Context: an optimization exercise on an open-source flow, tuned for small area, a short achievable clock period and few clock cycles. The choices shown serve that exercise and are no tape-out recipe. At most, simulation tests tie the RTL to the original design; equivalence was not proved. Not every run is shown, and edits may drop behaviour that the tests do not exercise. No functional check of the RTL was part of runs 1, 3, 6, 7 and 22.

### design/flow/flow/run.sh
#!/bin/bash
# The standard layout, with timing repair aiming for 21 ns of setup slack
# at the design's clock period (over-fixing, as SETUP_SLACK_MARGIN does).
set -euo pipefail
bash standard.sh SETUP_SLACK_MARGIN=21 finish > orfs_make.log 2>&1
### design/flow/standard.sh
#!/bin/bash
# synth_recipe.tcl (not shown) runs the flow's synth.tcl, then flattens the netlist and writes it again
# the make line also repeats each setting of config.mk as NAME=value (left out here)
make -C /OpenROAD-flow-scripts/flow DESIGN_CONFIG=/design/flow/config.mk WORK_HOME=/design/flow/orfs CLKGATE_MAP_FILE= SYNTH_SCRIPT=/design/flow/synth_recipe.tcl "${@:-finish}"
### design/flow/design.v
module lfsr(d, n);
input  [8:0] d;
output [8:0] n;
assign n = {d[7:0], d[1] ^ d[2] ^ d[3] ^ d[7]};
endmodule
module beetle_left_antenna(d1, d2, q1, q2, ra, rb);
input [17:0] d1, d2;
input q1, q2;
output [32:0] ra, rb;
wire hs0, hk0;
assign {hk0, hs0} = {1'b0, (d1[0] & d1[6])} + {1'b0, (d1[1] & d1[5])};
wire hs1, hk1;
assign {hk1, hs1} = {1'b0, (d1[0] & d1[4])} + {1'b0, (d1[1] & d1[3])};
wire s0, k0;
assign {k0, s0} = {1'b0, (d1[0] & d1[5])} + {1'b0, (d1[1] & d1[4])} + {1'b0, (d1[3] & ~d1[2])};
wire s1, k1;
assign {k1, s1} = {1'b0, (d1[2] & d1[4])} + {1'b0, (d1[3] & d1[2])} + {1'b0, hs0};
wire [8:0] Alo = {1'b0, k0, hk1, hs1, (d1[0] & d1[3]), (d1[0] & d1[2]), (d1[1] & ~d1[0]), 1'b0, d1[0]} + {1'b0, s1, s0, (d1[2] & d1[1]), (d1[2] & ~d1[1]), (d1[1] & d1[0]), 1'b0, 1'b0, 1'b0};
wire hs2, hk2;
assign {hk2, hs2} = {1'b0, (d2[0] & d2[6])} + {1'b0, (d2[1] & d2[5])};
wire hs3, hk3;
assign {hk3, hs3} = {1'b0, (d2[0] & d2[4])} + {1'b0, (d2[1] & d2[3])};
wire s2, k2;
assign {k2, s2} = {1'b0, (d2[0] & d2[5])} + {1'b0, (d2[1] & d2[4])} + {1'b0, (d2[3] & ~d2[2])};
wire s3, k3;
assign {k3, s3} = {1'b0, (d2[2] & d2[4])} + {1'b0, (d2[3] & d2[2])} + {1'b0, hs2};
wire [8:0] Blo = {1'b0, k2, hk3, hs3, (d2[0] & d2[3]), (d2[0] & d2[2]), (d2[1] & ~d2[0]), 1'b0, d2[0]} + {1'b0, s3, s2, (d2[2] & d2[1]), (d2[2] & ~d2[1]), (d2[1] & d2[0]), 1'b0, 1'b0, 1'b0};
wire hs4, hk4;
assign {hk4, hs4} = {1'b0, (d1[0] & d1[7])} + {1'b0, (d1[1] & d1[6])};
wire hs5, hk5;
assign {hk5, hs5} = {1'b0, (d1[0] & d1[12])} + {1'b0, (d1[1] & d1[11])};
wire s4, k4;
assign {k4, s4} = {1'b0, (d1[0] & d1[13])} + {1'b0, (d1[1] & d1[12])} + {1'b0, (d1[2] & d1[11])};
wire s5, k5;
assign {k5, s5} = {1'b0, (d1[0] & d1[14])} + {1'b0, (d1[1] & d1[13])} + {1'b0, (d1[2] & d1[12])};
wire s6, k6;
assign {k6, s6} = {1'b0, (d1[3] & d1[11])} + {1'b0, (d1[4] & d1[10])} + {1'b0, (d1[5] & d1[9])};
wire s7, k7;
assign {k7, s7} = {1'b0, (d1[0] & d1[15])} + {1'b0, (d1[1] & d1[14])} + {1'b0, (d1[2] & d1[13])};
wire s8, k8;
assign {k8, s8} = {1'b0, (d1[3] & d1[12])} + {1'b0, (d1[4] & d1[11])} + {1'b0, (d1[5] & d1[10])};
wire hs6, hk6;
assign {hk6, hs6} = {1'b0, (d1[6] & d1[9])} + {1'b0, (d1[8] & ~d1[7])};
wire s9, k9;
assign {k9, s9} = {1'b0, (d1[0] & d1[16])} + {1'b0, (d1[1] & d1[15])} + {1'b0, (d1[2] & d1[14])};
wire s10, k10;
assign {k10, s10} = {1'b0, (d1[3] & d1[13])} + {1'b0, (d1[4] & d1[12])} + {1'b0, (d1[5] & d1[11])};
wire s11, k11;
assign {k11, s11} = {1'b0, (d1[6] & d1[10])} + {1'b0, (d1[7] & d1[9])} + {1'b0, (d1[8] & d1[7])};
wire s12, k12;
assign {k12, s12} = {1'b0, (d2[0] & d2[16])} + {1'b0, (d2[1] & d2[15])} + {1'b0, (d2[2] & d2[14])};
wire s13, k13;
assign {k13, s13} = {1'b0, (d1[1] & d1[16])} + {1'b0, (d1[2] & d1[15])} + {1'b0, (d1[3] & d1[14])};
wire s14, k14;
assign {k14, s14} = {1'b0, (d1[4] & d1[13])} + {1'b0, (d1[5] & d1[12])} + {1'b0, (d1[6] & d1[11])};
wire s15, k15;
assign {k15, s15} = {1'b0, (d1[7] & d1[10])} + {1'b0, (d1[9] & ~d1[8])} + {1'b0, ~(d1[17] & d1[0])};
wire s16, k16;
assign {k16, s16} = {1'b0, (d2[1] & d2[16])} + {1'b0, (d2[2] & d2[15])} + {1'b0, (d2[3] & d2[14])};
wire hs7, hk7;
assign {hk7, hs7} = {1'b0, (d2[4] & d2[13])} + {1'b0, (d2[5] & d2[12])};
wire s17, k17;
assign {k17, s17} = {1'b0, 1'b1} + {1'b0, (d1[2] & d1[16])} + {1'b0, (d1[3] & d1[15])};
wire s18, k18;
assign {k18, s18} = {1'b0, (d1[4] & d1[14])} + {1'b0, (d1[5] & d1[13])} + {1'b0, (d1[6] & d1[12])};
wire s19, k19;
assign {k19, s19} = {1'b0, (d1[7] & d1[11])} + {1'b0, (d1[8] & d1[10])} + {1'b0, (d1[9] & d1[8])};
wire s20, k20;
assign {k20, s20} = {1'b0, ~(d1[17] & d1[1])} + {1'b0, (d2[2] & d2[16])} + {1'b0, (d2[3] & d2[15])};
wire s21, k21;
assign {k21, s21} = {1'b0, (d2[4] & d2[14])} + {1'b0, (d2[5] & d2[13])} + {1'b0, (d2[6] & d2[12])};
wire hs8, hk8;
assign {hk8, hs8} = {1'b0, (d2[7] & d2[11])} + {1'b0, (d2[8] & d2[10])};
wire s22, k22;
assign {k22, s22} = {1'b0, (d1[3] & d1[16])} + {1'b0, (d1[4] & d1[15])} + {1'b0, (d1[5] & d1[14])};
wire s23, k23;
assign {k23, s23} = {1'b0, (d1[6] & d1[13])} + {1'b0, (d1[7] & d1[12])} + {1'b0, (d1[8] & d1[11])};
wire s24, k24;
assign {k24, s24} = {1'b0, (d1[10] & ~d1[9])} + {1'b0, ~(d1[17] & d1[2])} + {1'b0, (d2[3] & d2[16])};
wire s25, k25;
assign {k25, s25} = {1'b0, (d2[4] & d2[15])} + {1'b0, (d2[5] & d2[14])} + {1'b0, (d2[6] & d2[13])};
wire hs9, hk9;
assign {hk9, hs9} = {1'b0, (d2[7] & d2[12])} + {1'b0, (d2[8] & d2[11])};
wire s26, k26;
assign {k26, s26} = {1'b0, (d1[4] & d1[16])} + {1'b0, (d1[5] & d1[15])} + {1'b0, (d1[6] & d1[14])};
wire s27, k27;
assign {k27, s27} = {1'b0, (d1[7] & d1[13])} + {1'b0, (d1[8] & d1[12])} + {1'b0, (d1[9] & d1[11])};
wire s28, k28;
assign {k28, s28} = {1'b0, (d1[10] & d1[9])} + {1'b0, ~(d1[17] & d1[3])} + {1'b0, (d2[4] & d2[16])};
wire s29, k29;
assign {k29, s29} = {1'b0, (d2[5] & d2[15])} + {1'b0, (d2[6] & d2[14])} + {1'b0, (d2[7] & d2[13])};
wire s30, k30;
assign {k30, s30} = {1'b0, (d1[5] & d1[16])} + {1'b0, (d1[6] & d1[15])} + {1'b0, (d1[7] & d1[14])};
wire s31, k31;
assign {k31, s31} = {1'b0, (d1[8] & d1[13])} + {1'b0, (d1[9] & d1[12])} + {1'b0, (d1[11] & ~d1[10])};
wire hs10, hk10;
assign {hk10, hs10} = {1'b0, ~(d1[17] & d1[4])} + {1'b0, (d2[5] & d2[16])};
wire s32, k32;
assign {k32, s32} = {1'b0, (d1[6] & d1[16])} + {1'b0, (d1[7] & d1[15])} + {1'b0, (d1[8] & d1[14])};
wire s33, k33;
assign {k33, s33} = {1'b0, (d1[9] & d1[13])} + {1'b0, (d1[10] & d1[12])} + {1'b0, (d1[11] & d1[10])};
wire hs11, hk11;
assign {hk11, hs11} = {1'b0, (d1[7] & d1[16])} + {1'b0, (d1[8] & d1[15])};
wire s34, k34;
assign {k34, s34} = {1'b0, (d1[2] & d1[5])} + {1'b0, (d1[4] & ~d1[3])} + {1'b0, (d2[0] & d2[7])};
wire s35, k35;
assign {k35, s35} = {1'b0, (d2[1] & d2[6])} + {1'b0, (d2[2] & d2[5])} + {1'b0, (d2[4] & ~d2[3])};
wire s36, k36;
assign {k36, s36} = {1'b0, (d1[0] & d1[8])} + {1'b0, (d1[1] & d1[7])} + {1'b0, (d1[2] & d1[6])};
wire s37, k37;
assign {k37, s37} = {1'b0, (d1[3] & d1[5])} + {1'b0, (d1[4] & d1[3])} + {1'b0, (d2[0] & d2[8])};
wire s38, k38;
assign {k38, s38} = {1'b0, (d1[0] & d1[9])} + {1'b0, (d1[1] & d1[8])} + {1'b0, (d1[2] & d1[7])};
wire hs12, hk12;
assign {hk12, hs12} = {1'b0, (d1[3] & d1[6])} + {1'b0, (d1[5] & ~d1[4])};
wire s39, k39;
assign {k39, s39} = {1'b0, (d1[0] & d1[10])} + {1'b0, (d1[1] & d1[9])} + {1'b0, (d1[2] & d1[8])};
wire s40, k40;
assign {k40, s40} = {1'b0, (d1[3] & d1[7])} + {1'b0, (d1[4] & d1[6])} + {1'b0, (d1[5] & d1[4])};
wire hs13, hk13;
assign {hk13, hs13} = {1'b0, (d2[0] & d2[10])} + {1'b0, (d2[1] & d2[9])};
wire s41, k41;
assign {k41, s41} = {1'b0, (d1[0] & d1[11])} + {1'b0, (d1[1] & d1[10])} + {1'b0, (d1[2] & d1[9])};
wire s42, k42;
assign {k42, s42} = {1'b0, (d1[3] & d1[8])} + {1'b0, (d1[4] & d1[7])} + {1'b0, (d1[6] & ~d1[5])};
wire s43, k43;
assign {k43, s43} = {1'b0, (d2[0] & d2[11])} + {1'b0, (d2[1] & d2[10])} + {1'b0, (d2[2] & d2[9])};
wire s44, k44;
assign {k44, s44} = {1'b0, (d1[2] & d1[10])} + {1'b0, (d1[3] & d1[9])} + {1'b0, (d1[4] & d1[8])};
wire s45, k45;
assign {k45, s45} = {1'b0, (d1[5] & d1[7])} + {1'b0, (d1[6] & d1[5])} + {1'b0, (d2[0] & d2[12])};
wire s46, k46;
assign {k46, s46} = {1'b0, (d2[1] & d2[11])} + {1'b0, (d2[2] & d2[10])} + {1'b0, (d2[3] & d2[9])};
wire hs14, hk14;
assign {hk14, hs14} = {1'b0, (d2[4] & d2[8])} + {1'b0, (d2[5] & d2[7])};
wire s47, k47;
assign {k47, s47} = {1'b0, (d1[3] & d1[10])} + {1'b0, (d1[4] & d1[9])} + {1'b0, (d1[5] & d1[8])};
wire s48, k48;
assign {k48, s48} = {1'b0, (d1[7] & ~d1[6])} + {1'b0, (d2[0] & d2[13])} + {1'b0, (d2[1] & d2[12])};
wire s49, k49;
assign {k49, s49} = {1'b0, (d2[2] & d2[11])} + {1'b0, (d2[3] & d2[10])} + {1'b0, (d2[4] & d2[9])};
wire s50, k50;
assign {k50, s50} = {1'b0, (d2[5] & d2[8])} + {1'b0, (d2[7] & ~d2[6])} + {1'b0, hk5};
wire s51, k51;
assign {k51, s51} = {1'b0, (d1[6] & d1[8])} + {1'b0, (d1[7] & d1[6])} + {1'b0, (d2[0] & d2[14])};
wire s52, k52;
assign {k52, s52} = {1'b0, (d2[1] & d2[13])} + {1'b0, (d2[2] & d2[12])} + {1'b0, (d2[3] & d2[11])};
wire s53, k53;
assign {k53, s53} = {1'b0, (d2[4] & d2[10])} + {1'b0, (d2[5] & d2[9])} + {1'b0, (d2[6] & d2[8])};
wire s54, k54;
assign {k54, s54} = {1'b0, (d2[7] & d2[6])} + {1'b0, k4} + {1'b0, s5};
wire s55, k55;
assign {k55, s55} = {1'b0, (d2[0] & d2[15])} + {1'b0, (d2[1] & d2[14])} + {1'b0, (d2[2] & d2[13])};
wire s56, k56;
assign {k56, s56} = {1'b0, (d2[3] & d2[12])} + {1'b0, (d2[4] & d2[11])} + {1'b0, (d2[5] & d2[10])};
wire s57, k57;
assign {k57, s57} = {1'b0, (d2[6] & d2[9])} + {1'b0, (d2[8] & ~d2[7])} + {1'b0, k5};
wire s58, k58;
assign {k58, s58} = {1'b0, k6} + {1'b0, s7} + {1'b0, s8};
wire s59, k59;
assign {k59, s59} = {1'b0, (d2[3] & d2[13])} + {1'b0, (d2[4] & d2[12])} + {1'b0, (d2[5] & d2[11])};
wire s60, k60;
assign {k60, s60} = {1'b0, (d2[6] & d2[10])} + {1'b0, (d2[7] & d2[9])} + {1'b0, (d2[8] & d2[7])};
wire s61, k61;
assign {k61, s61} = {1'b0, k7} + {1'b0, k8} + {1'b0, hk6};
wire s62, k62;
assign {k62, s62} = {1'b0, s9} + {1'b0, s10} + {1'b0, s11};
wire s63, k63;
assign {k63, s63} = {1'b0, (d2[6] & d2[11])} + {1'b0, (d2[7] & d2[10])} + {1'b0, (d2[9] & ~d2[8])};
wire s64, k64;
assign {k64, s64} = {1'b0, ~(d2[17] & d2[0])} + {1'b0, k9} + {1'b0, k10};
wire s65, k65;
assign {k65, s65} = {1'b0, k11} + {1'b0, k12} + {1'b0, s13};
wire s66, k66;
assign {k66, s66} = {1'b0, s14} + {1'b0, s15} + {1'b0, s16};
wire s67, k67;
assign {k67, s67} = {1'b0, (d2[9] & d2[8])} + {1'b0, ~(d2[17] & d2[1])} + {1'b0, k13};
wire s68, k68;
assign {k68, s68} = {1'b0, k14} + {1'b0, k15} + {1'b0, k16};
wire s69, k69;
assign {k69, s69} = {1'b0, hk7} + {1'b0, s17} + {1'b0, s18};
wire s70, k70;
assign {k70, s70} = {1'b0, s19} + {1'b0, s20} + {1'b0, s21};
wire s71, k71;
assign {k71, s71} = {1'b0, (d2[10] & ~d2[9])} + {1'b0, ~(d2[17] & d2[2])} + {1'b0, k17};
wire s72, k72;
assign {k72, s72} = {1'b0, k18} + {1'b0, k19} + {1'b0, k20};
wire s73, k73;
assign {k73, s73} = {1'b0, k21} + {1'b0, hk8} + {1'b0, s22};
wire s74, k74;
assign {k74, s74} = {1'b0, s23} + {1'b0, s24} + {1'b0, s25};
wire s75, k75;
assign {k75, s75} = {1'b0, (d2[8] & d2[12])} + {1'b0, (d2[9] & d2[11])} + {1'b0, (d2[10] & d2[9])};
wire s76, k76;
assign {k76, s76} = {1'b0, ~(d2[17] & d2[3])} + {1'b0, k22} + {1'b0, k23};
wire s77, k77;
assign {k77, s77} = {1'b0, k24} + {1'b0, k25} + {1'b0, hk9};
wire s78, k78;
assign {k78, s78} = {1'b0, s26} + {1'b0, s27} + {1'b0, s28};
wire s79, k79;
assign {k79, s79} = {1'b0, (d2[6] & d2[15])} + {1'b0, (d2[7] & d2[14])} + {1'b0, (d2[8] & d2[13])};
wire s80, k80;
assign {k80, s80} = {1'b0, (d2[9] & d2[12])} + {1'b0, (d2[11] & ~d2[10])} + {1'b0, ~(d2[17] & d2[4])};
wire s81, k81;
assign {k81, s81} = {1'b0, k26} + {1'b0, k27} + {1'b0, k28};
wire s82, k82;
assign {k82, s82} = {1'b0, k29} + {1'b0, s30} + {1'b0, s31};
wire s83, k83;
assign {k83, s83} = {1'b0, ~(d1[17] & d1[5])} + {1'b0, (d2[6] & d2[16])} + {1'b0, (d2[7] & d2[15])};
wire s84, k84;
assign {k84, s84} = {1'b0, (d2[8] & d2[14])} + {1'b0, (d2[9] & d2[13])} + {1'b0, (d2[10] & d2[12])};
wire s85, k85;
assign {k85, s85} = {1'b0, (d2[11] & d2[10])} + {1'b0, ~(d2[17] & d2[5])} + {1'b0, k30};
wire s86, k86;
assign {k86, s86} = {1'b0, k31} + {1'b0, hk10} + {1'b0, s32};
wire s87, k87;
assign {k87, s87} = {1'b0, (d1[9] & d1[14])} + {1'b0, (d1[10] & d1[13])} + {1'b0, (d1[12] & ~d1[11])};
wire s88, k88;
assign {k88, s88} = {1'b0, ~(d1[17] & d1[6])} + {1'b0, (d2[7] & d2[16])} + {1'b0, (d2[8] & d2[15])};
wire s89, k89;
assign {k89, s89} = {1'b0, (d2[9] & d2[14])} + {1'b0, (d2[10] & d2[13])} + {1'b0, (d2[12] & ~d2[11])};
wire s90, k90;
assign {k90, s90} = {1'b0, ~(d2[17] & d2[6])} + {1'b0, k32} + {1'b0, k33};
wire s91, k91;
assign {k91, s91} = {1'b0, (d1[8] & d1[16])} + {1'b0, (d1[9] & d1[15])} + {1'b0, (d1[10] & d1[14])};
wire s92, k92;
assign {k92, s92} = {1'b0, (d1[11] & d1[13])} + {1'b0, (d1[12] & d1[11])} + {1'b0, ~(d1[17] & d1[7])};
wire s93, k93;
assign {k93, s93} = {1'b0, (d2[8] & d2[16])} + {1'b0, (d2[9] & d2[15])} + {1'b0, (d2[10] & d2[14])};
wire s94, k94;
assign {k94, s94} = {1'b0, (d2[11] & d2[13])} + {1'b0, (d2[12] & d2[11])} + {1'b0, ~(d2[17] & d2[7])};
wire s95, k95;
assign {k95, s95} = {1'b0, (d1[9] & d1[16])} + {1'b0, (d1[10] & d1[15])} + {1'b0, (d1[11] & d1[14])};
wire s96, k96;
assign {k96, s96} = {1'b0, (d1[13] & ~d1[12])} + {1'b0, ~(d1[17] & d1[8])} + {1'b0, (d2[9] & d2[16])};
wire hs15, hk15;
assign {hk15, hs15} = {1'b0, (d2[10] & d2[15])} + {1'b0, (d2[11] & d2[14])};
wire s97, k97;
assign {k97, s97} = {1'b0, (d1[10] & d1[16])} + {1'b0, (d1[11] & d1[15])} + {1'b0, (d1[12] & d1[14])};
wire s98, k98;
assign {k98, s98} = {1'b0, (d1[13] & d1[12])} + {1'b0, ~(d1[17] & d1[9])} + {1'b0, (d2[10] & d2[16])};
wire hs16, hk16;
assign {hk16, hs16} = {1'b0, (d1[11] & d1[16])} + {1'b0, (d1[12] & d1[15])};
wire s99, k99;
assign {k99, s99} = {1'b0, hk0} + {1'b0, hk2} + {1'b0, s34};
wire hs17, hk17;
assign {hk17, hs17} = {1'b0, s35} + {1'b0, hs4};
wire s100, k100;
assign {k100, s100} = {1'b0, (d2[1] & d2[7])} + {1'b0, (d2[2] & d2[6])} + {1'b0, (d2[3] & d2[5])};
wire s101, k101;
assign {k101, s101} = {1'b0, (d2[4] & d2[3])} + {1'b0, k34} + {1'b0, k35};
wire hs18, hk18;
assign {hk18, hs18} = {1'b0, hk4} + {1'b0, s36};
wire s102, k102;
assign {k102, s102} = {1'b0, (d2[0] & d2[9])} + {1'b0, (d2[1] & d2[8])} + {1'b0, (d2[2] & d2[7])};
wire s103, k103;
assign {k103, s103} = {1'b0, (d2[3] & d2[6])} + {1'b0, (d2[5] & ~d2[4])} + {1'b0, k36};
wire s104, k104;
assign {k104, s104} = {1'b0, k37} + {1'b0, s38} + {1'b0, hs12};
wire s105, k105;
assign {k105, s105} = {1'b0, (d2[2] & d2[8])} + {1'b0, (d2[3] & d2[7])} + {1'b0, (d2[4] & d2[6])};
wire s106, k106;
assign {k106, s106} = {1'b0, (d2[5] & d2[4])} + {1'b0, k38} + {1'b0, hk12};
wire s107, k107;
assign {k107, s107} = {1'b0, s39} + {1'b0, s40} + {1'b0, hs13};
wire s108, k108;
assign {k108, s108} = {1'b0, (d2[3] & d2[8])} + {1'b0, (d2[4] & d2[7])} + {1'b0, (d2[6] & ~d2[5])};
wire s109, k109;
assign {k109, s109} = {1'b0, k39} + {1'b0, k40} + {1'b0, hk13};
wire s110, k110;
assign {k110, s110} = {1'b0, s41} + {1'b0, s42} + {1'b0, s43};
wire s111, k111;
assign {k111, s111} = {1'b0, (d2[6] & d2[5])} + {1'b0, k41} + {1'b0, k42};
wire s112, k112;
assign {k112, s112} = {1'b0, k43} + {1'b0, s44} + {1'b0, s45};
wire s113, k113;
assign {k113, s113} = {1'b0, s46} + {1'b0, hs14} + {1'b0, hs5};
wire s114, k114;
assign {k114, s114} = {1'b0, k44} + {1'b0, k45} + {1'b0, k46};
wire s115, k115;
assign {k115, s115} = {1'b0, hk14} + {1'b0, s47} + {1'b0, s48};
wire s116, k116;
assign {k116, s116} = {1'b0, s49} + {1'b0, s4} + {1'b0, s50};
wire s117, k117;
assign {k117, s117} = {1'b0, k47} + {1'b0, k48} + {1'b0, k49};
wire s118, k118;
assign {k118, s118} = {1'b0, s51} + {1'b0, s52} + {1'b0, s53};
wire s119, k119;
assign {k119, s119} = {1'b0, s6} + {1'b0, k50} + {1'b0, s54};
wire s120, k120;
assign {k120, s120} = {1'b0, k51} + {1'b0, k52} + {1'b0, k53};
wire s121, k121;
assign {k121, s121} = {1'b0, s55} + {1'b0, s56} + {1'b0, hs6};
wire s122, k122;
assign {k122, s122} = {1'b0, k54} + {1'b0, s57} + {1'b0, s58};
wire s123, k123;
assign {k123, s123} = {1'b0, k55} + {1'b0, k56} + {1'b0, s59};
wire s124, k124;
assign {k124, s124} = {1'b0, s60} + {1'b0, s12} + {1'b0, k57};
wire s125, k125;
assign {k125, s125} = {1'b0, k58} + {1'b0, s61} + {1'b0, s62};
wire s126, k126;
assign {k126, s126} = {1'b0, k59} + {1'b0, k60} + {1'b0, s63};
wire s127, k127;
assign {k127, s127} = {1'b0, hs7} + {1'b0, k61} + {1'b0, k62};
wire s128, k128;
assign {k128, s128} = {1'b0, s64} + {1'b0, s65} + {1'b0, s66};
wire s129, k129;
assign {k129, s129} = {1'b0, k63} + {1'b0, hs8} + {1'b0, k64};
wire s130, k130;
assign {k130, s130} = {1'b0, k65} + {1'b0, k66} + {1'b0, s67};
wire s131, k131;
assign {k131, s131} = {1'b0, s68} + {1'b0, s69} + {1'b0, s70};
wire s132, k132;
assign {k132, s132} = {1'b0, hs9} + {1'b0, k67} + {1'b0, k68};
wire s133, k133;
assign {k133, s133} = {1'b0, k69} + {1'b0, k70} + {1'b0, s71};
wire s134, k134;
assign {k134, s134} = {1'b0, s72} + {1'b0, s73} + {1'b0, s74};
wire s135, k135;
assign {k135, s135} = {1'b0, s75} + {1'b0, s29} + {1'b0, k71};
wire s136, k136;
assign {k136, s136} = {1'b0, k72} + {1'b0, k73} + {1'b0, k74};
wire s137, k137;
assign {k137, s137} = {1'b0, s76} + {1'b0, s77} + {1'b0, s78};
wire s138, k138;
assign {k138, s138} = {1'b0, k75} + {1'b0, s79} + {1'b0, s80};
wire s139, k139;
assign {k139, s139} = {1'b0, hs10} + {1'b0, k76} + {1'b0, k77};
wire s140, k140;
assign {k140, s140} = {1'b0, k78} + {1'b0, s81} + {1'b0, s82};
wire s141, k141;
assign {k141, s141} = {1'b0, k79} + {1'b0, k80} + {1'b0, s83};
wire s142, k142;
assign {k142, s142} = {1'b0, s84} + {1'b0, s33} + {1'b0, k81};
wire s143, k143;
assign {k143, s143} = {1'b0, k82} + {1'b0, s85} + {1'b0, s86};
wire s144, k144;
assign {k144, s144} = {1'b0, k83} + {1'b0, k84} + {1'b0, s87};
wire s145, k145;
assign {k145, s145} = {1'b0, s88} + {1'b0, s89} + {1'b0, hs11};
wire s146, k146;
assign {k146, s146} = {1'b0, k85} + {1'b0, k86} + {1'b0, s90};
wire s147, k147;
assign {k147, s147} = {1'b0, k87} + {1'b0, k88} + {1'b0, k89};
wire s148, k148;
assign {k148, s148} = {1'b0, hk11} + {1'b0, s91} + {1'b0, s92};
wire s149, k149;
assign {k149, s149} = {1'b0, s93} + {1'b0, s94} + {1'b0, k90};
wire s150, k150;
assign {k150, s150} = {1'b0, (d2[13] & ~d2[12])} + {1'b0, ~(d2[17] & d2[8])} + {1'b0, k91};
wire s151, k151;
assign {k151, s151} = {1'b0, k92} + {1'b0, k93} + {1'b0, k94};
wire s152, k152;
assign {k152, s152} = {1'b0, s95} + {1'b0, s96} + {1'b0, hs15};
wire s153, k153;
assign {k153, s153} = {1'b0, (d2[11] & d2[15])} + {1'b0, (d2[12] & d2[14])} + {1'b0, (d2[13] & d2[12])};
wire s154, k154;
assign {k154, s154} = {1'b0, ~(d2[17] & d2[9])} + {1'b0, k95} + {1'b0, k96};
wire s155, k155;
assign {k155, s155} = {1'b0, hk15} + {1'b0, s97} + {1'b0, s98};
wire s156, k156;
assign {k156, s156} = {1'b0, (d1[14] & ~d1[13])} + {1'b0, ~(d1[17] & d1[10])} + {1'b0, (d2[11] & d2[16])};
wire s157, k157;
assign {k157, s157} = {1'b0, (d2[12] & d2[15])} + {1'b0, (d2[14] & ~d2[13])} + {1'b0, ~(d2[17] & d2[10])};
wire s158, k158;
assign {k158, s158} = {1'b0, k97} + {1'b0, k98} + {1'b0, hs16};
wire s159, k159;
assign {k159, s159} = {1'b0, (d1[12] & d1[16])} + {1'b0, (d1[13] & d1[15])} + {1'b0, (d1[14] & d1[13])};
wire s160, k160;
assign {k160, s160} = {1'b0, ~(d1[17] & d1[11])} + {1'b0, (d2[12] & d2[16])} + {1'b0, (d2[13] & d2[15])};
wire s161, k161;
assign {k161, s161} = {1'b0, (d2[14] & d2[13])} + {1'b0, ~(d2[17] & d2[11])} + {1'b0, hk16};
wire s162, k162;
assign {k162, s162} = {1'b0, (d1[13] & d1[16])} + {1'b0, (d1[15] & ~d1[14])} + {1'b0, ~(d1[17] & d1[12])};
wire hs19, hk19;
assign {hk19, hs19} = {1'b0, (d2[13] & d2[16])} + {1'b0, (d2[15] & ~d2[14])};
wire s163, k163;
assign {k163, s163} = {1'b0, (d1[14] & d1[16])} + {1'b0, (d1[15] & d1[14])} + {1'b0, ~(d1[17] & d1[13])};
wire s164, k164;
assign {k164, s164} = {1'b0, k1} + {1'b0, k3} + {1'b0, s99};
wire s165, k165;
assign {k165, s165} = {1'b0, s100} + {1'b0, s37} + {1'b0, k99};
wire hs20, hk20;
assign {hk20, hs20} = {1'b0, hk17} + {1'b0, s101};
wire s166, k166;
assign {k166, s166} = {1'b0, k100} + {1'b0, s102} + {1'b0, k101};
wire s167, k167;
assign {k167, s167} = {1'b0, hk18} + {1'b0, s103} + {1'b0, s104};
wire s168, k168;
assign {k168, s168} = {1'b0, k102} + {1'b0, s105} + {1'b0, k103};
wire s169, k169;
assign {k169, s169} = {1'b0, k104} + {1'b0, s106} + {1'b0, s107};
wire s170, k170;
assign {k170, s170} = {1'b0, k105} + {1'b0, s108} + {1'b0, k106};
wire s171, k171;
assign {k171, s171} = {1'b0, k107} + {1'b0, s109} + {1'b0, s110};
wire s172, k172;
assign {k172, s172} = {1'b0, k108} + {1'b0, k109} + {1'b0, k110};
wire s173, k173;
assign {k173, s173} = {1'b0, s111} + {1'b0, s112} + {1'b0, s113};
wire s174, k174;
assign {k174, s174} = {1'b0, k111} + {1'b0, k112} + {1'b0, k113};
wire s175, k175;
assign {k175, s175} = {1'b0, s114} + {1'b0, s115} + {1'b0, s116};
wire s176, k176;
assign {k176, s176} = {1'b0, k114} + {1'b0, k115} + {1'b0, s117};
wire s177, k177;
assign {k177, s177} = {1'b0, s118} + {1'b0, k116} + {1'b0, s119};
wire s178, k178;
assign {k178, s178} = {1'b0, k117} + {1'b0, k118} + {1'b0, s120};
wire s179, k179;
assign {k179, s179} = {1'b0, s121} + {1'b0, k119} + {1'b0, s122};
wire s180, k180;
assign {k180, s180} = {1'b0, k120} + {1'b0, k121} + {1'b0, s123};
wire s181, k181;
assign {k181, s181} = {1'b0, s124} + {1'b0, k122} + {1'b0, s125};
wire s182, k182;
assign {k182, s182} = {1'b0, k123} + {1'b0, s126} + {1'b0, k124};
wire s183, k183;
assign {k183, s183} = {1'b0, s127} + {1'b0, k125} + {1'b0, s128};
wire s184, k184;
assign {k184, s184} = {1'b0, k126} + {1'b0, k127} + {1'b0, s129};
wire s185, k185;
assign {k185, s185} = {1'b0, s130} + {1'b0, k128} + {1'b0, s131};
wire s186, k186;
assign {k186, s186} = {1'b0, k129} + {1'b0, k130} + {1'b0, s132};
wire s187, k187;
assign {k187, s187} = {1'b0, s133} + {1'b0, k131} + {1'b0, s134};
wire s188, k188;
assign {k188, s188} = {1'b0, k132} + {1'b0, k133} + {1'b0, s135};
wire s189, k189;
assign {k189, s189} = {1'b0, s136} + {1'b0, k134} + {1'b0, s137};
wire s190, k190;
assign {k190, s190} = {1'b0, s138} + {1'b0, k135} + {1'b0, k136};
wire s191, k191;
assign {k191, s191} = {1'b0, s139} + {1'b0, k137} + {1'b0, s140};
wire s192, k192;
assign {k192, s192} = {1'b0, k138} + {1'b0, s141} + {1'b0, k139};
wire s193, k193;
assign {k193, s193} = {1'b0, s142} + {1'b0, k140} + {1'b0, s143};
wire s194, k194;
assign {k194, s194} = {1'b0, k141} + {1'b0, s144} + {1'b0, s145};
wire s195, k195;
assign {k195, s195} = {1'b0, k142} + {1'b0, s146} + {1'b0, k143};
wire s196, k196;
assign {k196, s196} = {1'b0, k144} + {1'b0, k145} + {1'b0, s147};
wire s197, k197;
assign {k197, s197} = {1'b0, s148} + {1'b0, k146} + {1'b0, s149};
wire s198, k198;
assign {k198, s198} = {1'b0, k147} + {1'b0, k148} + {1'b0, s150};
wire s199, k199;
assign {k199, s199} = {1'b0, s151} + {1'b0, s152} + {1'b0, k149};
wire s200, k200;
assign {k200, s200} = {1'b0, s153} + {1'b0, k150} + {1'b0, k151};
wire s201, k201;
assign {k201, s201} = {1'b0, k152} + {1'b0, s154} + {1'b0, s155};
wire s202, k202;
assign {k202, s202} = {1'b0, k153} + {1'b0, s156} + {1'b0, s157};
wire s203, k203;
assign {k203, s203} = {1'b0, k154} + {1'b0, k155} + {1'b0, s158};
wire s204, k204;
assign {k204, s204} = {1'b0, k156} + {1'b0, k157} + {1'b0, s159};
wire s205, k205;
assign {k205, s205} = {1'b0, s160} + {1'b0, k158} + {1'b0, s161};
wire s206, k206;
assign {k206, s206} = {1'b0, ~(d2[17] & d2[12])} + {1'b0, k159} + {1'b0, k160};
wire s207, k207;
assign {k207, s207} = {1'b0, s162} + {1'b0, hs19} + {1'b0, k161};
wire s208, k208;
assign {k208, s208} = {1'b0, (d2[14] & d2[16])} + {1'b0, (d2[15] & d2[14])} + {1'b0, ~(d2[17] & d2[13])};
wire s209, k209;
assign {k209, s209} = {1'b0, k162} + {1'b0, hk19} + {1'b0, s163};
wire s210, k210;
assign {k210, s210} = {1'b0, (d1[16] & ~d1[15])} + {1'b0, ~(d1[17] & d1[14])} + {1'b0, (d2[16] & ~d2[15])};
wire hs21, hk21;
assign {hk21, hs21} = {1'b0, ~(d2[17] & d2[14])} + {1'b0, k163};
wire s211, k211;
assign {k211, s211} = {1'b0, (d1[16] & d1[15])} + {1'b0, ~(d1[17] & d1[15])} + {1'b0, (d2[16] & d2[15])};
wire s212, k212;
assign {k212, s212} = {1'b0, ~(d2[17] & d2[15])} + {1'b0, (q1 & d1[0])} + {1'b0, (q2 & d2[0])};
wire s213, k213;
assign {k213, s213} = {1'b0, d1[17]} + {1'b0, d2[17]} + {1'b0, ~(d1[17] & d1[16])};
wire s214, k214;
assign {k214, s214} = {1'b0, ~(d2[17] & d2[16])} + {1'b0, (q1 & d1[1])} + {1'b0, (q2 & d2[1])};
wire hs22, hk22;
assign {hk22, hs22} = {1'b0, hs17} + {1'b0, s164};
wire s215, k215;
assign {k215, s215} = {1'b0, hs18} + {1'b0, s165} + {1'b0, hs20};
wire s216, k216;
assign {k216, s216} = {1'b0, k165} + {1'b0, hk20} + {1'b0, s166};
wire s217, k217;
assign {k217, s217} = {1'b0, k166} + {1'b0, s168} + {1'b0, k167};
wire s218, k218;
assign {k218, s218} = {1'b0, k168} + {1'b0, s170} + {1'b0, k169};
wire s219, k219;
assign {k219, s219} = {1'b0, k170} + {1'b0, s172} + {1'b0, k171};
wire s220, k220;
assign {k220, s220} = {1'b0, k172} + {1'b0, s174} + {1'b0, k173};
wire s221, k221;
assign {k221, s221} = {1'b0, k174} + {1'b0, s176} + {1'b0, k175};
wire s222, k222;
assign {k222, s222} = {1'b0, k176} + {1'b0, s178} + {1'b0, k177};
wire s223, k223;
assign {k223, s223} = {1'b0, k178} + {1'b0, s180} + {1'b0, k179};
wire s224, k224;
assign {k224, s224} = {1'b0, k180} + {1'b0, s182} + {1'b0, k181};
wire s225, k225;
assign {k225, s225} = {1'b0, k182} + {1'b0, s184} + {1'b0, k183};
wire s226, k226;
assign {k226, s226} = {1'b0, k184} + {1'b0, s186} + {1'b0, k185};
wire s227, k227;
assign {k227, s227} = {1'b0, k186} + {1'b0, s188} + {1'b0, k187};
wire s228, k228;
assign {k228, s228} = {1'b0, k188} + {1'b0, s190} + {1'b0, k189};
wire s229, k229;
assign {k229, s229} = {1'b0, k190} + {1'b0, s192} + {1'b0, k191};
wire s230, k230;
assign {k230, s230} = {1'b0, s194} + {1'b0, k192} + {1'b0, k193};
wire s231, k231;
assign {k231, s231} = {1'b0, s196} + {1'b0, k194} + {1'b0, k195};
wire s232, k232;
assign {k232, s232} = {1'b0, k196} + {1'b0, s198} + {1'b0, s199};
wire s233, k233;
assign {k233, s233} = {1'b0, k198} + {1'b0, s200} + {1'b0, s201};
wire s234, k234;
assign {k234, s234} = {1'b0, s202} + {1'b0, k200} + {1'b0, k201};
wire s235, k235;
assign {k235, s235} = {1'b0, k202} + {1'b0, s204} + {1'b0, s205};
wire s236, k236;
assign {k236, s236} = {1'b0, k204} + {1'b0, s206} + {1'b0, k205};
wire s237, k237;
assign {k237, s237} = {1'b0, s208} + {1'b0, k206} + {1'b0, s209};
wire s238, k238;
assign {k238, s238} = {1'b0, k208} + {1'b0, s210} + {1'b0, k209};
wire s239, k239;
assign {k239, s239} = {1'b0, k210} + {1'b0, s211} + {1'b0, s212};
wire s240, k240;
assign {k240, s240} = {1'b0, k211} + {1'b0, s213} + {1'b0, k212};
wire s241, k241;
assign {k241, s241} = {1'b0, (q1 & d1[2])} + {1'b0, (q2 & d2[2])} + {1'b0, k213};
wire hs23, hk23;
assign {hk23, hs23} = {1'b0, 1'b1} + {1'b0, (q1 & d1[3])};
wire hs24, hk24;
assign {hk24, hs24} = {1'b0, 1'b1} + {1'b0, (q1 & d1[4])};
wire hs25, hk25;
assign {hk25, hs25} = {1'b0, 1'b1} + {1'b0, (q1 & d1[5])};
wire hs26, hk26;
assign {hk26, hs26} = {1'b0, 1'b1} + {1'b0, (q1 & d1[6])};
wire hs27, hk27;
assign {hk27, hs27} = {1'b0, Alo[8]} + {1'b0, Blo[8]};
wire s242, k242;
assign {k242, s242} = {1'b0, k164} + {1'b0, hk22} + {1'b0, s215};
wire s243, k243;
assign {k243, s243} = {1'b0, s167} + {1'b0, k215} + {1'b0, s216};
wire s244, k244;
assign {k244, s244} = {1'b0, s169} + {1'b0, k216} + {1'b0, s217};
wire s245, k245;
assign {k245, s245} = {1'b0, s171} + {1'b0, k217} + {1'b0, s218};
wire s246, k246;
assign {k246, s246} = {1'b0, s173} + {1'b0, k218} + {1'b0, s219};
wire s247, k247;
assign {k247, s247} = {1'b0, k219} + {1'b0, s175} + {1'b0, s220};
wire s248, k248;
assign {k248, s248} = {1'b0, k220} + {1'b0, s177} + {1'b0, s221};
wire s249, k249;
assign {k249, s249} = {1'b0, s179} + {1'b0, k221} + {1'b0, s222};
wire s250, k250;
assign {k250, s250} = {1'b0, s181} + {1'b0, k222} + {1'b0, s223};
wire s251, k251;
assign {k251, s251} = {1'b0, s183} + {1'b0, k223} + {1'b0, s224};
wire s252, k252;
assign {k252, s252} = {1'b0, s185} + {1'b0, k224} + {1'b0, s225};
wire s253, k253;
assign {k253, s253} = {1'b0, s187} + {1'b0, k225} + {1'b0, s226};
wire s254, k254;
assign {k254, s254} = {1'b0, s189} + {1'b0, k226} + {1'b0, s227};
wire s255, k255;
assign {k255, s255} = {1'b0, s191} + {1'b0, k227} + {1'b0, s228};
wire s256, k256;
assign {k256, s256} = {1'b0, s193} + {1'b0, k228} + {1'b0, s229};
wire s257, k257;
assign {k257, s257} = {1'b0, s195} + {1'b0, k229} + {1'b0, s230};
wire s258, k258;
assign {k258, s258} = {1'b0, s197} + {1'b0, k230} + {1'b0, s231};
wire s259, k259;
assign {k259, s259} = {1'b0, k197} + {1'b0, k231} + {1'b0, s232};
wire s260, k260;
assign {k260, s260} = {1'b0, k199} + {1'b0, s233} + {1'b0, k232};
wire s261, k261;
assign {k261, s261} = {1'b0, s203} + {1'b0, k233} + {1'b0, s234};
wire s262, k262;
assign {k262, s262} = {1'b0, k203} + {1'b0, k234} + {1'b0, s235};
wire s263, k263;
assign {k263, s263} = {1'b0, s207} + {1'b0, s236} + {1'b0, k235};
wire s264, k264;
assign {k264, s264} = {1'b0, k207} + {1'b0, s237} + {1'b0, k236};
wire s265, k265;
assign {k265, s265} = {1'b0, hs21} + {1'b0, s238} + {1'b0, k237};
wire s266, k266;
assign {k266, s266} = {1'b0, hk21} + {1'b0, s239} + {1'b0, k238};
wire s267, k267;
assign {k267, s267} = {1'b0, s214} + {1'b0, k239} + {1'b0, s240};
wire s268, k268;
assign {k268, s268} = {1'b0, k214} + {1'b0, s241} + {1'b0, k240};
wire s269, k269;
assign {k269, s269} = {1'b0, (q2 & d2[3])} + {1'b0, hs23} + {1'b0, k241};
wire s270, k270;
assign {k270, s270} = {1'b0, (q2 & d2[4])} + {1'b0, hk23} + {1'b0, hs24};
wire s271, k271;
assign {k271, s271} = {1'b0, (q2 & d2[5])} + {1'b0, hk24} + {1'b0, hs25};
wire s272, k272;
assign {k272, s272} = {1'b0, (q2 & d2[6])} + {1'b0, hk25} + {1'b0, hs26};
wire hs28, hk28;
assign {hk28, hs28} = {1'b0, 1'b1} + {1'b0, hk26};
assign ra = {k272, k271, k270, k269, k268, k267, k266, k265, k264, k263, k262, k261, k260, k259, k258, k257, k256, k255, k254, k253, k252, k251, k250, k249, k248, k247, k246, k245, k244, k243, k242, hk27, hs27};
assign rb = {hs28, s272, s271, s270, s269, s268, s267, s266, s265, s264, s263, s262, s261, s260, s259, s258, s257, s256, s255, s254, s253, s252, s251, s250, s249, s248, s247, s246, s245, s244, s243, s242, hs22};
endmodule
module beetle_compare(al, bl, ar, br, gt);
input [32:0] al, bl, ar, br;
output gt;
wire [31:0] a = {~al[31], al[30:0]};
wire [31:0] b = bl[31:0];
wire [31:0] c = ~{~ar[31], ar[30:0]};
wire [31:0] e = ~br[31:0];
wire [32:0] tl = {1'b0, a} + {1'b0, b};
wire [32:0] tr = {1'b0, ~c} + {1'b0, br[31:0]};
wire xs0, xk0;
assign {xk0, xs0} = {1'b0, a[0]} + {1'b0, b[0]} + {1'b0, c[0]};
wire xs1, xk1;
assign {xk1, xs1} = {1'b0, a[1]} + {1'b0, b[1]} + {1'b0, c[1]};
wire xs2, xk2;
assign {xk2, xs2} = {1'b0, a[2]} + {1'b0, b[2]} + {1'b0, c[2]};
wire xs3, xk3;
assign {xk3, xs3} = {1'b0, a[3]} + {1'b0, b[3]} + {1'b0, c[3]};
wire xs4, xk4;
assign {xk4, xs4} = {1'b0, a[4]} + {1'b0, b[4]} + {1'b0, c[4]};
wire xs5, xk5;
assign {xk5, xs5} = {1'b0, a[5]} + {1'b0, b[5]} + {1'b0, c[5]};
wire xs6, xk6;
assign {xk6, xs6} = {1'b0, a[6]} + {1'b0, b[6]} + {1'b0, c[6]};
wire xs7, xk7;
assign {xk7, xs7} = {1'b0, a[7]} + {1'b0, b[7]} + {1'b0, c[7]};
wire xs8, xk8;
assign {xk8, xs8} = {1'b0, a[8]} + {1'b0, b[8]} + {1'b0, c[8]};
wire xs9, xk9;
assign {xk9, xs9} = {1'b0, a[9]} + {1'b0, b[9]} + {1'b0, c[9]};
wire xs10, xk10;
assign {xk10, xs10} = {1'b0, a[10]} + {1'b0, b[10]} + {1'b0, c[10]};
wire xs11, xk11;
assign {xk11, xs11} = {1'b0, a[11]} + {1'b0, b[11]} + {1'b0, c[11]};
wire xs12, xk12;
assign {xk12, xs12} = {1'b0, a[12]} + {1'b0, b[12]} + {1'b0, c[12]};
wire xs13, xk13;
assign {xk13, xs13} = {1'b0, a[13]} + {1'b0, b[13]} + {1'b0, c[13]};
wire xs14, xk14;
assign {xk14, xs14} = {1'b0, a[14]} + {1'b0, b[14]} + {1'b0, c[14]};
wire xs15, xk15;
assign {xk15, xs15} = {1'b0, a[15]} + {1'b0, b[15]} + {1'b0, c[15]};
wire xs16, xk16;
assign {xk16, xs16} = {1'b0, a[16]} + {1'b0, b[16]} + {1'b0, c[16]};
wire xs17, xk17;
assign {xk17, xs17} = {1'b0, a[17]} + {1'b0, b[17]} + {1'b0, c[17]};
wire xs18, xk18;
assign {xk18, xs18} = {1'b0, a[18]} + {1'b0, b[18]} + {1'b0, c[18]};
wire xs19, xk19;
assign {xk19, xs19} = {1'b0, a[19]} + {1'b0, b[19]} + {1'b0, c[19]};
wire xs20, xk20;
assign {xk20, xs20} = {1'b0, a[20]} + {1'b0, b[20]} + {1'b0, c[20]};
wire xs21, xk21;
assign {xk21, xs21} = {1'b0, a[21]} + {1'b0, b[21]} + {1'b0, c[21]};
wire xs22, xk22;
assign {xk22, xs22} = {1'b0, a[22]} + {1'b0, b[22]} + {1'b0, c[22]};
wire xs23, xk23;
assign {xk23, xs23} = {1'b0, a[23]} + {1'b0, b[23]} + {1'b0, c[23]};
wire xs24, xk24;
assign {xk24, xs24} = {1'b0, a[24]} + {1'b0, b[24]} + {1'b0, c[24]};
wire xs25, xk25;
assign {xk25, xs25} = {1'b0, a[25]} + {1'b0, b[25]} + {1'b0, c[25]};
wire xs26, xk26;
assign {xk26, xs26} = {1'b0, a[26]} + {1'b0, b[26]} + {1'b0, c[26]};
wire xs27, xk27;
assign {xk27, xs27} = {1'b0, a[27]} + {1'b0, b[27]} + {1'b0, c[27]};
wire xs28, xk28;
assign {xk28, xs28} = {1'b0, a[28]} + {1'b0, b[28]} + {1'b0, c[28]};
wire xs29, xk29;
assign {xk29, xs29} = {1'b0, a[29]} + {1'b0, b[29]} + {1'b0, c[29]};
wire xs30, xk30;
assign {xk30, xs30} = {1'b0, a[30]} + {1'b0, b[30]} + {1'b0, c[30]};
wire xs31, xk31;
assign {xk31, xs31} = {1'b0, a[31]} + {1'b0, b[31]} + {1'b0, c[31]};
wire ys32, yk32;
assign {yk32, ys32} = {1'b0, xs0} + {1'b0, e[0]} + {1'b0, 1'b1};
wire ys33, yk33;
assign {yk33, ys33} = {1'b0, xs1} + {1'b0, e[1]} + {1'b0, xk0};
wire ys34, yk34;
assign {yk34, ys34} = {1'b0, xs2} + {1'b0, e[2]} + {1'b0, xk1};
wire ys35, yk35;
assign {yk35, ys35} = {1'b0, xs3} + {1'b0, e[3]} + {1'b0, xk2};
wire ys36, yk36;
assign {yk36, ys36} = {1'b0, xs4} + {1'b0, e[4]} + {1'b0, xk3};
wire ys37, yk37;
assign {yk37, ys37} = {1'b0, xs5} + {1'b0, e[5]} + {1'b0, xk4};
wire ys38, yk38;
assign {yk38, ys38} = {1'b0, xs6} + {1'b0, e[6]} + {1'b0, xk5};
wire ys39, yk39;
assign {yk39, ys39} = {1'b0, xs7} + {1'b0, e[7]} + {1'b0, xk6};
wire ys40, yk40;
assign {yk40, ys40} = {1'b0, xs8} + {1'b0, e[8]} + {1'b0, xk7};
wire ys41, yk41;
assign {yk41, ys41} = {1'b0, xs9} + {1'b0, e[9]} + {1'b0, xk8};
wire ys42, yk42;
assign {yk42, ys42} = {1'b0, xs10} + {1'b0, e[10]} + {1'b0, xk9};
wire ys43, yk43;
assign {yk43, ys43} = {1'b0, xs11} + {1'b0, e[11]} + {1'b0, xk10};
wire ys44, yk44;
assign {yk44, ys44} = {1'b0, xs12} + {1'b0, e[12]} + {1'b0, xk11};
wire ys45, yk45;
assign {yk45, ys45} = {1'b0, xs13} + {1'b0, e[13]} + {1'b0, xk12};
wire ys46, yk46;
assign {yk46, ys46} = {1'b0, xs14} + {1'b0, e[14]} + {1'b0, xk13};
wire ys47, yk47;
assign {yk47, ys47} = {1'b0, xs15} + {1'b0, e[15]} + {1'b0, xk14};
wire ys48, yk48;
assign {yk48, ys48} = {1'b0, xs16} + {1'b0, e[16]} + {1'b0, xk15};
wire ys49, yk49;
assign {yk49, ys49} = {1'b0, xs17} + {1'b0, e[17]} + {1'b0, xk16};
wire ys50, yk50;
assign {yk50, ys50} = {1'b0, xs18} + {1'b0, e[18]} + {1'b0, xk17};
wire ys51, yk51;
assign {yk51, ys51} = {1'b0, xs19} + {1'b0, e[19]} + {1'b0, xk18};
wire ys52, yk52;
assign {yk52, ys52} = {1'b0, xs20} + {1'b0, e[20]} + {1'b0, xk19};
wire ys53, yk53;
assign {yk53, ys53} = {1'b0, xs21} + {1'b0, e[21]} + {1'b0, xk20};
wire ys54, yk54;
assign {yk54, ys54} = {1'b0, xs22} + {1'b0, e[22]} + {1'b0, xk21};
wire ys55, yk55;
assign {yk55, ys55} = {1'b0, xs23} + {1'b0, e[23]} + {1'b0, xk22};
wire ys56, yk56;
assign {yk56, ys56} = {1'b0, xs24} + {1'b0, e[24]} + {1'b0, xk23};
wire ys57, yk57;
assign {yk57, ys57} = {1'b0, xs25} + {1'b0, e[25]} + {1'b0, xk24};
wire ys58, yk58;
assign {yk58, ys58} = {1'b0, xs26} + {1'b0, e[26]} + {1'b0, xk25};
wire ys59, yk59;
assign {yk59, ys59} = {1'b0, xs27} + {1'b0, e[27]} + {1'b0, xk26};
wire ys60, yk60;
assign {yk60, ys60} = {1'b0, xs28} + {1'b0, e[28]} + {1'b0, xk27};
wire ys61, yk61;
assign {yk61, ys61} = {1'b0, xs29} + {1'b0, e[29]} + {1'b0, xk28};
wire ys62, yk62;
assign {yk62, ys62} = {1'b0, xs30} + {1'b0, e[30]} + {1'b0, xk29};
wire ys63, yk63;
assign {yk63, ys63} = {1'b0, xs31} + {1'b0, e[31]} + {1'b0, xk30};
wire [31:0] xs = {ys63, ys62, ys61, ys60, ys59, ys58, ys57, ys56, ys55, ys54, ys53, ys52, ys51, ys50, ys49, ys48, ys47, ys46, ys45, ys44, ys43, ys42, ys41, ys40, ys39, ys38, ys37, ys36, ys35, ys34, ys33, ys32};
wire [31:0] xk = {yk62, yk61, yk60, yk59, yk58, yk57, yk56, yk55, yk54, yk53, yk52, yk51, yk50, yk49, yk48, yk47, yk46, yk45, yk44, yk43, yk42, yk41, yk40, yk39, yk38, yk37, yk36, yk35, yk34, yk33, yk32, 1'b0};
wire [32:0] ts = {1'b0, xs} + {1'b0, xk};
assign gt = ~(ts[32] ^ xk31 ^ yk63 ^ tl[32] ^ tr[32]);
endmodule
module beetle_right_antenna(dir, sense, step);
input  signed [8:0]  dir;
input         [12:0] sense;
output signed [13:0] step;
wire signed [22:0] p = dir * $signed({1'b0, sense});
assign step = p[21:8];
endmodule
module beetle_position(mx, my, nx, ny, d1, d2, q1, q2);
parameter NB = 0;
input  [15:0] mx, my;
input  signed [13:0] nx, ny;
output [17:0] d1, d2;
output q1, q2;
wire [15:0] fx = {{2{nx[13]}}, nx};
wire [15:0] fy = {{2{ny[13]}}, ny};
wire [15:0] ax = NB ? mx - fx : mx + fx;
wire [15:0] ay = NB ? my - fy : my + fy;
assign d1 = {2'b00, ax} + {ay[15], ay, 1'b0} - 18'd1792;
assign d2 = {ax[15], ax, 1'b0} + {2'b00, ay} - 18'd1280;
assign q1 = ay[15];
assign q2 = ax[15];
endmodule
module bas(clock,reset,load, seed_x,seed_y,iterations,x,y,x_extreme,y_extreme,out_value,done );
    input clock,reset,load;
    input [8:0] seed_x,seed_y;
    input [8:0] iterations;
    input [15:0] x,y;
    output signed [15:0] x_extreme,y_extreme;
    output signed [39:0] out_value;
    output reg done;
    reg [15:0] x_curr, y_curr;           
    reg signed [13:0] step_x, step_y;    
    reg signed [13:0] step_nx, step_ny;  
    reg [17:0] dl1, dl2, dr1, dr2;       
    reg ql1, ql2, qr1, qr2;              
    reg [32:0] value_curr;               
    reg [8:0] dir_x, dir_y;              
    reg [12:0] sense;                    
    reg [9:0] remain;
    reg run;
    reg first;                           
    reg [15:0] x_best, y_best;
    reg [32:0] value_best;
    reg value_init;                      
    wire [32:0] al, bl, ar, br;
    beetle_left_antenna ol(dl1, dl2, ql1, ql2, al, bl);
    beetle_left_antenna or_(dr1, dr2, qr1, qr2, ar, br);
    wire go_right;
    beetle_compare cmp(al, bl, ar, br, go_right);
    wire [32:0] odour_l = al + bl;
    wire [32:0] odour_r = ar + br;
    wire [15:0] x_l = x_curr + {{2{step_x[13]}}, step_x};
    wire [15:0] y_l = y_curr + {{2{step_y[13]}}, step_y};
    wire [15:0] x_r = x_curr - {{2{step_x[13]}}, step_x};
    wire [15:0] y_r = y_curr - {{2{step_y[13]}}, step_y};
    wire [17:0] ell1, ell2, elr1, elr2, erl1, erl2, err1, err2;
    wire qll1, qll2, qlr1, qlr2, qrl1, qrl2, qrr1, qrr2;
    beetle_position #(0) pll(x_l, y_l, step_nx, step_ny, ell1, ell2, qll1, qll2);
    beetle_position #(1) plr(x_l, y_l, step_nx, step_ny, elr1, elr2, qlr1, qlr2);
    beetle_position #(0) prl(x_r, y_r, step_nx, step_ny, erl1, erl2, qrl1, qrl2);
    beetle_position #(1) prr(x_r, y_r, step_nx, step_ny, err1, err2, qrr1, qrr2);
    wire signed [13:0] mul_x, mul_y;
    beetle_right_antenna mulx(dir_x, sense, mul_x);
    beetle_right_antenna muly(dir_y, sense, mul_y);
    wire [8:0] dir_x_n, dir_y_n;
    lfsr lx(dir_x, dir_x_n);
    lfsr ly(dir_y, dir_y_n);
    assign x_extreme = x_best;
    assign y_extreme = y_best;
    assign out_value = {4'b0, {3{value_init}}, value_best};
    always @(posedge clock) begin
        if (reset) begin
            x_curr <= x;
            y_curr <= y;
            dl1 <= 18'd0;
            dl2 <= 18'd0;
            dr1 <= 18'd0;
            dr2 <= 18'd0;
            ql1 <= 1'b0;
            ql2 <= 1'b0;
            qr1 <= 1'b0;
            qr2 <= 1'b0;
            step_x <= 14'd0;
            step_y <= 14'd0;
            step_nx <= 14'd0;
            step_ny <= 14'd0;
            dir_x <= 9'd0;
            dir_y <= 9'd0;
        end else begin
            if (go_right) begin
                x_curr <= x_r;
                y_curr <= y_r;
                dl1 <= erl1;
                dl2 <= erl2;
                dr1 <= err1;
                dr2 <= err2;
                ql1 <= qrl1;
                ql2 <= qrl2;
                qr1 <= qrr1;
                qr2 <= qrr2;
            end else begin
                x_curr <= x_l;
                y_curr <= y_l;
                dl1 <= ell1;
                dl2 <= ell2;
                dr1 <= elr1;
                dr2 <= elr2;
                ql1 <= qll1;
                ql2 <= qll2;
                qr1 <= qlr1;
                qr2 <= qlr2;
            end
            step_x <= step_nx;
            step_y <= step_ny;
            step_nx <= mul_x;
            step_ny <= mul_y;
            if (load) begin
                dir_x <= seed_x;
                dir_y <= seed_y;
            end else begin
                dir_x <= dir_x_n;
                dir_y <= dir_y_n;
            end
        end
        value_curr <= go_right ? odour_r : odour_l;
        if (reset | load)
            sense <= 13'd6400;
        else
            sense <= sense - {8'd0, sense[12:8]} - {12'd0, sense[7:0] != 8'd0};
        if (reset) begin
            run <= 1'b0;
            done <= 1'b0;
            x_best <= 16'd0;
            y_best <= 16'd0;
            value_best <= {33{1'b1}};
            value_init <= 1'b1;
        end else if (load) begin
            remain <= {1'b0, iterations} + 10'd1;
            first <= 1'b1;
            run <= iterations != 9'd0;
            done <= iterations == 9'd0;
        end else if (run) begin
            remain <= remain - 10'd1;
            first <= 1'b0;
            if (remain == 10'd0) begin
                run <= 1'b0;
                done <= 1'b1;
            end
            if (!first && value_curr < value_best) begin
                x_best <= x_curr;
                y_best <= y_curr;
                value_best <= value_curr;
                value_init <= 1'b0;
            end
        end
    end
endmodule
### design/flow/constraint.sdc
create_clock -name core_clock -period 27.0 [get_ports {clock}]
set_input_delay 5.4000 -clock core_clock [delete_from_list [all_inputs] [get_ports {clock}]]
set_output_delay 5.4000 -clock core_clock [all_outputs]
set_load 0.01 [all_outputs]
### design/flow/config.mk
export PLATFORM = sky130hd
export DESIGN_NAME = bas
export DESIGN_NICKNAME = bas
export VERILOG_FILES = /design/flow/design.v
export SDC_FILE = /design/flow/constraint.sdc
export NUM_CORES = 8
export LEC_CHECK = 0
export CAP_MARGIN = 20
export CORE_MARGIN = 2
export CORE_UTILIZATION = 45
export SLEW_MARGIN = 20
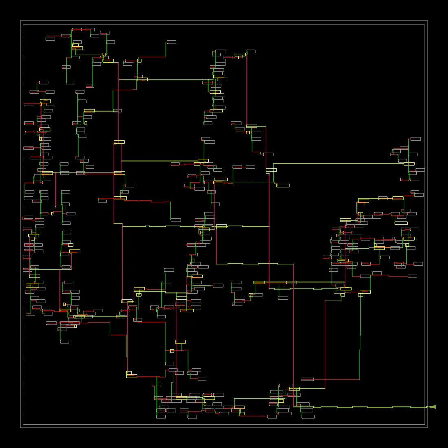
*Clock wiring as the flow saved it, run 1*
clock skew: 72.96 ps

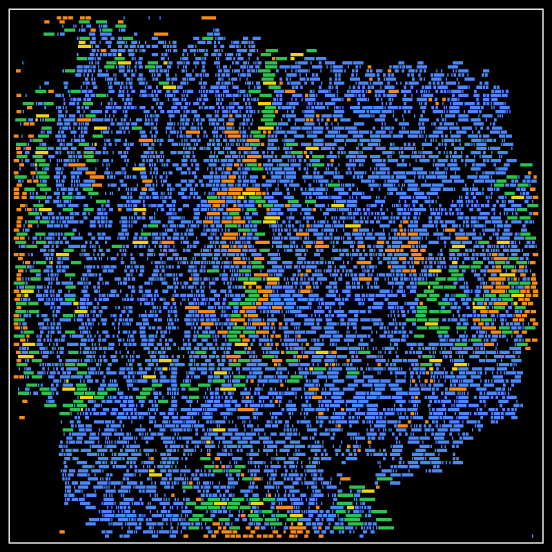
*Cell classes on the final placement, run 1*
(1.5 px per um)
Green shows registers, cells 307, share of their area 11%. Orange shows remaining buffers and delay cells, cells 363, share of their area 7.7%. Blue shows remaining logic cells, cells 5833, share of their area 79%. Yellow shows clock drivers and dummy loads, cells 80, share of their area 2.5%.
Rows: 128
post-route cell area: 0.06492 mm^2
Seq area share: 0.1018
Core Region: 0.1219 mm^2

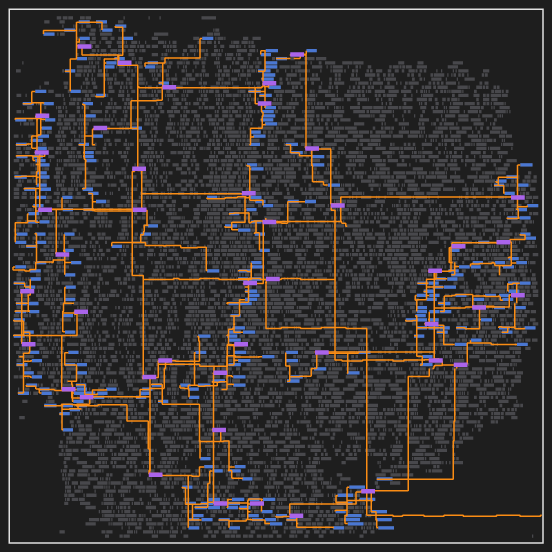
*Clock distribution, run 1*
(1.5 px per um)
Purple shows clock-net drivers, count 44. Orange shows clock wires, length 6320 um. Blue shows flip-flops, count 307.
There are 45 routed clock nets.

==> reports/results.txt, run 1 <==
Fin util - 0.5327
Metal3 WL - 9915 um
Synth top cells by count - 984 x inv_1, 783 x fa_1, 736 x ha_1, 626 x nand2_1, 513 x and2_1
Vias in the first global route - 44940
Largest net degree at the start of global routing - 69
1st-iter DRT viols - 3080
Non-Filler Instances - 8208
Worst path bufs/invs - 7
DIE AREA - 0.1259 mm^2
Hold_buf cts - 0
Synth area leaders - fa_1 28%, ha_1 17%, dfxtp_1 11%, inv_1 6.7%, and2_1 5.8%
Die Ht - 354.8 um
RSZ-0062 raised after global routing - yes
Synthesis-stage register bit count - 307
Overflow after GRT - 0
Biggest Area Class - multi-input combinational cells
Share of the synthesized area in the top cell type - 0.2831
Post-synthesis async set-or-reset flop share - 0
Detail Route Antenna Nets - 0
CP endpoint kind - register
Setup ws final - 19340 ps
Critical path peak fanout - 8
Reg area - 0.006610 mm^2
Slowest cell delay on critical path - 590 ps
Non-clk invs - 984
Synthesis-to-layout area growth - 17.25%
Layout cell share with drive strength beyond 1 - 0.1367
Area share of buffers outside the clock network - 0.07439
Met1 Use GR - 0.3612
# clock sinks - 307
Slew @ Worst Pin - 931.2 ps
Crit path kind - reg -> reg
Startpoint Class - register
Sequential element share of the synthesized area - 0.1130
WHS Path Cells - 1
Top Layer Used - met4
Hold Crit Class - reg -> reg
# fillers - 11090
Top-count cell post-synth - inv_1
Status - complete, no violations
Synth Area in Compound Gates - 0.1086
Worst Setup SP - dl2[6]
GPL Wtd Cong - 0.9582
RR Endpoint - dl2[0]
R2R Setup Slk - 19340 ps
Max_cap viols - 0
XOR/XNOR Fraction of Synth Area - 0.05877
Reg2Reg Launch Point - dl2[6]
Path length in cells of the critical path - 28
DR DRC count - 0
Setup_tns - 0 ps
DP HPWL - 125900 um
Busiest layer in global routing - met2
Initial antenna violation count - 1
Wire length per cell - 21.15 um
Warnings, synthesis - 1
Critical path arrival - 8200 ps
FMAX - 130.6 MHz
Antenna diodes - 0
Final net count - 8130
I/O Pins - 135
Final Hold Vio Count - 0
Clk pin slew, worst setup/hold paths - 60 ps
GRT Util Overall - 0.2696
FF-to-FF path depth - 28
Required time worst endpoint - 27540 ps
Vias per std cell - 5.399
Hold Startpoint - value_curr[6]
CTS resizes - 804
Syn Area/Cell - 8.683 um^2
Cell family with most CP delay - adder cells
CTS Buf Count - 44
Postcts setup bufs - 92
Fraction of area in multi-input gates - 0.7114
N_taps - 1625
Slowest cell on crit path - fa_1
Mapped cell area - 0.05537 mm^2
Longest Clk Path Bufs - 3
Slew Viols, Final - 0
Hold slack - 468.9 ps
Clock buf/inv share - 0.02382
Met3 GRT Util - 0.03256
Worst skew pair latency - 660 ps
Worst setup path end - dl2[0]
Die span in x - 354.8 um
Footprint of the multi-input gates - 0.04619 mm^2
WHS Endpoint - value_best[6]
[run 1: flip-flops by register name (all words and copies together), names as in the netlist, 14 cells and up]
name / cells
y_best: 16
dr2: 18
dl1: 18
step_ny: 14
step_nx: 14
dr1: 18
step_x: 14
x_curr: 16
x_best: 16
dl2: 18
value_curr: 33
y_curr: 16
value_best: 33
step_y: 14
[run 1: cell usage in the layout (no fill, tap or decap), types with 31 or more instances in the layout]
cell type / instances
a211o_1: 35
a211oi_1: 33
a21o_1: 86
a21oi_1: 282
a21oi_2: 60
and2_1: 502
buf_12: 32
buf_16: 31
buf_4: 102
buf_6: 100
clkbuf_16: 58
clkdlybuf4s50_1: 51
dfxtp_1: 147
dfxtp_2: 82
dfxtp_4: 67
fa_1: 733
fa_2: 50
ha_1: 732
inv_1: 971
mux2i_1: 55
nand2_1: 595
nand2b_1: 82
nand3_1: 36
nor2_1: 306
nor2b_1: 93
nor3_1: 78
o21ai_0: 128
o21ai_1: 47
o21bai_1: 87
xnor2_1: 257
xor2_1: 106
==> run 1 -> run 2 <==
--- a/design/flow/design.v
+++ b/design/flow/design.v
@@ -764,3 +764,4 @@
 output signed [13:0] step;
-wire signed [22:0] p = dir * $signed({1'b0, sense});
+wire signed [13:0] s = {1'b0, sense};
+wire signed [22:0] p = dir * s;
 assign step = p[21:8];
==> run 2 against run 1 <==
  * Still clean
  * Synthesized cell count unchanged
  * Critical path depth unchanged
  * Area after synthesis unchanged
  * Critical path type unchanged
  * Highest routed layer unchanged
==> reports/results.txt, run 2 <==
1st-iter DRT viols - 3080
Max_cap viols - 0
GPL Wtd Cong - 0.9582
Initial antenna violation count - 1
Non-Filler Instances - 8208
Slew @ Worst Pin - 931.2 ps
Synthesis-to-layout area growth - 17.25%
Longest Clk Path Bufs - 3
Setup ws final - 19340 ps
Leading registers by flop count - value_best: 33 flops, value_curr: 33 flops
FMAX - 130.6 MHz
I/O Pins - 135
Sequential element share of the synthesized area - 0.1130
Overflow after GRT - 0
Synth top cells by count - 984 x inv_1, 783 x fa_1, 736 x ha_1, 626 x nand2_1, 513 x and2_1
DR DRC count - 0
DIE AREA - 0.1259 mm^2
Synthesis-stage register bit count - 307
Synth Area in Compound Gates - 0.1086
Top-count cell post-synth - inv_1
Antenna diodes - 0
Post-route cell area - 0.06492 mm^2
Worst path bufs/invs - 7
# clock sinks - 307
Leading cell type in the layout, fill and taps excluded - inv_1
WHS Path Cells - 1
Final Hold Vio Count - 0
Largest net degree at the start of global routing - 69
Warnings, synthesis - 1
Mapped cell area - 0.05537 mm^2
Status - complete, no violations
Core Region - 0.1219 mm^2
Die span in x - 354.8 um
Clk pin slew, worst setup/hold paths - 60 ps
Path length in cells of the critical path - 28
Rows - 128
Most frequent cells in the layout - 971 x inv_1, 733 x fa_1, 732 x ha_1, 595 x nand2_1, 502 x and2_1
Share of the synthesized area in the top cell type - 0.2831
Testbench counts for the RTL of run 2, summed over its fixed seeds: cycles 49,368.
==> run 2: cell counts in the layout (fill, tap and decap cells not counted) <==
Identical to the previous run, type by type.
==> run 2: final timing paths <==
kind	startpoint	slack [ps]	end
setup / recovery	dl2[6]	19340	dl2[0]
hold / removal	value_curr[6]	470	value_best[6]
setup reg to reg	dl2[6]	19340	dl2[0]
hold reg to reg	value_curr[6]	470	value_best[6]
==> run 2: area by class of cell <==
cell class,instances,area (um^2)
Timing Repair Buffer,363,4830
Clock inverter,29,389.1
Multi-Input combinational cell,4849,46190
Fill cell,11090,56950
Tap cell,1625,2033
Sequential cell,307,6610
Clock buffer,51,1157
Inverter,984,3715
==> run 2: repair_timing <==
action / in CTS / in global routing
setup buffers: 92 / 55
pin swaps: 38 / 79
setup endpoints to repair: 345 / 297
cloned: 33 / 17
resized for setup: 804 / 249
==> run 2: per-layer routing <==
layer  vias up  GRT usage  wire [um]
met5         -          0          0
met4         0    0.08941       7773
met3       329    0.03256       9915
met2      1357     0.4522      81450
met1     21920     0.3612      74460
li1      20720          -          -
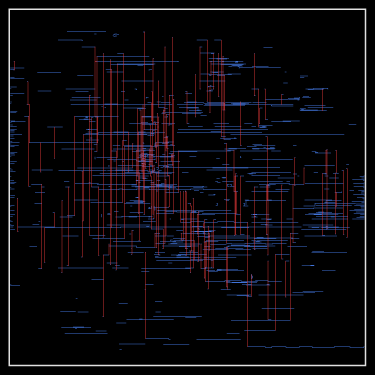
*Signal wires by layer, run 2*
(1 px per um) Two of the layers only.
Red shows M4, wire length 7770 um. Blue shows M3, wire length 9920 um.
total routed wirelength: 173600 um
wire length per cell: 21.15 um
GRT Util Overall: 0.2696

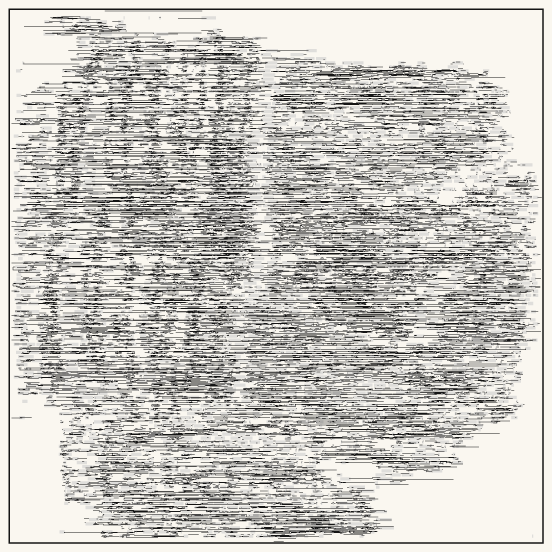
*The metal 1 layer, run 2*
(1.5 px per um)
The layer holds 43% of the routed length. The longest straight run is 76.4 um. 7498 nets have wire on it. The wires run mostly horizontal. The layer carries 74.5 mm of wire.
met1 Use GR: 0.3612
Via Count: 44320

==> run 2 -> run 3 <==
--- a/design/flow/design.v
+++ b/design/flow/design.v
@@ -764,4 +764,3 @@
 output signed [13:0] step;
-wire signed [13:0] s = {1'b0, sense};
-wire signed [22:0] p = dir * s;
+wire signed [22:0] p = dir * $signed({1'b0, sense});
 assign step = p[21:8];
==> design/flow/flow/run.sh (replaced) <==
#!/bin/bash
# The standard layout, with timing repair aiming for 20 ns of setup slack
# at the design's clock period (over-fixing, as SETUP_SLACK_MARGIN does).
set -euo pipefail
bash standard.sh SETUP_SLACK_MARGIN=20 finish > orfs_make.log 2>&1
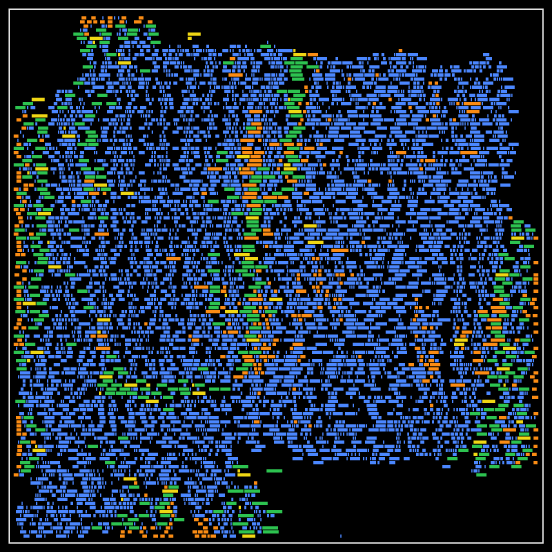
*Cell classes on the final placement, run 3*
(1.5 px per um)
Green shows registers, cells 307, share of their area 11%. Blue shows remaining logic cells, cells 5833, share of their area 81%. Orange shows remaining buffers and delay cells, cells 353, share of their area 6.8%. Yellow shows clock drivers and dummy loads, cells 68, share of their area 2.1%.

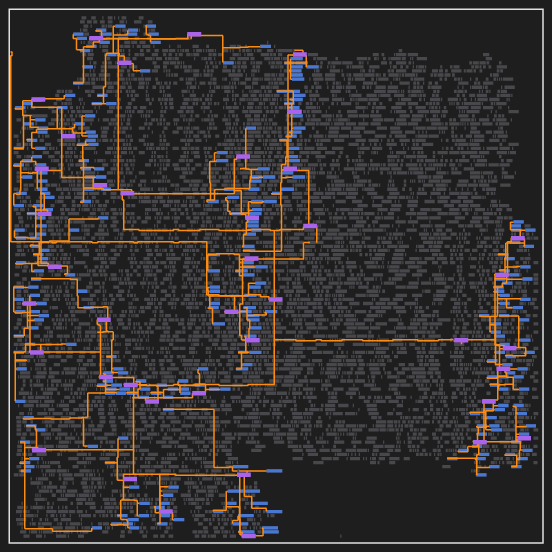
*Clock distribution, run 3*
(1.5 px per um)
clock skew: 61.88 ps
worst skew pair latency: 650 ps

==> run 3 against run 2 <==
  * Largest cell class unchanged
  * Global-route usage up 0.091 points
  * Utilization down 1.0 points
  * Final cell count down 0.26%
  * Count of clock-buffer cells in the layout down 1
==> reports/results.txt, run 3 <==
Status - complete, no violations
1st-iter DRT viols - 3018
Met3 GRT Util - 0.03374
Critical path peak fanout - 8
Clk pin slew, worst setup/hold paths - 70 ps
Tmin final - 7644 ps
Busiest layer in global routing - met2
Final net count - 8116
FMAX - 130.8 MHz
Layout cell share with drive strength beyond 1 - 0.1046
Hold Crit Class - reg -> reg
Max_cap viols - 0
Startpoint Class - register
Final Hold Vio Count - 0
M1 WL - 73860 um
Rows - 128
FF-to-FF path depth - 27
Slew Viols, Final - 0
Met1 Use GR - 0.3565
Required time worst endpoint - 27520 ps
Synth area leaders - fa_1 28%, ha_1 17%, dfxtp_1 11%, inv_1 6.7%, and2_1 5.8%
WHS Path Cells - 1
RSZ-0062 raised after global routing - yes
Drt pass-1 iters - 6
Die Ht - 354.8 um
Vias in the first global route - 44750
Syn Area/Cell - 8.683 um^2
Critical path arrival - 8160 ps
Sequential element share of the synthesized area - 0.1130
CTS Buf Count - 40
Final worst path period share - 0.2831
Slowest cell delay on critical path - 600 ps
DIE AREA - 0.1259 mm^2
Post-route cell area - 0.06366 mm^2
Vias per std cell - 5.339
Yosys cell types - 83
Initial antenna violation count - 3
H-tree depth - 2
XOR/XNOR Fraction of Synth Area - 0.05877
Met2 usage - 0.4479
Core Region - 0.1219 mm^2
Top-count cell post-synth - inv_1
Largest net degree at the start of global routing - 89
I/O Pins - 135
Synth Area in Compound Gates - 0.1086
Synth top cells by count - 984 x inv_1, 783 x fa_1, 736 x ha_1, 626 x nand2_1, 513 x and2_1
Die span in x - 354.8 um
Warnings, synthesis - 1
Top Layer Used - met5
Slowest cell on crit path - fa_1
Leading registers by flop count - value_best: 33 flops, value_curr: 33 flops
Share of the synthesized area in the top cell type - 0.2831
R2R Setup Slk - 19360 ps
Synthesis-to-layout area growth - 14.96%
Mapped cell area - 0.05537 mm^2
Adder-Cell Fraction of Synth Area - 0.4494
Postcts setup bufs - 129
Via Count - 43710
Total routed wirelength - 171900 um
DR DRC count - 0
Leading cell type in the layout, fill and taps excluded - inv_1
Hold_buf cts - 0
CTS resizes - 406
GPL Wtd Cong - 0.9332
Overflow after GRT - 0
Setup_tns - 0 ps
Longest Clk Path Bufs - 3
GRT Util Overall - 0.2705
Synthesis-stage register bit count - 307
Detail Route Antenna Nets - 0
Number of synthesized flops with an enable pin - 11
Metal3 WL - 9695 um
Slew @ Worst Pin - 1211 ps
IO buf count - 130
Most frequent cells in the layout - 966 x inv_1, 730 x fa_1, 730 x ha_1, 577 x nand2_1, 503 x and2_1
DP HPWL - 129900 um
DR WL met2 - 79410 um
Crit path kind - reg -> reg
CP endpoint kind - register
Post-synthesis async set-or-reset flop share - 0
# clock sinks - 307
Wire length per cell - 20.99 um
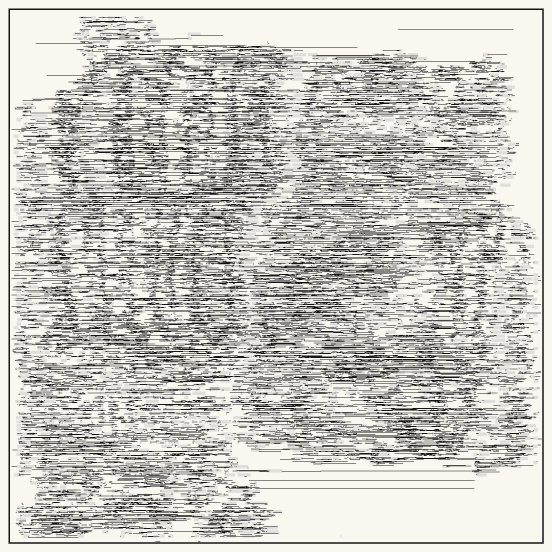
*The metal 1 layer, run 3*
(1.5 px per um)
The longest straight run is 150 um. The wires run mostly horizontal. 7493 nets have wire on it.

run 3: cell counts after synthesis:
No cell type changed its count.
run 3: metrics by stage:
step           hold slack (ps)    util  cells  worst slack [ps]
3_3_place_gp             452.2  0.4769   7932             17660
4_1_cts                  468.1  0.5134   8153             19510
2_1_floorplan            439.7       -   6380             20000
3_5_place_dp             451.1  0.4769   7932             17530
5_1_grt                  476.6  0.5223   8187             19240
6_report                 463.3  0.5223   8187             19360
run 3: worst max-delay path: cells and delay by family, from the launching register on:
kind,cells,cell delay [ps]
xor+xnor,3,640
fa+ha+maj,9,4200
simple gates,2,210
flops,1,330
buf+inv,8,1100
compound gates,5,970
run 3: worst paths after layout:
check | startpoint | end
worst max-delay path | dr2[2] | dl2[5]
worst min-delay path | value_curr[2] | value_best[2]
worst max register to register | dr2[2] | dl2[5]
worst min register to register | value_curr[2] | value_best[2]
run 3: layout make-up:
cell class	instances	area [um^2]
multi-input combinational	4849	45950
sequential	307	6477
antenna	1	2.502
clock inverter	18	222.7
timing repair buffer	353	4210
tap	1625	2033
fill	11310	58220
clock buffer	50	1059
inverter	984	3700
### Signal wires by layer, run 3

(1 px per um) Two of the layers only.
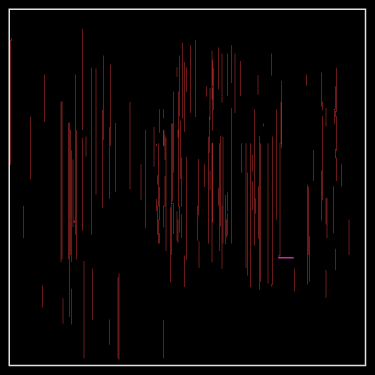

==> run 3 -> run 4 <==
--- a/design/flow/design.v
+++ b/design/flow/design.v
@@ -764,3 +764,4 @@
 output signed [13:0] step;
-wire signed [22:0] p = dir * $signed({1'b0, sense});
+wire signed [13:0] s = {1'b0, sense};
+wire signed [22:0] p = dir * s;
 assign step = p[21:8];
--- a/design/flow/config.mk
+++ b/design/flow/config.mk
@@ -9,3 +9,3 @@
 export CORE_MARGIN = 2
-export CORE_UTILIZATION = 45
+export CORE_UTILIZATION = 60
 export SLEW_MARGIN = 20
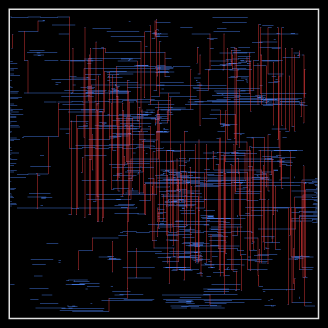
*Signal wires by layer, run 4*
(1 px per um) Two of the layers only.
Red shows M4, wire length 12000 um. Blue shows M3, wire length 12000 um.
wire length per cell: 22.14 um
GRT Util Overall: 0.3643
total routed wirelength: 170900 um
Via Count: 44230

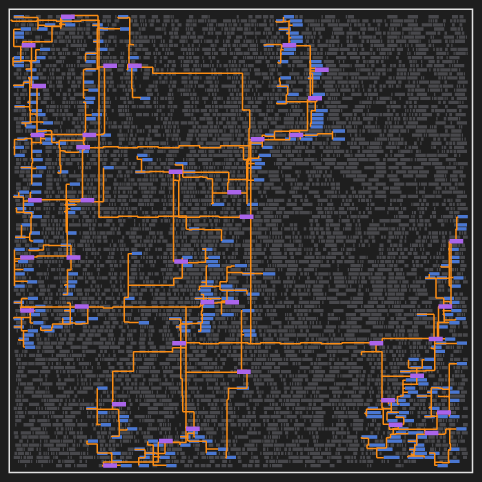
*Clock distribution, run 4*
(1.5 px per um)
clock skew: 44.89 ps
worst skew pair latency: 620 ps

==> run 4 against run 3 <==
  * Still clean
  * First-iteration DRC count increased by 4.7%
  * Die area decreased by 25%
  * Wire length decreased by 0.56%
  * Highest routed layer is now met4
==> reports/results.txt, run 4 <==
Max_cap viols - 0
R2R Setup Slk - 19230 ps
Most frequent cells in the layout - 976 x inv_1, 755 x fa_1, 734 x ha_1, 594 x nand2_1, 510 x and2_1
DP HPWL - 130200 um
WHS Path Cells - 1
Adder-Cell Fraction of Synth Area - 0.4494
Fraction of area in multi-input gates - 0.7294
Clock buf/inv share - 0.02141
DR DRC count - 0
Top-count cell post-synth - inv_1
Reg2Reg Launch Point - dl1[15]
1st-iter DRT viols - 3161
GPL Wtd Cong - 0.9979
Sequential element share of the synthesized area - 0.1130
Detail Route Antenna Nets - 0
Pre-CTS setup slack - 17800 ps
Required time worst endpoint - 27500 ps
Longest Clk Path Bufs - 3
Busiest layer in global routing - met2
Status - complete, no violations
Synthesis-to-layout area growth - 13.34%
Critical path peak fanout - 6
Met2 usage - 0.5853
H-tree depth - 2
Antenna diodes - 1
# fillers - 7535
Yosys cell types - 83
Post-route cell area - 0.06276 mm^2
Clk pin slew, worst setup/hold paths - 70 ps
Area share of buffers outside the clock network - 0.06342
# clock sinks - 307
Leading cell type in the layout, fill and taps excluded - inv_1
FMAX - 128.8 MHz
CTS Buf Count - 40
RR Endpoint - dl1[4]
Synth area leaders - fa_1 28%, ha_1 17%, dfxtp_1 11%, inv_1 6.7%, and2_1 5.8%
Slew @ Worst Pin - 964.8 ps
Critical path arrival - 8270 ps
Drt pass-1 iters - 5
Largest net degree at the start of global routing - 111
Final Hold Vio Count - 0
M1 WL - 69500 um
WHS Endpoint - value_best[8]
Non-clk invs - 984
Clk_buf instances - 47
CP endpoint kind - register
Synthesis-stage register bit count - 307
Top Layer Used - met4
Rows - 111
Seq_cells - 307
Hold_buf cts - 0
Buffers, non-clock - 322
Hold Crit Class - reg -> reg
Metal3 WL - 12010 um
Die Ht - 307.8 um
FF-to-FF path depth - 30
Setup ws final - 19230 ps
Warnings, synthesis - 1
Footprint of the multi-input gates - 0.04577 mm^2
Worst Setup SP - dl1[15]
Hold Startpoint - value_curr[8]
Mapped cell area - 0.05537 mm^2
I/O Pins - 135
Die span in x - 307.8 um
Setup_tns - 0 ps
Vias in the first global route - 45070
Syn Area/Cell - 8.683 um^2
Layout cell share with drive strength beyond 1 - 0.09293
Worst setup path end - dl1[4]
RSZ-0062 raised after global routing - yes
Tmin final - 7766 ps
Startpoint Class - register
Post-synthesis async set-or-reset flop share - 0
Final net count - 8084
Seq area share - 0.1032
Multi-input combinational gate total - 4848
Synth top cells by count - 984 x inv_1, 783 x fa_1, 736 x ha_1, 626 x nand2_1, 513 x and2_1
Overflow after GRT - 0
XOR/XNOR Fraction of Synth Area - 0.05877
Leading registers by flop count - value_best: 33 flops, value_curr: 33 flops
Slew Viols, Final - 0
Core Region - 0.09152 mm^2
N_taps - 1186
Met3 GRT Util - 0.06139
Worst path most repeated cell - fa_1
IO buf count - 130
Number of synthesized flops with an enable pin - 11
DIE AREA - 0.09473 mm^2
Final worst path period share - 0.2876
Reg area - 0.006477 mm^2
Synth Area in Compound Gates - 0.1086
Vias per std cell - 5.730
Share of the synthesized area in the top cell type - 0.2831
DR WL met2 - 77350 um
Testbench counts for the RTL of run 4, summed over its fixed seeds: cycles 49,368.
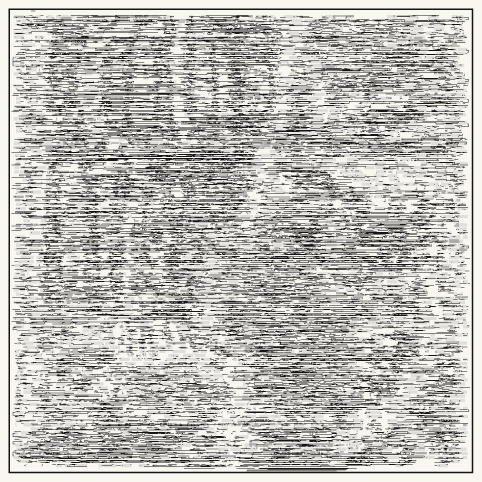
*The metal 1 layer, run 4*
(1.5 px per um)
met1 Use GR: 0.4669

==> run 4: per-stage QoR <==
stage | util | hold slack (ps) | instances
floorplan | - | 439.7 | 6380
global placement | 0.6283 | 450.9 | 7484
detailed placement | 0.6283 | 454.8 | 7484
CTS | 0.6708 | 464.3 | 7669
global route | 0.6857 | 487.4 | 7718
finish | 0.6857 | 462.8 | 7719
==> run 4: critical path, delay by kind of cell (launching register included) <==
kind	cells	cell delay (ps)
buffers and inverters	9	960
AOI/OAI and AO/OA	5	920
xor gates and xnor gates	3	610
DFF	1	370
and+or+nand+nor	4	460
adders and majority gates	9	4280
==> run 4: repair_timing <==
item,4_1_cts,5_1_grt
gates resized for setup,323,188
setup buffers,88,37
endpoints found under the setup margin,220,220
pin swaps,37,66
cloned,26,12
==> run 4 -> run 5 <==
--- a/design/flow/config.mk
+++ b/design/flow/config.mk
@@ -9,3 +9,3 @@
 export CORE_MARGIN = 2
-export CORE_UTILIZATION = 60
+export CORE_UTILIZATION = 70
 export SLEW_MARGIN = 20
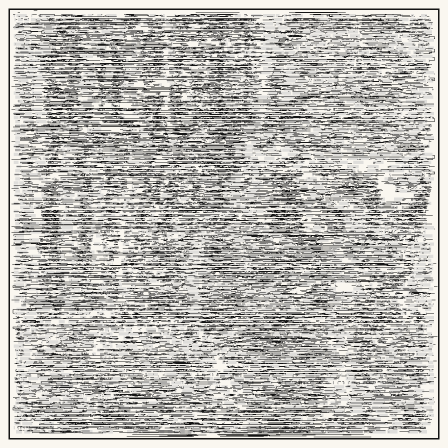
*The metal 1 layer, run 5*
(1.5 px per um)
The layer holds 37% of the routed length. The wires run mostly horizontal. 7481 nets have wire on it. The longest straight run is 82.3 um. The layer carries 63.3 mm of wire.

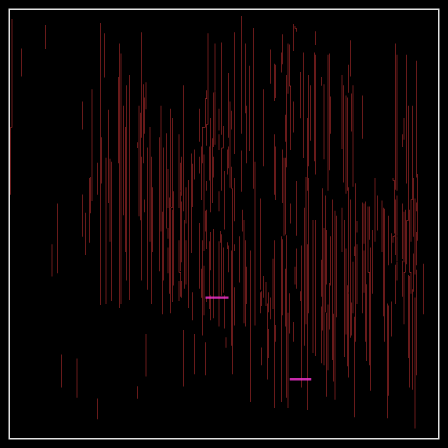
*Signal wires by layer, run 5*
(1.5 px per um) Two of the layers only.
Red shows M4, wire length 14000 um. Magenta shows M5, wire length 26.7 um.
Via Count: 45390
total routed wirelength: 168800 um
GRT Util Overall: 0.4102

==> run 5 against run 4 <==
  * Setup slack better by 80 ps
  * Non-clock buffer count fell by 11
  * Critical endpoint is now dl1[13]
  * Worst hold slack better by 2.3 ps
  * Utilization grew 10 points
  * Critical path type unchanged
  * Via count rose by 2.6%
  * First-iteration DRC count rose by 19%
  * Sequential share of layout area grew 0.13 points
  * Still clean
==> reports/results.txt, run 5 <==
Status - complete, no violations
Footprint of the multi-input gates - 0.04562 mm^2
M1 WL - 63270 um
DR DRC count - 0
Syn Area/Cell - 8.683 um^2
CTS resizes - 305
Postcts setup bufs - 97
Leading cell type in the layout, fill and taps excluded - inv_1
Post-synthesis async set-or-reset flop share - 0
Warnings, synthesis - 1
Top Layer Used - met5
CTS Buf Count - 39
GPL Wtd Cong - 1.023
Critical path arrival - 8170 ps
Final worst path period share - 0.2847
Vias per std cell - 5.991
Critical path peak fanout - 25
Layout cell share with drive strength beyond 1 - 0.08874
Clock skew - 43.80 ps
Slowest cell delay on critical path - 570 ps
Worst skew pair latency - 600 ps
H-tree depth - 2
Vias in the first global route - 46530
I/O Pins - 135
Worst path most repeated cell - fa_2
1st-iter DRT viols - 3749
Busiest layer in global routing - met2
Slew Viols, Final - 0
CP endpoint kind - register
Hold_buf cts - 0
Setup_tns - 0 ps
Required time worst endpoint - 27480 ps
Slew @ Worst Pin - 945.1 ps
Metal3 WL - 15140 um
Synthesis-stage register bit count - 307
DR WL met2 - 76370 um
Largest net degree at the start of global routing - 109
Worst path bufs/invs - 8
Final Hold Vio Count - 0
IO buf count - 130
Startpoint Class - register
Reg area - 0.006482 mm^2
Leading registers by flop count - value_best: 33 flops, value_curr: 33 flops
Overflow after GRT - 0
RSZ-0062 raised after global routing - yes
Drt pass-1 iters - 6
Clk pin slew, worst setup/hold paths - 80 ps
Synthesis-to-layout area growth - 12.03%
Cell family with most CP delay - adder cells
Die Ht - 285.3 um
Yosys cell types - 83
Hold Crit Class - reg -> reg
Initial antenna violation count - 3
DIE AREA - 0.08137 mm^2
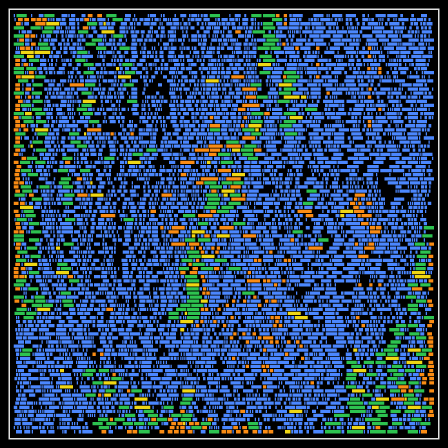
*Cell classes on the final placement, run 5*
(1.5 px per um)
Green shows registers, cells 307, share of their area 11%. Orange shows remaining buffers and delay cells, cells 311, share of their area 5.8%. Yellow shows clock drivers and dummy loads, cells 72, share of their area 2.3%. Blue shows remaining logic cells, cells 5835, share of their area 81%.
fin util: 0.7891
Rows: 103

## run 5: cell counts after synthesis
Identical to the previous run, type by type.
## run 5: logic make-up after synthesis
family          count (synthesis)  share of synthesized area
buf+inv                      1225                    0.08401
compound gates                955                     0.1086
other cells                     1                 0.00006772
simple gates                 1915                     0.1705
mux                            86                    0.01559
fa+ha+maj                    1519                     0.4494
xor+xnor                      369                    0.05877
flops                         307                     0.1130
## run 5: cell type report
class	count	area share
tap	1050	0.02118
clock inverter	22	0.004700
inverter	984	0.05960
clock buffer	50	0.01789
multi-input combinational	4851	0.7354
antenna	1	0.00004034
sequential	307	0.1045
timing repair buffer	311	0.05668
## run 5: worst paths after layout
path,startpoint,end,cells past startpoint
min reg2reg,value_curr[11],value_best[11],1
max reg2reg,dl1[8],dl1[13],29
min,value_curr[11],value_best[11],1
max,dl1[8],dl1[13],29
## run 5: through the flow
stage          cell area (um^2)  hold slack, ps  worst slack, ps  instances
2_1_floorplan             55670           439.7            20000       6380
3_3_place_gp              57310           446.5            17710       7345
3_5_place_dp              57310           452.3            17570       7345
4_1_cts                   60950           465.8            19470       7532
5_1_grt                   62030           475.1            19150       7575
6_report                  62030           465.1            19310       7576
### Clock wiring as the flow saved it, run 5

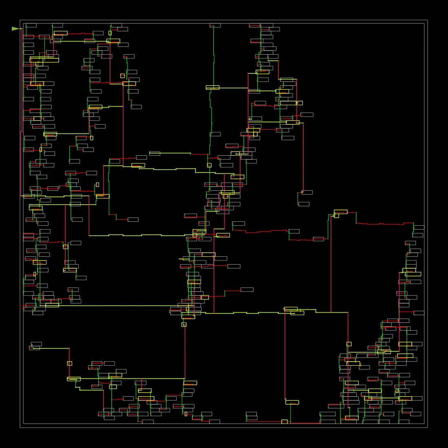

==> run 5 -> run 6 <==
--- a/design/flow/design.v
+++ b/design/flow/design.v
@@ -799,3 +799,3 @@
     reg [12:0] sense;                    
-    reg [9:0] remain;
+    reg [8:0] remain;
     reg run;
@@ -825,5 +825,7 @@
     beetle_right_antenna muly(dir_y, sense, mul_y);
-    wire [8:0] dir_x_n, dir_y_n;
+    wire [8:0] dir_x_n, dir_y_n, seed_x_n, seed_y_n;
     lfsr lx(dir_x, dir_x_n);
     lfsr ly(dir_y, dir_y_n);
+    lfsr lsx(seed_x, seed_x_n);
+    lfsr lsy(seed_y, seed_y_n);
     assign x_extreme = x_best;
@@ -875,8 +877,10 @@
             step_y <= step_ny;
-            step_nx <= mul_x;
-            step_ny <= mul_y;
             if (load) begin
-                dir_x <= seed_x;
-                dir_y <= seed_y;
+                step_nx <= {{5{seed_x[8]}}, seed_x} + {{2{seed_x[8]}}, seed_x, 3'b000} + {seed_x[8], seed_x, 4'b0000};
+                step_ny <= {{5{seed_y[8]}}, seed_y} + {{2{seed_y[8]}}, seed_y, 3'b000} + {seed_y[8], seed_y, 4'b0000};
+                dir_x <= seed_x_n;
+                dir_y <= seed_y_n;
             end else begin
+                step_nx <= mul_x;
+                step_ny <= mul_y;
                 dir_x <= dir_x_n;
@@ -886,4 +890,6 @@
         value_curr <= go_right ? odour_r : odour_l;
-        if (reset | load)
+        if (reset)
             sense <= 13'd6400;
+        else if (load)
+            sense <= 13'd6375;
         else
@@ -898,3 +904,3 @@
         end else if (load) begin
-            remain <= {1'b0, iterations} + 10'd1;
+            remain <= iterations;
             first <= 1'b1;
@@ -903,5 +909,5 @@
         end else if (run) begin
-            remain <= remain - 10'd1;
+            remain <= remain - 9'd1;
             first <= 1'b0;
-            if (remain == 10'd0) begin
+            if (remain == 9'd0) begin
                 run <= 1'b0;
--- a/design/flow/config.mk
+++ b/design/flow/config.mk
@@ -9,3 +9,3 @@
 export CORE_MARGIN = 2
-export CORE_UTILIZATION = 70
+export CORE_UTILIZATION = 45
 export SLEW_MARGIN = 20
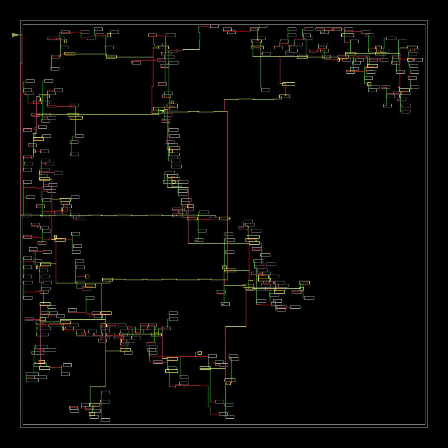
*Clock wiring as the flow saved it, run 6*
seq_cells: 306
clk_buf instances: 58
CTS Buf Count: 43

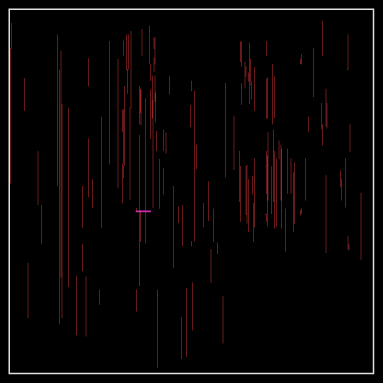
*Signal wires by layer, run 6*
(1 px per um) Two of the layers only.
Red shows M4, wire length 6740 um. Magenta shows M5, wire length 13.8 um.

==> run 6 against run 5 <==
  * Still clean
  * Synthesized cell count up 5.7%
  * Flip-flop and latch count down 1
  * Highest routed layer unchanged
==> reports/results.txt, run 6 <==
Slowest cell delay on critical path - 640 ps
Drt pass-1 iters - 8
Total routed wirelength - 187700 um
Syn Area/Cell - 8.597 um^2
Final net count - 8472
Share of the synthesized area in the top cell type - 0.2760
DP Area - 0.06058 mm^2
DIE AREA - 0.1317 mm^2
Status - complete, no violations
Initial antenna violation count - 3
Final Hold Vio Count - 0
Met3 GRT Util - 0.03661
Hold slack - 505.0 ps
Yosys cell types - 83
IO buf count - 130
Layout cell share with drive strength beyond 1 - 0.1154
Post-synthesis async set-or-reset flop share - 0
Sequential element share of the synthesized area - 0.1074
GRT Util Overall - 0.2851
DR WL met2 - 88100 um
# clock sinks - 306
Synth top cells by count - 987 x inv_1, 799 x fa_1, 754 x ha_1, 654 x nand2_1, 498 x and2_1
Worst path most repeated cell - fa_1
CTS resizes - 635
Crit path kind - reg -> reg
Top-count cell post-synth - inv_1
Critical path arrival - 7940 ps
Overflow after GRT - 0
Tmin final - 7466 ps
I/O Pins - 135
Leading cell type in the layout, fill and taps excluded - inv_1
Non-Filler Instances - 8554
Critical path peak fanout - 7
WHS Path Cells - 2
Core Region - 0.1277 mm^2
Postcts setup bufs - 110
Cell family with most CP delay - adder cells
Rows - 131
Reg2Reg Launch Point - dl1[12]
RR Endpoint - dl1[16]
Final worst path period share - 0.2765
Slew Viols, Final - 0
CP endpoint kind - register
Worst path bufs/invs - 7
Vias in the first global route - 48680
Leading registers by flop count - value_best: 33 flops, value_curr: 33 flops
Synth area leaders - fa_1 28%, ha_1 16%, dfxtp_1 10%, inv_1 6.4%, and2_1 5.4%
Vias per std cell - 5.557
Detail Route Antenna Nets - 0
Required time worst endpoint - 27470 ps
Antenna diodes - 0
Longest Clk Path Bufs - 3
Number of synthesized flops with an enable pin - 10
Die span in x - 362.8 um
Hold_buf cts - 0
Metal3 WL - 11770 um
H-tree depth - 2
DP HPWL - 140500 um
Setup_tns - 0 ps
Met2 usage - 0.4774
Hold Crit Class - reg -> reg
DR DRC count - 0
Slowest cell on crit path - xor3_4
Most frequent cells in the layout - 975 x inv_1, 743 x ha_1, 731 x fa_1, 561 x nand2_1, 493 x and2_1
Busiest layer in global routing - met2
RSZ-0062 raised after global routing - yes
GPL Wtd Cong - 0.9130
Largest net degree at the start of global routing - 99
Die Ht - 362.8 um
Via Count - 47540
Startpoint Class - register
Pre-CTS setup slack - 17950 ps
1st-iter DRT viols - 3456
Met1 Use GR - 0.3832
Clk pin slew, worst setup/hold paths - 60 ps
Mapped cell area - 0.05794 mm^2
Post-route cell area - 0.06705 mm^2
Fin util - 0.5251
Warnings, synthesis - 1
Top Layer Used - met5
R2R Setup Slk - 19530 ps
WHS Endpoint - run
Initial core utilization - 0.4538
Wire length per cell - 21.94 um
Synthesis-stage register bit count - 306
M1 WL - 81040 um
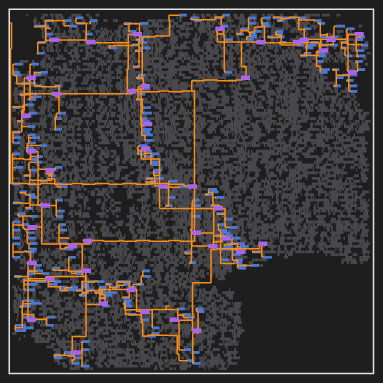
*Clock distribution, run 6*
(1 px per um)
worst skew pair latency: 650 ps
clock skew: 51.88 ps

==> run 6: worst max path at each step <==
stage                  end  cells past startpoint       from  slack, ps
2_1_floorplan  step_nx[12]                     13  seed_x[0]      19450
3_3_place_gp       dl2[16]                     23    dr1[11]      18050
3_5_place_dp       dl2[16]                     25     dl1[6]      17950
4_1_cts            dl2[16]                     26     dl2[6]      19750
5_1_grt            dl2[16]                     25    dl1[12]      19360
6_report           dl1[16]                     25    dl1[12]      19530
==> run 6: area by class of cell <==
type	count	area [um^2]
clock buffers	58	1202
clock inverters	22	359.1
fillers	11860	60640
inverters	988	3716
multi-input cells	5170	49210
flip-flops and latches	306	6420
well taps	1662	2079
repair buffers	348	4058
==> run 6: kinds of logic after synthesis <==
| kind of cell | share of synthesized area |
|---|---|
| multiplexers | 0.01049 |
| AND/OR/NAND/NOR | 0.1712 |
| adder cells (fa/ha/maj) | 0.4389 |
| buffers and inverters | 0.08473 |
| XOR/XNOR | 0.05824 |
| AO/OA/AOI/OAI | 0.1290 |
| flip-flops | 0.1074 |
| other | 0.00006472 |
### The metal 1 layer, run 6

(1 px per um)
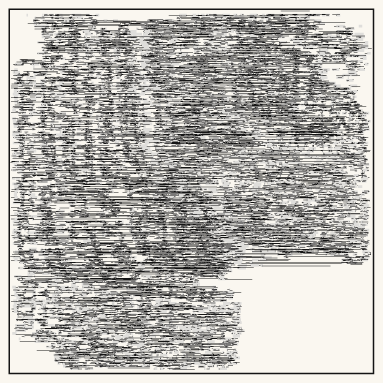

==> run 6 -> run 7 <==
--- a/design/flow/design.v
+++ b/design/flow/design.v
@@ -627,134 +627,16 @@
 wire [32:0] tr = {1'b0, ~c} + {1'b0, br[31:0]};
-wire xs0, xk0;
-assign {xk0, xs0} = {1'b0, a[0]} + {1'b0, b[0]} + {1'b0, c[0]};
-wire xs1, xk1;
-assign {xk1, xs1} = {1'b0, a[1]} + {1'b0, b[1]} + {1'b0, c[1]};
-wire xs2, xk2;
-assign {xk2, xs2} = {1'b0, a[2]} + {1'b0, b[2]} + {1'b0, c[2]};
-wire xs3, xk3;
-assign {xk3, xs3} = {1'b0, a[3]} + {1'b0, b[3]} + {1'b0, c[3]};
-wire xs4, xk4;
-assign {xk4, xs4} = {1'b0, a[4]} + {1'b0, b[4]} + {1'b0, c[4]};
-wire xs5, xk5;
-assign {xk5, xs5} = {1'b0, a[5]} + {1'b0, b[5]} + {1'b0, c[5]};
-wire xs6, xk6;
-assign {xk6, xs6} = {1'b0, a[6]} + {1'b0, b[6]} + {1'b0, c[6]};
-wire xs7, xk7;
-assign {xk7, xs7} = {1'b0, a[7]} + {1'b0, b[7]} + {1'b0, c[7]};
-wire xs8, xk8;
-assign {xk8, xs8} = {1'b0, a[8]} + {1'b0, b[8]} + {1'b0, c[8]};
-wire xs9, xk9;
-assign {xk9, xs9} = {1'b0, a[9]} + {1'b0, b[9]} + {1'b0, c[9]};
-wire xs10, xk10;
-assign {xk10, xs10} = {1'b0, a[10]} + {1'b0, b[10]} + {1'b0, c[10]};
-wire xs11, xk11;
-assign {xk11, xs11} = {1'b0, a[11]} + {1'b0, b[11]} + {1'b0, c[11]};
-wire xs12, xk12;
-assign {xk12, xs12} = {1'b0, a[12]} + {1'b0, b[12]} + {1'b0, c[12]};
-wire xs13, xk13;
-assign {xk13, xs13} = {1'b0, a[13]} + {1'b0, b[13]} + {1'b0, c[13]};
-wire xs14, xk14;
-assign {xk14, xs14} = {1'b0, a[14]} + {1'b0, b[14]} + {1'b0, c[14]};
-wire xs15, xk15;
-assign {xk15, xs15} = {1'b0, a[15]} + {1'b0, b[15]} + {1'b0, c[15]};
-wire xs16, xk16;
-assign {xk16, xs16} = {1'b0, a[16]} + {1'b0, b[16]} + {1'b0, c[16]};
-wire xs17, xk17;
-assign {xk17, xs17} = {1'b0, a[17]} + {1'b0, b[17]} + {1'b0, c[17]};
-wire xs18, xk18;
-assign {xk18, xs18} = {1'b0, a[18]} + {1'b0, b[18]} + {1'b0, c[18]};
-wire xs19, xk19;
-assign {xk19, xs19} = {1'b0, a[19]} + {1'b0, b[19]} + {1'b0, c[19]};
-wire xs20, xk20;
-assign {xk20, xs20} = {1'b0, a[20]} + {1'b0, b[20]} + {1'b0, c[20]};
-wire xs21, xk21;
-assign {xk21, xs21} = {1'b0, a[21]} + {1'b0, b[21]} + {1'b0, c[21]};
-wire xs22, xk22;
-assign {xk22, xs22} = {1'b0, a[22]} + {1'b0, b[22]} + {1'b0, c[22]};
-wire xs23, xk23;
-assign {xk23, xs23} = {1'b0, a[23]} + {1'b0, b[23]} + {1'b0, c[23]};
-wire xs24, xk24;
-assign {xk24, xs24} = {1'b0, a[24]} + {1'b0, b[24]} + {1'b0, c[24]};
-wire xs25, xk25;
-assign {xk25, xs25} = {1'b0, a[25]} + {1'b0, b[25]} + {1'b0, c[25]};
-wire xs26, xk26;
-assign {xk26, xs26} = {1'b0, a[26]} + {1'b0, b[26]} + {1'b0, c[26]};
-wire xs27, xk27;
-assign {xk27, xs27} = {1'b0, a[27]} + {1'b0, b[27]} + {1'b0, c[27]};
-wire xs28, xk28;
-assign {xk28, xs28} = {1'b0, a[28]} + {1'b0, b[28]} + {1'b0, c[28]};
-wire xs29, xk29;
-assign {xk29, xs29} = {1'b0, a[29]} + {1'b0, b[29]} + {1'b0, c[29]};
-wire xs30, xk30;
-assign {xk30, xs30} = {1'b0, a[30]} + {1'b0, b[30]} + {1'b0, c[30]};
-wire xs31, xk31;
-assign {xk31, xs31} = {1'b0, a[31]} + {1'b0, b[31]} + {1'b0, c[31]};
-wire ys32, yk32;
-assign {yk32, ys32} = {1'b0, xs0} + {1'b0, e[0]} + {1'b0, 1'b1};
-wire ys33, yk33;
-assign {yk33, ys33} = {1'b0, xs1} + {1'b0, e[1]} + {1'b0, xk0};
-wire ys34, yk34;
-assign {yk34, ys34} = {1'b0, xs2} + {1'b0, e[2]} + {1'b0, xk1};
-wire ys35, yk35;
-assign {yk35, ys35} = {1'b0, xs3} + {1'b0, e[3]} + {1'b0, xk2};
-wire ys36, yk36;
-assign {yk36, ys36} = {1'b0, xs4} + {1'b0, e[4]} + {1'b0, xk3};
-wire ys37, yk37;
-assign {yk37, ys37} = {1'b0, xs5} + {1'b0, e[5]} + {1'b0, xk4};
-wire ys38, yk38;
-assign {yk38, ys38} = {1'b0, xs6} + {1'b0, e[6]} + {1'b0, xk5};
-wire ys39, yk39;
-assign {yk39, ys39} = {1'b0, xs7} + {1'b0, e[7]} + {1'b0, xk6};
-wire ys40, yk40;
-assign {yk40, ys40} = {1'b0, xs8} + {1'b0, e[8]} + {1'b0, xk7};
-wire ys41, yk41;
-assign {yk41, ys41} = {1'b0, xs9} + {1'b0, e[9]} + {1'b0, xk8};
-wire ys42, yk42;
-assign {yk42, ys42} = {1'b0, xs10} + {1'b0, e[10]} + {1'b0, xk9};
-wire ys43, yk43;
-assign {yk43, ys43} = {1'b0, xs11} + {1'b0, e[11]} + {1'b0, xk10};
-wire ys44, yk44;
-assign {yk44, ys44} = {1'b0, xs12} + {1'b0, e[12]} + {1'b0, xk11};
-wire ys45, yk45;
-assign {yk45, ys45} = {1'b0, xs13} + {1'b0, e[13]} + {1'b0, xk12};
-wire ys46, yk46;
-assign {yk46, ys46} = {1'b0, xs14} + {1'b0, e[14]} + {1'b0, xk13};
-wire ys47, yk47;
-assign {yk47, ys47} = {1'b0, xs15} + {1'b0, e[15]} + {1'b0, xk14};
-wire ys48, yk48;
-assign {yk48, ys48} = {1'b0, xs16} + {1'b0, e[16]} + {1'b0, xk15};
-wire ys49, yk49;
-assign {yk49, ys49} = {1'b0, xs17} + {1'b0, e[17]} + {1'b0, xk16};
-wire ys50, yk50;
-assign {yk50, ys50} = {1'b0, xs18} + {1'b0, e[18]} + {1'b0, xk17};
-wire ys51, yk51;
-assign {yk51, ys51} = {1'b0, xs19} + {1'b0, e[19]} + {1'b0, xk18};
-wire ys52, yk52;
-assign {yk52, ys52} = {1'b0, xs20} + {1'b0, e[20]} + {1'b0, xk19};
-wire ys53, yk53;
-assign {yk53, ys53} = {1'b0, xs21} + {1'b0, e[21]} + {1'b0, xk20};
-wire ys54, yk54;
-assign {yk54, ys54} = {1'b0, xs22} + {1'b0, e[22]} + {1'b0, xk21};
-wire ys55, yk55;
-assign {yk55, ys55} = {1'b0, xs23} + {1'b0, e[23]} + {1'b0, xk22};
-wire ys56, yk56;
-assign {yk56, ys56} = {1'b0, xs24} + {1'b0, e[24]} + {1'b0, xk23};
-wire ys57, yk57;
-assign {yk57, ys57} = {1'b0, xs25} + {1'b0, e[25]} + {1'b0, xk24};
-wire ys58, yk58;
-assign {yk58, ys58} = {1'b0, xs26} + {1'b0, e[26]} + {1'b0, xk25};
-wire ys59, yk59;
-assign {yk59, ys59} = {1'b0, xs27} + {1'b0, e[27]} + {1'b0, xk26};
-wire ys60, yk60;
-assign {yk60, ys60} = {1'b0, xs28} + {1'b0, e[28]} + {1'b0, xk27};
-wire ys61, yk61;
-assign {yk61, ys61} = {1'b0, xs29} + {1'b0, e[29]} + {1'b0, xk28};
-wire ys62, yk62;
-assign {yk62, ys62} = {1'b0, xs30} + {1'b0, e[30]} + {1'b0, xk29};
-wire ys63, yk63;
-assign {yk63, ys63} = {1'b0, xs31} + {1'b0, e[31]} + {1'b0, xk30};
-wire [31:0] xs = {ys63, ys62, ys61, ys60, ys59, ys58, ys57, ys56, ys55, ys54, ys53, ys52, ys51, ys50, ys49, ys48, ys47, ys46, ys45, ys44, ys43, ys42, ys41, ys40, ys39, ys38, ys37, ys36, ys35, ys34, ys33, ys32};
-wire [31:0] xk = {yk62, yk61, yk60, yk59, yk58, yk57, yk56, yk55, yk54, yk53, yk52, yk51, yk50, yk49, yk48, yk47, yk46, yk45, yk44, yk43, yk42, yk41, yk40, yk39, yk38, yk37, yk36, yk35, yk34, yk33, yk32, 1'b0};
+wire [31:0] x1 = a ^ b;
+wire [31:0] x2 = c ^ e;
+wire [31:0] x = x1 ^ x2;
+wire [31:0] co;
+wire [31:0] ci = {co[30:0], 1'b1};
+genvar i;
+generate for (i = 0; i < 32; i = i + 1) begin : cmp4
+  assign co[i] = x1[i] ? c[i] : a[i];
+end endgenerate
+wire [31:0] xs = x ^ ci;
+wire [31:0] xk = {x[30:0] & ci[30:0] | ~x[30:0] & e[30:0], 1'b0};
+wire k31 = x[31] ? ci[31] : e[31];
 wire [32:0] ts = {1'b0, xs} + {1'b0, xk};
-assign gt = ~(ts[32] ^ xk31 ^ yk63 ^ tl[32] ^ tr[32]);
+assign gt = ~(ts[32] ^ k31 ^ co[31] ^ tl[32] ^ tr[32]);
 endmodule
@@ -799,3 +681,3 @@
     reg [12:0] sense;                    
-    reg [8:0] remain;
+    reg [9:0] remain;
     reg run;
@@ -825,7 +707,5 @@
     beetle_right_antenna muly(dir_y, sense, mul_y);
-    wire [8:0] dir_x_n, dir_y_n, seed_x_n, seed_y_n;
+    wire [8:0] dir_x_n, dir_y_n;
     lfsr lx(dir_x, dir_x_n);
     lfsr ly(dir_y, dir_y_n);
-    lfsr lsx(seed_x, seed_x_n);
-    lfsr lsy(seed_y, seed_y_n);
     assign x_extreme = x_best;
@@ -877,10 +757,8 @@
             step_y <= step_ny;
+            step_nx <= mul_x;
+            step_ny <= mul_y;
             if (load) begin
-                step_nx <= {{5{seed_x[8]}}, seed_x} + {{2{seed_x[8]}}, seed_x, 3'b000} + {seed_x[8], seed_x, 4'b0000};
-                step_ny <= {{5{seed_y[8]}}, seed_y} + {{2{seed_y[8]}}, seed_y, 3'b000} + {seed_y[8], seed_y, 4'b0000};
-                dir_x <= seed_x_n;
-                dir_y <= seed_y_n;
+                dir_x <= seed_x;
+                dir_y <= seed_y;
             end else begin
-                step_nx <= mul_x;
-                step_ny <= mul_y;
                 dir_x <= dir_x_n;
@@ -890,6 +768,4 @@
         value_curr <= go_right ? odour_r : odour_l;
-        if (reset)
+        if (reset | load)
             sense <= 13'd6400;
-        else if (load)
-            sense <= 13'd6375;
         else
@@ -904,3 +780,3 @@
         end else if (load) begin
-            remain <= iterations;
+            remain <= {1'b0, iterations} + 10'd1;
             first <= 1'b1;
@@ -909,5 +785,5 @@
         end else if (run) begin
-            remain <= remain - 9'd1;
+            remain <= remain - 10'd1;
             first <= 1'b0;
-            if (remain == 9'd0) begin
+            if (remain == 10'd0) begin
                 run <= 1'b0;
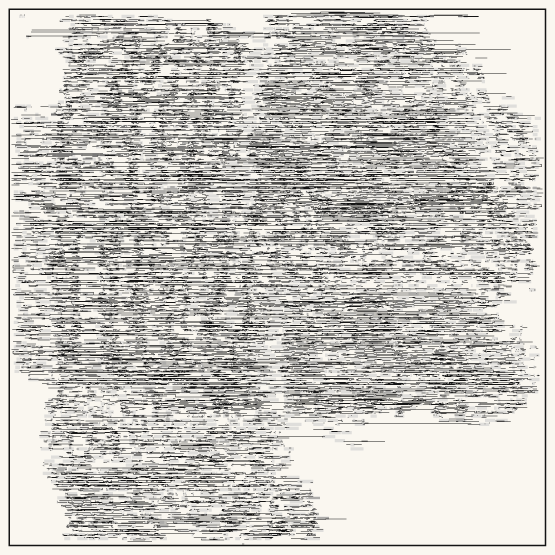
*The metal 1 layer, run 7*
(1.5 px per um)
The longest straight run is 85.1 um. 7578 nets have wire on it. The layer carries 75.6 mm of wire. The layer holds 43% of the routed length.
total routed wirelength: 177200 um
met1 Use GR: 0.3599
Via Count: 44960

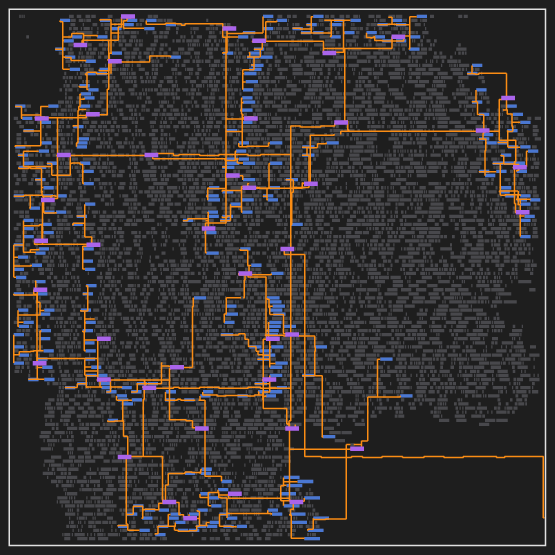
*Clock distribution, run 7*
(1.5 px per um)
Orange shows clock wires, length 6150 um. Blue shows flip-flops, count 307. Purple shows clock-net drivers, count 43.
Position of the flops: spread over the die. There are 44 routed clock nets.
worst skew pair latency: 660 ps

==> run 7 against run 6 <==
  * Still clean on timing, DRC and antenna
  * Non-clock buffer count grew 13
  * Critical endpoint is now value_curr[24]
==> reports/results.txt, run 7 <==
R2R Setup Slk - 19390 ps
Status - complete, no violations
Critical path arrival - 8160 ps
Mapped cell area - 0.05591 mm^2
DP HPWL - 129400 um
CTS tree - done
Yosys cell types - 79
Most frequent cells in the layout - 959 x inv_1, 699 x ha_1, 662 x fa_1, 554 x nand2_1, 501 x and2_1
Worst setup path end - value_curr[24]
Non-clk invs - 980
# clock sinks - 307
Reg area - 0.006471 mm^2
Final worst path period share - 0.2819
Share of the synthesized area in the top cell type - 0.2578
Hold Startpoint - y_best[6]
Final net count - 8168
Initial core utilization - 0.4528
Synth area leaders - fa_1 26%, ha_1 16%, dfxtp_1 11%, inv_1 6.6%, and2_1 5.8%
Clock buf/inv share - 0.02388
Seq_cells - 307
Die Ht - 356.5 um
GPL Wtd Cong - 0.9417
Number of synthesized flops with an enable pin - 11
Reg2Reg Launch Point - dr2[5]
Top-count cell post-synth - inv_1
I/O Pins - 135
Hold Crit Class - reg -> reg
N_taps - 1637
Warnings, synthesis - 1
Drt pass-1 iters - 6
Tmin final - 7611 ps
Synth Area in Compound Gates - 0.1077
Largest net degree at the start of global routing - 93
Worst Setup SP - dr2[5]
CP endpoint kind - register
Setup_tns - 0 ps
Adder-Cell Fraction of Synth Area - 0.4220
XOR/XNOR Fraction of Synth Area - 0.06874
Overflow after GRT - 0
Slowest cell delay on critical path - 610 ps
Die span in x - 356.5 um
RSZ-0062 raised after global routing - yes
Required time worst endpoint - 27550 ps
Largest family of logic cells by synthesized area - adder cells
CTS Buf Count - 43
Max_cap viols - 0
Final Hold Vio Count - 0
Fin util - 0.5267
DR DRC count - 0
Clock skew - 61.99 ps
Area share of buffers outside the clock network - 0.06672
Post-route cell area - 0.06504 mm^2
IO buf count - 130
Multi-input combinational gate total - 4959
Initial antenna violation count - 8
Layout cell share with drive strength beyond 1 - 0.1132
Leading registers by flop count - value_best: 33 flops, value_curr: 33 flops
Pre-CTS setup slack - 17490 ps
1st-iter DRT viols - 3255
Sequential element share of the synthesized area - 0.1119
Clk pin slew, worst setup/hold paths - 60 ps
Buffers, non-clock - 361
Slew Viols, Final - 0
Vias per std cell - 5.399
Setup ws final - 19390 ps
FMAX - 131.4 MHz
Placed cell count - 8052
Biggest Area Class - multi-input combinational cells
WHS Path Cells - 2
Antenna diodes - 3
Slowest cell on crit path - fa_2
Footprint of the multi-input gates - 0.04694 mm^2
Critical path peak fanout - 20
Synthesis-stage register bit count - 307
Seq area share - 0.09950
Crit path kind - reg -> reg
Vias in the first global route - 45730
Slew @ Worst Pin - 1265 ps
Multiplexer share of the synthesized area - 0.02822
GRT Util Overall - 0.2723
Core Region - 0.1235 mm^2
Longest Clk Path Bufs - 3
Fraction of area in multi-input gates - 0.7217
Rows - 129
Hold slack - 470.5 ps
Startpoint Class - register
H-tree depth - 2
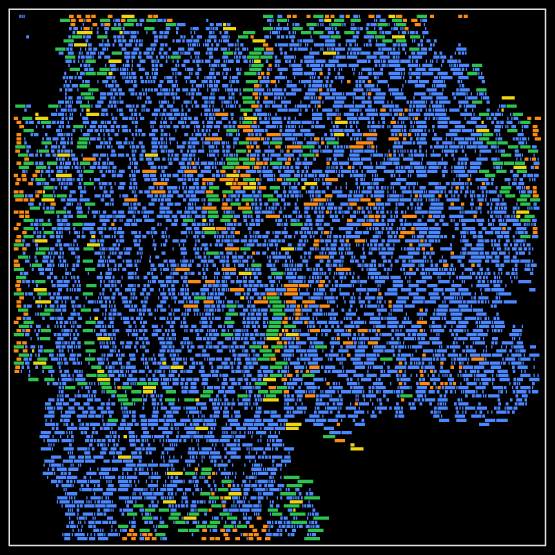
*Cell classes on the final placement, run 7*
(1.5 px per um)
Yellow shows clock drivers and dummy loads, cells 80, share of their area 2.5%. Green shows registers, cells 307, share of their area 10%. Blue shows remaining logic cells, cells 5939, share of their area 80%. Orange shows remaining buffers and delay cells, cells 361, share of their area 6.9%.

## run 7: cell types whose count changed in the layout (fill, tap and decap cells not counted), sizes merged, moves of 30 or more
cell    before  now
a31oi       73   25
fa         799  720
mux2i       54  143
nand2      654  611
nand2b      84  140
nand3       80   50
o211ai      91   11
o311ai      40    6
xnor2      274  330
## run 7: per-layer routing
metal	vias up	track usage	part of all wire
li1	21110	-	-
met1	22170	0.3599	0.43
met2	1379	0.4589	0.47
met3	297	0.03141	0.064
met4	4	0.09772	0.043
met5	-	0	0.00013
## run 7: critical path, delay by kind of cell, from the launching register on
family | cells | cell delay (ps)
simple gates | 5 | 1010
flops | 1 | 330
xor+xnor | 3 | 440
buf+inv | 9 | 1210
fa+ha+maj | 8 | 3360
compound gates | 4 | 780
mux | 1 | 330
## run 7: worst min-delay path by stage
stage | endpoint | slack (ps)
3_5_place_dp | x_best[7] | 460
2_1_floorplan | x_best[15] | 460
6_report | y_best[6] | 470
5_1_grt | y_best[6] | 490
4_1_cts | y_best[6] | 480
3_3_place_gp | x_best[14] | 460
## run 7: timing repair
item                                    CTS  global route
resized for setup                       332           340
hold buffers                              0             0
endpoints found under the setup margin  231           213
pin swaps                                68           144
buffers inserted                         70            85
cloned                                   25            12
--- run 8 (changed files replaced; the others as in run 7) ---
==> design/flow/design.v <==
module lfsr(d, n);
input  [8:0] d;
output [8:0] n;
assign n = {d[7:0], d[1] ^ d[2] ^ d[3] ^ d[7]};
endmodule
module beetle_left_antenna(d1, d2, q1, q2, ra, rb);
input [17:0] d1, d2;
input q1, q2;
output [32:0] ra, rb;
wire s0, k0;
assign {k0, s0} = {1'b0, ~(d1[0] & d1[6])} + {1'b0, ~(d1[1] & d1[5])} + {1'b0, 1'b1};
wire s1, k1;
assign {k1, s1} = {1'b0, ~(d1[0] & d1[4])} + {1'b0, ~(d1[1] & d1[3])} + {1'b0, 1'b1};
wire s2, k2;
assign {k2, s2} = {1'b0, ~(d1[0] & d1[5])} + {1'b0, ~(d1[1] & d1[4])} + {1'b0, ~(d1[3] & ~d1[2])};
wire s3, k3;
assign {k3, s3} = {1'b0, ~(d1[2] & d1[4])} + {1'b0, ~(d1[3] & d1[2])} + {1'b0, s0};
wire [8:0] Alo = {1'b0, k2, k1, s1, ~(d1[0] & d1[3]), ~(d1[0] & d1[2]), ~(d1[1] & ~d1[0]), 1'b1, ~d1[0]} + {1'b0, s3, s2, ~(d1[2] & d1[1]), ~(d1[2] & ~d1[1]), ~(d1[1] & d1[0]), 1'b1, 1'b1, 1'b1} + 9'd1;
wire s4, k4;
assign {k4, s4} = {1'b0, ~(d2[0] & d2[6])} + {1'b0, ~(d2[1] & d2[5])} + {1'b0, 1'b1};
wire s5, k5;
assign {k5, s5} = {1'b0, ~(d2[0] & d2[4])} + {1'b0, ~(d2[1] & d2[3])} + {1'b0, 1'b1};
wire s6, k6;
assign {k6, s6} = {1'b0, ~(d2[0] & d2[5])} + {1'b0, ~(d2[1] & d2[4])} + {1'b0, ~(d2[3] & ~d2[2])};
wire s7, k7;
assign {k7, s7} = {1'b0, ~(d2[2] & d2[4])} + {1'b0, ~(d2[3] & d2[2])} + {1'b0, s4};
wire [8:0] Blo = {1'b0, k6, k5, s5, ~(d2[0] & d2[3]), ~(d2[0] & d2[2]), ~(d2[1] & ~d2[0]), 1'b1, ~d2[0]} + {1'b0, s7, s6, ~(d2[2] & d2[1]), ~(d2[2] & ~d2[1]), ~(d2[1] & d2[0]), 1'b1, 1'b1, 1'b1} + 9'd1;
wire s8, k8;
assign {k8, s8} = {1'b0, ~(d1[0] & d1[7])} + {1'b0, ~(d1[1] & d1[6])} + {1'b0, 1'b1};
wire s9, k9;
assign {k9, s9} = {1'b0, ~(d1[0] & d1[12])} + {1'b0, ~(d1[1] & d1[11])} + {1'b0, 1'b1};
wire s10, k10;
assign {k10, s10} = {1'b0, ~(d1[0] & d1[13])} + {1'b0, ~(d1[1] & d1[12])} + {1'b0, ~(d1[2] & d1[11])};
wire s11, k11;
assign {k11, s11} = {1'b0, ~(d1[0] & d1[14])} + {1'b0, ~(d1[1] & d1[13])} + {1'b0, ~(d1[2] & d1[12])};
wire s12, k12;
assign {k12, s12} = {1'b0, ~(d1[3] & d1[11])} + {1'b0, ~(d1[4] & d1[10])} + {1'b0, ~(d1[5] & d1[9])};
wire s13, k13;
assign {k13, s13} = {1'b0, ~(d1[0] & d1[15])} + {1'b0, ~(d1[1] & d1[14])} + {1'b0, ~(d1[2] & d1[13])};
wire s14, k14;
assign {k14, s14} = {1'b0, ~(d1[3] & d1[12])} + {1'b0, ~(d1[4] & d1[11])} + {1'b0, ~(d1[5] & d1[10])};
wire s15, k15;
assign {k15, s15} = {1'b0, ~(d1[6] & d1[9])} + {1'b0, ~(d1[8] & ~d1[7])} + {1'b0, 1'b1};
wire s16, k16;
assign {k16, s16} = {1'b0, ~(d1[0] & d1[16])} + {1'b0, ~(d1[1] & d1[15])} + {1'b0, ~(d1[2] & d1[14])};
wire s17, k17;
assign {k17, s17} = {1'b0, ~(d1[3] & d1[13])} + {1'b0, ~(d1[4] & d1[12])} + {1'b0, ~(d1[5] & d1[11])};
wire s18, k18;
assign {k18, s18} = {1'b0, ~(d1[6] & d1[10])} + {1'b0, ~(d1[7] & d1[9])} + {1'b0, ~(d1[8] & d1[7])};
wire s19, k19;
assign {k19, s19} = {1'b0, ~(d2[0] & d2[16])} + {1'b0, ~(d2[1] & d2[15])} + {1'b0, ~(d2[2] & d2[14])};
wire s20, k20;
assign {k20, s20} = {1'b0, ~(d1[1] & d1[16])} + {1'b0, ~(d1[2] & d1[15])} + {1'b0, ~(d1[3] & d1[14])};
wire s21, k21;
assign {k21, s21} = {1'b0, ~(d1[4] & d1[13])} + {1'b0, ~(d1[5] & d1[12])} + {1'b0, ~(d1[6] & d1[11])};
wire s22, k22;
assign {k22, s22} = {1'b0, ~(d1[7] & d1[10])} + {1'b0, ~(d1[9] & ~d1[8])} + {1'b0, (d1[17] & d1[0])};
wire s23, k23;
assign {k23, s23} = {1'b0, ~(d2[1] & d2[16])} + {1'b0, ~(d2[2] & d2[15])} + {1'b0, ~(d2[3] & d2[14])};
wire s24, k24;
assign {k24, s24} = {1'b0, ~(d2[4] & d2[13])} + {1'b0, ~(d2[5] & d2[12])} + {1'b0, 1'b1};
wire s25, k25;
assign {k25, s25} = {1'b0, 1'b0} + {1'b0, ~(d1[2] & d1[16])} + {1'b0, ~(d1[3] & d1[15])};
wire s26, k26;
assign {k26, s26} = {1'b0, ~(d1[4] & d1[14])} + {1'b0, ~(d1[5] & d1[13])} + {1'b0, ~(d1[6] & d1[12])};
wire s27, k27;
assign {k27, s27} = {1'b0, ~(d1[7] & d1[11])} + {1'b0, ~(d1[8] & d1[10])} + {1'b0, ~(d1[9] & d1[8])};
wire s28, k28;
assign {k28, s28} = {1'b0, (d1[17] & d1[1])} + {1'b0, ~(d2[2] & d2[16])} + {1'b0, ~(d2[3] & d2[15])};
wire s29, k29;
assign {k29, s29} = {1'b0, ~(d2[4] & d2[14])} + {1'b0, ~(d2[5] & d2[13])} + {1'b0, ~(d2[6] & d2[12])};
wire s30, k30;
assign {k30, s30} = {1'b0, ~(d2[7] & d2[11])} + {1'b0, ~(d2[8] & d2[10])} + {1'b0, 1'b1};
wire s31, k31;
assign {k31, s31} = {1'b0, ~(d1[3] & d1[16])} + {1'b0, ~(d1[4] & d1[15])} + {1'b0, ~(d1[5] & d1[14])};
wire s32, k32;
assign {k32, s32} = {1'b0, ~(d1[6] & d1[13])} + {1'b0, ~(d1[7] & d1[12])} + {1'b0, ~(d1[8] & d1[11])};
wire s33, k33;
assign {k33, s33} = {1'b0, ~(d1[10] & ~d1[9])} + {1'b0, (d1[17] & d1[2])} + {1'b0, ~(d2[3] & d2[16])};
wire s34, k34;
assign {k34, s34} = {1'b0, ~(d2[4] & d2[15])} + {1'b0, ~(d2[5] & d2[14])} + {1'b0, ~(d2[6] & d2[13])};
wire s35, k35;
assign {k35, s35} = {1'b0, ~(d2[7] & d2[12])} + {1'b0, ~(d2[8] & d2[11])} + {1'b0, 1'b1};
wire s36, k36;
assign {k36, s36} = {1'b0, ~(d1[4] & d1[16])} + {1'b0, ~(d1[5] & d1[15])} + {1'b0, ~(d1[6] & d1[14])};
wire s37, k37;
assign {k37, s37} = {1'b0, ~(d1[7] & d1[13])} + {1'b0, ~(d1[8] & d1[12])} + {1'b0, ~(d1[9] & d1[11])};
wire s38, k38;
assign {k38, s38} = {1'b0, ~(d1[10] & d1[9])} + {1'b0, (d1[17] & d1[3])} + {1'b0, ~(d2[4] & d2[16])};
wire s39, k39;
assign {k39, s39} = {1'b0, ~(d2[5] & d2[15])} + {1'b0, ~(d2[6] & d2[14])} + {1'b0, ~(d2[7] & d2[13])};
wire s40, k40;
assign {k40, s40} = {1'b0, ~(d1[5] & d1[16])} + {1'b0, ~(d1[6] & d1[15])} + {1'b0, ~(d1[7] & d1[14])};
wire s41, k41;
assign {k41, s41} = {1'b0, ~(d1[8] & d1[13])} + {1'b0, ~(d1[9] & d1[12])} + {1'b0, ~(d1[11] & ~d1[10])};
wire s42, k42;
assign {k42, s42} = {1'b0, (d1[17] & d1[4])} + {1'b0, ~(d2[5] & d2[16])} + {1'b0, 1'b1};
wire s43, k43;
assign {k43, s43} = {1'b0, ~(d1[6] & d1[16])} + {1'b0, ~(d1[7] & d1[15])} + {1'b0, ~(d1[8] & d1[14])};
wire s44, k44;
assign {k44, s44} = {1'b0, ~(d1[9] & d1[13])} + {1'b0, ~(d1[10] & d1[12])} + {1'b0, ~(d1[11] & d1[10])};
wire s45, k45;
assign {k45, s45} = {1'b0, ~(d1[7] & d1[16])} + {1'b0, ~(d1[8] & d1[15])} + {1'b0, 1'b1};
wire s46, k46;
assign {k46, s46} = {1'b0, ~(d1[2] & d1[5])} + {1'b0, ~(d1[4] & ~d1[3])} + {1'b0, ~(d2[0] & d2[7])};
wire s47, k47;
assign {k47, s47} = {1'b0, ~(d2[1] & d2[6])} + {1'b0, ~(d2[2] & d2[5])} + {1'b0, ~(d2[4] & ~d2[3])};
wire s48, k48;
assign {k48, s48} = {1'b0, ~(d1[0] & d1[8])} + {1'b0, ~(d1[1] & d1[7])} + {1'b0, ~(d1[2] & d1[6])};
wire s49, k49;
assign {k49, s49} = {1'b0, ~(d1[3] & d1[5])} + {1'b0, ~(d1[4] & d1[3])} + {1'b0, ~(d2[0] & d2[8])};
wire s50, k50;
assign {k50, s50} = {1'b0, ~(d1[0] & d1[9])} + {1'b0, ~(d1[1] & d1[8])} + {1'b0, ~(d1[2] & d1[7])};
wire s51, k51;
assign {k51, s51} = {1'b0, ~(d1[3] & d1[6])} + {1'b0, ~(d1[5] & ~d1[4])} + {1'b0, 1'b1};
wire s52, k52;
assign {k52, s52} = {1'b0, ~(d1[0] & d1[10])} + {1'b0, ~(d1[1] & d1[9])} + {1'b0, ~(d1[2] & d1[8])};
wire s53, k53;
assign {k53, s53} = {1'b0, ~(d1[3] & d1[7])} + {1'b0, ~(d1[4] & d1[6])} + {1'b0, ~(d1[5] & d1[4])};
wire s54, k54;
assign {k54, s54} = {1'b0, ~(d2[0] & d2[10])} + {1'b0, ~(d2[1] & d2[9])} + {1'b0, 1'b1};
wire s55, k55;
assign {k55, s55} = {1'b0, ~(d1[0] & d1[11])} + {1'b0, ~(d1[1] & d1[10])} + {1'b0, ~(d1[2] & d1[9])};
wire s56, k56;
assign {k56, s56} = {1'b0, ~(d1[3] & d1[8])} + {1'b0, ~(d1[4] & d1[7])} + {1'b0, ~(d1[6] & ~d1[5])};
wire s57, k57;
assign {k57, s57} = {1'b0, ~(d2[0] & d2[11])} + {1'b0, ~(d2[1] & d2[10])} + {1'b0, ~(d2[2] & d2[9])};
wire s58, k58;
assign {k58, s58} = {1'b0, ~(d1[2] & d1[10])} + {1'b0, ~(d1[3] & d1[9])} + {1'b0, ~(d1[4] & d1[8])};
wire s59, k59;
assign {k59, s59} = {1'b0, ~(d1[5] & d1[7])} + {1'b0, ~(d1[6] & d1[5])} + {1'b0, ~(d2[0] & d2[12])};
wire s60, k60;
assign {k60, s60} = {1'b0, ~(d2[1] & d2[11])} + {1'b0, ~(d2[2] & d2[10])} + {1'b0, ~(d2[3] & d2[9])};
wire s61, k61;
assign {k61, s61} = {1'b0, ~(d2[4] & d2[8])} + {1'b0, ~(d2[5] & d2[7])} + {1'b0, 1'b1};
wire s62, k62;
assign {k62, s62} = {1'b0, ~(d1[3] & d1[10])} + {1'b0, ~(d1[4] & d1[9])} + {1'b0, ~(d1[5] & d1[8])};
wire s63, k63;
assign {k63, s63} = {1'b0, ~(d1[7] & ~d1[6])} + {1'b0, ~(d2[0] & d2[13])} + {1'b0, ~(d2[1] & d2[12])};
wire s64, k64;
assign {k64, s64} = {1'b0, ~(d2[2] & d2[11])} + {1'b0, ~(d2[3] & d2[10])} + {1'b0, ~(d2[4] & d2[9])};
wire s65, k65;
assign {k65, s65} = {1'b0, ~(d2[5] & d2[8])} + {1'b0, ~(d2[7] & ~d2[6])} + {1'b0, k9};
wire s66, k66;
assign {k66, s66} = {1'b0, ~(d1[6] & d1[8])} + {1'b0, ~(d1[7] & d1[6])} + {1'b0, ~(d2[0] & d2[14])};
wire s67, k67;
assign {k67, s67} = {1'b0, ~(d2[1] & d2[13])} + {1'b0, ~(d2[2] & d2[12])} + {1'b0, ~(d2[3] & d2[11])};
wire s68, k68;
assign {k68, s68} = {1'b0, ~(d2[4] & d2[10])} + {1'b0, ~(d2[5] & d2[9])} + {1'b0, ~(d2[6] & d2[8])};
wire s69, k69;
assign {k69, s69} = {1'b0, ~(d2[7] & d2[6])} + {1'b0, k10} + {1'b0, s11};
wire s70, k70;
assign {k70, s70} = {1'b0, ~(d2[0] & d2[15])} + {1'b0, ~(d2[1] & d2[14])} + {1'b0, ~(d2[2] & d2[13])};
wire s71, k71;
assign {k71, s71} = {1'b0, ~(d2[3] & d2[12])} + {1'b0, ~(d2[4] & d2[11])} + {1'b0, ~(d2[5] & d2[10])};
wire s72, k72;
assign {k72, s72} = {1'b0, ~(d2[6] & d2[9])} + {1'b0, ~(d2[8] & ~d2[7])} + {1'b0, k11};
wire s73, k73;
assign {k73, s73} = {1'b0, k12} + {1'b0, s13} + {1'b0, s14};
wire s74, k74;
assign {k74, s74} = {1'b0, ~(d2[3] & d2[13])} + {1'b0, ~(d2[4] & d2[12])} + {1'b0, ~(d2[5] & d2[11])};
wire s75, k75;
assign {k75, s75} = {1'b0, ~(d2[6] & d2[10])} + {1'b0, ~(d2[7] & d2[9])} + {1'b0, ~(d2[8] & d2[7])};
wire s76, k76;
assign {k76, s76} = {1'b0, k13} + {1'b0, k14} + {1'b0, k15};
wire s77, k77;
assign {k77, s77} = {1'b0, s16} + {1'b0, s17} + {1'b0, s18};
wire s78, k78;
assign {k78, s78} = {1'b0, ~(d2[6] & d2[11])} + {1'b0, ~(d2[7] & d2[10])} + {1'b0, ~(d2[9] & ~d2[8])};
wire s79, k79;
assign {k79, s79} = {1'b0, (d2[17] & d2[0])} + {1'b0, k16} + {1'b0, k17};
wire s80, k80;
assign {k80, s80} = {1'b0, k18} + {1'b0, k19} + {1'b0, s20};
wire s81, k81;
assign {k81, s81} = {1'b0, s21} + {1'b0, s22} + {1'b0, s23};
wire s82, k82;
assign {k82, s82} = {1'b0, ~(d2[9] & d2[8])} + {1'b0, (d2[17] & d2[1])} + {1'b0, k20};
wire s83, k83;
assign {k83, s83} = {1'b0, k21} + {1'b0, k22} + {1'b0, k23};
wire s84, k84;
assign {k84, s84} = {1'b0, k24} + {1'b0, s25} + {1'b0, s26};
wire s85, k85;
assign {k85, s85} = {1'b0, s27} + {1'b0, s28} + {1'b0, s29};
wire s86, k86;
assign {k86, s86} = {1'b0, ~(d2[10] & ~d2[9])} + {1'b0, (d2[17] & d2[2])} + {1'b0, k25};
wire s87, k87;
assign {k87, s87} = {1'b0, k26} + {1'b0, k27} + {1'b0, k28};
wire s88, k88;
assign {k88, s88} = {1'b0, k29} + {1'b0, k30} + {1'b0, s31};
wire s89, k89;
assign {k89, s89} = {1'b0, s32} + {1'b0, s33} + {1'b0, s34};
wire s90, k90;
assign {k90, s90} = {1'b0, ~(d2[8] & d2[12])} + {1'b0, ~(d2[9] & d2[11])} + {1'b0, ~(d2[10] & d2[9])};
wire s91, k91;
assign {k91, s91} = {1'b0, (d2[17] & d2[3])} + {1'b0, k31} + {1'b0, k32};
wire s92, k92;
assign {k92, s92} = {1'b0, k33} + {1'b0, k34} + {1'b0, k35};
wire s93, k93;
assign {k93, s93} = {1'b0, s36} + {1'b0, s37} + {1'b0, s38};
wire s94, k94;
assign {k94, s94} = {1'b0, ~(d2[6] & d2[15])} + {1'b0, ~(d2[7] & d2[14])} + {1'b0, ~(d2[8] & d2[13])};
wire s95, k95;
assign {k95, s95} = {1'b0, ~(d2[9] & d2[12])} + {1'b0, ~(d2[11] & ~d2[10])} + {1'b0, (d2[17] & d2[4])};
wire s96, k96;
assign {k96, s96} = {1'b0, k36} + {1'b0, k37} + {1'b0, k38};
wire s97, k97;
assign {k97, s97} = {1'b0, k39} + {1'b0, s40} + {1'b0, s41};
wire s98, k98;
assign {k98, s98} = {1'b0, (d1[17] & d1[5])} + {1'b0, ~(d2[6] & d2[16])} + {1'b0, ~(d2[7] & d2[15])};
wire s99, k99;
assign {k99, s99} = {1'b0, ~(d2[8] & d2[14])} + {1'b0, ~(d2[9] & d2[13])} + {1'b0, ~(d2[10] & d2[12])};
wire s100, k100;
assign {k100, s100} = {1'b0, ~(d2[11] & d2[10])} + {1'b0, (d2[17] & d2[5])} + {1'b0, k40};
wire s101, k101;
assign {k101, s101} = {1'b0, k41} + {1'b0, k42} + {1'b0, s43};
wire s102, k102;
assign {k102, s102} = {1'b0, ~(d1[9] & d1[14])} + {1'b0, ~(d1[10] & d1[13])} + {1'b0, ~(d1[12] & ~d1[11])};
wire s103, k103;
assign {k103, s103} = {1'b0, (d1[17] & d1[6])} + {1'b0, ~(d2[7] & d2[16])} + {1'b0, ~(d2[8] & d2[15])};
wire s104, k104;
assign {k104, s104} = {1'b0, ~(d2[9] & d2[14])} + {1'b0, ~(d2[10] & d2[13])} + {1'b0, ~(d2[12] & ~d2[11])};
wire s105, k105;
assign {k105, s105} = {1'b0, (d2[17] & d2[6])} + {1'b0, k43} + {1'b0, k44};
wire s106, k106;
assign {k106, s106} = {1'b0, ~(d1[8] & d1[16])} + {1'b0, ~(d1[9] & d1[15])} + {1'b0, ~(d1[10] & d1[14])};
wire s107, k107;
assign {k107, s107} = {1'b0, ~(d1[11] & d1[13])} + {1'b0, ~(d1[12] & d1[11])} + {1'b0, (d1[17] & d1[7])};
wire s108, k108;
assign {k108, s108} = {1'b0, ~(d2[8] & d2[16])} + {1'b0, ~(d2[9] & d2[15])} + {1'b0, ~(d2[10] & d2[14])};
wire s109, k109;
assign {k109, s109} = {1'b0, ~(d2[11] & d2[13])} + {1'b0, ~(d2[12] & d2[11])} + {1'b0, (d2[17] & d2[7])};
wire s110, k110;
assign {k110, s110} = {1'b0, ~(d1[9] & d1[16])} + {1'b0, ~(d1[10] & d1[15])} + {1'b0, ~(d1[11] & d1[14])};
wire s111, k111;
assign {k111, s111} = {1'b0, ~(d1[13] & ~d1[12])} + {1'b0, (d1[17] & d1[8])} + {1'b0, ~(d2[9] & d2[16])};
wire s112, k112;
assign {k112, s112} = {1'b0, ~(d2[10] & d2[15])} + {1'b0, ~(d2[11] & d2[14])} + {1'b0, 1'b1};
wire s113, k113;
assign {k113, s113} = {1'b0, ~(d1[10] & d1[16])} + {1'b0, ~(d1[11] & d1[15])} + {1'b0, ~(d1[12] & d1[14])};
wire s114, k114;
assign {k114, s114} = {1'b0, ~(d1[13] & d1[12])} + {1'b0, (d1[17] & d1[9])} + {1'b0, ~(d2[10] & d2[16])};
wire s115, k115;
assign {k115, s115} = {1'b0, ~(d1[11] & d1[16])} + {1'b0, ~(d1[12] & d1[15])} + {1'b0, 1'b1};
wire s116, k116;
assign {k116, s116} = {1'b0, k0} + {1'b0, k4} + {1'b0, s46};
wire s117, k117;
assign {k117, s117} = {1'b0, s47} + {1'b0, s8} + {1'b0, 1'b1};
wire s118, k118;
assign {k118, s118} = {1'b0, ~(d2[1] & d2[7])} + {1'b0, ~(d2[2] & d2[6])} + {1'b0, ~(d2[3] & d2[5])};
wire s119, k119;
assign {k119, s119} = {1'b0, ~(d2[4] & d2[3])} + {1'b0, k46} + {1'b0, k47};
wire s120, k120;
assign {k120, s120} = {1'b0, k8} + {1'b0, s48} + {1'b0, 1'b1};
wire s121, k121;
assign {k121, s121} = {1'b0, ~(d2[0] & d2[9])} + {1'b0, ~(d2[1] & d2[8])} + {1'b0, ~(d2[2] & d2[7])};
wire s122, k122;
assign {k122, s122} = {1'b0, ~(d2[3] & d2[6])} + {1'b0, ~(d2[5] & ~d2[4])} + {1'b0, k48};
wire s123, k123;
assign {k123, s123} = {1'b0, k49} + {1'b0, s50} + {1'b0, s51};
wire s124, k124;
assign {k124, s124} = {1'b0, ~(d2[2] & d2[8])} + {1'b0, ~(d2[3] & d2[7])} + {1'b0, ~(d2[4] & d2[6])};
wire s125, k125;
assign {k125, s125} = {1'b0, ~(d2[5] & d2[4])} + {1'b0, k50} + {1'b0, k51};
wire s126, k126;
assign {k126, s126} = {1'b0, s52} + {1'b0, s53} + {1'b0, s54};
wire s127, k127;
assign {k127, s127} = {1'b0, ~(d2[3] & d2[8])} + {1'b0, ~(d2[4] & d2[7])} + {1'b0, ~(d2[6] & ~d2[5])};
wire s128, k128;
assign {k128, s128} = {1'b0, k52} + {1'b0, k53} + {1'b0, k54};
wire s129, k129;
assign {k129, s129} = {1'b0, s55} + {1'b0, s56} + {1'b0, s57};
wire s130, k130;
assign {k130, s130} = {1'b0, ~(d2[6] & d2[5])} + {1'b0, k55} + {1'b0, k56};
wire s131, k131;
assign {k131, s131} = {1'b0, k57} + {1'b0, s58} + {1'b0, s59};
wire s132, k132;
assign {k132, s132} = {1'b0, s60} + {1'b0, s61} + {1'b0, s9};
wire s133, k133;
assign {k133, s133} = {1'b0, k58} + {1'b0, k59} + {1'b0, k60};
wire s134, k134;
assign {k134, s134} = {1'b0, k61} + {1'b0, s62} + {1'b0, s63};
wire s135, k135;
assign {k135, s135} = {1'b0, s64} + {1'b0, s10} + {1'b0, s65};
wire s136, k136;
assign {k136, s136} = {1'b0, k62} + {1'b0, k63} + {1'b0, k64};
wire s137, k137;
assign {k137, s137} = {1'b0, s66} + {1'b0, s67} + {1'b0, s68};
wire s138, k138;
assign {k138, s138} = {1'b0, s12} + {1'b0, k65} + {1'b0, s69};
wire s139, k139;
assign {k139, s139} = {1'b0, k66} + {1'b0, k67} + {1'b0, k68};
wire s140, k140;
assign {k140, s140} = {1'b0, s70} + {1'b0, s71} + {1'b0, s15};
wire s141, k141;
assign {k141, s141} = {1'b0, k69} + {1'b0, s72} + {1'b0, s73};
wire s142, k142;
assign {k142, s142} = {1'b0, k70} + {1'b0, k71} + {1'b0, s74};
wire s143, k143;
assign {k143, s143} = {1'b0, s75} + {1'b0, s19} + {1'b0, k72};
wire s144, k144;
assign {k144, s144} = {1'b0, k73} + {1'b0, s76} + {1'b0, s77};
wire s145, k145;
assign {k145, s145} = {1'b0, k74} + {1'b0, k75} + {1'b0, s78};
wire s146, k146;
assign {k146, s146} = {1'b0, s24} + {1'b0, k76} + {1'b0, k77};
wire s147, k147;
assign {k147, s147} = {1'b0, s79} + {1'b0, s80} + {1'b0, s81};
wire s148, k148;
assign {k148, s148} = {1'b0, k78} + {1'b0, s30} + {1'b0, k79};
wire s149, k149;
assign {k149, s149} = {1'b0, k80} + {1'b0, k81} + {1'b0, s82};
wire s150, k150;
assign {k150, s150} = {1'b0, s83} + {1'b0, s84} + {1'b0, s85};
wire s151, k151;
assign {k151, s151} = {1'b0, s35} + {1'b0, k82} + {1'b0, k83};
wire s152, k152;
assign {k152, s152} = {1'b0, k84} + {1'b0, k85} + {1'b0, s86};
wire s153, k153;
assign {k153, s153} = {1'b0, s87} + {1'b0, s88} + {1'b0, s89};
wire s154, k154;
assign {k154, s154} = {1'b0, s90} + {1'b0, s39} + {1'b0, k86};
wire s155, k155;
assign {k155, s155} = {1'b0, k87} + {1'b0, k88} + {1'b0, k89};
wire s156, k156;
assign {k156, s156} = {1'b0, s91} + {1'b0, s92} + {1'b0, s93};
wire s157, k157;
assign {k157, s157} = {1'b0, k90} + {1'b0, s94} + {1'b0, s95};
wire s158, k158;
assign {k158, s158} = {1'b0, s42} + {1'b0, k91} + {1'b0, k92};
wire s159, k159;
assign {k159, s159} = {1'b0, k93} + {1'b0, s96} + {1'b0, s97};
wire s160, k160;
assign {k160, s160} = {1'b0, k94} + {1'b0, k95} + {1'b0, s98};
wire s161, k161;
assign {k161, s161} = {1'b0, s99} + {1'b0, s44} + {1'b0, k96};
wire s162, k162;
assign {k162, s162} = {1'b0, k97} + {1'b0, s100} + {1'b0, s101};
wire s163, k163;
assign {k163, s163} = {1'b0, k98} + {1'b0, k99} + {1'b0, s102};
wire s164, k164;
assign {k164, s164} = {1'b0, s103} + {1'b0, s104} + {1'b0, s45};
wire s165, k165;
assign {k165, s165} = {1'b0, k100} + {1'b0, k101} + {1'b0, s105};
wire s166, k166;
assign {k166, s166} = {1'b0, k102} + {1'b0, k103} + {1'b0, k104};
wire s167, k167;
assign {k167, s167} = {1'b0, k45} + {1'b0, s106} + {1'b0, s107};
wire s168, k168;
assign {k168, s168} = {1'b0, s108} + {1'b0, s109} + {1'b0, k105};
wire s169, k169;
assign {k169, s169} = {1'b0, ~(d2[13] & ~d2[12])} + {1'b0, (d2[17] & d2[8])} + {1'b0, k106};
wire s170, k170;
assign {k170, s170} = {1'b0, k107} + {1'b0, k108} + {1'b0, k109};
wire s171, k171;
assign {k171, s171} = {1'b0, s110} + {1'b0, s111} + {1'b0, s112};
wire s172, k172;
assign {k172, s172} = {1'b0, ~(d2[11] & d2[15])} + {1'b0, ~(d2[12] & d2[14])} + {1'b0, ~(d2[13] & d2[12])};
wire s173, k173;
assign {k173, s173} = {1'b0, (d2[17] & d2[9])} + {1'b0, k110} + {1'b0, k111};
wire s174, k174;
assign {k174, s174} = {1'b0, k112} + {1'b0, s113} + {1'b0, s114};
wire s175, k175;
assign {k175, s175} = {1'b0, ~(d1[14] & ~d1[13])} + {1'b0, (d1[17] & d1[10])} + {1'b0, ~(d2[11] & d2[16])};
wire s176, k176;
assign {k176, s176} = {1'b0, ~(d2[12] & d2[15])} + {1'b0, ~(d2[14] & ~d2[13])} + {1'b0, (d2[17] & d2[10])};
wire s177, k177;
assign {k177, s177} = {1'b0, k113} + {1'b0, k114} + {1'b0, s115};
wire s178, k178;
assign {k178, s178} = {1'b0, ~(d1[12] & d1[16])} + {1'b0, ~(d1[13] & d1[15])} + {1'b0, ~(d1[14] & d1[13])};
wire s179, k179;
assign {k179, s179} = {1'b0, (d1[17] & d1[11])} + {1'b0, ~(d2[12] & d2[16])} + {1'b0, ~(d2[13] & d2[15])};
wire s180, k180;
assign {k180, s180} = {1'b0, ~(d2[14] & d2[13])} + {1'b0, (d2[17] & d2[11])} + {1'b0, k115};
wire s181, k181;
assign {k181, s181} = {1'b0, ~(d1[13] & d1[16])} + {1'b0, ~(d1[15] & ~d1[14])} + {1'b0, (d1[17] & d1[12])};
wire s182, k182;
assign {k182, s182} = {1'b0, ~(d2[13] & d2[16])} + {1'b0, ~(d2[15] & ~d2[14])} + {1'b0, 1'b1};
wire s183, k183;
assign {k183, s183} = {1'b0, ~(d1[14] & d1[16])} + {1'b0, ~(d1[15] & d1[14])} + {1'b0, (d1[17] & d1[13])};
wire s184, k184;
assign {k184, s184} = {1'b0, k3} + {1'b0, k7} + {1'b0, s116};
wire s185, k185;
assign {k185, s185} = {1'b0, s118} + {1'b0, s49} + {1'b0, k116};
wire s186, k186;
assign {k186, s186} = {1'b0, k117} + {1'b0, s119} + {1'b0, 1'b1};
wire s187, k187;
assign {k187, s187} = {1'b0, k118} + {1'b0, s121} + {1'b0, k119};
wire s188, k188;
assign {k188, s188} = {1'b0, k120} + {1'b0, s122} + {1'b0, s123};
wire s189, k189;
assign {k189, s189} = {1'b0, k121} + {1'b0, s124} + {1'b0, k122};
wire s190, k190;
assign {k190, s190} = {1'b0, k123} + {1'b0, s125} + {1'b0, s126};
wire s191, k191;
assign {k191, s191} = {1'b0, k124} + {1'b0, s127} + {1'b0, k125};
wire s192, k192;
assign {k192, s192} = {1'b0, k126} + {1'b0, s128} + {1'b0, s129};
wire s193, k193;
assign {k193, s193} = {1'b0, k127} + {1'b0, k128} + {1'b0, k129};
wire s194, k194;
assign {k194, s194} = {1'b0, s130} + {1'b0, s131} + {1'b0, s132};
wire s195, k195;
assign {k195, s195} = {1'b0, k130} + {1'b0, k131} + {1'b0, k132};
wire s196, k196;
assign {k196, s196} = {1'b0, s133} + {1'b0, s134} + {1'b0, s135};
wire s197, k197;
assign {k197, s197} = {1'b0, k133} + {1'b0, k134} + {1'b0, s136};
wire s198, k198;
assign {k198, s198} = {1'b0, s137} + {1'b0, k135} + {1'b0, s138};
wire s199, k199;
assign {k199, s199} = {1'b0, k136} + {1'b0, k137} + {1'b0, s139};
wire s200, k200;
assign {k200, s200} = {1'b0, s140} + {1'b0, k138} + {1'b0, s141};
wire s201, k201;
assign {k201, s201} = {1'b0, k139} + {1'b0, k140} + {1'b0, s142};
wire s202, k202;
assign {k202, s202} = {1'b0, s143} + {1'b0, k141} + {1'b0, s144};
wire s203, k203;
assign {k203, s203} = {1'b0, k142} + {1'b0, s145} + {1'b0, k143};
wire s204, k204;
assign {k204, s204} = {1'b0, s146} + {1'b0, k144} + {1'b0, s147};
wire s205, k205;
assign {k205, s205} = {1'b0, k145} + {1'b0, k146} + {1'b0, s148};
wire s206, k206;
assign {k206, s206} = {1'b0, s149} + {1'b0, k147} + {1'b0, s150};
wire s207, k207;
assign {k207, s207} = {1'b0, k148} + {1'b0, k149} + {1'b0, s151};
wire s208, k208;
assign {k208, s208} = {1'b0, s152} + {1'b0, k150} + {1'b0, s153};
wire s209, k209;
assign {k209, s209} = {1'b0, k151} + {1'b0, k152} + {1'b0, s154};
wire s210, k210;
assign {k210, s210} = {1'b0, s155} + {1'b0, k153} + {1'b0, s156};
wire s211, k211;
assign {k211, s211} = {1'b0, s157} + {1'b0, k154} + {1'b0, k155};
wire s212, k212;
assign {k212, s212} = {1'b0, s158} + {1'b0, k156} + {1'b0, s159};
wire s213, k213;
assign {k213, s213} = {1'b0, k157} + {1'b0, s160} + {1'b0, k158};
wire s214, k214;
assign {k214, s214} = {1'b0, s161} + {1'b0, k159} + {1'b0, s162};
wire s215, k215;
assign {k215, s215} = {1'b0, k160} + {1'b0, s163} + {1'b0, s164};
wire s216, k216;
assign {k216, s216} = {1'b0, k161} + {1'b0, s165} + {1'b0, k162};
wire s217, k217;
assign {k217, s217} = {1'b0, k163} + {1'b0, k164} + {1'b0, s166};
wire s218, k218;
assign {k218, s218} = {1'b0, s167} + {1'b0, k165} + {1'b0, s168};
wire s219, k219;
assign {k219, s219} = {1'b0, k166} + {1'b0, k167} + {1'b0, s169};
wire s220, k220;
assign {k220, s220} = {1'b0, s170} + {1'b0, s171} + {1'b0, k168};
wire s221, k221;
assign {k221, s221} = {1'b0, s172} + {1'b0, k169} + {1'b0, k170};
wire s222, k222;
assign {k222, s222} = {1'b0, k171} + {1'b0, s173} + {1'b0, s174};
wire s223, k223;
assign {k223, s223} = {1'b0, k172} + {1'b0, s175} + {1'b0, s176};
wire s224, k224;
assign {k224, s224} = {1'b0, k173} + {1'b0, k174} + {1'b0, s177};
wire s225, k225;
assign {k225, s225} = {1'b0, k175} + {1'b0, k176} + {1'b0, s178};
wire s226, k226;
assign {k226, s226} = {1'b0, s179} + {1'b0, k177} + {1'b0, s180};
wire s227, k227;
assign {k227, s227} = {1'b0, (d2[17] & d2[12])} + {1'b0, k178} + {1'b0, k179};
wire s228, k228;
assign {k228, s228} = {1'b0, s181} + {1'b0, s182} + {1'b0, k180};
wire s229, k229;
assign {k229, s229} = {1'b0, ~(d2[14] & d2[16])} + {1'b0, ~(d2[15] & d2[14])} + {1'b0, (d2[17] & d2[13])};
wire s230, k230;
assign {k230, s230} = {1'b0, k181} + {1'b0, k182} + {1'b0, s183};
wire s231, k231;
assign {k231, s231} = {1'b0, ~(d1[16] & ~d1[15])} + {1'b0, (d1[17] & d1[14])} + {1'b0, ~(d2[16] & ~d2[15])};
wire s232, k232;
assign {k232, s232} = {1'b0, (d2[17] & d2[14])} + {1'b0, k183} + {1'b0, 1'b1};
wire s233, k233;
assign {k233, s233} = {1'b0, ~(d1[16] & d1[15])} + {1'b0, (d1[17] & d1[15])} + {1'b0, ~(d2[16] & d2[15])};
wire s234, k234;
assign {k234, s234} = {1'b0, (d2[17] & d2[15])} + {1'b0, ~(q1 & d1[0])} + {1'b0, ~(q2 & d2[0])};
wire s235, k235;
assign {k235, s235} = {1'b0, ~d1[17]} + {1'b0, ~d2[17]} + {1'b0, (d1[17] & d1[16])};
wire s236, k236;
assign {k236, s236} = {1'b0, (d2[17] & d2[16])} + {1'b0, ~(q1 & d1[1])} + {1'b0, ~(q2 & d2[1])};
wire s237, k237;
assign {k237, s237} = {1'b0, s117} + {1'b0, s184} + {1'b0, 1'b1};
wire s238, k238;
assign {k238, s238} = {1'b0, s120} + {1'b0, s185} + {1'b0, s186};
wire s239, k239;
assign {k239, s239} = {1'b0, k185} + {1'b0, k186} + {1'b0, s187};
wire s240, k240;
assign {k240, s240} = {1'b0, k187} + {1'b0, s189} + {1'b0, k188};
wire s241, k241;
assign {k241, s241} = {1'b0, k189} + {1'b0, s191} + {1'b0, k190};
wire s242, k242;
assign {k242, s242} = {1'b0, k191} + {1'b0, s193} + {1'b0, k192};
wire s243, k243;
assign {k243, s243} = {1'b0, k193} + {1'b0, s195} + {1'b0, k194};
wire s244, k244;
assign {k244, s244} = {1'b0, k195} + {1'b0, s197} + {1'b0, k196};
wire s245, k245;
assign {k245, s245} = {1'b0, k197} + {1'b0, s199} + {1'b0, k198};
wire s246, k246;
assign {k246, s246} = {1'b0, k199} + {1'b0, s201} + {1'b0, k200};
wire s247, k247;
assign {k247, s247} = {1'b0, k201} + {1'b0, s203} + {1'b0, k202};
wire s248, k248;
assign {k248, s248} = {1'b0, k203} + {1'b0, s205} + {1'b0, k204};
wire s249, k249;
assign {k249, s249} = {1'b0, k205} + {1'b0, s207} + {1'b0, k206};
wire s250, k250;
assign {k250, s250} = {1'b0, k207} + {1'b0, s209} + {1'b0, k208};
wire s251, k251;
assign {k251, s251} = {1'b0, k209} + {1'b0, s211} + {1'b0, k210};
wire s252, k252;
assign {k252, s252} = {1'b0, k211} + {1'b0, s213} + {1'b0, k212};
wire s253, k253;
assign {k253, s253} = {1'b0, s215} + {1'b0, k213} + {1'b0, k214};
wire s254, k254;
assign {k254, s254} = {1'b0, s217} + {1'b0, k215} + {1'b0, k216};
wire s255, k255;
assign {k255, s255} = {1'b0, k217} + {1'b0, s219} + {1'b0, s220};
wire s256, k256;
assign {k256, s256} = {1'b0, k219} + {1'b0, s221} + {1'b0, s222};
wire s257, k257;
assign {k257, s257} = {1'b0, s223} + {1'b0, k221} + {1'b0, k222};
wire s258, k258;
assign {k258, s258} = {1'b0, k223} + {1'b0, s225} + {1'b0, s226};
wire s259, k259;
assign {k259, s259} = {1'b0, k225} + {1'b0, s227} + {1'b0, k226};
wire s260, k260;
assign {k260, s260} = {1'b0, s229} + {1'b0, k227} + {1'b0, s230};
wire s261, k261;
assign {k261, s261} = {1'b0, k229} + {1'b0, s231} + {1'b0, k230};
wire s262, k262;
assign {k262, s262} = {1'b0, k231} + {1'b0, s233} + {1'b0, s234};
wire s263, k263;
assign {k263, s263} = {1'b0, k233} + {1'b0, s235} + {1'b0, k234};
wire s264, k264;
assign {k264, s264} = {1'b0, ~(q1 & d1[2])} + {1'b0, ~(q2 & d2[2])} + {1'b0, k235};
wire s265, k265;
assign {k265, s265} = {1'b0, 1'b0} + {1'b0, ~(q1 & d1[3])} + {1'b0, 1'b1};
wire s266, k266;
assign {k266, s266} = {1'b0, 1'b0} + {1'b0, ~(q1 & d1[4])} + {1'b0, 1'b1};
wire s267, k267;
assign {k267, s267} = {1'b0, 1'b0} + {1'b0, ~(q1 & d1[5])} + {1'b0, 1'b1};
wire s268, k268;
assign {k268, s268} = {1'b0, 1'b0} + {1'b0, ~(q1 & d1[6])} + {1'b0, 1'b1};
wire s269, k269;
assign {k269, s269} = {1'b0, Alo[8]} + {1'b0, Blo[8]} + {1'b0, 1'b1};
wire s270, k270;
assign {k270, s270} = {1'b0, k184} + {1'b0, k237} + {1'b0, s238};
wire s271, k271;
assign {k271, s271} = {1'b0, s188} + {1'b0, k238} + {1'b0, s239};
wire s272, k272;
assign {k272, s272} = {1'b0, s190} + {1'b0, k239} + {1'b0, s240};
wire s273, k273;
assign {k273, s273} = {1'b0, s192} + {1'b0, k240} + {1'b0, s241};
wire s274, k274;
assign {k274, s274} = {1'b0, s194} + {1'b0, k241} + {1'b0, s242};
wire s275, k275;
assign {k275, s275} = {1'b0, k242} + {1'b0, s196} + {1'b0, s243};
wire s276, k276;
assign {k276, s276} = {1'b0, k243} + {1'b0, s198} + {1'b0, s244};
wire s277, k277;
assign {k277, s277} = {1'b0, s200} + {1'b0, k244} + {1'b0, s245};
wire s278, k278;
assign {k278, s278} = {1'b0, s202} + {1'b0, k245} + {1'b0, s246};
wire s279, k279;
assign {k279, s279} = {1'b0, s204} + {1'b0, k246} + {1'b0, s247};
wire s280, k280;
assign {k280, s280} = {1'b0, s206} + {1'b0, k247} + {1'b0, s248};
wire s281, k281;
assign {k281, s281} = {1'b0, s208} + {1'b0, k248} + {1'b0, s249};
wire s282, k282;
assign {k282, s282} = {1'b0, s210} + {1'b0, k249} + {1'b0, s250};
wire s283, k283;
assign {k283, s283} = {1'b0, s212} + {1'b0, k250} + {1'b0, s251};
wire s284, k284;
assign {k284, s284} = {1'b0, s214} + {1'b0, k251} + {1'b0, s252};
wire s285, k285;
assign {k285, s285} = {1'b0, s216} + {1'b0, k252} + {1'b0, s253};
wire s286, k286;
assign {k286, s286} = {1'b0, s218} + {1'b0, k253} + {1'b0, s254};
wire s287, k287;
assign {k287, s287} = {1'b0, k218} + {1'b0, k254} + {1'b0, s255};
wire s288, k288;
assign {k288, s288} = {1'b0, k220} + {1'b0, s256} + {1'b0, k255};
wire s289, k289;
assign {k289, s289} = {1'b0, s224} + {1'b0, k256} + {1'b0, s257};
wire s290, k290;
assign {k290, s290} = {1'b0, k224} + {1'b0, k257} + {1'b0, s258};
wire s291, k291;
assign {k291, s291} = {1'b0, s228} + {1'b0, s259} + {1'b0, k258};
wire s292, k292;
assign {k292, s292} = {1'b0, k228} + {1'b0, s260} + {1'b0, k259};
wire s293, k293;
assign {k293, s293} = {1'b0, s232} + {1'b0, s261} + {1'b0, k260};
wire s294, k294;
assign {k294, s294} = {1'b0, k232} + {1'b0, s262} + {1'b0, k261};
wire s295, k295;
assign {k295, s295} = {1'b0, s236} + {1'b0, k262} + {1'b0, s263};
wire s296, k296;
assign {k296, s296} = {1'b0, k236} + {1'b0, s264} + {1'b0, k263};
wire s297, k297;
assign {k297, s297} = {1'b0, ~(q2 & d2[3])} + {1'b0, s265} + {1'b0, k264};
wire s298, k298;
assign {k298, s298} = {1'b0, ~(q2 & d2[4])} + {1'b0, k265} + {1'b0, s266};
wire s299, k299;
assign {k299, s299} = {1'b0, ~(q2 & d2[5])} + {1'b0, k266} + {1'b0, s267};
wire s300, k300;
assign {k300, s300} = {1'b0, ~(q2 & d2[6])} + {1'b0, k267} + {1'b0, s268};
wire s301, k301;
assign {k301, s301} = {1'b0, 1'b0} + {1'b0, k268} + {1'b0, 1'b1};
assign ra = ~{k300, k299, k298, k297, k296, k295, k294, k293, k292, k291, k290, k289, k288, k287, k286, k285, k284, k283, k282, k281, k280, k279, k278, k277, k276, k275, k274, k273, k272, k271, k270, k269, s269};
assign rb = ~{s301, s300, s299, s298, s297, s296, s295, s294, s293, s292, s291, s290, s289, s288, s287, s286, s285, s284, s283, s282, s281, s280, s279, s278, s277, s276, s275, s274, s273, s272, s271, s270, s237};
endmodule
module beetle_compare(al, bl, ar, br, gt);
input [32:0] al, bl, ar, br;
output gt;
wire [31:0] a = {~al[31], al[30:0]};
wire [31:0] b = bl[31:0];
wire [31:0] c = ~{~ar[31], ar[30:0]};
wire [31:0] e = ~br[31:0];
wire [32:0] tl = {1'b0, a} + {1'b0, b};
wire [32:0] tr = {1'b0, ~c} + {1'b0, br[31:0]};
wire [31:0] x1 = a ^ b;
wire [31:0] x2 = c ^ e;
wire [31:0] x = x1 ^ x2;
wire [31:0] co;
wire [31:0] ci = {co[30:0], 1'b1};
genvar i;
generate for (i = 0; i < 32; i = i + 1) begin : cmp4
  assign co[i] = x1[i] ? c[i] : a[i];
end endgenerate
wire [31:0] xs = x ^ ci;
wire [31:0] xk = {x[30:0] & ci[30:0] | ~x[30:0] & e[30:0], 1'b0};
wire k31 = x[31] ? ci[31] : e[31];
wire [32:0] ts = {1'b0, xs} + {1'b0, xk};
assign gt = ~(ts[32] ^ k31 ^ co[31] ^ tl[32] ^ tr[32]);
endmodule
module beetle_right_antenna(dir, sense, s3, step);
input  [8:0]  dir;
input  [12:0] sense;
input  [14:0] s3;
output [13:0] step;
wire [15:0] s1 = {3'b000, sense};
wire [15:0] s2 = {2'b00, sense, 1'b0};
wire [15:0] t3 = {1'b0, s3};
wire [15:0] s4 = {1'b0, sense, 2'b00};
wire [3:0] g0 = {dir[2:0], 1'b0};
wire [3:0] g1 = dir[5:2];
wire [3:0] g2 = dir[8:5];
wire [15:0] r0, r1, r2;
wire n0, n1, n2;
beetle_booth_row b0(g0, s1, s2, t3, s4, r0, n0);
beetle_booth_row b1(g1, s1, s2, t3, s4, r1, n1);
beetle_booth_row b2(g2, s1, s2, t3, s4, r2, n2);
wire [21:0] p = {{6{n0}}, r0} + {{3{n1}}, r1, 3'd0} + {r2, 6'd0}
              + {15'd0, n2, 2'b00, n1, 2'b00, n0};
assign step = p[21:8];
endmodule
module beetle_booth_row(g, s1, s2, s3, s4, r, n);
input  [3:0]  g;
input  [15:0] s1, s2, s3, s4;
output [15:0] r;
output n;
wire [2:0] a = g[3] ? ~g[2:0] : g[2:0];
wire m1 = ~a[2] & (a[1] ^ a[0]);
wire m2 = ~a[2] & a[1] & a[0] | a[2] & ~a[1] & ~a[0];
wire m3 = a[2] & (a[1] ^ a[0]);
wire m4 = a[2] & a[1] & a[0];
wire [15:0] mag = {16{m1}} & s1 | {16{m2}} & s2 | {16{m3}} & s3 | {16{m4}} & s4;
assign r = g[3] ? ~mag : mag;
assign n = g[3];
endmodule
module beetle_position(mx, my, nx, ny, d1, d2, q1, q2);
parameter NB = 0;
input  [15:0] mx, my;
input  signed [13:0] nx, ny;
output [17:0] d1, d2;
output q1, q2;
wire [15:0] fx = {{2{nx[13]}}, nx};
wire [15:0] fy = {{2{ny[13]}}, ny};
wire [15:0] ax = NB ? mx - fx : mx + fx;
wire [15:0] ay = NB ? my - fy : my + fy;
assign d1 = {2'b00, ax} + {ay[15], ay, 1'b0} - 18'd1792;
assign d2 = {ax[15], ax, 1'b0} + {2'b00, ay} - 18'd1280;
assign q1 = ay[15];
assign q2 = ax[15];
endmodule
module bas(clock,reset,load, seed_x,seed_y,iterations,x,y,x_extreme,y_extreme,out_value,done );
    input clock,reset,load;
    input [8:0] seed_x,seed_y;
    input [8:0] iterations;
    input [15:0] x,y;
    output signed [15:0] x_extreme,y_extreme;
    output signed [39:0] out_value;
    output reg done;
    reg [15:0] x_curr, y_curr;           
    reg signed [13:0] step_x, step_y;    
    reg signed [13:0] step_nx, step_ny;  
    reg [17:0] dl1, dl2, dr1, dr2;       
    reg ql1, ql2, qr1, qr2;              
    reg [32:0] value_curr;               
    reg [8:0] dir_x, dir_y;              
    reg [12:0] sense;                    
    reg [8:0] remain;
    reg run;
    reg first;                           
    reg [15:0] x_best, y_best;
    reg [32:0] value_best;
    reg value_init;                      
    wire [32:0] al, bl, ar, br;
    beetle_left_antenna ol(dl1, dl2, ql1, ql2, al, bl);
    beetle_left_antenna or_(dr1, dr2, qr1, qr2, ar, br);
    wire go_right;
    beetle_compare cmp(al, bl, ar, br, go_right);
    wire [32:0] odour_l = al + bl;
    wire [32:0] odour_r = ar + br;
    wire [15:0] x_l = x_curr + {{2{step_x[13]}}, step_x};
    wire [15:0] y_l = y_curr + {{2{step_y[13]}}, step_y};
    wire [15:0] x_r = x_curr - {{2{step_x[13]}}, step_x};
    wire [15:0] y_r = y_curr - {{2{step_y[13]}}, step_y};
    wire [17:0] ell1, ell2, elr1, elr2, erl1, erl2, err1, err2;
    wire qll1, qll2, qlr1, qlr2, qrl1, qrl2, qrr1, qrr2;
    beetle_position #(0) pll(x_l, y_l, step_nx, step_ny, ell1, ell2, qll1, qll2);
    beetle_position #(1) plr(x_l, y_l, step_nx, step_ny, elr1, elr2, qlr1, qlr2);
    beetle_position #(0) prl(x_r, y_r, step_nx, step_ny, erl1, erl2, qrl1, qrl2);
    beetle_position #(1) prr(x_r, y_r, step_nx, step_ny, err1, err2, qrr1, qrr2);
    wire signed [13:0] mul_x, mul_y;
    wire [14:0] sense3 = {2'b00, sense} + {1'b0, sense, 1'b0};
    beetle_right_antenna mulx(dir_x, sense, sense3, mul_x);
    beetle_right_antenna muly(dir_y, sense, sense3, mul_y);
    wire [8:0] dir_x_n, dir_y_n, seed_x_n, seed_y_n;
    lfsr lx(dir_x, dir_x_n);
    lfsr ly(dir_y, dir_y_n);
    lfsr lsx(seed_x, seed_x_n);
    lfsr lsy(seed_y, seed_y_n);
    assign x_extreme = x_best;
    assign y_extreme = y_best;
    assign out_value = {4'b0, {3{value_init}}, value_best};
    always @(posedge clock) begin
        if (reset) begin
            x_curr <= x;
            y_curr <= y;
            dl1 <= 18'd0;
            dl2 <= 18'd0;
            dr1 <= 18'd0;
            dr2 <= 18'd0;
            ql1 <= 1'b0;
            ql2 <= 1'b0;
            qr1 <= 1'b0;
            qr2 <= 1'b0;
            step_x <= 14'd0;
            step_y <= 14'd0;
            step_nx <= 14'd0;
            step_ny <= 14'd0;
            dir_x <= 9'd0;
            dir_y <= 9'd0;
        end else begin
            if (go_right) begin
                x_curr <= x_r;
                y_curr <= y_r;
                dl1 <= erl1;
                dl2 <= erl2;
                dr1 <= err1;
                dr2 <= err2;
                ql1 <= qrl1;
                ql2 <= qrl2;
                qr1 <= qrr1;
                qr2 <= qrr2;
            end else begin
                x_curr <= x_l;
                y_curr <= y_l;
                dl1 <= ell1;
                dl2 <= ell2;
                dr1 <= elr1;
                dr2 <= elr2;
                ql1 <= qll1;
                ql2 <= qll2;
                qr1 <= qlr1;
                qr2 <= qlr2;
            end
            step_x <= step_nx;
            step_y <= step_ny;
            if (load) begin
                step_nx <= {{5{seed_x[8]}}, seed_x} + {{2{seed_x[8]}}, seed_x, 3'b000} + {seed_x[8], seed_x, 4'b0000};
                step_ny <= {{5{seed_y[8]}}, seed_y} + {{2{seed_y[8]}}, seed_y, 3'b000} + {seed_y[8], seed_y, 4'b0000};
                dir_x <= seed_x_n;
                dir_y <= seed_y_n;
            end else begin
                step_nx <= mul_x;
                step_ny <= mul_y;
                dir_x <= dir_x_n;
                dir_y <= dir_y_n;
            end
        end
        value_curr <= go_right ? odour_r : odour_l;
        if (reset)
            sense <= 13'd6400;
        else if (load)
            sense <= 13'd6375;
        else
            sense <= sense - {8'd0, sense[12:8]} - {12'd0, sense[7:0] != 8'd0};
        if (reset) begin
            run <= 1'b0;
            done <= 1'b0;
            x_best <= 16'd0;
            y_best <= 16'd0;
            value_best <= {33{1'b1}};
            value_init <= 1'b1;
        end else if (load) begin
            remain <= iterations;
            first <= 1'b1;
            run <= iterations != 9'd0;
            done <= iterations == 9'd0;
        end else if (run) begin
            remain <= remain - 9'd1;
            first <= 1'b0;
            if (remain == 9'd0) begin
                run <= 1'b0;
                done <= 1'b1;
            end
            if (!first && value_curr < value_best) begin
                x_best <= x_curr;
                y_best <= y_curr;
                value_best <= value_curr;
                value_init <= 1'b0;
            end
        end
    end
endmodule
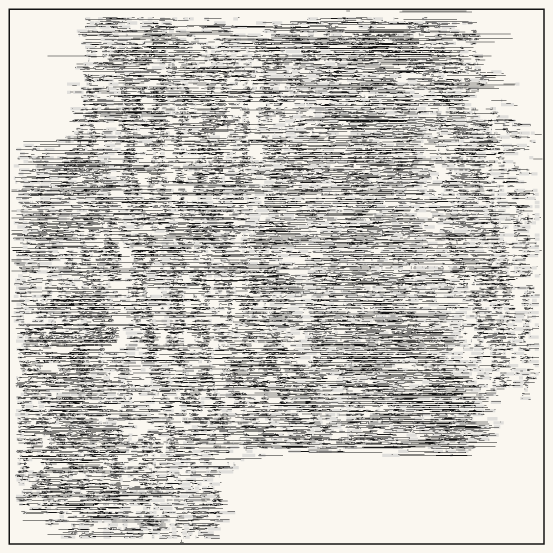
*The metal 1 layer, run 8*
(1.5 px per um)
The layer carries 75.2 mm of wire. The wires run mostly horizontal. The longest straight run is 65.8 um. 7438 nets have wire on it. The layer holds 41% of the routed length.

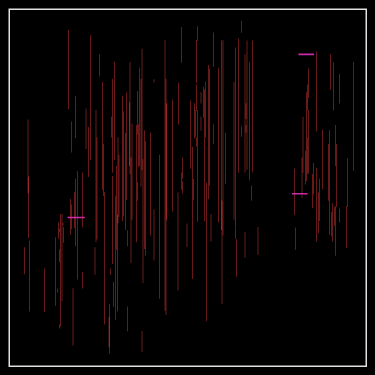
*Signal wires by layer, run 8*
(1 px per um) Two of the layers only.
Red shows M4, wire length 10400 um. Magenta shows M5, wire length 43.2 um.

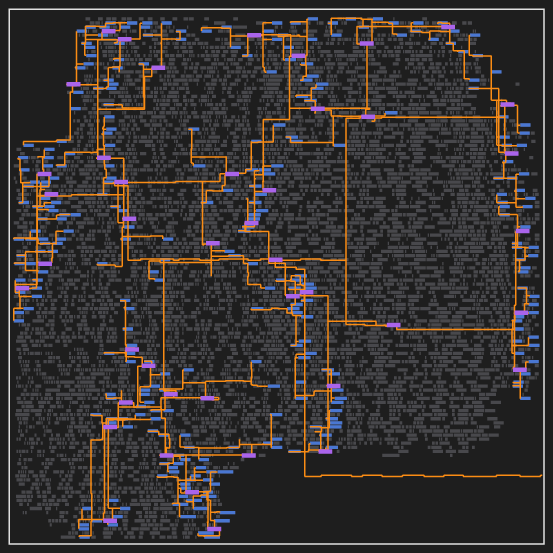
*Clock distribution, run 8*
(1.5 px per um)
Blue shows flip-flops, count 306. Purple shows clock-net drivers, count 43. Orange shows clock wires, length 6490 um.
Position of the flops: spread over the die. There are 44 routed clock nets.
clock skew: 51.78 ps

==> run 8 against run 7 <==
  * Count of clock-buffer cells in the layout rose by 3
  * Still clean on timing, DRC and antenna
  * Fmax fell by 1.4%
  * Highest routed layer unchanged
  * Register-to-register slack got worse by 110 ps
  * Clock skew fell by 10 ps
  * Global-route usage rose by 1.7 points
  * Final cell count fell by 0.64%
  * Non-clock buffer count rose by 39
==> reports/results.txt, run 8 <==
Worst skew pair latency - 660 ps
Slowest cell delay on critical path - 620 ps
Non-Filler Instances - 8274
Required time worst endpoint - 27490 ps
Largest net degree at the start of global routing - 83
Wire length per cell - 22.17 um
Synthesis-stage register bit count - 306
DP HPWL - 137800 um
DP Area - 0.05815 mm^2
Setup_tns - 0 ps
Worst path most repeated cell - fa_1
Pre-CTS setup slack - 16450 ps
RR Endpoint - dl2[4]
Antenna diodes - 2
CTS Buf Count - 43
Via Count - 46370
IO buf count - 130
Leading cell type in the layout, fill and taps excluded - ha_1
Placed cell count - 7968
FMAX - 129.5 MHz
Met2 usage - 0.4869
N_taps - 1625
Vias per std cell - 5.604
Overflow after GRT - 0
Status - complete, no violations
Initial antenna violation count - 3
Metal3 WL - 11590 um
Initial core utilization - 0.4549
Worst path bufs/invs - 9
H-tree depth - 2
DR WL met2 - 86280 um
Vias in the first global route - 47450
Fin util - 0.5306
Layout cell share with drive strength beyond 1 - 0.1273
Multi-input combinational gate total - 5198
CTS resizes - 656
Hold_buf cts - 0
Worst Setup SP - dl1[15]
DIE AREA - 0.1264 mm^2
WHS Path Cells - 2
Slowest cell on crit path - ha_1
R2R Setup Slk - 19280 ps
Non-clk invs - 663
Slew @ Worst Pin - 1031 ps
FF-to-FF path depth - 28
M1 WL - 75150 um
Reg2Reg Launch Point - dl1[15]
Core Region - 0.1222 mm^2
Final net count - 8017
Post-route cell area - 0.06484 mm^2
Clock buf/inv share - 0.02337
WHS Endpoint - value_best[0]
Hold slack - 471.5 ps
Synth area leaders - fa_1 21%, ha_1 17%, dfxtp_1 11%, and2_1 6.1%, xnor2_1 5.8%
Met1 Use GR - 0.3594
Top-count cell post-synth - ha_1
Hold Crit Class - reg -> reg
Warnings, synthesis - 1
Fraction of area in multi-input gates - 0.7375
Post-synthesis async set-or-reset flop share - 0
Buffers, non-clock - 400
Clk pin slew, worst setup/hold paths - 60 ps
Top Layer Used - met5
Postcts setup bufs - 161
Startpoint Class - register
# fillers - 11190
Tmin final - 7720 ps
Worst setup path end - dl2[4]
Cell family with most CP delay - adder cells
Clk_buf instances - 54
Slew Viols, Final - 0
Synth top cells by count - 758 x ha_1, 662 x inv_1, 585 x fa_1, 545 x and2_1, 432 x nand2_1
Area share of buffers outside the clock network - 0.06957
Busiest layer in global routing - met2
Seq area share - 0.09960
Reg area - 0.006457 mm^2
Met3 GRT Util - 0.04635
Drt pass-1 iters - 10
Critical path arrival - 8210 ps
Mapped cell area - 0.05559 mm^2
GPL Wtd Cong - 0.9240
Detail Route Antenna Nets - 0
Longest Clk Path Bufs - 3
Testbench counts for the RTL of run 8, summed over its fixed seeds: cycles 49,176.
-- run 8: worst reg2reg max path: cells and delay by family (launching register included) --
family / cells / cell delay (ps)
buffers and inverters: 9 / 1300
AND/OR/NAND/NOR: 4 / 780
flip-flops: 1 / 380
XOR/XNOR: 4 / 800
AO/OA/AOI/OAI: 3 / 640
adder cells (fa/ha/maj): 7 / 3310
multiplexers: 1 / 360
-- run 8: kinds of logic (layout without fill, tap and decap cells) --
kind of cell | Yosys count | count (layout) | synth area share
simple gates | 1819 | 1819 | 0.1647
fa+ha+maj | 1344 | 1344 | 0.3815
compound gates | 1259 | 1259 | 0.1470
buf+inv | 978 | 1143 | 0.06728
xor+xnor | 566 | 567 | 0.09010
flops | 306 | 306 | 0.1120
mux | 205 | 205 | 0.03739
other cells | 1 | 6 | 0.00006746
==> run 8 -> run 9 <==
==> design/flow/flow/run.sh (replaced) <==
#!/bin/bash
# The standard layout, with timing repair aiming for 21 ns of setup slack
# at the design's clock period (over-fixing, as SETUP_SLACK_MARGIN does).
set -euo pipefail
bash standard.sh SETUP_SLACK_MARGIN=21 finish > orfs_make.log 2>&1
==> run 9 against run 8 <==
  * Still clean on timing, DRC and antenna
  * Sequential share of layout area shrank 0.055 points
  * Fmax grew 3.2%
  * Register-to-register slack gained 240 ps
  * Final cell count grew 1.5%
  * First-iteration DRC count grew 15%
  * Area after synthesis is the same
  * Count of clock-buffer cells in the layout grew 1
  * Wire length grew 3.6%
  * Setup slack gained 240 ps
  * Via count grew 1.6%
  * Synthesized cell count is the same
  * Critical path type unchanged
==> reports/results.txt, run 9 <==
Synth area leaders - fa_1 21%, ha_1 17%, dfxtp_1 11%, and2_1 6.1%, xnor2_1 5.8%
M1 WL - 81280 um
Worst skew pair latency - 630 ps
Worst path bufs/invs - 7
Slowest cell delay on critical path - 620 ps
Slew Viols, Final - 0
Sequential element share of the synthesized area - 0.1120
Hold slack - 476.4 ps
Startpoint Class - register
# clock sinks - 306
Worst path most repeated cell - fa_2
CP endpoint kind - register
RSZ-0062 raised after global routing - yes
Adder-Cell Fraction of Synth Area - 0.3815
RR Endpoint - dr2[2]
Pre-CTS setup slack - 17700 ps
Drt pass-1 iters - 10
Vias in the first global route - 47050
Final net count - 8145
Met3 GRT Util - 0.03898
Reg2Reg Launch Point - dr2[4]
Critical path peak fanout - 10
Met2 usage - 0.4859
Status - complete, no violations
Die Ht - 355.5 um
Multiplexer share of the synthesized area - 0.03739
Post-synthesis simple-gate area fraction - 0.1647
Detail Route Antenna Nets - 0
H-tree depth - 2
Rows - 128
Tmin final - 7480 ps
Warnings, synthesis - 1
DR DRC count - 0
Clk pin slew, worst setup/hold paths - 60 ps
Hold Startpoint - value_curr[8]
Post-route cell area - 0.06667 mm^2
Synth Area in Compound Gates - 0.1470
IO buf count - 130
Synthesis-stage register bit count - 306
Die span in x - 355.5 um
Synthesis-to-layout area growth - 19.95%
Max_cap viols - 0
Overflow after GRT - 0
Metal3 WL - 11620 um
Setup_tns - 0 ps
[run 9: cell counts after synthesis]
Identical to the previous run, type by type.
[run 9: timing repair]
action,4_1_cts,5_1_grt
hold buffers,0,0
buffers inserted,243,80
setup endpoints to repair,361,317
cloned,30,9
gates resized for setup,1018,252
pin swaps,157,138
[run 9: worst max path at each step]
| stage | from | endpoint | cells after the start | slack (ps) |
|---|---|---|---|---|
| detailed placement | dr1[3] | dr2[0] | 26 | 17700 |
| finish | dr2[4] | dr2[2] | 28 | 19520 |
| global placement | dr1[3] | dr2[0] | 26 | 17790 |
| floorplan | seed_y[0] | step_ny[12] | 12 | 19540 |
| CTS | dr1[9] | x_curr[7] | 29 | 19610 |
| global route | dr2[10] | dr2[17] | 27 | 19340 |
[run 9: final cells by class]
cell class / count / area, um^2 / area share
multi-input cells: 5197 / 48100 / 0.7215
flip-flops and latches: 306 / 6604 / 0.09905
repair buffers: 531 / 6032 / 0.09047
inverters: 663 / 2535 / 0.03802
well taps: 1625 / 2033 / 0.03049
clock buffers: 55 / 1137 / 0.01706
clock inverters: 16 / 216.5 / 0.003247
repair inverters: 1 / 8.758 / 0.0001314
diodes: 2 / 5.005 / 0.00007506
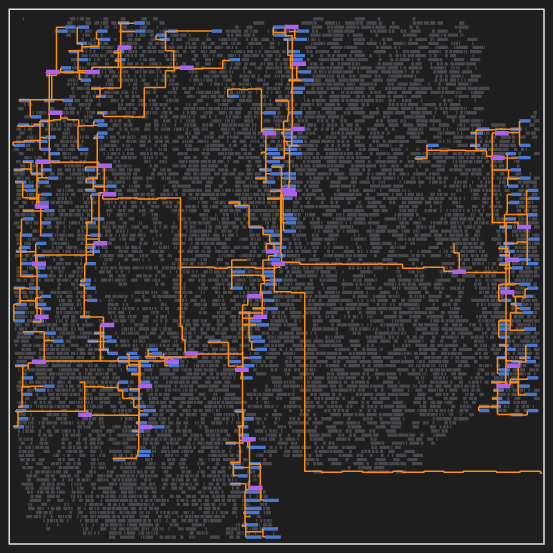
*Clock distribution, run 9*
(1.5 px per um)
Blue shows flip-flops, count 306. Orange shows clock wires, length 5250 um. Purple shows clock-net drivers, count 40.
Position of the flops: spread over the die.

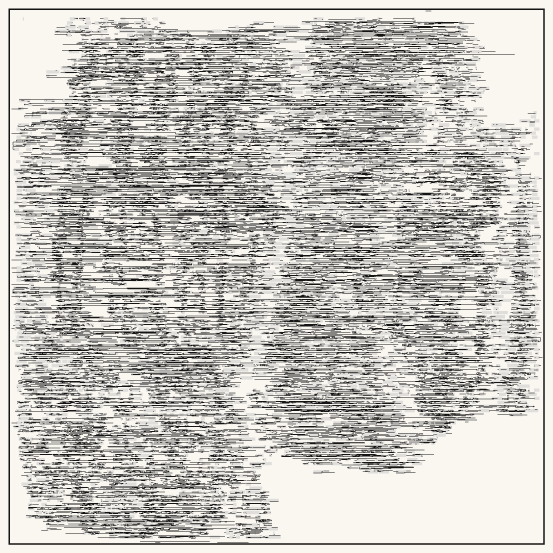
*The metal 1 layer, run 9*
(1.5 px per um)
The longest straight run is 69.5 um. The wires run mostly horizontal. 7550 nets have wire on it. The layer carries 81.3 mm of wire. The layer holds 43% of the routed length.
Via Count: 47100
met1 Use GR: 0.3818

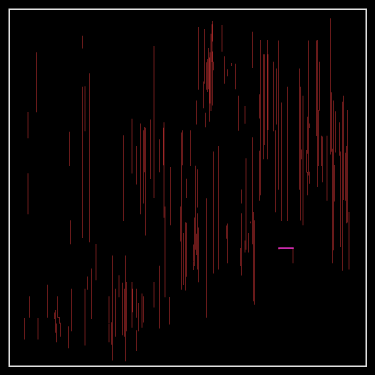
*Signal wires by layer, run 9*
(1 px per um) Two of the layers only.
total routed wirelength: 190100 um
GRT Util Overall: 0.2915
wire length per cell: 22.64 um

==> run 9 -> run 10 <==
==> design/flow/flow/run.sh (replaced) <==
#!/bin/bash
# The standard layout, with timing repair aiming for 21 ns of setup slack
# at the design's clock period (over-fixing, as SETUP_SLACK_MARGIN does),
# on the worst 20% of endpoints.
set -euo pipefail
bash standard.sh SETUP_SLACK_MARGIN=21 TNS_END_PERCENT=20 finish > orfs_make.log 2>&1
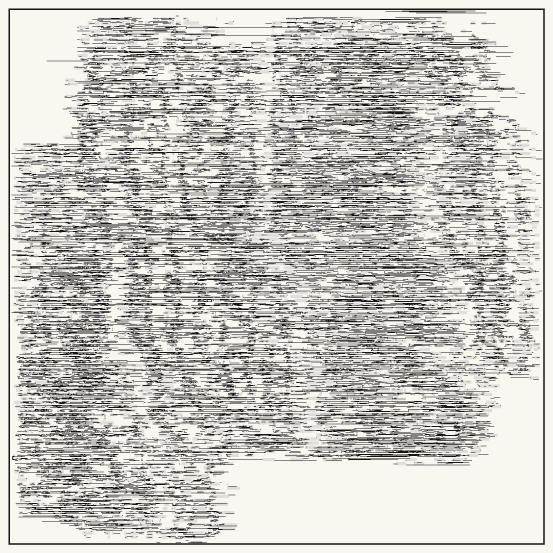
*The metal 1 layer, run 10*
(1.5 px per um)
7431 nets have wire on it. The layer carries 75.3 mm of wire. The wires run mostly horizontal. The layer holds 41% of the routed length. The longest straight run is 70.4 um.

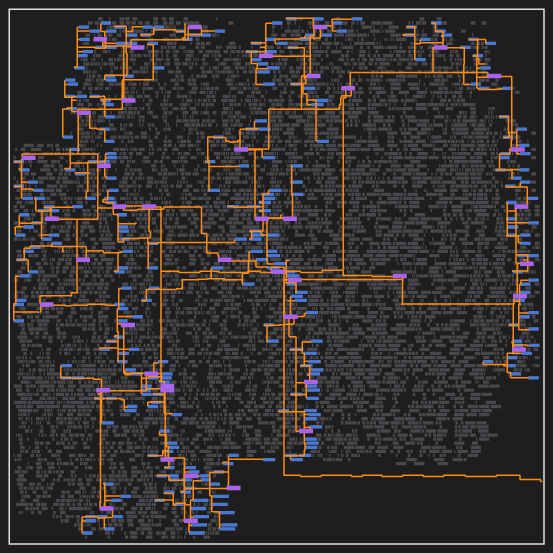
*Clock distribution, run 10*
(1.5 px per um)
clock skew: 56.64 ps

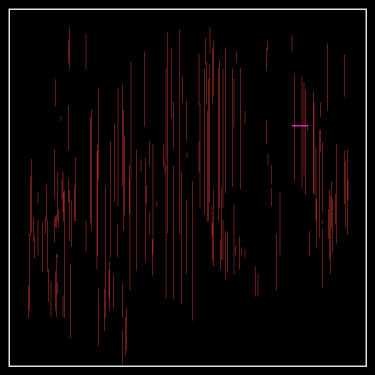
*Signal wires by layer, run 10*
(1 px per um) Two of the layers only.
Red shows M4, wire length 9780 um. Magenta shows M5, wire length 14.7 um.
total routed wirelength: 184600 um
Via Count: 46590
wire length per cell: 22.29 um

==> run 10 against run 9 <==
  * Still clean
  * Utilization is 2.1 points lower
  * Flip-flop and latch count stayed put
  * Critical path type unchanged
  * Fmax is 1.2% lower
  * Wire length is 2.9% lower
  * Critical path depth is 1 higher
  * Count of clock-buffer cells in the layout is 1 higher
  * Sequential share of layout area is 0.21 points higher
==> reports/results.txt, run 10 <==
Share of the synthesized area in the top cell type - 0.2107
Slowest cell delay on critical path - 610 ps
Rows - 128
DIE AREA - 0.1264 mm^2
Setup ws final - 19430 ps
Status - complete, no violations
Worst setup path end - value_curr[30]
Final worst path period share - 0.2804
Tmin final - 7572 ps
Reg2Reg Launch Point - dl1[10]
WHS Path Cells - 2
Drt pass-1 iters - 12
Initial core utilization - 0.4549
Yosys cell types - 89
Most frequent cells in the layout - 712 x ha_1, 649 x inv_1, 540 x and2_1, 511 x fa_1, 427 x nand2_1
Synthesis-to-layout area growth - 15.42%
Core Region - 0.1222 mm^2
Clk pin slew, worst setup/hold paths - 60 ps
R2R Setup Slk - 19430 ps
Die span in x - 355.5 um
Startpoint Class - register
DR DRC count - 0
CP endpoint kind - register
Leading registers by flop count - value_best: 33 flops, value_curr: 33 flops
Layout cell share with drive strength beyond 1 - 0.1190
Placed cell count - 7957
FF-to-FF path depth - 29
WHS Endpoint - value_best[32]
DP HPWL - 136600 um
Worst path most repeated cell - fa_2
1st-iter DRT viols - 3580
Hold Crit Class - reg -> reg
Critical path peak fanout - 8
Slew Viols, Final - 0
Fin util - 0.5250
DP Area - 0.05840 mm^2
Vias per std cell - 5.626
CTS Buf Count - 43
Worst skew pair latency - 660 ps
Critical path arrival - 8100 ps
Post-synthesis async set-or-reset flop share - 0
H-tree depth - 2
Sequential element share of the synthesized area - 0.1120
Leading cell type in the layout, fill and taps excluded - ha_1
Overflow after GRT - 0
[run 10: cell counts after synthesis]
Identical to the previous run, type by type.
[run 10: per-layer routing]
layer  vias up  global-route usage  wire length, um
met5         -                   0               14
met4         2              0.1277             9783
met3       357             0.03969            11050
met2      1511              0.4916            88460
met1     22860              0.3531            75270
li1      21860                   -                -
[run 10: worst max-delay path: cells and delay by family (launching register included)]
family	cells	cell delay, ps
compound gates	4	1050
fa+ha+maj	8	3570
simple gates	3	210
mux	1	330
flops	1	410
buf+inv	9	1120
xor+xnor	4	760
[run 10: logic make-up (layout without fill, tap and decap cells)]
group	Yosys count	after routing	share of synthesized area
xor gates and xnor gates	566	566	0.09010
buffers and inverters	978	1154	0.06728
DFF	306	306	0.1120
adders and majority gates	1344	1344	0.3815
and+or+nand+nor	1819	1819	0.1647
AOI/OAI and AO/OA	1259	1259	0.1470
other	1	4	0.00006746
muxes	205	205	0.03739
[run 10: cell type report]
class | instances | share of cell area
Sequential cell | 306 | 0.1012
Inverter | 663 | 0.03883
Clock buffer | 56 | 0.01831
Timing Repair Buffer | 414 | 0.06636
Clock inverter | 21 | 0.004271
Tap cell | 1625 | 0.03169
Multi-Input combinational cell | 5197 | 0.7394
### Clock wiring as the flow saved it, run 10

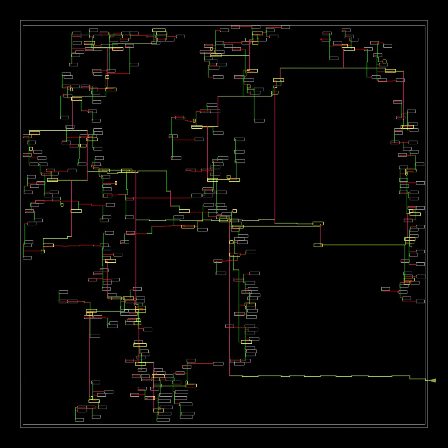

==> run 10 -> run 11 <==
--- a/design/flow/config.mk
+++ b/design/flow/config.mk
@@ -7,2 +7,3 @@
 export LEC_CHECK = 0
+export ABC_AREA = 1
 export CAP_MARGIN = 20
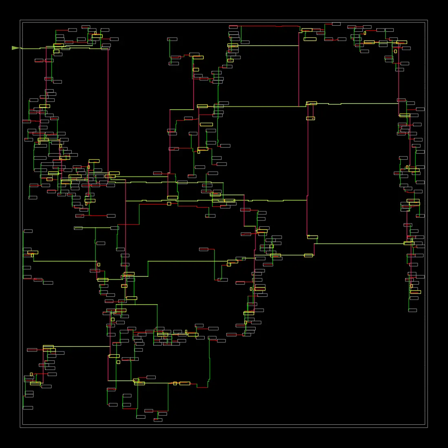
*Clock wiring as the flow saved it, run 11*
# clock sinks: 306

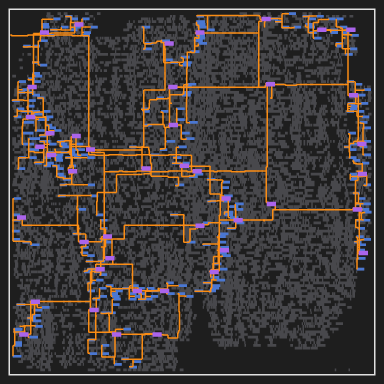
*Clock distribution, run 11*
(1 px per um)
Blue shows flip-flops, count 306. Orange shows clock wires, length 6350 um. Purple shows clock-net drivers, count 44.
There are 45 routed clock nets.

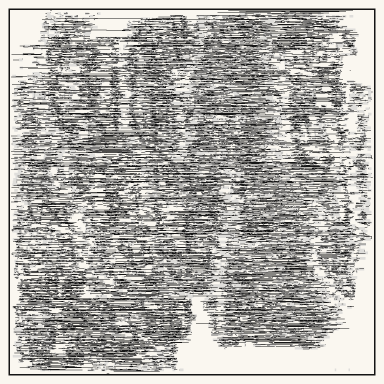
*The metal 1 layer, run 11*
(1 px per um)
The layer carries 90.5 mm of wire. 9394 nets have wire on it. The longest straight run is 84.9 um.
total routed wirelength: 224500 um
met1 Use GR: 0.4093

==> run 11 against run 10 <==
  * Critical path depth is 13 lower
  * Final cell count increased by 23%
  * Synthesized cell count up 27%
  * Die area is 4.8% higher
  * Worst hold slack lost 9.5 ps
  * Non-clock buffer count is 78 higher
  * Critical path type is now in -> reg
  * Highest routed layer unchanged
==> reports/results.txt, run 11 <==
Status - complete, no violations
GRT Util Overall - 0.3321
Tmin final - 7082 ps
Clock skew - 37.28 ps
DR WL met2 - 105000 um
Critical path arrival - 7640 ps
Critical path peak fanout - 3
CTS tree - done
Largest net degree at the start of global routing - 70
Met2 usage - 0.5633
1st-iter DRT viols - 4278
M1 WL - 90540 um
Biggest Area Class - multi-input combinational cells
Startpoint Class - input pin
Initial core utilization - 0.4520
Number of synthesized flops with an enable pin - 10
Pre-CTS setup slack - 18160 ps
Busiest layer in global routing - met2
Mapped cell area - 0.05830 mm^2
Top-count cell post-synth - inv_1
Longest Clk Path Bufs - 3
Footprint of the multi-input gates - 0.04701 mm^2
DP Area - 0.06099 mm^2
Synth Area in Compound Gates - 0.1353
Share of the synthesized area in the top cell type - 0.2009
# fillers - 12480
H-tree depth - 2
Fraction of area in multi-input gates - 0.6803
Clock buf/inv share - 0.02245
N_taps - 1742
Cell family with most CP delay - compound AO/OA/AOI/OAI gates
Via Count - 55350
Slowest cell delay on critical path - 500 ps
IO buf count - 130
Synthesis-stage register bit count - 306
Overflow after GRT - 0
Setup_tns - 0 ps
Area share of buffers outside the clock network - 0.07695
Buffers, non-clock - 492
Post-route cell area - 0.06911 mm^2
Max_cap viols - 0
GPL Wtd Cong - 0.9952
Drt pass-1 iters - 6
DP HPWL - 167900 um
FMAX - 141.2 MHz
XOR/XNOR Fraction of Synth Area - 0.07691
Worst path bufs/invs - 3
Leading registers by flop count - value_best: 33 flops, value_curr: 33 flops
Most frequent cells in the layout - 1636 x inv_1, 1586 x nand2_1, 697 x ha_1, 580 x a21oi_1, 476 x fa_1
Syn Area/Cell - 7.079 um^2
Antenna diodes - 0
Warnings, synthesis - 1
Top Layer Used - met5
Setup ws final - 19920 ps
Initial antenna violation count - 2
Worst path most repeated cell - a21oi_2
Non-Filler Instances - 10220
Leading cell type in the layout, fill and taps excluded - inv_1
Multiplexer share of the synthesized area - 0.001524
Final worst path period share - 0.2623
Final Hold Vio Count - 0
Seq area share - 0.09415
DIE AREA - 0.1325 mm^2
Rows - 132
Fin util - 0.5357
Synthesis-to-layout area growth - 18.53%
Hold slack - 475.8 ps
I/O Pins - 135
Seq_cells - 306
Die span in x - 363.9 um
Final net count - 9847
Die Ht - 363.9 um
Hold Crit Class - reg -> reg
CP endpoint kind - register
Largest family of logic cells by synthesized area - adder cells
Slowest cell on crit path - fa_1
Synth area leaders - fa_1 20%, ha_1 16%, inv_1 11%, nand2_1 11%, dfxtp_1 10%
Crit path kind - in -> reg
Post-synthesis simple-gate area fraction - 0.1821
Vias per std cell - 5.416
Layout cell share with drive strength beyond 1 - 0.1281
Multi-input combinational gate total - 5895
Non-clk invs - 1703
Reg area - 0.006506 mm^2
Sequential element share of the synthesized area - 0.1068
DR DRC count - 0
Core Region - 0.1290 mm^2
Yosys cell types - 70
Adder-Cell Fraction of Synth Area - 0.3635
Slew Viols, Final - 0
RSZ-0062 raised after global routing - yes
Post-synthesis async set-or-reset flop share - 0
Detail Route Antenna Nets - 0
Wire length per cell - 21.97 um
Metal3 WL - 15400 um
CTS Buf Count - 44
Worst skew pair latency - 650 ps
run 11: changes by cell type after synthesis, moves of 206 or more:
| cell | before | now |
|---|---|---|
| nand2_1 | 432 | 1674 |
| nand3_1 | 62 | 290 |
| xnor2_1 | 368 | 113 |
| and2_1 | 545 | 2 |
| xor2_1 | 193 | 399 |
| inv_1 | 662 | 1680 |
| a21oi_1 | 403 | 629 |
run 11: what timing repair did:
action	4_1_cts	5_1_grt
setup endpoints to repair	354	365
resized for setup	624	392
pin swaps	168	185
buffers inserted	201	96
cloned	24	10
hold endpoints to repair	0	0
run 11: final timing paths:
check / from / to / slack (ps) / cells after the start
hold reg to reg: value_init / value_init / 480 / 2
setup reg to reg: dl1[8] / y_curr[8] / 20090 / 35
hold / removal: value_init / value_init / 480 / 2
setup / recovery: seed_y[1] / step_ny[11] / 19920 / 16
==> run 11 -> run 12 <==
==> design/flow/flow/run.sh (replaced) <==
#!/bin/bash
# The standard layout, with timing repair aiming for 20 ns of setup slack
# at the design's clock period (over-fixing, as SETUP_SLACK_MARGIN does),
# on the worst 20% of endpoints.
set -euo pipefail
bash standard.sh SETUP_SLACK_MARGIN=20 TNS_END_PERCENT=20 finish > orfs_make.log 2>&1
--- a/design/flow/config.mk
+++ b/design/flow/config.mk
@@ -7,3 +7,2 @@
 export LEC_CHECK = 0
-export ABC_AREA = 1
 export CAP_MARGIN = 20
==> run 12 against run 11 <==
  * Fmax shrank 5.3%
  * Global-route usage fell by 4.5 points
  * Count of clock-buffer cells in the layout is 8 lower
  * Synthesized cell count down 21%
  * Die area fell by 4.6%
  * Highest routed layer unchanged
==> reports/results.txt, run 12 <==
Placed cell count - 7971
R2R Setup Slk - 19520 ps
Number of synthesized flops with an enable pin - 10
CTS resizes - 449
Synth Area in Compound Gates - 0.1470
RSZ-0062 raised after global routing - yes
DP Area - 0.05813 mm^2
DP HPWL - 140300 um
Synth top cells by count - 758 x ha_1, 662 x inv_1, 585 x fa_1, 545 x and2_1, 432 x nand2_1
Reg area - 0.006459 mm^2
Warnings, synthesis - 1
Met1 Use GR - 0.3579
FMAX - 133.7 MHz
DR DRC count - 0
Synthesis-to-layout area growth - 15.05%
Final net count - 8025
WHS Endpoint - value_best[11]
Hold_buf cts - 0
Tmin final - 7482 ps
Hold Crit Class - reg -> reg
IO buf count - 130
Reg2Reg Launch Point - dr1[11]
CTS tree - done
Adder-Cell Fraction of Synth Area - 0.3815
Required time worst endpoint - 27540 ps
FF-to-FF path depth - 27
Post-synthesis async set-or-reset flop share - 0
Vias per std cell - 5.619
Drt pass-1 iters - 9
Status - complete, no violations
Mapped cell area - 0.05559 mm^2
Largest family of logic cells by synthesized area - adder cells
DIE AREA - 0.1264 mm^2
Critical path arrival - 8020 ps
CTS Buf Count - 43
Share of the synthesized area in the top cell type - 0.2107
Synth area leaders - fa_1 21%, ha_1 17%, dfxtp_1 11%, and2_1 6.1%, xnor2_1 5.8%
Met3 GRT Util - 0.03974
Leading cell type in the layout, fill and taps excluded - ha_1
[run 12: cell types whose count changed in the layout (fill, tap and decap cells not counted), moves of 212 or more]
cell	before	now
nand2_1	1586	431
inv_1	1636	649
and2_1	2	539
xnor2_1	101	353
xor2_1	388	176
[run 12: layout make-up]
cell class	instances	share of cell area
multi-input combinational	5197	0.7391
timing repair buffer	409	0.06629
antenna	1	0.00003913
inverter	663	0.03893
sequential	306	0.1010
clock inverter	24	0.004206
tap	1625	0.03179
clock buffer	52	0.01865
[run 12: worst max-delay path, cell delays in order (launching register included)]
cell and delay, ps:
dfxtp_4 390, buf_6 150, and2_4 140, fa_2 580, fa_2 450, fa_1 490
fa_2 400, fa_1 540, inv_1 60, fa_2 560, inv_2 60, ha_4 290
xor2_4 210, xnor2_2 80, ha_1 310, and4_4 170, a221oi_4 300, nor3_2 100
o31ai_4 280, a31oi_4 170, xnor2_2 180, xor2_2 190, xnor2_4 310, buf_12 170
buf_16 150, buf_16 150, nand2_1 100, a21oi_4 350
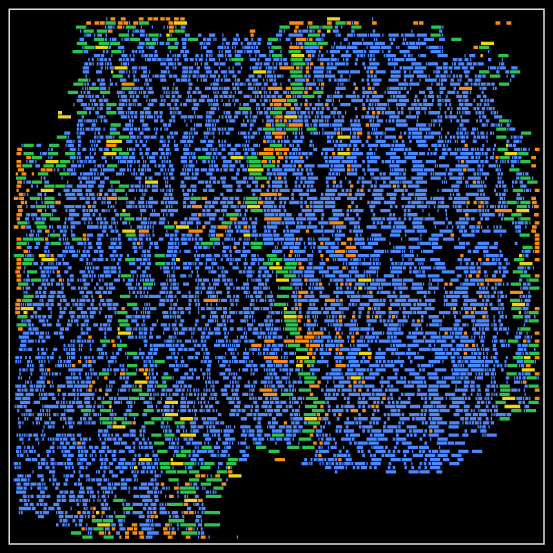
*Cell classes on the final placement, run 12*
(1.5 px per um)
Rows: 128
fin util: 0.5233
post-route cell area: 0.06395 mm^2
Core Region: 0.1222 mm^2

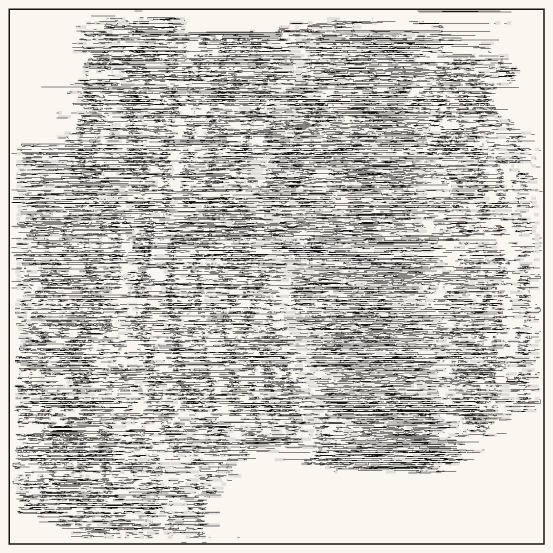
*The metal 1 layer, run 12*
(1.5 px per um)
The layer carries 76.4 mm of wire. The wires run mostly horizontal. 7454 nets have wire on it. The layer holds 41% of the routed length.

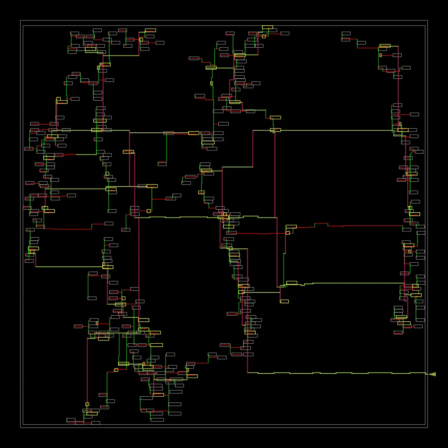
*Clock wiring as the flow saved it, run 12*
worst skew pair latency: 670 ps
clock skew: 57.14 ps

==> run 12 -> run 13 <==
--- a/design/flow/config.mk
+++ b/design/flow/config.mk
@@ -7,2 +7,3 @@
 export LEC_CHECK = 0
+export ABC_CLOCK_PERIOD_IN_PS = 2000
 export CAP_MARGIN = 20
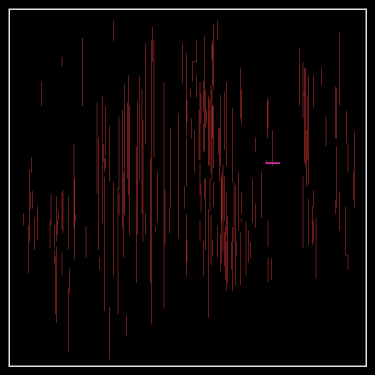
*Signal wires by layer, run 13*
(1 px per um) Two of the layers only.
GRT Util Overall: 0.2874
total routed wirelength: 185800 um

==> run 13 against run 12 <==
  * Utilization did not move
  * Still clean
  * Critical endpoint unchanged
  * Flip-flop and latch count did not move
  * Sequential share of layout area did not move
  * Register-to-register slack barely moved
  * Wire length did not move
  * Non-clock buffer count did not move
  * Critical path depth did not move
==> reports/results.txt, run 13 <==
Status - complete, no violations
RSZ-0062 raised after global routing - yes
Post-synthesis async set-or-reset flop share - 0
Setup ws final - 19520 ps
Initial antenna violation count - 3
Placed cell count - 7971
DIE AREA - 0.1264 mm^2
Drt pass-1 iters - 9
Top-count cell post-synth - ha_1
Fraction of area in multi-input gates - 0.7391
Critical path arrival - 8020 ps
Clock skew - 57.14 ps
1st-iter DRT viols - 3646
Leading cell type in the layout, fill and taps excluded - ha_1
Vias per std cell - 5.619
Layout cell share with drive strength beyond 1 - 0.1155
Met2 usage - 0.4951
Non-Filler Instances - 8277
Wire length per cell - 22.44 um
GPL Wtd Cong - 0.9612
Antenna diodes - 1
Syn Area/Cell - 8.581 um^2
Synthesis-to-layout area growth - 15.05%
CTS tree - done
Largest net degree at the start of global routing - 88
# fillers - 11330
Die Ht - 355.5 um
CTS Buf Count - 43
M1 WL - 76380 um
Vias in the first global route - 46930
Area share of buffers outside the clock network - 0.06629
Cell family with most CP delay - adder cells
Critical path peak fanout - 6
Leading registers by flop count - value_best: 33 flops, value_curr: 33 flops
CP endpoint kind - register
Required time worst endpoint - 27540 ps
R2R Setup Slk - 19520 ps
Hold_buf cts - 0
Slew Viols, Final - 0
Postcts setup bufs - 170
Post-route cell area - 0.06395 mm^2
Hold Crit Class - reg -> reg
Reg2Reg Launch Point - dr1[11]
Mapped cell area - 0.05559 mm^2
Share of the synthesized area in the top cell type - 0.2107
Footprint of the multi-input gates - 0.04727 mm^2
Worst path bufs/invs - 6
Synth area leaders - fa_1 21%, ha_1 17%, dfxtp_1 11%, and2_1 6.1%, xnor2_1 5.8%
Tmin final - 7482 ps
Detail Route Antenna Nets - 0
Worst Setup SP - dr1[11]
DR DRC count - 0
Clock buf/inv share - 0.02285
Overflow after GRT - 0
Final Hold Vio Count - 0
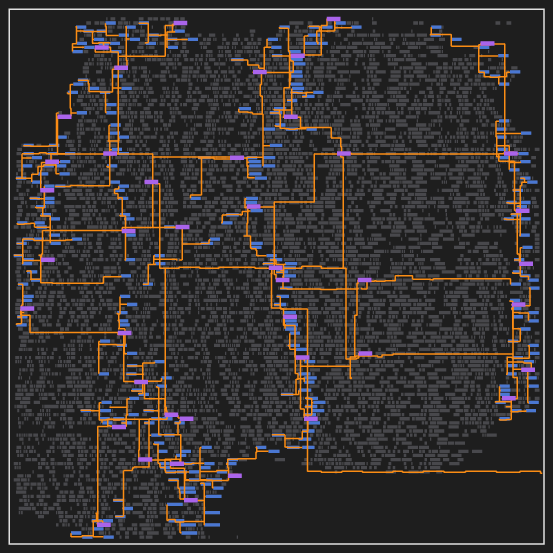
*Clock distribution, run 13*
(1.5 px per um)

[run 13: cell counts in the layout (fill, tap and decap cells not counted)]
Identical to the previous run, type by type.
[run 13: worst min-delay path by stage]
stage / start / end / slack, ps / depth (start not counted)
finish: value_curr[11] / value_best[11] / 470 / 2
global placement: value_curr[0] / value_best[0] / 470 / 2
floorplan: value_curr[0] / value_best[0] / 440 / 2
global route: value_curr[11] / value_best[11] / 470 / 2
detailed placement: value_curr[23] / value_best[23] / 480 / 2
CTS: value_curr[11] / value_best[11] / 470 / 2
[run 13: kinds of logic after synthesis]
family | count (synthesis) | synth area share
mux | 205 | 0.03739
flops | 306 | 0.1120
compound gates | 1259 | 0.1470
other cells | 1 | 0.00006746
buf+inv | 978 | 0.06728
xor+xnor | 566 | 0.09010
fa+ha+maj | 1344 | 0.3815
simple gates | 1819 | 0.1647
==> run 13 -> run 14 <==
==> design/flow/flow/run.sh (replaced) <==
#!/bin/bash
# The standard layout, with timing repair aiming for 20 ns of setup slack
# at the design's clock period (over-fixing, as SETUP_SLACK_MARGIN does),
# on the worst 50% of endpoints.
set -euo pipefail
bash standard.sh SETUP_SLACK_MARGIN=20 TNS_END_PERCENT=50 finish > orfs_make.log 2>&1
--- a/design/flow/config.mk
+++ b/design/flow/config.mk
@@ -7,3 +7,2 @@
 export LEC_CHECK = 0
-export ABC_CLOCK_PERIOD_IN_PS = 2000
 export CAP_MARGIN = 20
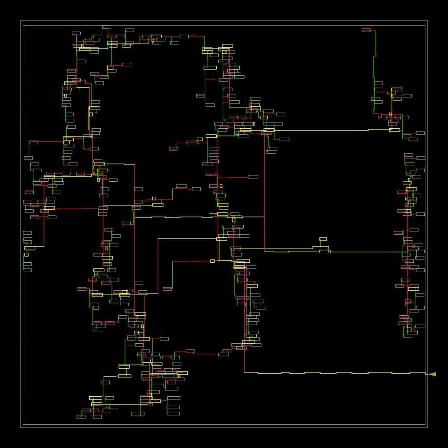
*Clock wiring as the flow saved it, run 14*
worst skew pair latency: 640 ps
clk_buf instances: 57

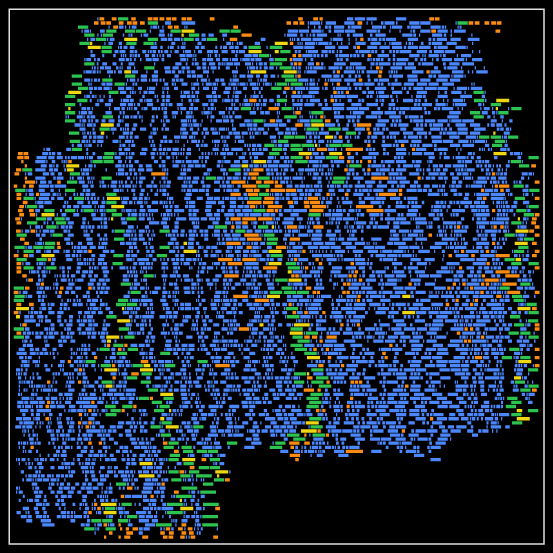
*Cell classes on the final placement, run 14*
(1.5 px per um)
Orange shows remaining buffers and delay cells, cells 396, share of their area 7.1%. Blue shows remaining logic cells, cells 5860, share of their area 80%. Yellow shows clock drivers and dummy loads, cells 82, share of their area 2.5%. Green shows registers, cells 306, share of their area 10%.

==> run 14 against run 13 <==
  * Clock skew down 20 ps
  * Critical path type unchanged
  * Setup slack worse by 72 ps
  * Sequential share of layout area down 0.10 points
  * Still clean on timing, DRC and antenna
  * Via count up 0.34%
  * Area after synthesis did not move
  * Wire length is 0.22% lower
==> reports/results.txt, run 14 <==
Status - complete, no violations
Top-count cell post-synth - ha_1
Seq area share - 0.09996
Area share of buffers outside the clock network - 0.06859
WHS Path Cells - 2
Fraction of area in multi-input gates - 0.7374
Slowest cell on crit path - fa_2
M1 WL - 75880 um
Vias per std cell - 5.643
CTS tree - done
WHS Endpoint - value_best[0]
Biggest Area Class - multi-input combinational cells
DR DRC count - 0
Worst path bufs/invs - 4
Non-Filler Instances - 8269
Longest Clk Path Bufs - 3
Synth top cells by count - 758 x ha_1, 662 x inv_1, 585 x fa_1, 545 x and2_1, 432 x nand2_1
Clock skew - 37.09 ps
Placed cell count - 7973
Crit path kind - reg -> reg
Warnings, synthesis - 1
Tmin final - 7554 ps
Die span in x - 355.5 um
Synth area leaders - fa_1 21%, ha_1 17%, dfxtp_1 11%, and2_1 6.1%, xnor2_1 5.8%
Layout cell share with drive strength beyond 1 - 0.1258
Final Hold Vio Count - 0
Core Region - 0.1222 mm^2
Drt pass-1 iters - 7
RSZ-0062 raised after global routing - yes
FF-to-FF path depth - 25
Leading cell type in the layout, fill and taps excluded - ha_1
RR Endpoint - y_curr[13]
DIE AREA - 0.1264 mm^2
Synthesis-to-layout area growth - 16.11%
Slew @ Worst Pin - 1077 ps
Slowest cell delay on critical path - 690 ps
Largest net degree at the start of global routing - 158
Seq_cells - 306
Rows - 128
Share of the synthesized area in the top cell type - 0.2107
Cell family with most CP delay - adder cells
Antenna diodes - 0
Worst path most repeated cell - fa_2
Required time worst endpoint - 27490 ps
Slew Viols, Final - 0
Detail Route Antenna Nets - 0
Worst Setup SP - dr1[12]
Critical path peak fanout - 8
Non-clk invs - 663
CP endpoint kind - register
GPL Wtd Cong - 0.9404
Hold_buf cts - 0
R2R Setup Slk - 19450 ps
Synthesis-stage register bit count - 306
Final net count - 8014
Top Layer Used - met4
Final worst path period share - 0.2798
Clk pin slew, worst setup/hold paths - 60 ps
Footprint of the multi-input gates - 0.04759 mm^2
IO buf count - 130
Path length in cells of the critical path - 25
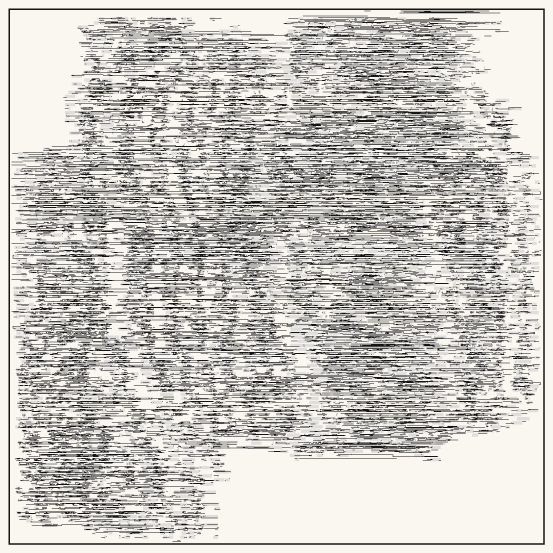
*The metal 1 layer, run 14*
(1.5 px per um)
The layer carries 75.9 mm of wire. 7428 nets have wire on it.

## run 14: through the flow
step | util | hold slack, ps | area, um^2 | setup slack [ps]
after floorplan | - | 436.3 | 55800 | 19520
after global placement | 0.4763 | 468.3 | 58210 | 17480
after detailed placement | 0.4766 | 473.5 | 58230 | 17390
after CTS | 0.5181 | 488.5 | 63310 | 19500
after global routing | 0.5281 | 514.4 | 64540 | 19280
final | 0.5281 | 483.5 | 64540 | 19450
## run 14: logic make-up (layout without fill, tap and decap cells)
family                   count (synthesis)  after routing  share of synthesized area
XOR/XNOR                               566            566                    0.09010
buffers and inverters                  978           1141                    0.06728
AO/OA/AOI/OAI                         1259           1259                     0.1470
other                                    1              4                 0.00006746
multiplexers                           205            205                    0.03739
AND/OR/NAND/NOR                       1819           1819                     0.1647
adder cells (fa/ha/maj)               1344           1344                     0.3815
flip-flops                             306            306                     0.1120
## run 14: layer usage
layer  track usage  up-vias
met4        0.1207        0
li1              -    21860
met2        0.5026     1524
met3       0.04046      358
met1        0.3599    22930
met5             0        -
==> run 14 -> run 15 <==
==> design/flow/flow/run.sh (replaced) <==
#!/bin/bash
# The standard layout, with timing repair aiming for 22 ns of setup slack
# at the design's clock period (over-fixing, as SETUP_SLACK_MARGIN does),
# on the worst 10% of endpoints.
set -euo pipefail
bash standard.sh SETUP_SLACK_MARGIN=22 TNS_END_PERCENT=10 finish > orfs_make.log 2>&1
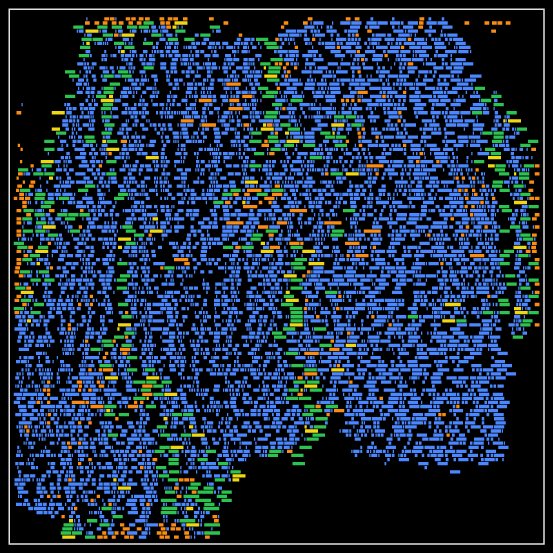
*Cell classes on the final placement, run 15*
(1.5 px per um)
fin util: 0.5155
post-route cell area: 0.06299 mm^2
Seq area share: 0.1027

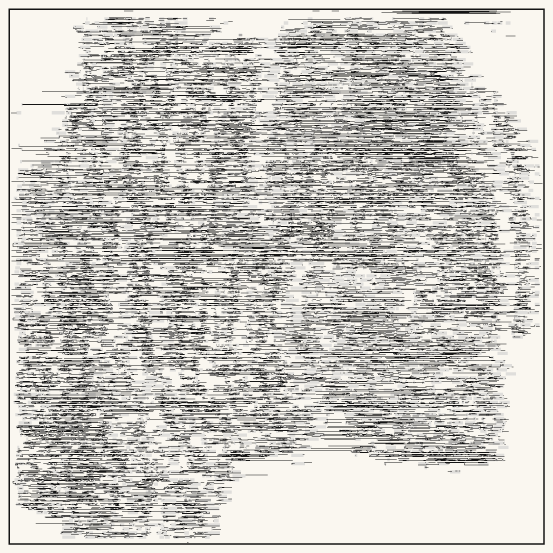
*The metal 1 layer, run 15*
(1.5 px per um)
The wires run mostly horizontal. The longest straight run is 69.9 um.
total routed wirelength: 177300 um
met1 Use GR: 0.3437

==> run 15 against run 14 <==
  * Wire length shrank 4.3%
  * Sequential share of layout area grew 0.27 points
  * Flip-flop and latch count is the same
  * Synthesized cell count is the same
  * Fmax shrank 1.3%
  * Non-clock buffer count shrank 62
==> reports/results.txt, run 15 <==
Status - complete, no violations
Hold Crit Class - reg -> reg
Clock skew - 31.13 ps
Leading registers by flop count - value_best: 33 flops, value_curr: 33 flops
Buffers, non-clock - 334
Placed cell count - 7971
GRT Util Overall - 0.2756
Critical path peak fanout - 7
Drt pass-1 iters - 11
WHS Path Cells - 2
Sequential element share of the synthesized area - 0.1120
Worst path most repeated cell - fa_2
RR Endpoint - y_curr[6]
Non-clk invs - 663
Setup ws final - 19340 ps
Final worst path period share - 0.2835
Seq_cells - 306
Postcts setup bufs - 86
Wire length per cell - 21.61 um
Clock buf/inv share - 0.02274
Via Count - 45840
Post-synthesis async set-or-reset flop share - 0
IO buf count - 130
Number of synthesized flops with an enable pin - 10
Syn Area/Cell - 8.581 um^2
Slew @ Worst Pin - 1021 ps
Worst path bufs/invs - 4
Required time worst endpoint - 27470 ps
Antenna diodes - 1
Most frequent cells in the layout - 724 x ha_1, 652 x inv_1, 543 x and2_1, 518 x fa_1, 430 x nand2_1
Fraction of area in multi-input gates - 0.7472
Die span in x - 355.5 um
Longest Clk Path Bufs - 3
Die Ht - 355.5 um
I/O Pins - 135
Hold_buf cts - 0
GPL Wtd Cong - 0.9621
CTS Buf Count - 43
FF-to-FF path depth - 25
Synthesis-to-layout area growth - 13.32%
DR DRC count - 0
Slew Viols, Final - 0
Pre-CTS setup slack - 17650 ps
Hold Startpoint - value_curr[6]
DIE AREA - 0.1264 mm^2
Worst skew pair latency - 630 ps
Path length in cells of the critical path - 25
# clock sinks - 306
Non-Filler Instances - 8205
DP HPWL - 135700 um
Clk_buf instances - 52
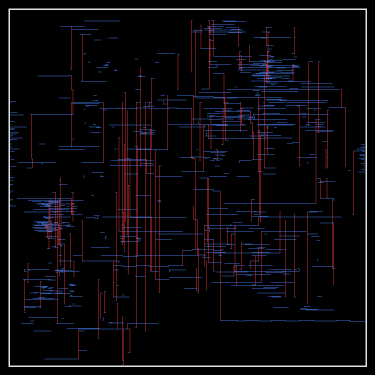
*Signal wires by layer, run 15*
(1 px per um) Two of the layers only.
Red shows M4, wire length 6610 um. Blue shows M3, wire length 8420 um.

-- run 15: cell counts after synthesis --
No cell type changed its count.
-- run 15: through the flow --
stage                     area [um^2]
after floorplan                 56360
after global placement          58470
after detailed placement        58470
after CTS                       61790
after global routing            62990
final                           62990
-- run 15: worst max path at each step --
stage | slack (ps) | end | from
finish | 19340 | y_curr[6] | dr1[9]
global route | 19170 | y_curr[6] | dr1[9]
CTS | 19590 | y_curr[6] | dr1[9]
detailed placement | 17650 | value_curr[13] | dl2[4]
global placement | 17740 | value_curr[13] | dl2[4]
floorplan | 19520 | step_ny[10] | seed_y[0]
-- run 15: per-layer routing --
metal  track usage  vias to the layer above  wire length [um]
li1              -                    21740                 -
met1        0.3437                    22530             74540
met2        0.4919                     1261             87750
met3       0.03227                      306              8420
met4       0.09110                        0              6611
met5             0                        -                 0
==> run 15 -> run 16 <==
==> design/flow/flow/run.sh (replaced) <==
#!/bin/bash
# The standard layout, with timing repair aiming for 19 ns of setup slack
# at the design's clock period (over-fixing, as SETUP_SLACK_MARGIN does),
# on the worst 20% of endpoints.
set -euo pipefail
bash standard.sh SETUP_SLACK_MARGIN=19 TNS_END_PERCENT=20 finish > orfs_make.log 2>&1
--- a/design/flow/config.mk
+++ b/design/flow/config.mk
@@ -7,2 +7,3 @@
 export LEC_CHECK = 0
+export ABC_AREA = 1
 export CAP_MARGIN = 20
==> run 16 against run 15 <==
  * Register-to-register slack got worse by 80 ps
  * Critical endpoint is now step_nx[12]
  * Fmax fell by 2.6%
  * Wire length rose by 17%
  * Still clean on timing, DRC and antenna
  * First-iteration DRC count rose by 30%
  * Clock skew rose by 7.0 ps
==> reports/results.txt, run 16 <==
DP Area - 0.06068 mm^2
# clock sinks - 306
Max_cap viols - 0
WHS Path Cells - 2
Initial antenna violation count - 1
Synthesis-to-layout area growth - 7.247%
Detail Route Antenna Nets - 0
Postcts setup bufs - 0
IO buf count - 130
Core Region - 0.1290 mm^2
Tmin final - 7864 ps
Post-synthesis simple-gate area fraction - 0.1821
Critical path arrival - 8420 ps
Reg area - 0.006326 mm^2
Syn Area/Cell - 7.079 um^2
Placed cell count - 9806
Total routed wirelength - 207000 um
Warnings, synthesis - 1
# fillers - 13220
Status - complete, no violations
Largest family of logic cells by synthesized area - adder cells
Synth area leaders - fa_1 20%, ha_1 16%, inv_1 11%, nand2_1 11%, dfxtp_1 10%
Top-count cell post-synth - inv_1
Vias per std cell - 5.363
Leading cell type in the layout, fill and taps excluded - inv_1
DIE AREA - 0.1325 mm^2
FMAX - 127.2 MHz
DP HPWL - 166900 um
Number of synthesized flops with an enable pin - 10
Via Count - 53050
Mapped cell area - 0.05830 mm^2
Post-route cell area - 0.06253 mm^2
Met3 GRT Util - 0.02647
Synth Area in Compound Gates - 0.1353
Setup_tns - 0 ps
Die span in x - 363.9 um
1st-iter DRT viols - 4164
Slew @ Worst Pin - 1204 ps
Share of the synthesized area in the top cell type - 0.2009
H-tree depth - 2
Top Layer Used - met4
Wire length per cell - 20.93 um
DR WL met2 - 98850 um
Crit path kind - in -> reg
Non-Filler Instances - 9892
Metal3 WL - 11650 um
FF-to-FF path depth - 26
Adder-Cell Fraction of Synth Area - 0.3635
Leading registers by flop count - value_best: 33 flops, value_curr: 33 flops
GPL Wtd Cong - 0.9755
Hold slack - 475.3 ps
M1 WL - 85020 um
XOR/XNOR Fraction of Synth Area - 0.07691
Final net count - 9523
Critical path peak fanout - 4
Required time worst endpoint - 27550 ps
CP endpoint kind - register
Longest Clk Path Bufs - 3
CTS Buf Count - 42
Synth top cells by count - 1680 x inv_1, 1674 x nand2_1, 758 x ha_1, 629 x a21oi_1, 585 x fa_1
Met2 usage - 0.5397
I/O Pins - 135
Overflow after GRT - 0
Multiplexer share of the synthesized area - 0.001524
Synthesis-stage register bit count - 306
Startpoint Class - input pin
CTS tree - done
Met1 Use GR - 0.3866
Final worst path period share - 0.2912
Layout cell share with drive strength beyond 1 - 0.03067
RSZ-0062 raised after global routing - yes
Sequential element share of the synthesized area - 0.1068
CTS resizes - 53
Hold_buf cts - 0
Drt pass-1 iters - 9
DR DRC count - 0
Vias in the first global route - 53540
Die Ht - 363.9 um
Largest net degree at the start of global routing - 86
Slew Viols, Final - 0
Footprint of the multi-input gates - 0.04445 mm^2
Antenna diodes - 0
Most frequent cells in the layout - 1680 x inv_1, 1673 x nand2_1, 757 x ha_1, 621 x a21oi_1, 585 x fa_1
Busiest layer in global routing - met2
Pre-CTS setup slack - 18170 ps
Yosys cell types - 70
Clk pin slew, worst setup/hold paths - 60 ps
Setup ws final - 19140 ps
Fin util - 0.4848
GRT Util Overall - 0.3097
Hold Crit Class - reg -> reg
Worst skew pair latency - 640 ps
Rows - 132
Initial core utilization - 0.4520
Final Hold Vio Count - 0
Post-synthesis async set-or-reset flop share - 0
-- run 16: cell count changes after synthesis, moves of 206 or more --
cell / previous run / this run
nand3_1: 62 / 290
a21oi_1: 403 / 629
nand2_1: 432 / 1674
xnor2_1: 368 / 113
xor2_1: 193 / 399
inv_1: 662 / 1680
and2_1: 545 / 2
-- run 16: area by class of cell --
type | instances | share of cell area
clock buffer | 52 | 0.01885
clock inverter | 24 | 0.004422
inverter | 1698 | 0.1023
multi-input combinational | 5897 | 0.7109
sequential | 306 | 0.1012
tap | 1742 | 0.03486
timing repair buffer | 173 | 0.02747
-- run 16: critical path: stages --
cell and delay (ps):
clkdlybuf4s50_1 620, fa_1 580, ha_1 170, inv_1 60
fa_1 400, o21ai_0 290, nand2_1 80, nand2_1 70
a21oi_1 70, nor2_1 150, o21a_1 130, o31ai_1 70
o21bai_1 250, inv_1 60
-- run 16: path summary, 6_finish.rpt --
kind                                 start          end  slack (ps)
worst max-delay path             seed_x[4]  step_nx[12]       19140
worst max register to register     dl1[13]       dr1[0]       19260
worst min register to register  value_init   value_init         480
worst min-delay path            value_init   value_init         480
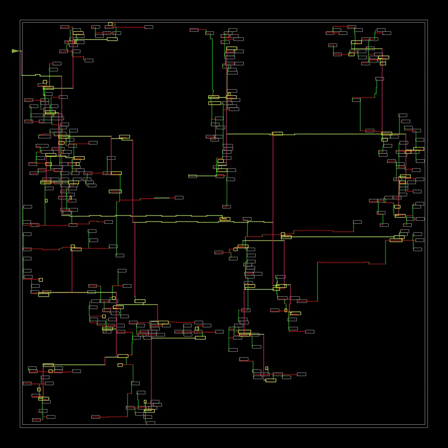
*Clock wiring as the flow saved it, run 16*
clk_buf instances: 52
clock skew: 38.09 ps

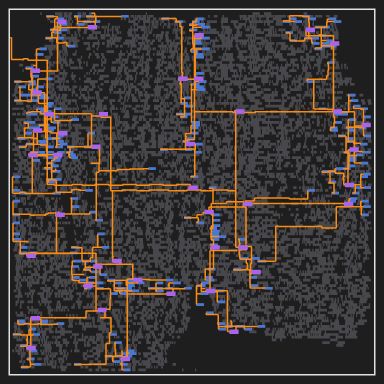
*Clock distribution, run 16*
(1 px per um)
Blue shows flip-flops, count 306. Purple shows clock-net drivers, count 42. Orange shows clock wires, length 6330 um.
There are 43 routed clock nets. Position of the flops: spread over the die.

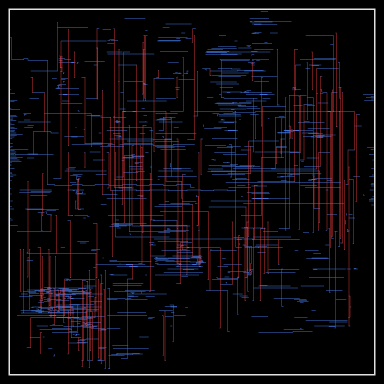
*Signal wires by layer, run 16*
(1 px per um) Two of the layers only.
Blue shows M3, wire length 11700 um. Red shows M4, wire length 11500 um.

==> run 16 -> run 17 <==
==> design/flow/flow/run.sh (replaced) <==
#!/bin/bash
# The standard layout, with timing repair aiming for 20 ns of setup slack
# at the design's clock period (over-fixing, as SETUP_SLACK_MARGIN does),
# on the worst 10% of endpoints.
set -euo pipefail
bash standard.sh SETUP_SLACK_MARGIN=20 TNS_END_PERCENT=10 finish > orfs_make.log 2>&1
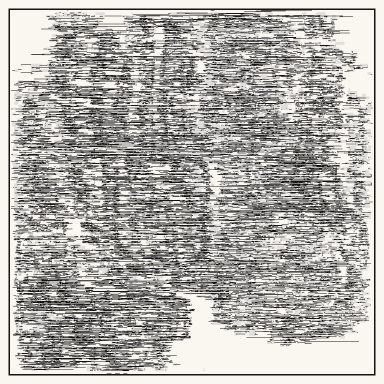
*The metal 1 layer, run 17*
(1 px per um)
9249 nets have wire on it. The layer holds 40% of the routed length.
Via Count: 54470
total routed wirelength: 219300 um

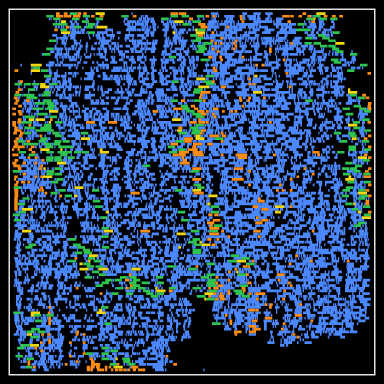
*Cell classes on the final placement, run 17*
(1 px per um)
Blue shows remaining logic cells, cells 7601, share of their area 81%. Green shows registers, cells 306, share of their area 10%. Orange shows remaining buffers and delay cells, cells 394, share of their area 6.4%. Yellow shows clock drivers and dummy loads, cells 81, share of their area 2.3%.
Seq area share: 0.09748
Rows: 132
fin util: 0.5139
Core Region: 0.1290 mm^2

==> run 17 against run 16 <==
  * Final cell count increased by 2.4%
  * Design area is 6.0% higher
  * Count of clock-buffer cells in the layout up 9
  * Utilization increased by 2.9 points
  * Wire length grew 5.9%
  * First-iteration DRC count is 1.2% higher
  * Largest cell class unchanged
  * Sequential share of layout area shrank 0.37 points
  * Synthesized cell count unchanged
==> reports/results.txt, run 17 <==
Seq_cells - 306
# fillers - 12770
Most frequent cells in the layout - 1665 x nand2_1, 1659 x inv_1, 713 x ha_1, 609 x a21oi_1, 532 x fa_1
Synthesis-stage register bit count - 306
Longest Clk Path Bufs - 3
Tmin final - 7141 ps
Met3 GRT Util - 0.03775
Initial antenna violation count - 2
Critical path arrival - 7660 ps
Yosys cell types - 70
Layout cell share with drive strength beyond 1 - 0.08363
Startpoint Class - input pin
Hold Startpoint - value_curr[3]
Setup_tns - 0 ps
Critical path peak fanout - 30
Crit path kind - in -> reg
M1 WL - 87200 um
Detail Route Antenna Nets - 0
Slowest cell delay on critical path - 510 ps
Area share of buffers outside the clock network - 0.06201
Synth top cells by count - 1680 x inv_1, 1674 x nand2_1, 758 x ha_1, 629 x a21oi_1, 585 x fa_1
Hold slack - 479.1 ps
Final Hold Vio Count - 0
Clk pin slew, worst setup/hold paths - 50 ps
Busiest layer in global routing - met2
FF-to-FF path depth - 29
Non-clk invs - 1701
Crit-path cells - clkdlybuf4s50_1, buf_12, clkinvlp_4, buf_4, nor2_1, buf_6, clkinvlp_4, buf_4, o22ai_1
Post-route cell area - 0.06628 mm^2
CTS tree - done
GRT Util Overall - 0.3199
Synth area leaders - fa_1 20%, ha_1 16%, inv_1 11%, nand2_1 11%, dfxtp_1 10%
Non-Filler Instances - 10130
Slew @ Worst Pin - 1153 ps
Slowest cell on crit path - clkdlybuf4s50_1
Overflow after GRT - 0
Share of the synthesized area in the top cell type - 0.2009
1st-iter DRT viols - 4216
WHS Path Cells - 2
Postcts setup bufs - 110
Final net count - 9752
Warnings, synthesis - 1
DIE AREA - 0.1325 mm^2
DR DRC count - 0
FMAX - 140.0 MHz
Sequential element share of the synthesized area - 0.1068
IO buf count - 130
Vias per std cell - 5.379
N_taps - 1742
Top-count cell post-synth - inv_1
H-tree depth - 2
GPL Wtd Cong - 0.9770
Synthesis-to-layout area growth - 13.69%
Number of synthesized flops with an enable pin - 10
Worst skew pair latency - 640 ps
Vias in the first global route - 54750
CTS Buf Count - 44
Hold_buf cts - 0
CP endpoint kind - register
Buffers, non-clock - 394
Met1 Use GR - 0.3865
Hold Crit Class - reg -> reg
Placed cell count - 9806
DP HPWL - 166000 um
Pre-CTS setup slack - 18150 ps
Status - complete, no violations
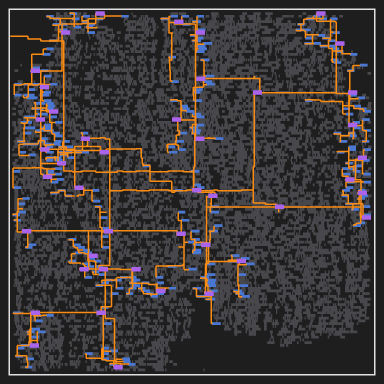
*Clock distribution, run 17*
(1 px per um)
Purple shows clock-net drivers, count 44. Blue shows flip-flops, count 306. Orange shows clock wires, length 5920 um.
Position of the flops: spread over the die.
clock skew: 37.20 ps

## run 17: changes by cell type in the layout (fill, tap and decap cells not counted), moves of 21 or more
cell | previous run | this run
ha_4 | 0 | 33
dfxtp_2 | 35 | 14
dfxtp_4 | 15 | 58
o21ai_0 | 387 | 365
buf_4 | 36 | 190
dfxtp_1 | 246 | 224
inv_1 | 1680 | 1659
fa_2 | 0 | 53
ha_1 | 757 | 713
buf_12 | 2 | 33
fa_1 | 585 | 532
## run 17: kinds of logic after synthesis
| logic type | Yosys count | synth area share |
|---|---|---|
| xor+xnor | 512 | 0.07691 |
| other cells | 1 | 0.00006432 |
| compound gates | 1400 | 0.1353 |
| buf+inv | 2041 | 0.1338 |
| simple gates | 2625 | 0.1821 |
| fa+ha+maj | 1343 | 0.3635 |
| mux | 8 | 0.001524 |
| flops | 306 | 0.1068 |
## run 17: worst max-delay path by stage
stage                          from           to  slack [ps]  depth (start not counted)
final                          load   step_ny[1]       19860                          9
after global routing      seed_x[5]  step_nx[11]       19810                         16
after CTS                      load   step_nx[1]       19900                          9
after detailed placement     dl2[4]       dr1[9]       18150                         32
after global placement       dl2[4]      dr1[10]       18120                         32
after floorplan           seed_x[0]  step_nx[12]       19690                         13
### Signal wires by layer, run 17

(1 px per um) Two of the layers only.
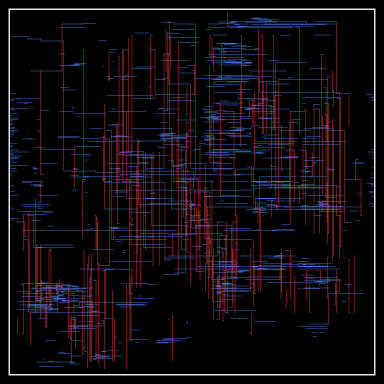

==> run 17 -> run 18 <==
==> design/flow/flow/run.sh (replaced) <==
#!/bin/bash
# The standard layout, with timing repair aiming for 20 ns of setup slack
# at the design's clock period (over-fixing, as SETUP_SLACK_MARGIN does),
# on the worst 20% of endpoints.
set -euo pipefail
bash standard.sh SETUP_SLACK_MARGIN=20 TNS_END_PERCENT=20 finish > orfs_make.log 2>&1
--- a/design/flow/config.mk
+++ b/design/flow/config.mk
@@ -10,3 +10,3 @@
 export CORE_MARGIN = 2
-export CORE_UTILIZATION = 45
+export CORE_UTILIZATION = 60
 export SLEW_MARGIN = 20
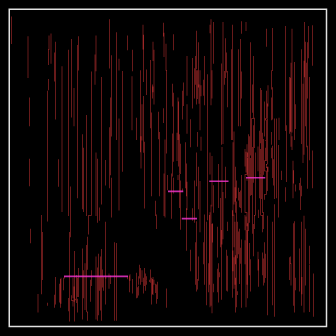
*Signal wires by layer, run 18*
(1 px per um) Two of the layers only.
Red shows M4, wire length 15300 um. Magenta shows M5, wire length 125 um.

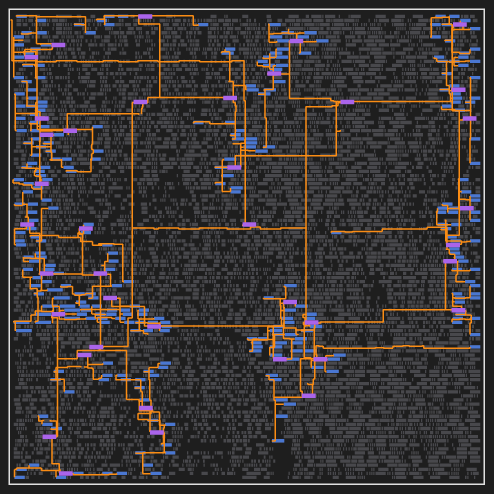
*Clock distribution, run 18*
(1.5 px per um)
Blue shows flip-flops, count 306. Orange shows clock wires, length 5630 um. Purple shows clock-net drivers, count 39.
There are 40 routed clock nets.
worst skew pair latency: 650 ps
clock skew: 53.14 ps

==> run 18 against run 17 <==
  * Setup slack lost 43 ps
  * Flip-flop and latch count unchanged
  * Fmax down 0.59%
  * Non-clock buffer count is 3 lower
  * Critical path type unchanged
  * Die area shrank 25%
  * Design area fell by 0.96%
  * Clock skew grew 16 ps
  * Highest routed layer is now met5
  * Wire length decreased by 5.2%
  * Utilization is 17 points higher
  * Still clean
  * Register-to-register slack better by 30 ps
==> reports/results.txt, run 18 <==
Vias in the first global route - 53450
Status - complete, no violations
I/O Pins - 135
Busiest layer in global routing - met2
1st-iter DRT viols - 5723
Adder-Cell Fraction of Synth Area - 0.3635
Longest Clk Path Bufs - 3
Final net count - 9739
Via Count - 56020
Required time worst endpoint - 27470 ps
DR WL met2 - 89770 um
Met3 GRT Util - 0.07950
Reg2Reg Launch Point - dr1[10]
WHS Endpoint - value_init
Worst path bufs/invs - 5
Core Region - 0.09657 mm^2
Crit path kind - in -> reg
Hold Startpoint - value_init
Fin util - 0.6798
DP Area - 0.06016 mm^2
Share of the synthesized area in the top cell type - 0.2009
H-tree depth - 2
Met2 usage - 0.6307
Path length in cells of the critical path - 9
XOR/XNOR Fraction of Synth Area - 0.07691
Post-synthesis simple-gate area fraction - 0.1821
CTS resizes - 300
Slowest cell on crit path - clkdlybuf4s50_1
Total routed wirelength - 207900 um
Final Hold Vio Count - 0
# clock sinks - 306
Syn Area/Cell - 7.079 um^2
Top Layer Used - met5
Critical path peak fanout - 100
Placed cell count - 9345
Hold_buf cts - 0
Detail Route Antenna Nets - 0
Setup ws final - 19820 ps
Pre-CTS setup slack - 17700 ps
FF-to-FF path depth - 28
Postcts setup bufs - 56
RR Endpoint - value_curr[21]
Leading registers by flop count - value_best: 33 flops, value_curr: 33 flops
Crit-path cells - clkdlybuf4s50_1, buf_4, nor2_1, nand2_1, buf_4, clkinv_2, buf_6, a21oi_1, o21ai_0
Initial antenna violation count - 3
Most frequent cells in the layout - 1659 x inv_1, 1649 x nand2_1, 711 x ha_1, 601 x a21oi_1, 520 x fa_1
Metal3 WL - 21400 um
Yosys cell types - 70
WHS Path Cells - 2
GPL Wtd Cong - 1.017
Vias per std cell - 5.810
Largest net degree at the start of global routing - 101
Cell family with most CP delay - buffers and inverters
Max_cap viols - 0
Warnings, synthesis - 1
Final worst path period share - 0.2661
Worst Setup SP - load
IO buf count - 130
Slew Viols, Final - 0
Initial core utilization - 0.6038
DR DRC count - 0
Number of synthesized flops with an enable pin - 10
Met1 Use GR - 0.5179
Sequential element share of the synthesized area - 0.1068
Synth top cells by count - 1680 x inv_1, 1674 x nand2_1, 758 x ha_1, 629 x a21oi_1, 585 x fa_1
Post-synthesis async set-or-reset flop share - 0
Synthesis-to-layout area growth - 12.60%
Leading cell type in the layout, fill and taps excluded - inv_1
Slowest cell delay on critical path - 460 ps
Multiplexer share of the synthesized area - 0.001524
Non-Filler Instances - 9642
Synth area leaders - fa_1 20%, ha_1 16%, inv_1 11%, nand2_1 11%, dfxtp_1 10%
DP HPWL - 158000 um
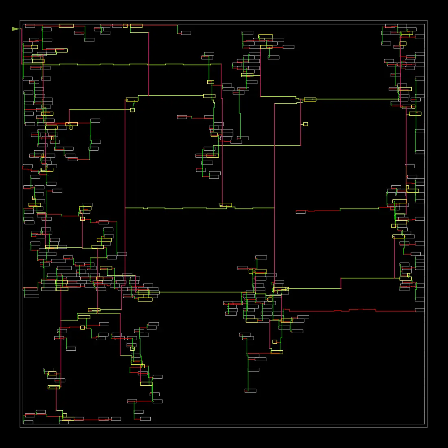
*Clock wiring as the flow saved it, run 18*
clk_buf instances: 47
CTS Buf Count: 39

==> run 18: cell count changes in the layout (fill, tap and decap cells not counted), moves of 5 or more <==
cell,previous run,this run
nand2_1,1665,1649
fa_1,532,520
fa_2,53,65
nand2_2,9,21
dfxtp_1,224,234
clkbuf_16,54,45
dfxtp_2,14,5
a21oi_1,609,601
buf_4,190,198
clkbuf_1,10,2
a21oi_2,21,28
nand3_1,283,276
buf_12,33,27
ha_4,33,38
==> run 18: cell type report <==
cell class	count	area (um^2)
inverters	1698	6435
well taps	1276	1597
multi-input cells	5898	45760
flip-flops and latches	306	6446
repair buffers	391	4021
clock buffers	47	1077
fillers	8408	30920
clock inverters	24	307.8
diodes	2	5.005
==> run 18: worst reg2reg max path: cells and delay by family, from the launching register on <==
kind	cells	cell delay [ps]
AO/OA/AOI/OAI	4	920
adder cells (fa/ha/maj)	8	3460
flip-flops	1	390
XOR/XNOR	1	200
AND/OR/NAND/NOR	10	1030
multiplexers	1	360
buffers and inverters	4	400
### The metal 1 layer, run 18

(1.5 px per um)
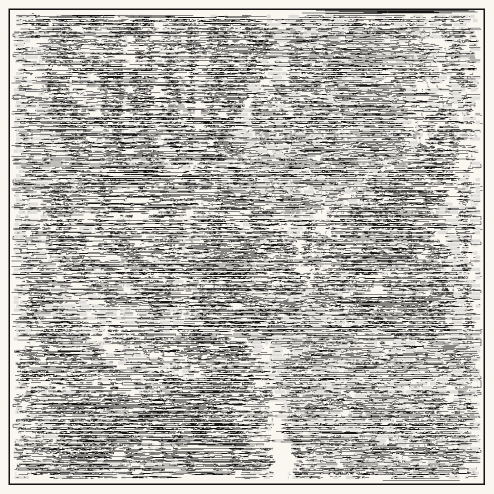

==> run 18 -> run 19 <==
--- a/design/flow/config.mk
+++ b/design/flow/config.mk
@@ -10,3 +10,4 @@
 export CORE_MARGIN = 2
-export CORE_UTILIZATION = 60
+export CORE_UTILIZATION = 45
+export PLACE_DENSITY = 0.75
 export SLEW_MARGIN = 20
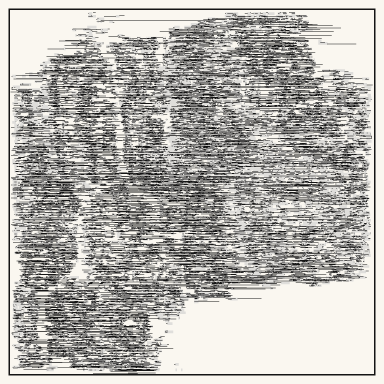
*The metal 1 layer, run 19*
(1 px per um)
The layer carries 80.9 mm of wire. The layer holds 39% of the routed length. The longest straight run is 111 um. 9213 nets have wire on it.
Via Count: 55340
met1 Use GR: 0.3702
total routed wirelength: 209700 um

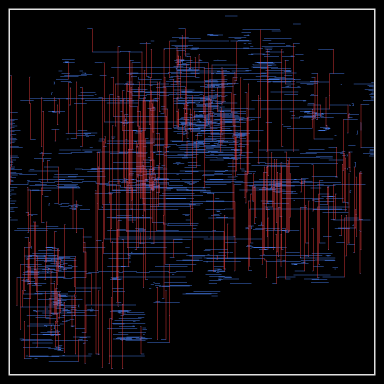
*Signal wires by layer, run 19*
(1 px per um) Two of the layers only.
Red shows M4, wire length 15300 um. Blue shows M3, wire length 17100 um.

==> run 19 against run 18 <==
  * Wire length rose by 0.85%
  * Non-clock buffer count is 32 lower
  * Synthesized cell count unchanged
  * Worst hold slack better by 3.3 ps
  * Largest cell class unchanged
  * Still clean on timing, DRC and antenna
  * First-iteration DRC count is 8.0% lower
  * Utilization shrank 17 points
==> reports/results.txt, run 19 <==
Wire length per cell - 20.78 um
Met2 usage - 0.5099
Synth Area in Compound Gates - 0.1353
Syn Area/Cell - 7.079 um^2
Rows - 132
RR Endpoint - dl2[16]
Largest family of logic cells by synthesized area - adder cells
CTS Buf Count - 41
Critical path peak fanout - 4
1st-iter DRT viols - 5264
FMAX - 140.0 MHz
Adder-Cell Fraction of Synth Area - 0.3635
CTS resizes - 280
Top Layer Used - met4
Core Region - 0.1290 mm^2
DIE AREA - 0.1325 mm^2
Worst skew pair latency - 670 ps
R2R Setup Slk - 20100 ps
Status - complete, no violations
# clock sinks - 306
DR WL met2 - 96340 um
Slowest cell on crit path - fa_1
Clk pin slew, worst setup/hold paths - 60 ps
Overflow after GRT - 0
Warnings, synthesis - 1
H-tree depth - 2
# fillers - 12400
Vias in the first global route - 54990
Die span in x - 363.9 um
XOR/XNOR Fraction of Synth Area - 0.07691
WHS Path Cells - 2
DP HPWL - 157400 um
Initial core utilization - 0.4520
Setup_tns - 0 ps
Worst path bufs/invs - 3
Busiest layer in global routing - met2
Initial antenna violation count - 3
FF-to-FF path depth - 32
Startpoint Class - input pin
Reg2Reg Launch Point - dr1[11]
Cell family with most CP delay - compound AO/OA/AOI/OAI gates
Synth top cells by count - 1680 x inv_1, 1674 x nand2_1, 758 x ha_1, 629 x a21oi_1, 585 x fa_1
Most frequent cells in the layout - 1661 x inv_1, 1660 x nand2_1, 713 x ha_1, 594 x a21oi_1, 495 x fa_1
GPL Wtd Cong - 0.9939
Slew Viols, Final - 0
Metal3 WL - 17070 um
Hold Crit Class - reg -> reg
Multiplexer share of the synthesized area - 0.001524
Final Hold Vio Count - 0
Die Ht - 363.9 um
Sequential element share of the synthesized area - 0.1068
Mapped cell area - 0.05830 mm^2
Synthesis-to-layout area growth - 13.21%
GRT Util Overall - 0.3041
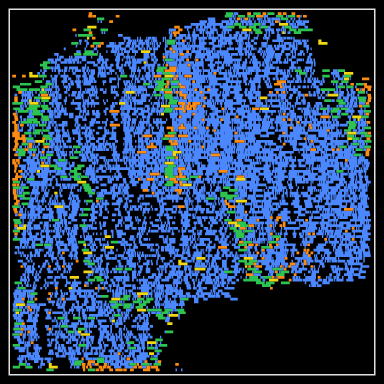
*Cell classes on the final placement, run 19*
(1 px per um)
fin util: 0.5117
Seq area share: 0.09791
post-route cell area: 0.06600 mm^2

run 19: cell counts after synthesis:
No cell type changed its count.
run 19: area by class of cell:
class	count	area, um^2	share of cell area
tap	1742	2180	0.03302
antenna	3	7.507	0.0001137
sequential	306	6462	0.09791
timing repair buffer	359	3672	0.05564
inverter	1698	6429	0.09740
clock buffer	50	1110	0.01681
multi-input combinational	5904	45840	0.6945
clock inverter	26	304.0	0.004606
run 19: stage by stage:
step                instance area [um^2]  instances  setup slack, ps
floorplan                          58350       8239            19690
global placement                   60640       9797            17410
detailed placement                 60640       9797            17360
CTS                                63680       9962            19920
global route                       66000      10090            19700
finish                             66000      10090            19860
run 19: tightest hold or removal path: stages (launching register included):
cell,delay [ps]
dfxtp_1,330
a21oi_1,60
o21ai_0,60
### Clock wiring as the flow saved it, run 19

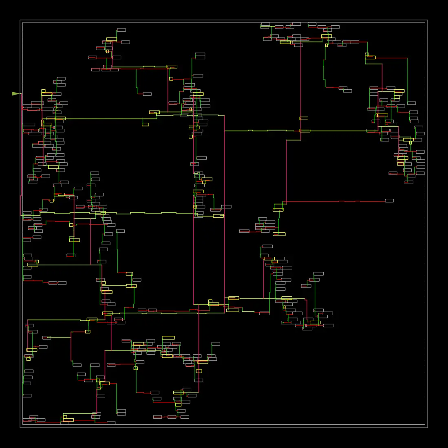

==> run 19 -> run 20 <==
--- a/design/flow/config.mk
+++ b/design/flow/config.mk
@@ -11,3 +11,2 @@
 export CORE_UTILIZATION = 45
-export PLACE_DENSITY = 0.75
 export SLEW_MARGIN = 20
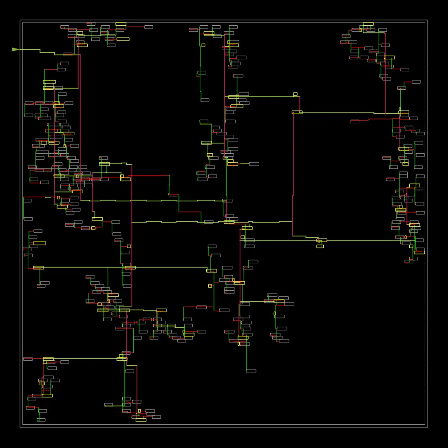
*Clock wiring as the flow saved it, run 20*
clk_buf instances: 61
clock skew: 41.29 ps
CTS Buf Count: 44

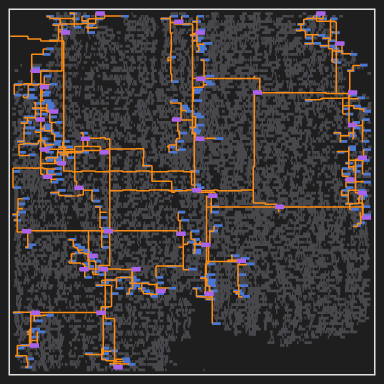
*Clock distribution, run 20*
(1 px per um)
Purple shows clock-net drivers, count 44. Orange shows clock wires, length 5940 um. Blue shows flip-flops, count 306.
Position of the flops: spread over the die. There are 45 routed clock nets.

==> run 20 against run 19 <==
  * Critical path type unchanged
  * Critical endpoint is now step_ny[1]
  * Register-to-register slack worse by 60 ps
  * Still clean on timing, DRC and antenna
  * Wire length is 4.7% higher
  * Non-clock buffer count is 37 higher
  * Via count down 1.5%
  * First-iteration DRC count shrank 21%
==> reports/results.txt, run 20 <==
Status - complete, no violations
FF-to-FF path depth - 35
Mapped cell area - 0.05830 mm^2
Longest Clk Path Bufs - 3
GRT Util Overall - 0.3199
Warnings, synthesis - 1
Most frequent cells in the layout - 1665 x nand2_1, 1659 x inv_1, 712 x ha_1, 609 x a21oi_1, 529 x fa_1
Path length in cells of the critical path - 9
IO buf count - 130
H-tree depth - 2
RSZ-0062 raised after global routing - yes
DP Area - 0.06071 mm^2
Tmin final - 7125 ps
Startpoint Class - input pin
Leading cell type in the layout, fill and taps excluded - nand2_1
Hold Startpoint - value_curr[7]
Multiplexer share of the synthesized area - 0.001524
Hold Crit Class - reg -> reg
DR WL met2 - 104700 um
Fin util - 0.5144
Syn Area/Cell - 7.079 um^2
Final net count - 9754
Share of the synthesized area in the top cell type - 0.2009
Drt pass-1 iters - 6
Core Region - 0.1290 mm^2
Final worst path period share - 0.2639
Synth top cells by count - 1680 x inv_1, 1674 x nand2_1, 758 x ha_1, 629 x a21oi_1, 585 x fa_1
Post-route cell area - 0.06635 mm^2
Slowest cell on crit path - clkdlybuf4s50_1
Reg2Reg Launch Point - dl1[9]
Slowest cell delay on critical path - 510 ps
I/O Pins - 135
Critical path peak fanout - 30
Crit path kind - in -> reg
Number of synthesized flops with an enable pin - 10
Worst Setup SP - load
CTS tree - done
Layout cell share with drive strength beyond 1 - 0.08457
Max_cap viols - 0
Post-synthesis simple-gate area fraction - 0.1821
Vias per std cell - 5.380
Slew Viols, Final - 0
Overflow after GRT - 0
WHS Path Cells - 2
Sequential element share of the synthesized area - 0.1068
Detail Route Antenna Nets - 0
Vias in the first global route - 54750
Clk pin slew, worst setup/hold paths - 60 ps
GPL Wtd Cong - 0.9770
Initial antenna violation count - 2
Largest family of logic cells by synthesized area - adder cells
R2R Setup Slk - 20040 ps
Critical path arrival - 7650 ps
Antenna diodes - 0
Slew @ Worst Pin - 1166 ps
Worst path bufs/invs - 7
Die span in x - 363.9 um
Die Ht - 363.9 um
1st-iter DRT viols - 4173
Reg area - 0.006461 mm^2
Worst setup path end - step_ny[1]
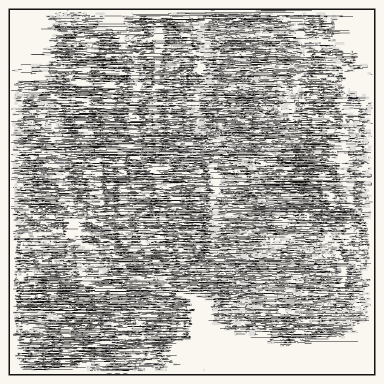
*The metal 1 layer, run 20*
(1 px per um)
The longest straight run is 97.5 um. The layer holds 40% of the routed length. The wires run mostly horizontal. The layer carries 87.9 mm of wire. 9248 nets have wire on it.
total routed wirelength: 219500 um
met1 Use GR: 0.3865
Via Count: 54480

[run 20: stage by stage]
step | worst slack [ps] | hold slack (ps) | std cells
2_1_floorplan | 19690 | 444.1 | 8239
3_3_place_gp | 18120 | 458.8 | 9806
3_5_place_dp | 18150 | 464.3 | 9806
4_1_cts | 19900 | 478.7 | 10010
5_1_grt | 19810 | 500.9 | 10130
6_report | 19870 | 477.5 | 10130
[run 20: repair_timing]
action / 4_1_cts / 5_1_grt
resized for setup: 358 / 247
pin swaps: 38 / 130
buffers inserted: 110 / 101
endpoints found under the setup margin: 243 / 233
gates cloned: 13 / 15
hold endpoints to repair: 0 / 0
hold buffers: 0 / 0
[run 20: final cells by class]
class                           instances  area share
Clock buffer                           61     0.01861
Clock inverter                         20    0.003791
Inverter                             1698     0.09712
Multi-Input combinational cell       5900      0.6876
Sequential cell                       306     0.09739
Tap cell                             1742     0.03285
Timing Repair Buffer                  396     0.06223
Timing Repair inverter                  3   0.0003960
[run 20: metal layers]
layer  GRT usage  vias up
met3     0.03775      540
met2      0.5610     1896
met5           0        -
li1            -    25990
met4      0.1587        0
met1      0.3865    26050
==> run 20 -> run 21 <==
==> design/flow/flow/run.sh (replaced) <==
#!/bin/bash
# The standard layout, with timing repair aiming for 20 ns of setup slack
# at the design's clock period (over-fixing, as SETUP_SLACK_MARGIN does),
# on the worst 20% of endpoints, and buf_4 cells as the port buffers.
set -euo pipefail
bash standard.sh SETUP_SLACK_MARGIN=20 TNS_END_PERCENT=20 "BUFFER_PORTS_ARGS=-buffer_cell sky130_fd_sc_hd__buf_4" finish > orfs_make.log 2>&1
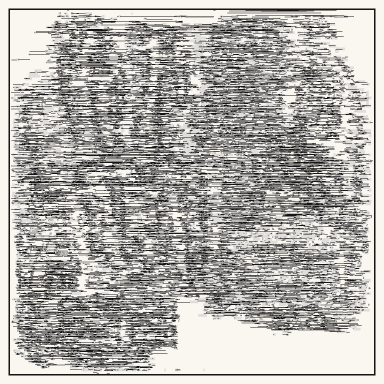
*The metal 1 layer, run 21*
(1 px per um)
met1 Use GR: 0.3880
total routed wirelength: 216000 um
Via Count: 54740

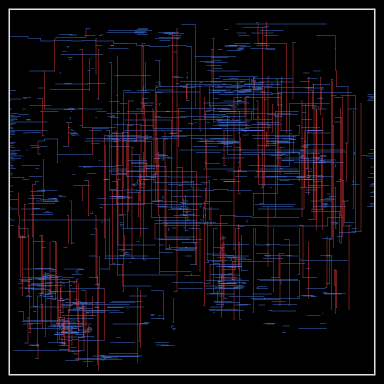
*Signal wires by layer, run 21*
(1 px per um) Two of the layers only.
wire length per cell: 21.38 um
GRT Util Overall: 0.3150

==> run 21 against run 20 <==
  * Still clean
  * Worst hold slack gained 2.5 ps
  * Die area is the same
  * Critical path type unchanged
  * Highest routed layer unchanged
==> reports/results.txt, run 21 <==
Status - complete, no violations
Synthesis-stage register bit count - 306
Rows - 132
Synth area leaders - fa_1 20%, ha_1 16%, inv_1 11%, nand2_1 11%, dfxtp_1 10%
Synthesis-to-layout area growth - 13.36%
GPL Wtd Cong - 0.9761
DP Area - 0.06039 mm^2
Layout cell share with drive strength beyond 1 - 0.09879
Detail Route Antenna Nets - 0
Path length in cells of the critical path - 14
Share of the synthesized area in the top cell type - 0.2009
IO buf count - 130
Most frequent cells in the layout - 1662 x nand2_1, 1662 x inv_1, 710 x ha_1, 603 x a21oi_1, 514 x fa_1
Required time worst endpoint - 27570 ps
Slowest cell on crit path - fa_1
Leading registers by flop count - value_best: 33 flops, value_curr: 33 flops
Slowest cell delay on critical path - 530 ps
Synth top cells by count - 1680 x inv_1, 1674 x nand2_1, 758 x ha_1, 629 x a21oi_1, 585 x fa_1
Longest Clk Path Bufs - 3
H-tree depth - 2
DIE AREA - 0.1325 mm^2
Vias per std cell - 5.417
DR WL met2 - 101500 um
DP HPWL - 163500 um
Multiplexer share of the synthesized area - 0.001524
Mapped cell area - 0.05830 mm^2
Syn Area/Cell - 7.079 um^2
Busiest layer in global routing - met2
Tmin final - 7104 ps
WHS Path Cells - 2
Slew @ Worst Pin - 1004 ps
Crit path kind - in -> reg
Max_cap viols - 0
WHS Endpoint - value_best[23]
FMAX - 140.8 MHz
Die Ht - 363.9 um
Drt pass-1 iters - 8
Worst Setup SP - seed_x[1]
CP endpoint kind - register
Post-route cell area - 0.06609 mm^2
Largest family of logic cells by synthesized area - adder cells
RR Endpoint - dr1[1]
Post-synthesis simple-gate area fraction - 0.1821
CTS tree - done
Core Region - 0.1290 mm^2
Metal3 WL - 15010 um
Setup ws final - 19900 ps
Top-count cell post-synth - inv_1
1st-iter DRT viols - 4497
Clk pin slew, worst setup/hold paths - 60 ps
Synth Area in Compound Gates - 0.1353
Startpoint Class - input pin
Setup_tns - 0 ps
XOR/XNOR Fraction of Synth Area - 0.07691
Slew Viols, Final - 0
# fillers - 12690
Initial antenna violation count - 0
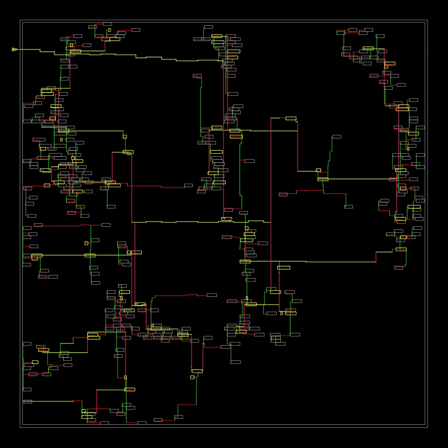
*Clock wiring as the flow saved it, run 21*
clock skew: 73.67 ps
worst skew pair latency: 670 ps
clk_buf instances: 57

==> run 21: area by class of cell <==
type | instances | area (um^2) | area share
Antenna cell | 1 | 2.502 | 0.00003786
Clock buffer | 57 | 1241 | 0.01878
Clock inverter | 25 | 456.7 | 0.006910
Inverter | 1698 | 6427 | 0.09725
Multi-Input combinational cell | 5905 | 45810 | 0.6931
Sequential cell | 306 | 6457 | 0.09770
Tap cell | 1742 | 2180 | 0.03298
Timing Repair Buffer | 369 | 3512 | 0.05314
Timing Repair inverter | 1 | 8.758 | 0.0001325
==> run 21: metrics by stage <==
step / util / hold WS [ps] / cells
3_5_place_dp: 0.4681 / 466.1 / 9806
6_report: 0.5124 / 480.0 / 10100
2_1_floorplan: - / 444.1 / 8239
4_1_cts: 0.4950 / 481.0 / 9982
3_3_place_gp: 0.4681 / 458.1 / 9806
5_1_grt: 0.5124 / 506.2 / 10100
==> run 21: repair_timing <==
item / in CTS / in global routing
setup endpoints to repair: 172 / 226
gates resized for setup: 250 / 282
setup buffers: 83 / 105
pin swaps: 27 / 134
cloned: 11 / 16
### Cell classes on the final placement, run 21

(1 px per um)
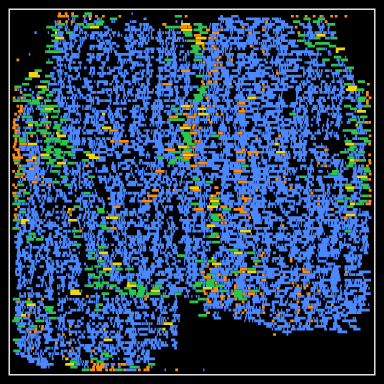

==> run 21 -> run 22 <==
--- a/design/flow/design.v
+++ b/design/flow/design.v
@@ -802,4 +802,2 @@
             sense <= 13'd6400;
-        else if (load)
-            sense <= 13'd6375;
         else
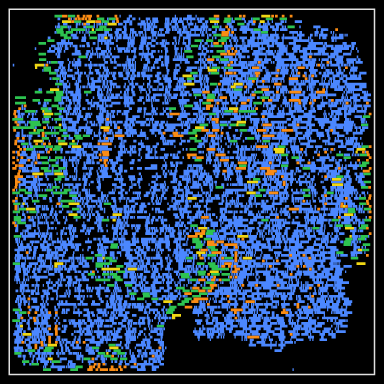
*Cell classes on the final placement, run 22*
(1 px per um)
Green shows registers, cells 306, share of their area 10%. Orange shows remaining buffers and delay cells, cells 376, share of their area 6.2%. Blue shows remaining logic cells, cells 7600, share of their area 81%. Yellow shows clock drivers and dummy loads, cells 77, share of their area 2.3%.

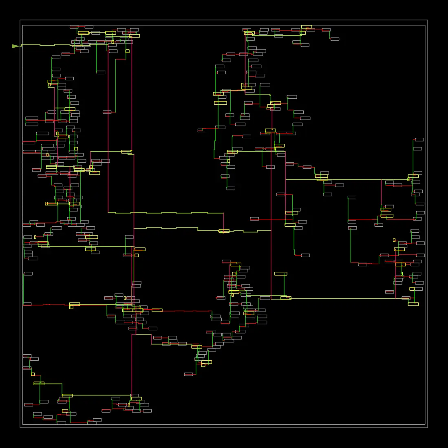
*Clock wiring as the flow saved it, run 22*
clock skew: 46.99 ps
worst skew pair latency: 640 ps

==> run 22 against run 21 <==
  * Clock skew shrank 27 ps
  * Die area down 0.10%
  * Highest routed layer unchanged
  * First-iteration DRC count rose by 2.5%
  * Global-route usage decreased by 0.44 points
  * Non-clock buffer count is 7 higher
  * Register-to-register slack better by 80 ps
  * Flip-flop and latch count unchanged
  * Utilization rose by 0.25 points
  * Sequential share of layout area is essentially flat
==> reports/results.txt, run 22 <==
1st-iter DRT viols - 4611
Leading registers by flop count - value_best: 33 flops, value_curr: 33 flops
Area share of buffers outside the clock network - 0.06006
DR DRC count - 0
Tmin final - 7096 ps
Required time worst endpoint - 27250 ps
WHS Endpoint - value_init
N_taps - 1729
Multi-input combinational gate total - 5914
Synthesis-to-layout area growth - 13.18%
Setup_tns - 0 ps
Drt pass-1 iters - 6
Leading cell type in the layout, fill and taps excluded - nand2_1
Fraction of area in multi-input gates - 0.6908
Sequential element share of the synthesized area - 0.1069
Footprint of the multi-input gates - 0.04553 mm^2
Mapped cell area - 0.05824 mm^2
Share of the synthesized area in the top cell type - 0.2011
RR Endpoint - dr1[1]
Max_cap viols - 0
Overflow after GRT - 0
Non-clk invs - 1686
Number of synthesized flops with an enable pin - 10
Die Ht - 363.8 um
Placed cell count - 9811
FF-to-FF path depth - 33
Synth top cells by count - 1670 x inv_1, 1662 x nand2_1, 758 x ha_1, 655 x a21oi_1, 585 x fa_1
Layout cell share with drive strength beyond 1 - 0.09403
RSZ-0062 raised after global routing - yes
Critical path peak fanout - 56
Core Region - 0.1280 mm^2
Final net count - 9733
Longest Clk Path Bufs - 3
# fillers - 12650
# clock sinks - 306
CTS Buf Count - 44
H-tree depth - 2
Synth area leaders - fa_1 20%, ha_1 16%, inv_1 11%, nand2_1 11%, dfxtp_1 10%
Largest net degree at the start of global routing - 90
Post-route cell area - 0.06591 mm^2
Buffers, non-clock - 376
Biggest Area Class - multi-input combinational cells
CTS tree - done
Slew Viols, Final - 0
Vias in the first global route - 53800
Wire length per cell - 20.96 um
Critical path arrival - 7350 ps
Fin util - 0.5149
Worst setup path end - remain[2]
Synthesis-stage register bit count - 306
Clk pin slew, worst setup/hold paths - 60 ps
Final Hold Vio Count - 0
Slew @ Worst Pin - 1181 ps
DP Area - 0.06034 mm^2
WHS Path Cells - 2
Rows - 131
Vias per std cell - 5.366
Warnings, synthesis - 1
Antenna diodes - 1
Status - complete, no violations
Initial core utilization - 0.4550
Reg2Reg Launch Point - dr1[9]
Clock buf/inv share - 0.02219
Non-Filler Instances - 10090
Initial antenna violation count - 2
Most frequent cells in the layout - 1649 x nand2_1, 1642 x inv_1, 717 x ha_1, 640 x a21oi_1, 527 x nor2_1
Crit path kind - in -> reg
IO buf count - 130
DIE AREA - 0.1323 mm^2
Hold slack - 476.8 ps
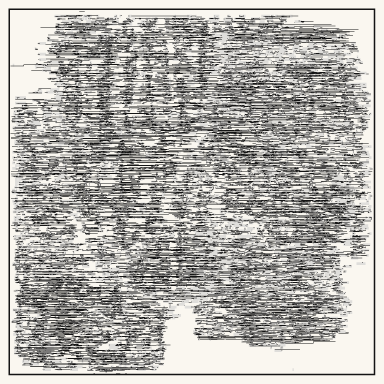
*The metal 1 layer, run 22*
(1 px per um)
total routed wirelength: 211500 um
met1 Use GR: 0.3855
Via Count: 54130

-- run 22: critical path: stages --
cell and delay (ps):
buf_6 160, buf_4 590, buf_4 660, a21oi_1 390
-- run 22: timing repair --
item / CTS / global route
resized for setup: 268 / 268
buffers inserted: 49 / 119
endpoints found under the setup margin: 209 / 217
pin swaps: 33 / 136
cloned: 20 / 12
-- run 22: metal layers --
| metal | wire length [um] | GRT usage |
|---|---|---|
| met5 | 0 | 0 |
| met4 | 11000 | 0.1303 |
| met3 | 13040 | 0.02937 |
| met2 | 101400 | 0.5490 |
| met1 | 86040 | 0.3855 |
-- run 22: logic make-up (layout without fill, tap and decap cells) --
kind of cell	count (synthesis)	count (layout)	synth area share
flip-flops	306	306	0.1069
buffers and inverters	2030	2139	0.1344
multiplexers	8	8	0.001525
other	1	5	0.00006439
XOR/XNOR	506	506	0.07609
AND/OR/NAND/NOR	2610	2616	0.1799
AO/OA/AOI/OAI	1437	1437	0.1372
adder cells (fa/ha/maj)	1343	1343	0.3639

==> separate check: timing with driven ports <==
No port has a modelled driver above. Below, the same layouts with a new extraction and two added sets of constraints. Step 1, drivers: a clkbuf_16 drives clock and a buf_2 each remaining input, both assumed. Step 2 adds t to the input delays and takes it off the output delays; t is the mean of the earliest and latest rising clock arrival at the registers after step 1. Input paths then give back, and output paths get back, about the clock's delay inside the block. Three values: ideal, step 1, step 2; two values: the first two.
run | shift t [ns] | setup slack, ns | hold slack, ns | latest minus earliest clock arrival (ns) | pins driven straight from the clock port
run 1 | 0.705 | 19.344 / 19.344 / 19.344 | 0.469 / 0.469 / 0.469 | 0.073 / 0.073 | 1
run 2 | 0.705 | 19.344 / 19.344 / 19.344 | 0.469 / 0.469 / 0.469 | 0.073 / 0.073 | 1
run 3 | 0.692 | 19.356 / 19.356 / 19.356 | 0.463 / 0.463 / 0.463 | 0.063 / 0.063 | 1
run 4 | 0.673 | 19.234 / 19.234 / 19.234 | 0.463 / 0.463 / 0.463 | 0.045 / 0.045 | 1
run 5 | 0.652 | 19.314 / 19.314 / 19.314 | 0.465 / 0.465 / 0.465 | 0.043 / 0.044 | 1
run 6 | 0.704 | 19.534 / 19.534 / 19.212 | 0.505 / 0.505 / 0.505 | 0.058 / 0.057 | 1
run 7 | 0.705 | 19.389 / 19.389 / 19.389 | 0.471 / 0.471 / 0.471 | 0.063 / 0.064 | 1
run 8 | 0.710 | 19.280 / 19.280 / 19.196 | 0.472 / 0.472 / 0.472 | 0.052 / 0.052 | 1
run 9 | 0.670 | 19.519 / 19.519 / 19.136 | 0.476 / 0.476 / 0.476 | 0.063 / 0.062 | 1
run 10 | 0.701 | 19.428 / 19.428 / 18.960 | 0.485 / 0.485 / 0.485 | 0.058 / 0.057 | 1
run 11 | 0.712 | 19.918 / 19.917 / 19.231 | 0.476 / 0.476 / 0.476 | 0.038 / 0.037 | 1
run 12 | 0.713 | 19.518 / 19.518 / 19.045 | 0.472 / 0.472 / 0.472 | 0.057 / 0.057 | 1
run 13 | 0.713 | 19.518 / 19.518 / 19.045 | 0.472 / 0.472 / 0.472 | 0.057 / 0.057 | 1
run 14 | 0.699 | 19.446 / 19.446 / 18.824 | 0.483 / 0.483 / 0.483 | 0.037 / 0.037 | 1
run 15 | 0.688 | 19.344 / 19.344 / 18.931 | 0.467 / 0.467 / 0.467 | 0.031 / 0.032 | 1
run 16 | 0.693 | 19.136 / 19.189 / 18.496 | 0.475 / 0.475 / 0.475 | 0.044 / 0.044 | 1
run 17 | 0.710 | 19.859 / 19.842 / 19.211 | 0.479 / 0.479 / 0.479 | 0.037 / 0.037 | 1
run 18 | 0.702 | 19.816 / 19.802 / 19.169 | 0.479 / 0.479 / 0.479 | 0.053 / 0.053 | 1
run 19 | 0.722 | 19.859 / 19.839 / 19.187 | 0.482 / 0.482 / 0.482 | 0.054 / 0.054 | 1
run 20 | 0.712 | 19.875 / 19.842 / 19.223 | 0.478 / 0.478 / 0.478 | 0.042 / 0.042 | 1
run 21 | 0.713 | 19.896 / 19.926 / 19.213 | 0.480 / 0.480 / 0.480 | 0.074 / 0.073 | 1
run 22 | 0.704 | 19.904 / 19.947 / 19.244 | 0.477 / 0.477 / 0.477 | 0.047 / 0.047 | 1
After both steps every run listed still meets setup and hold. For run 11, which loses most, drivers alone change the setup slack by -0.001 ns; drivers and shift together by -0.687 ns.
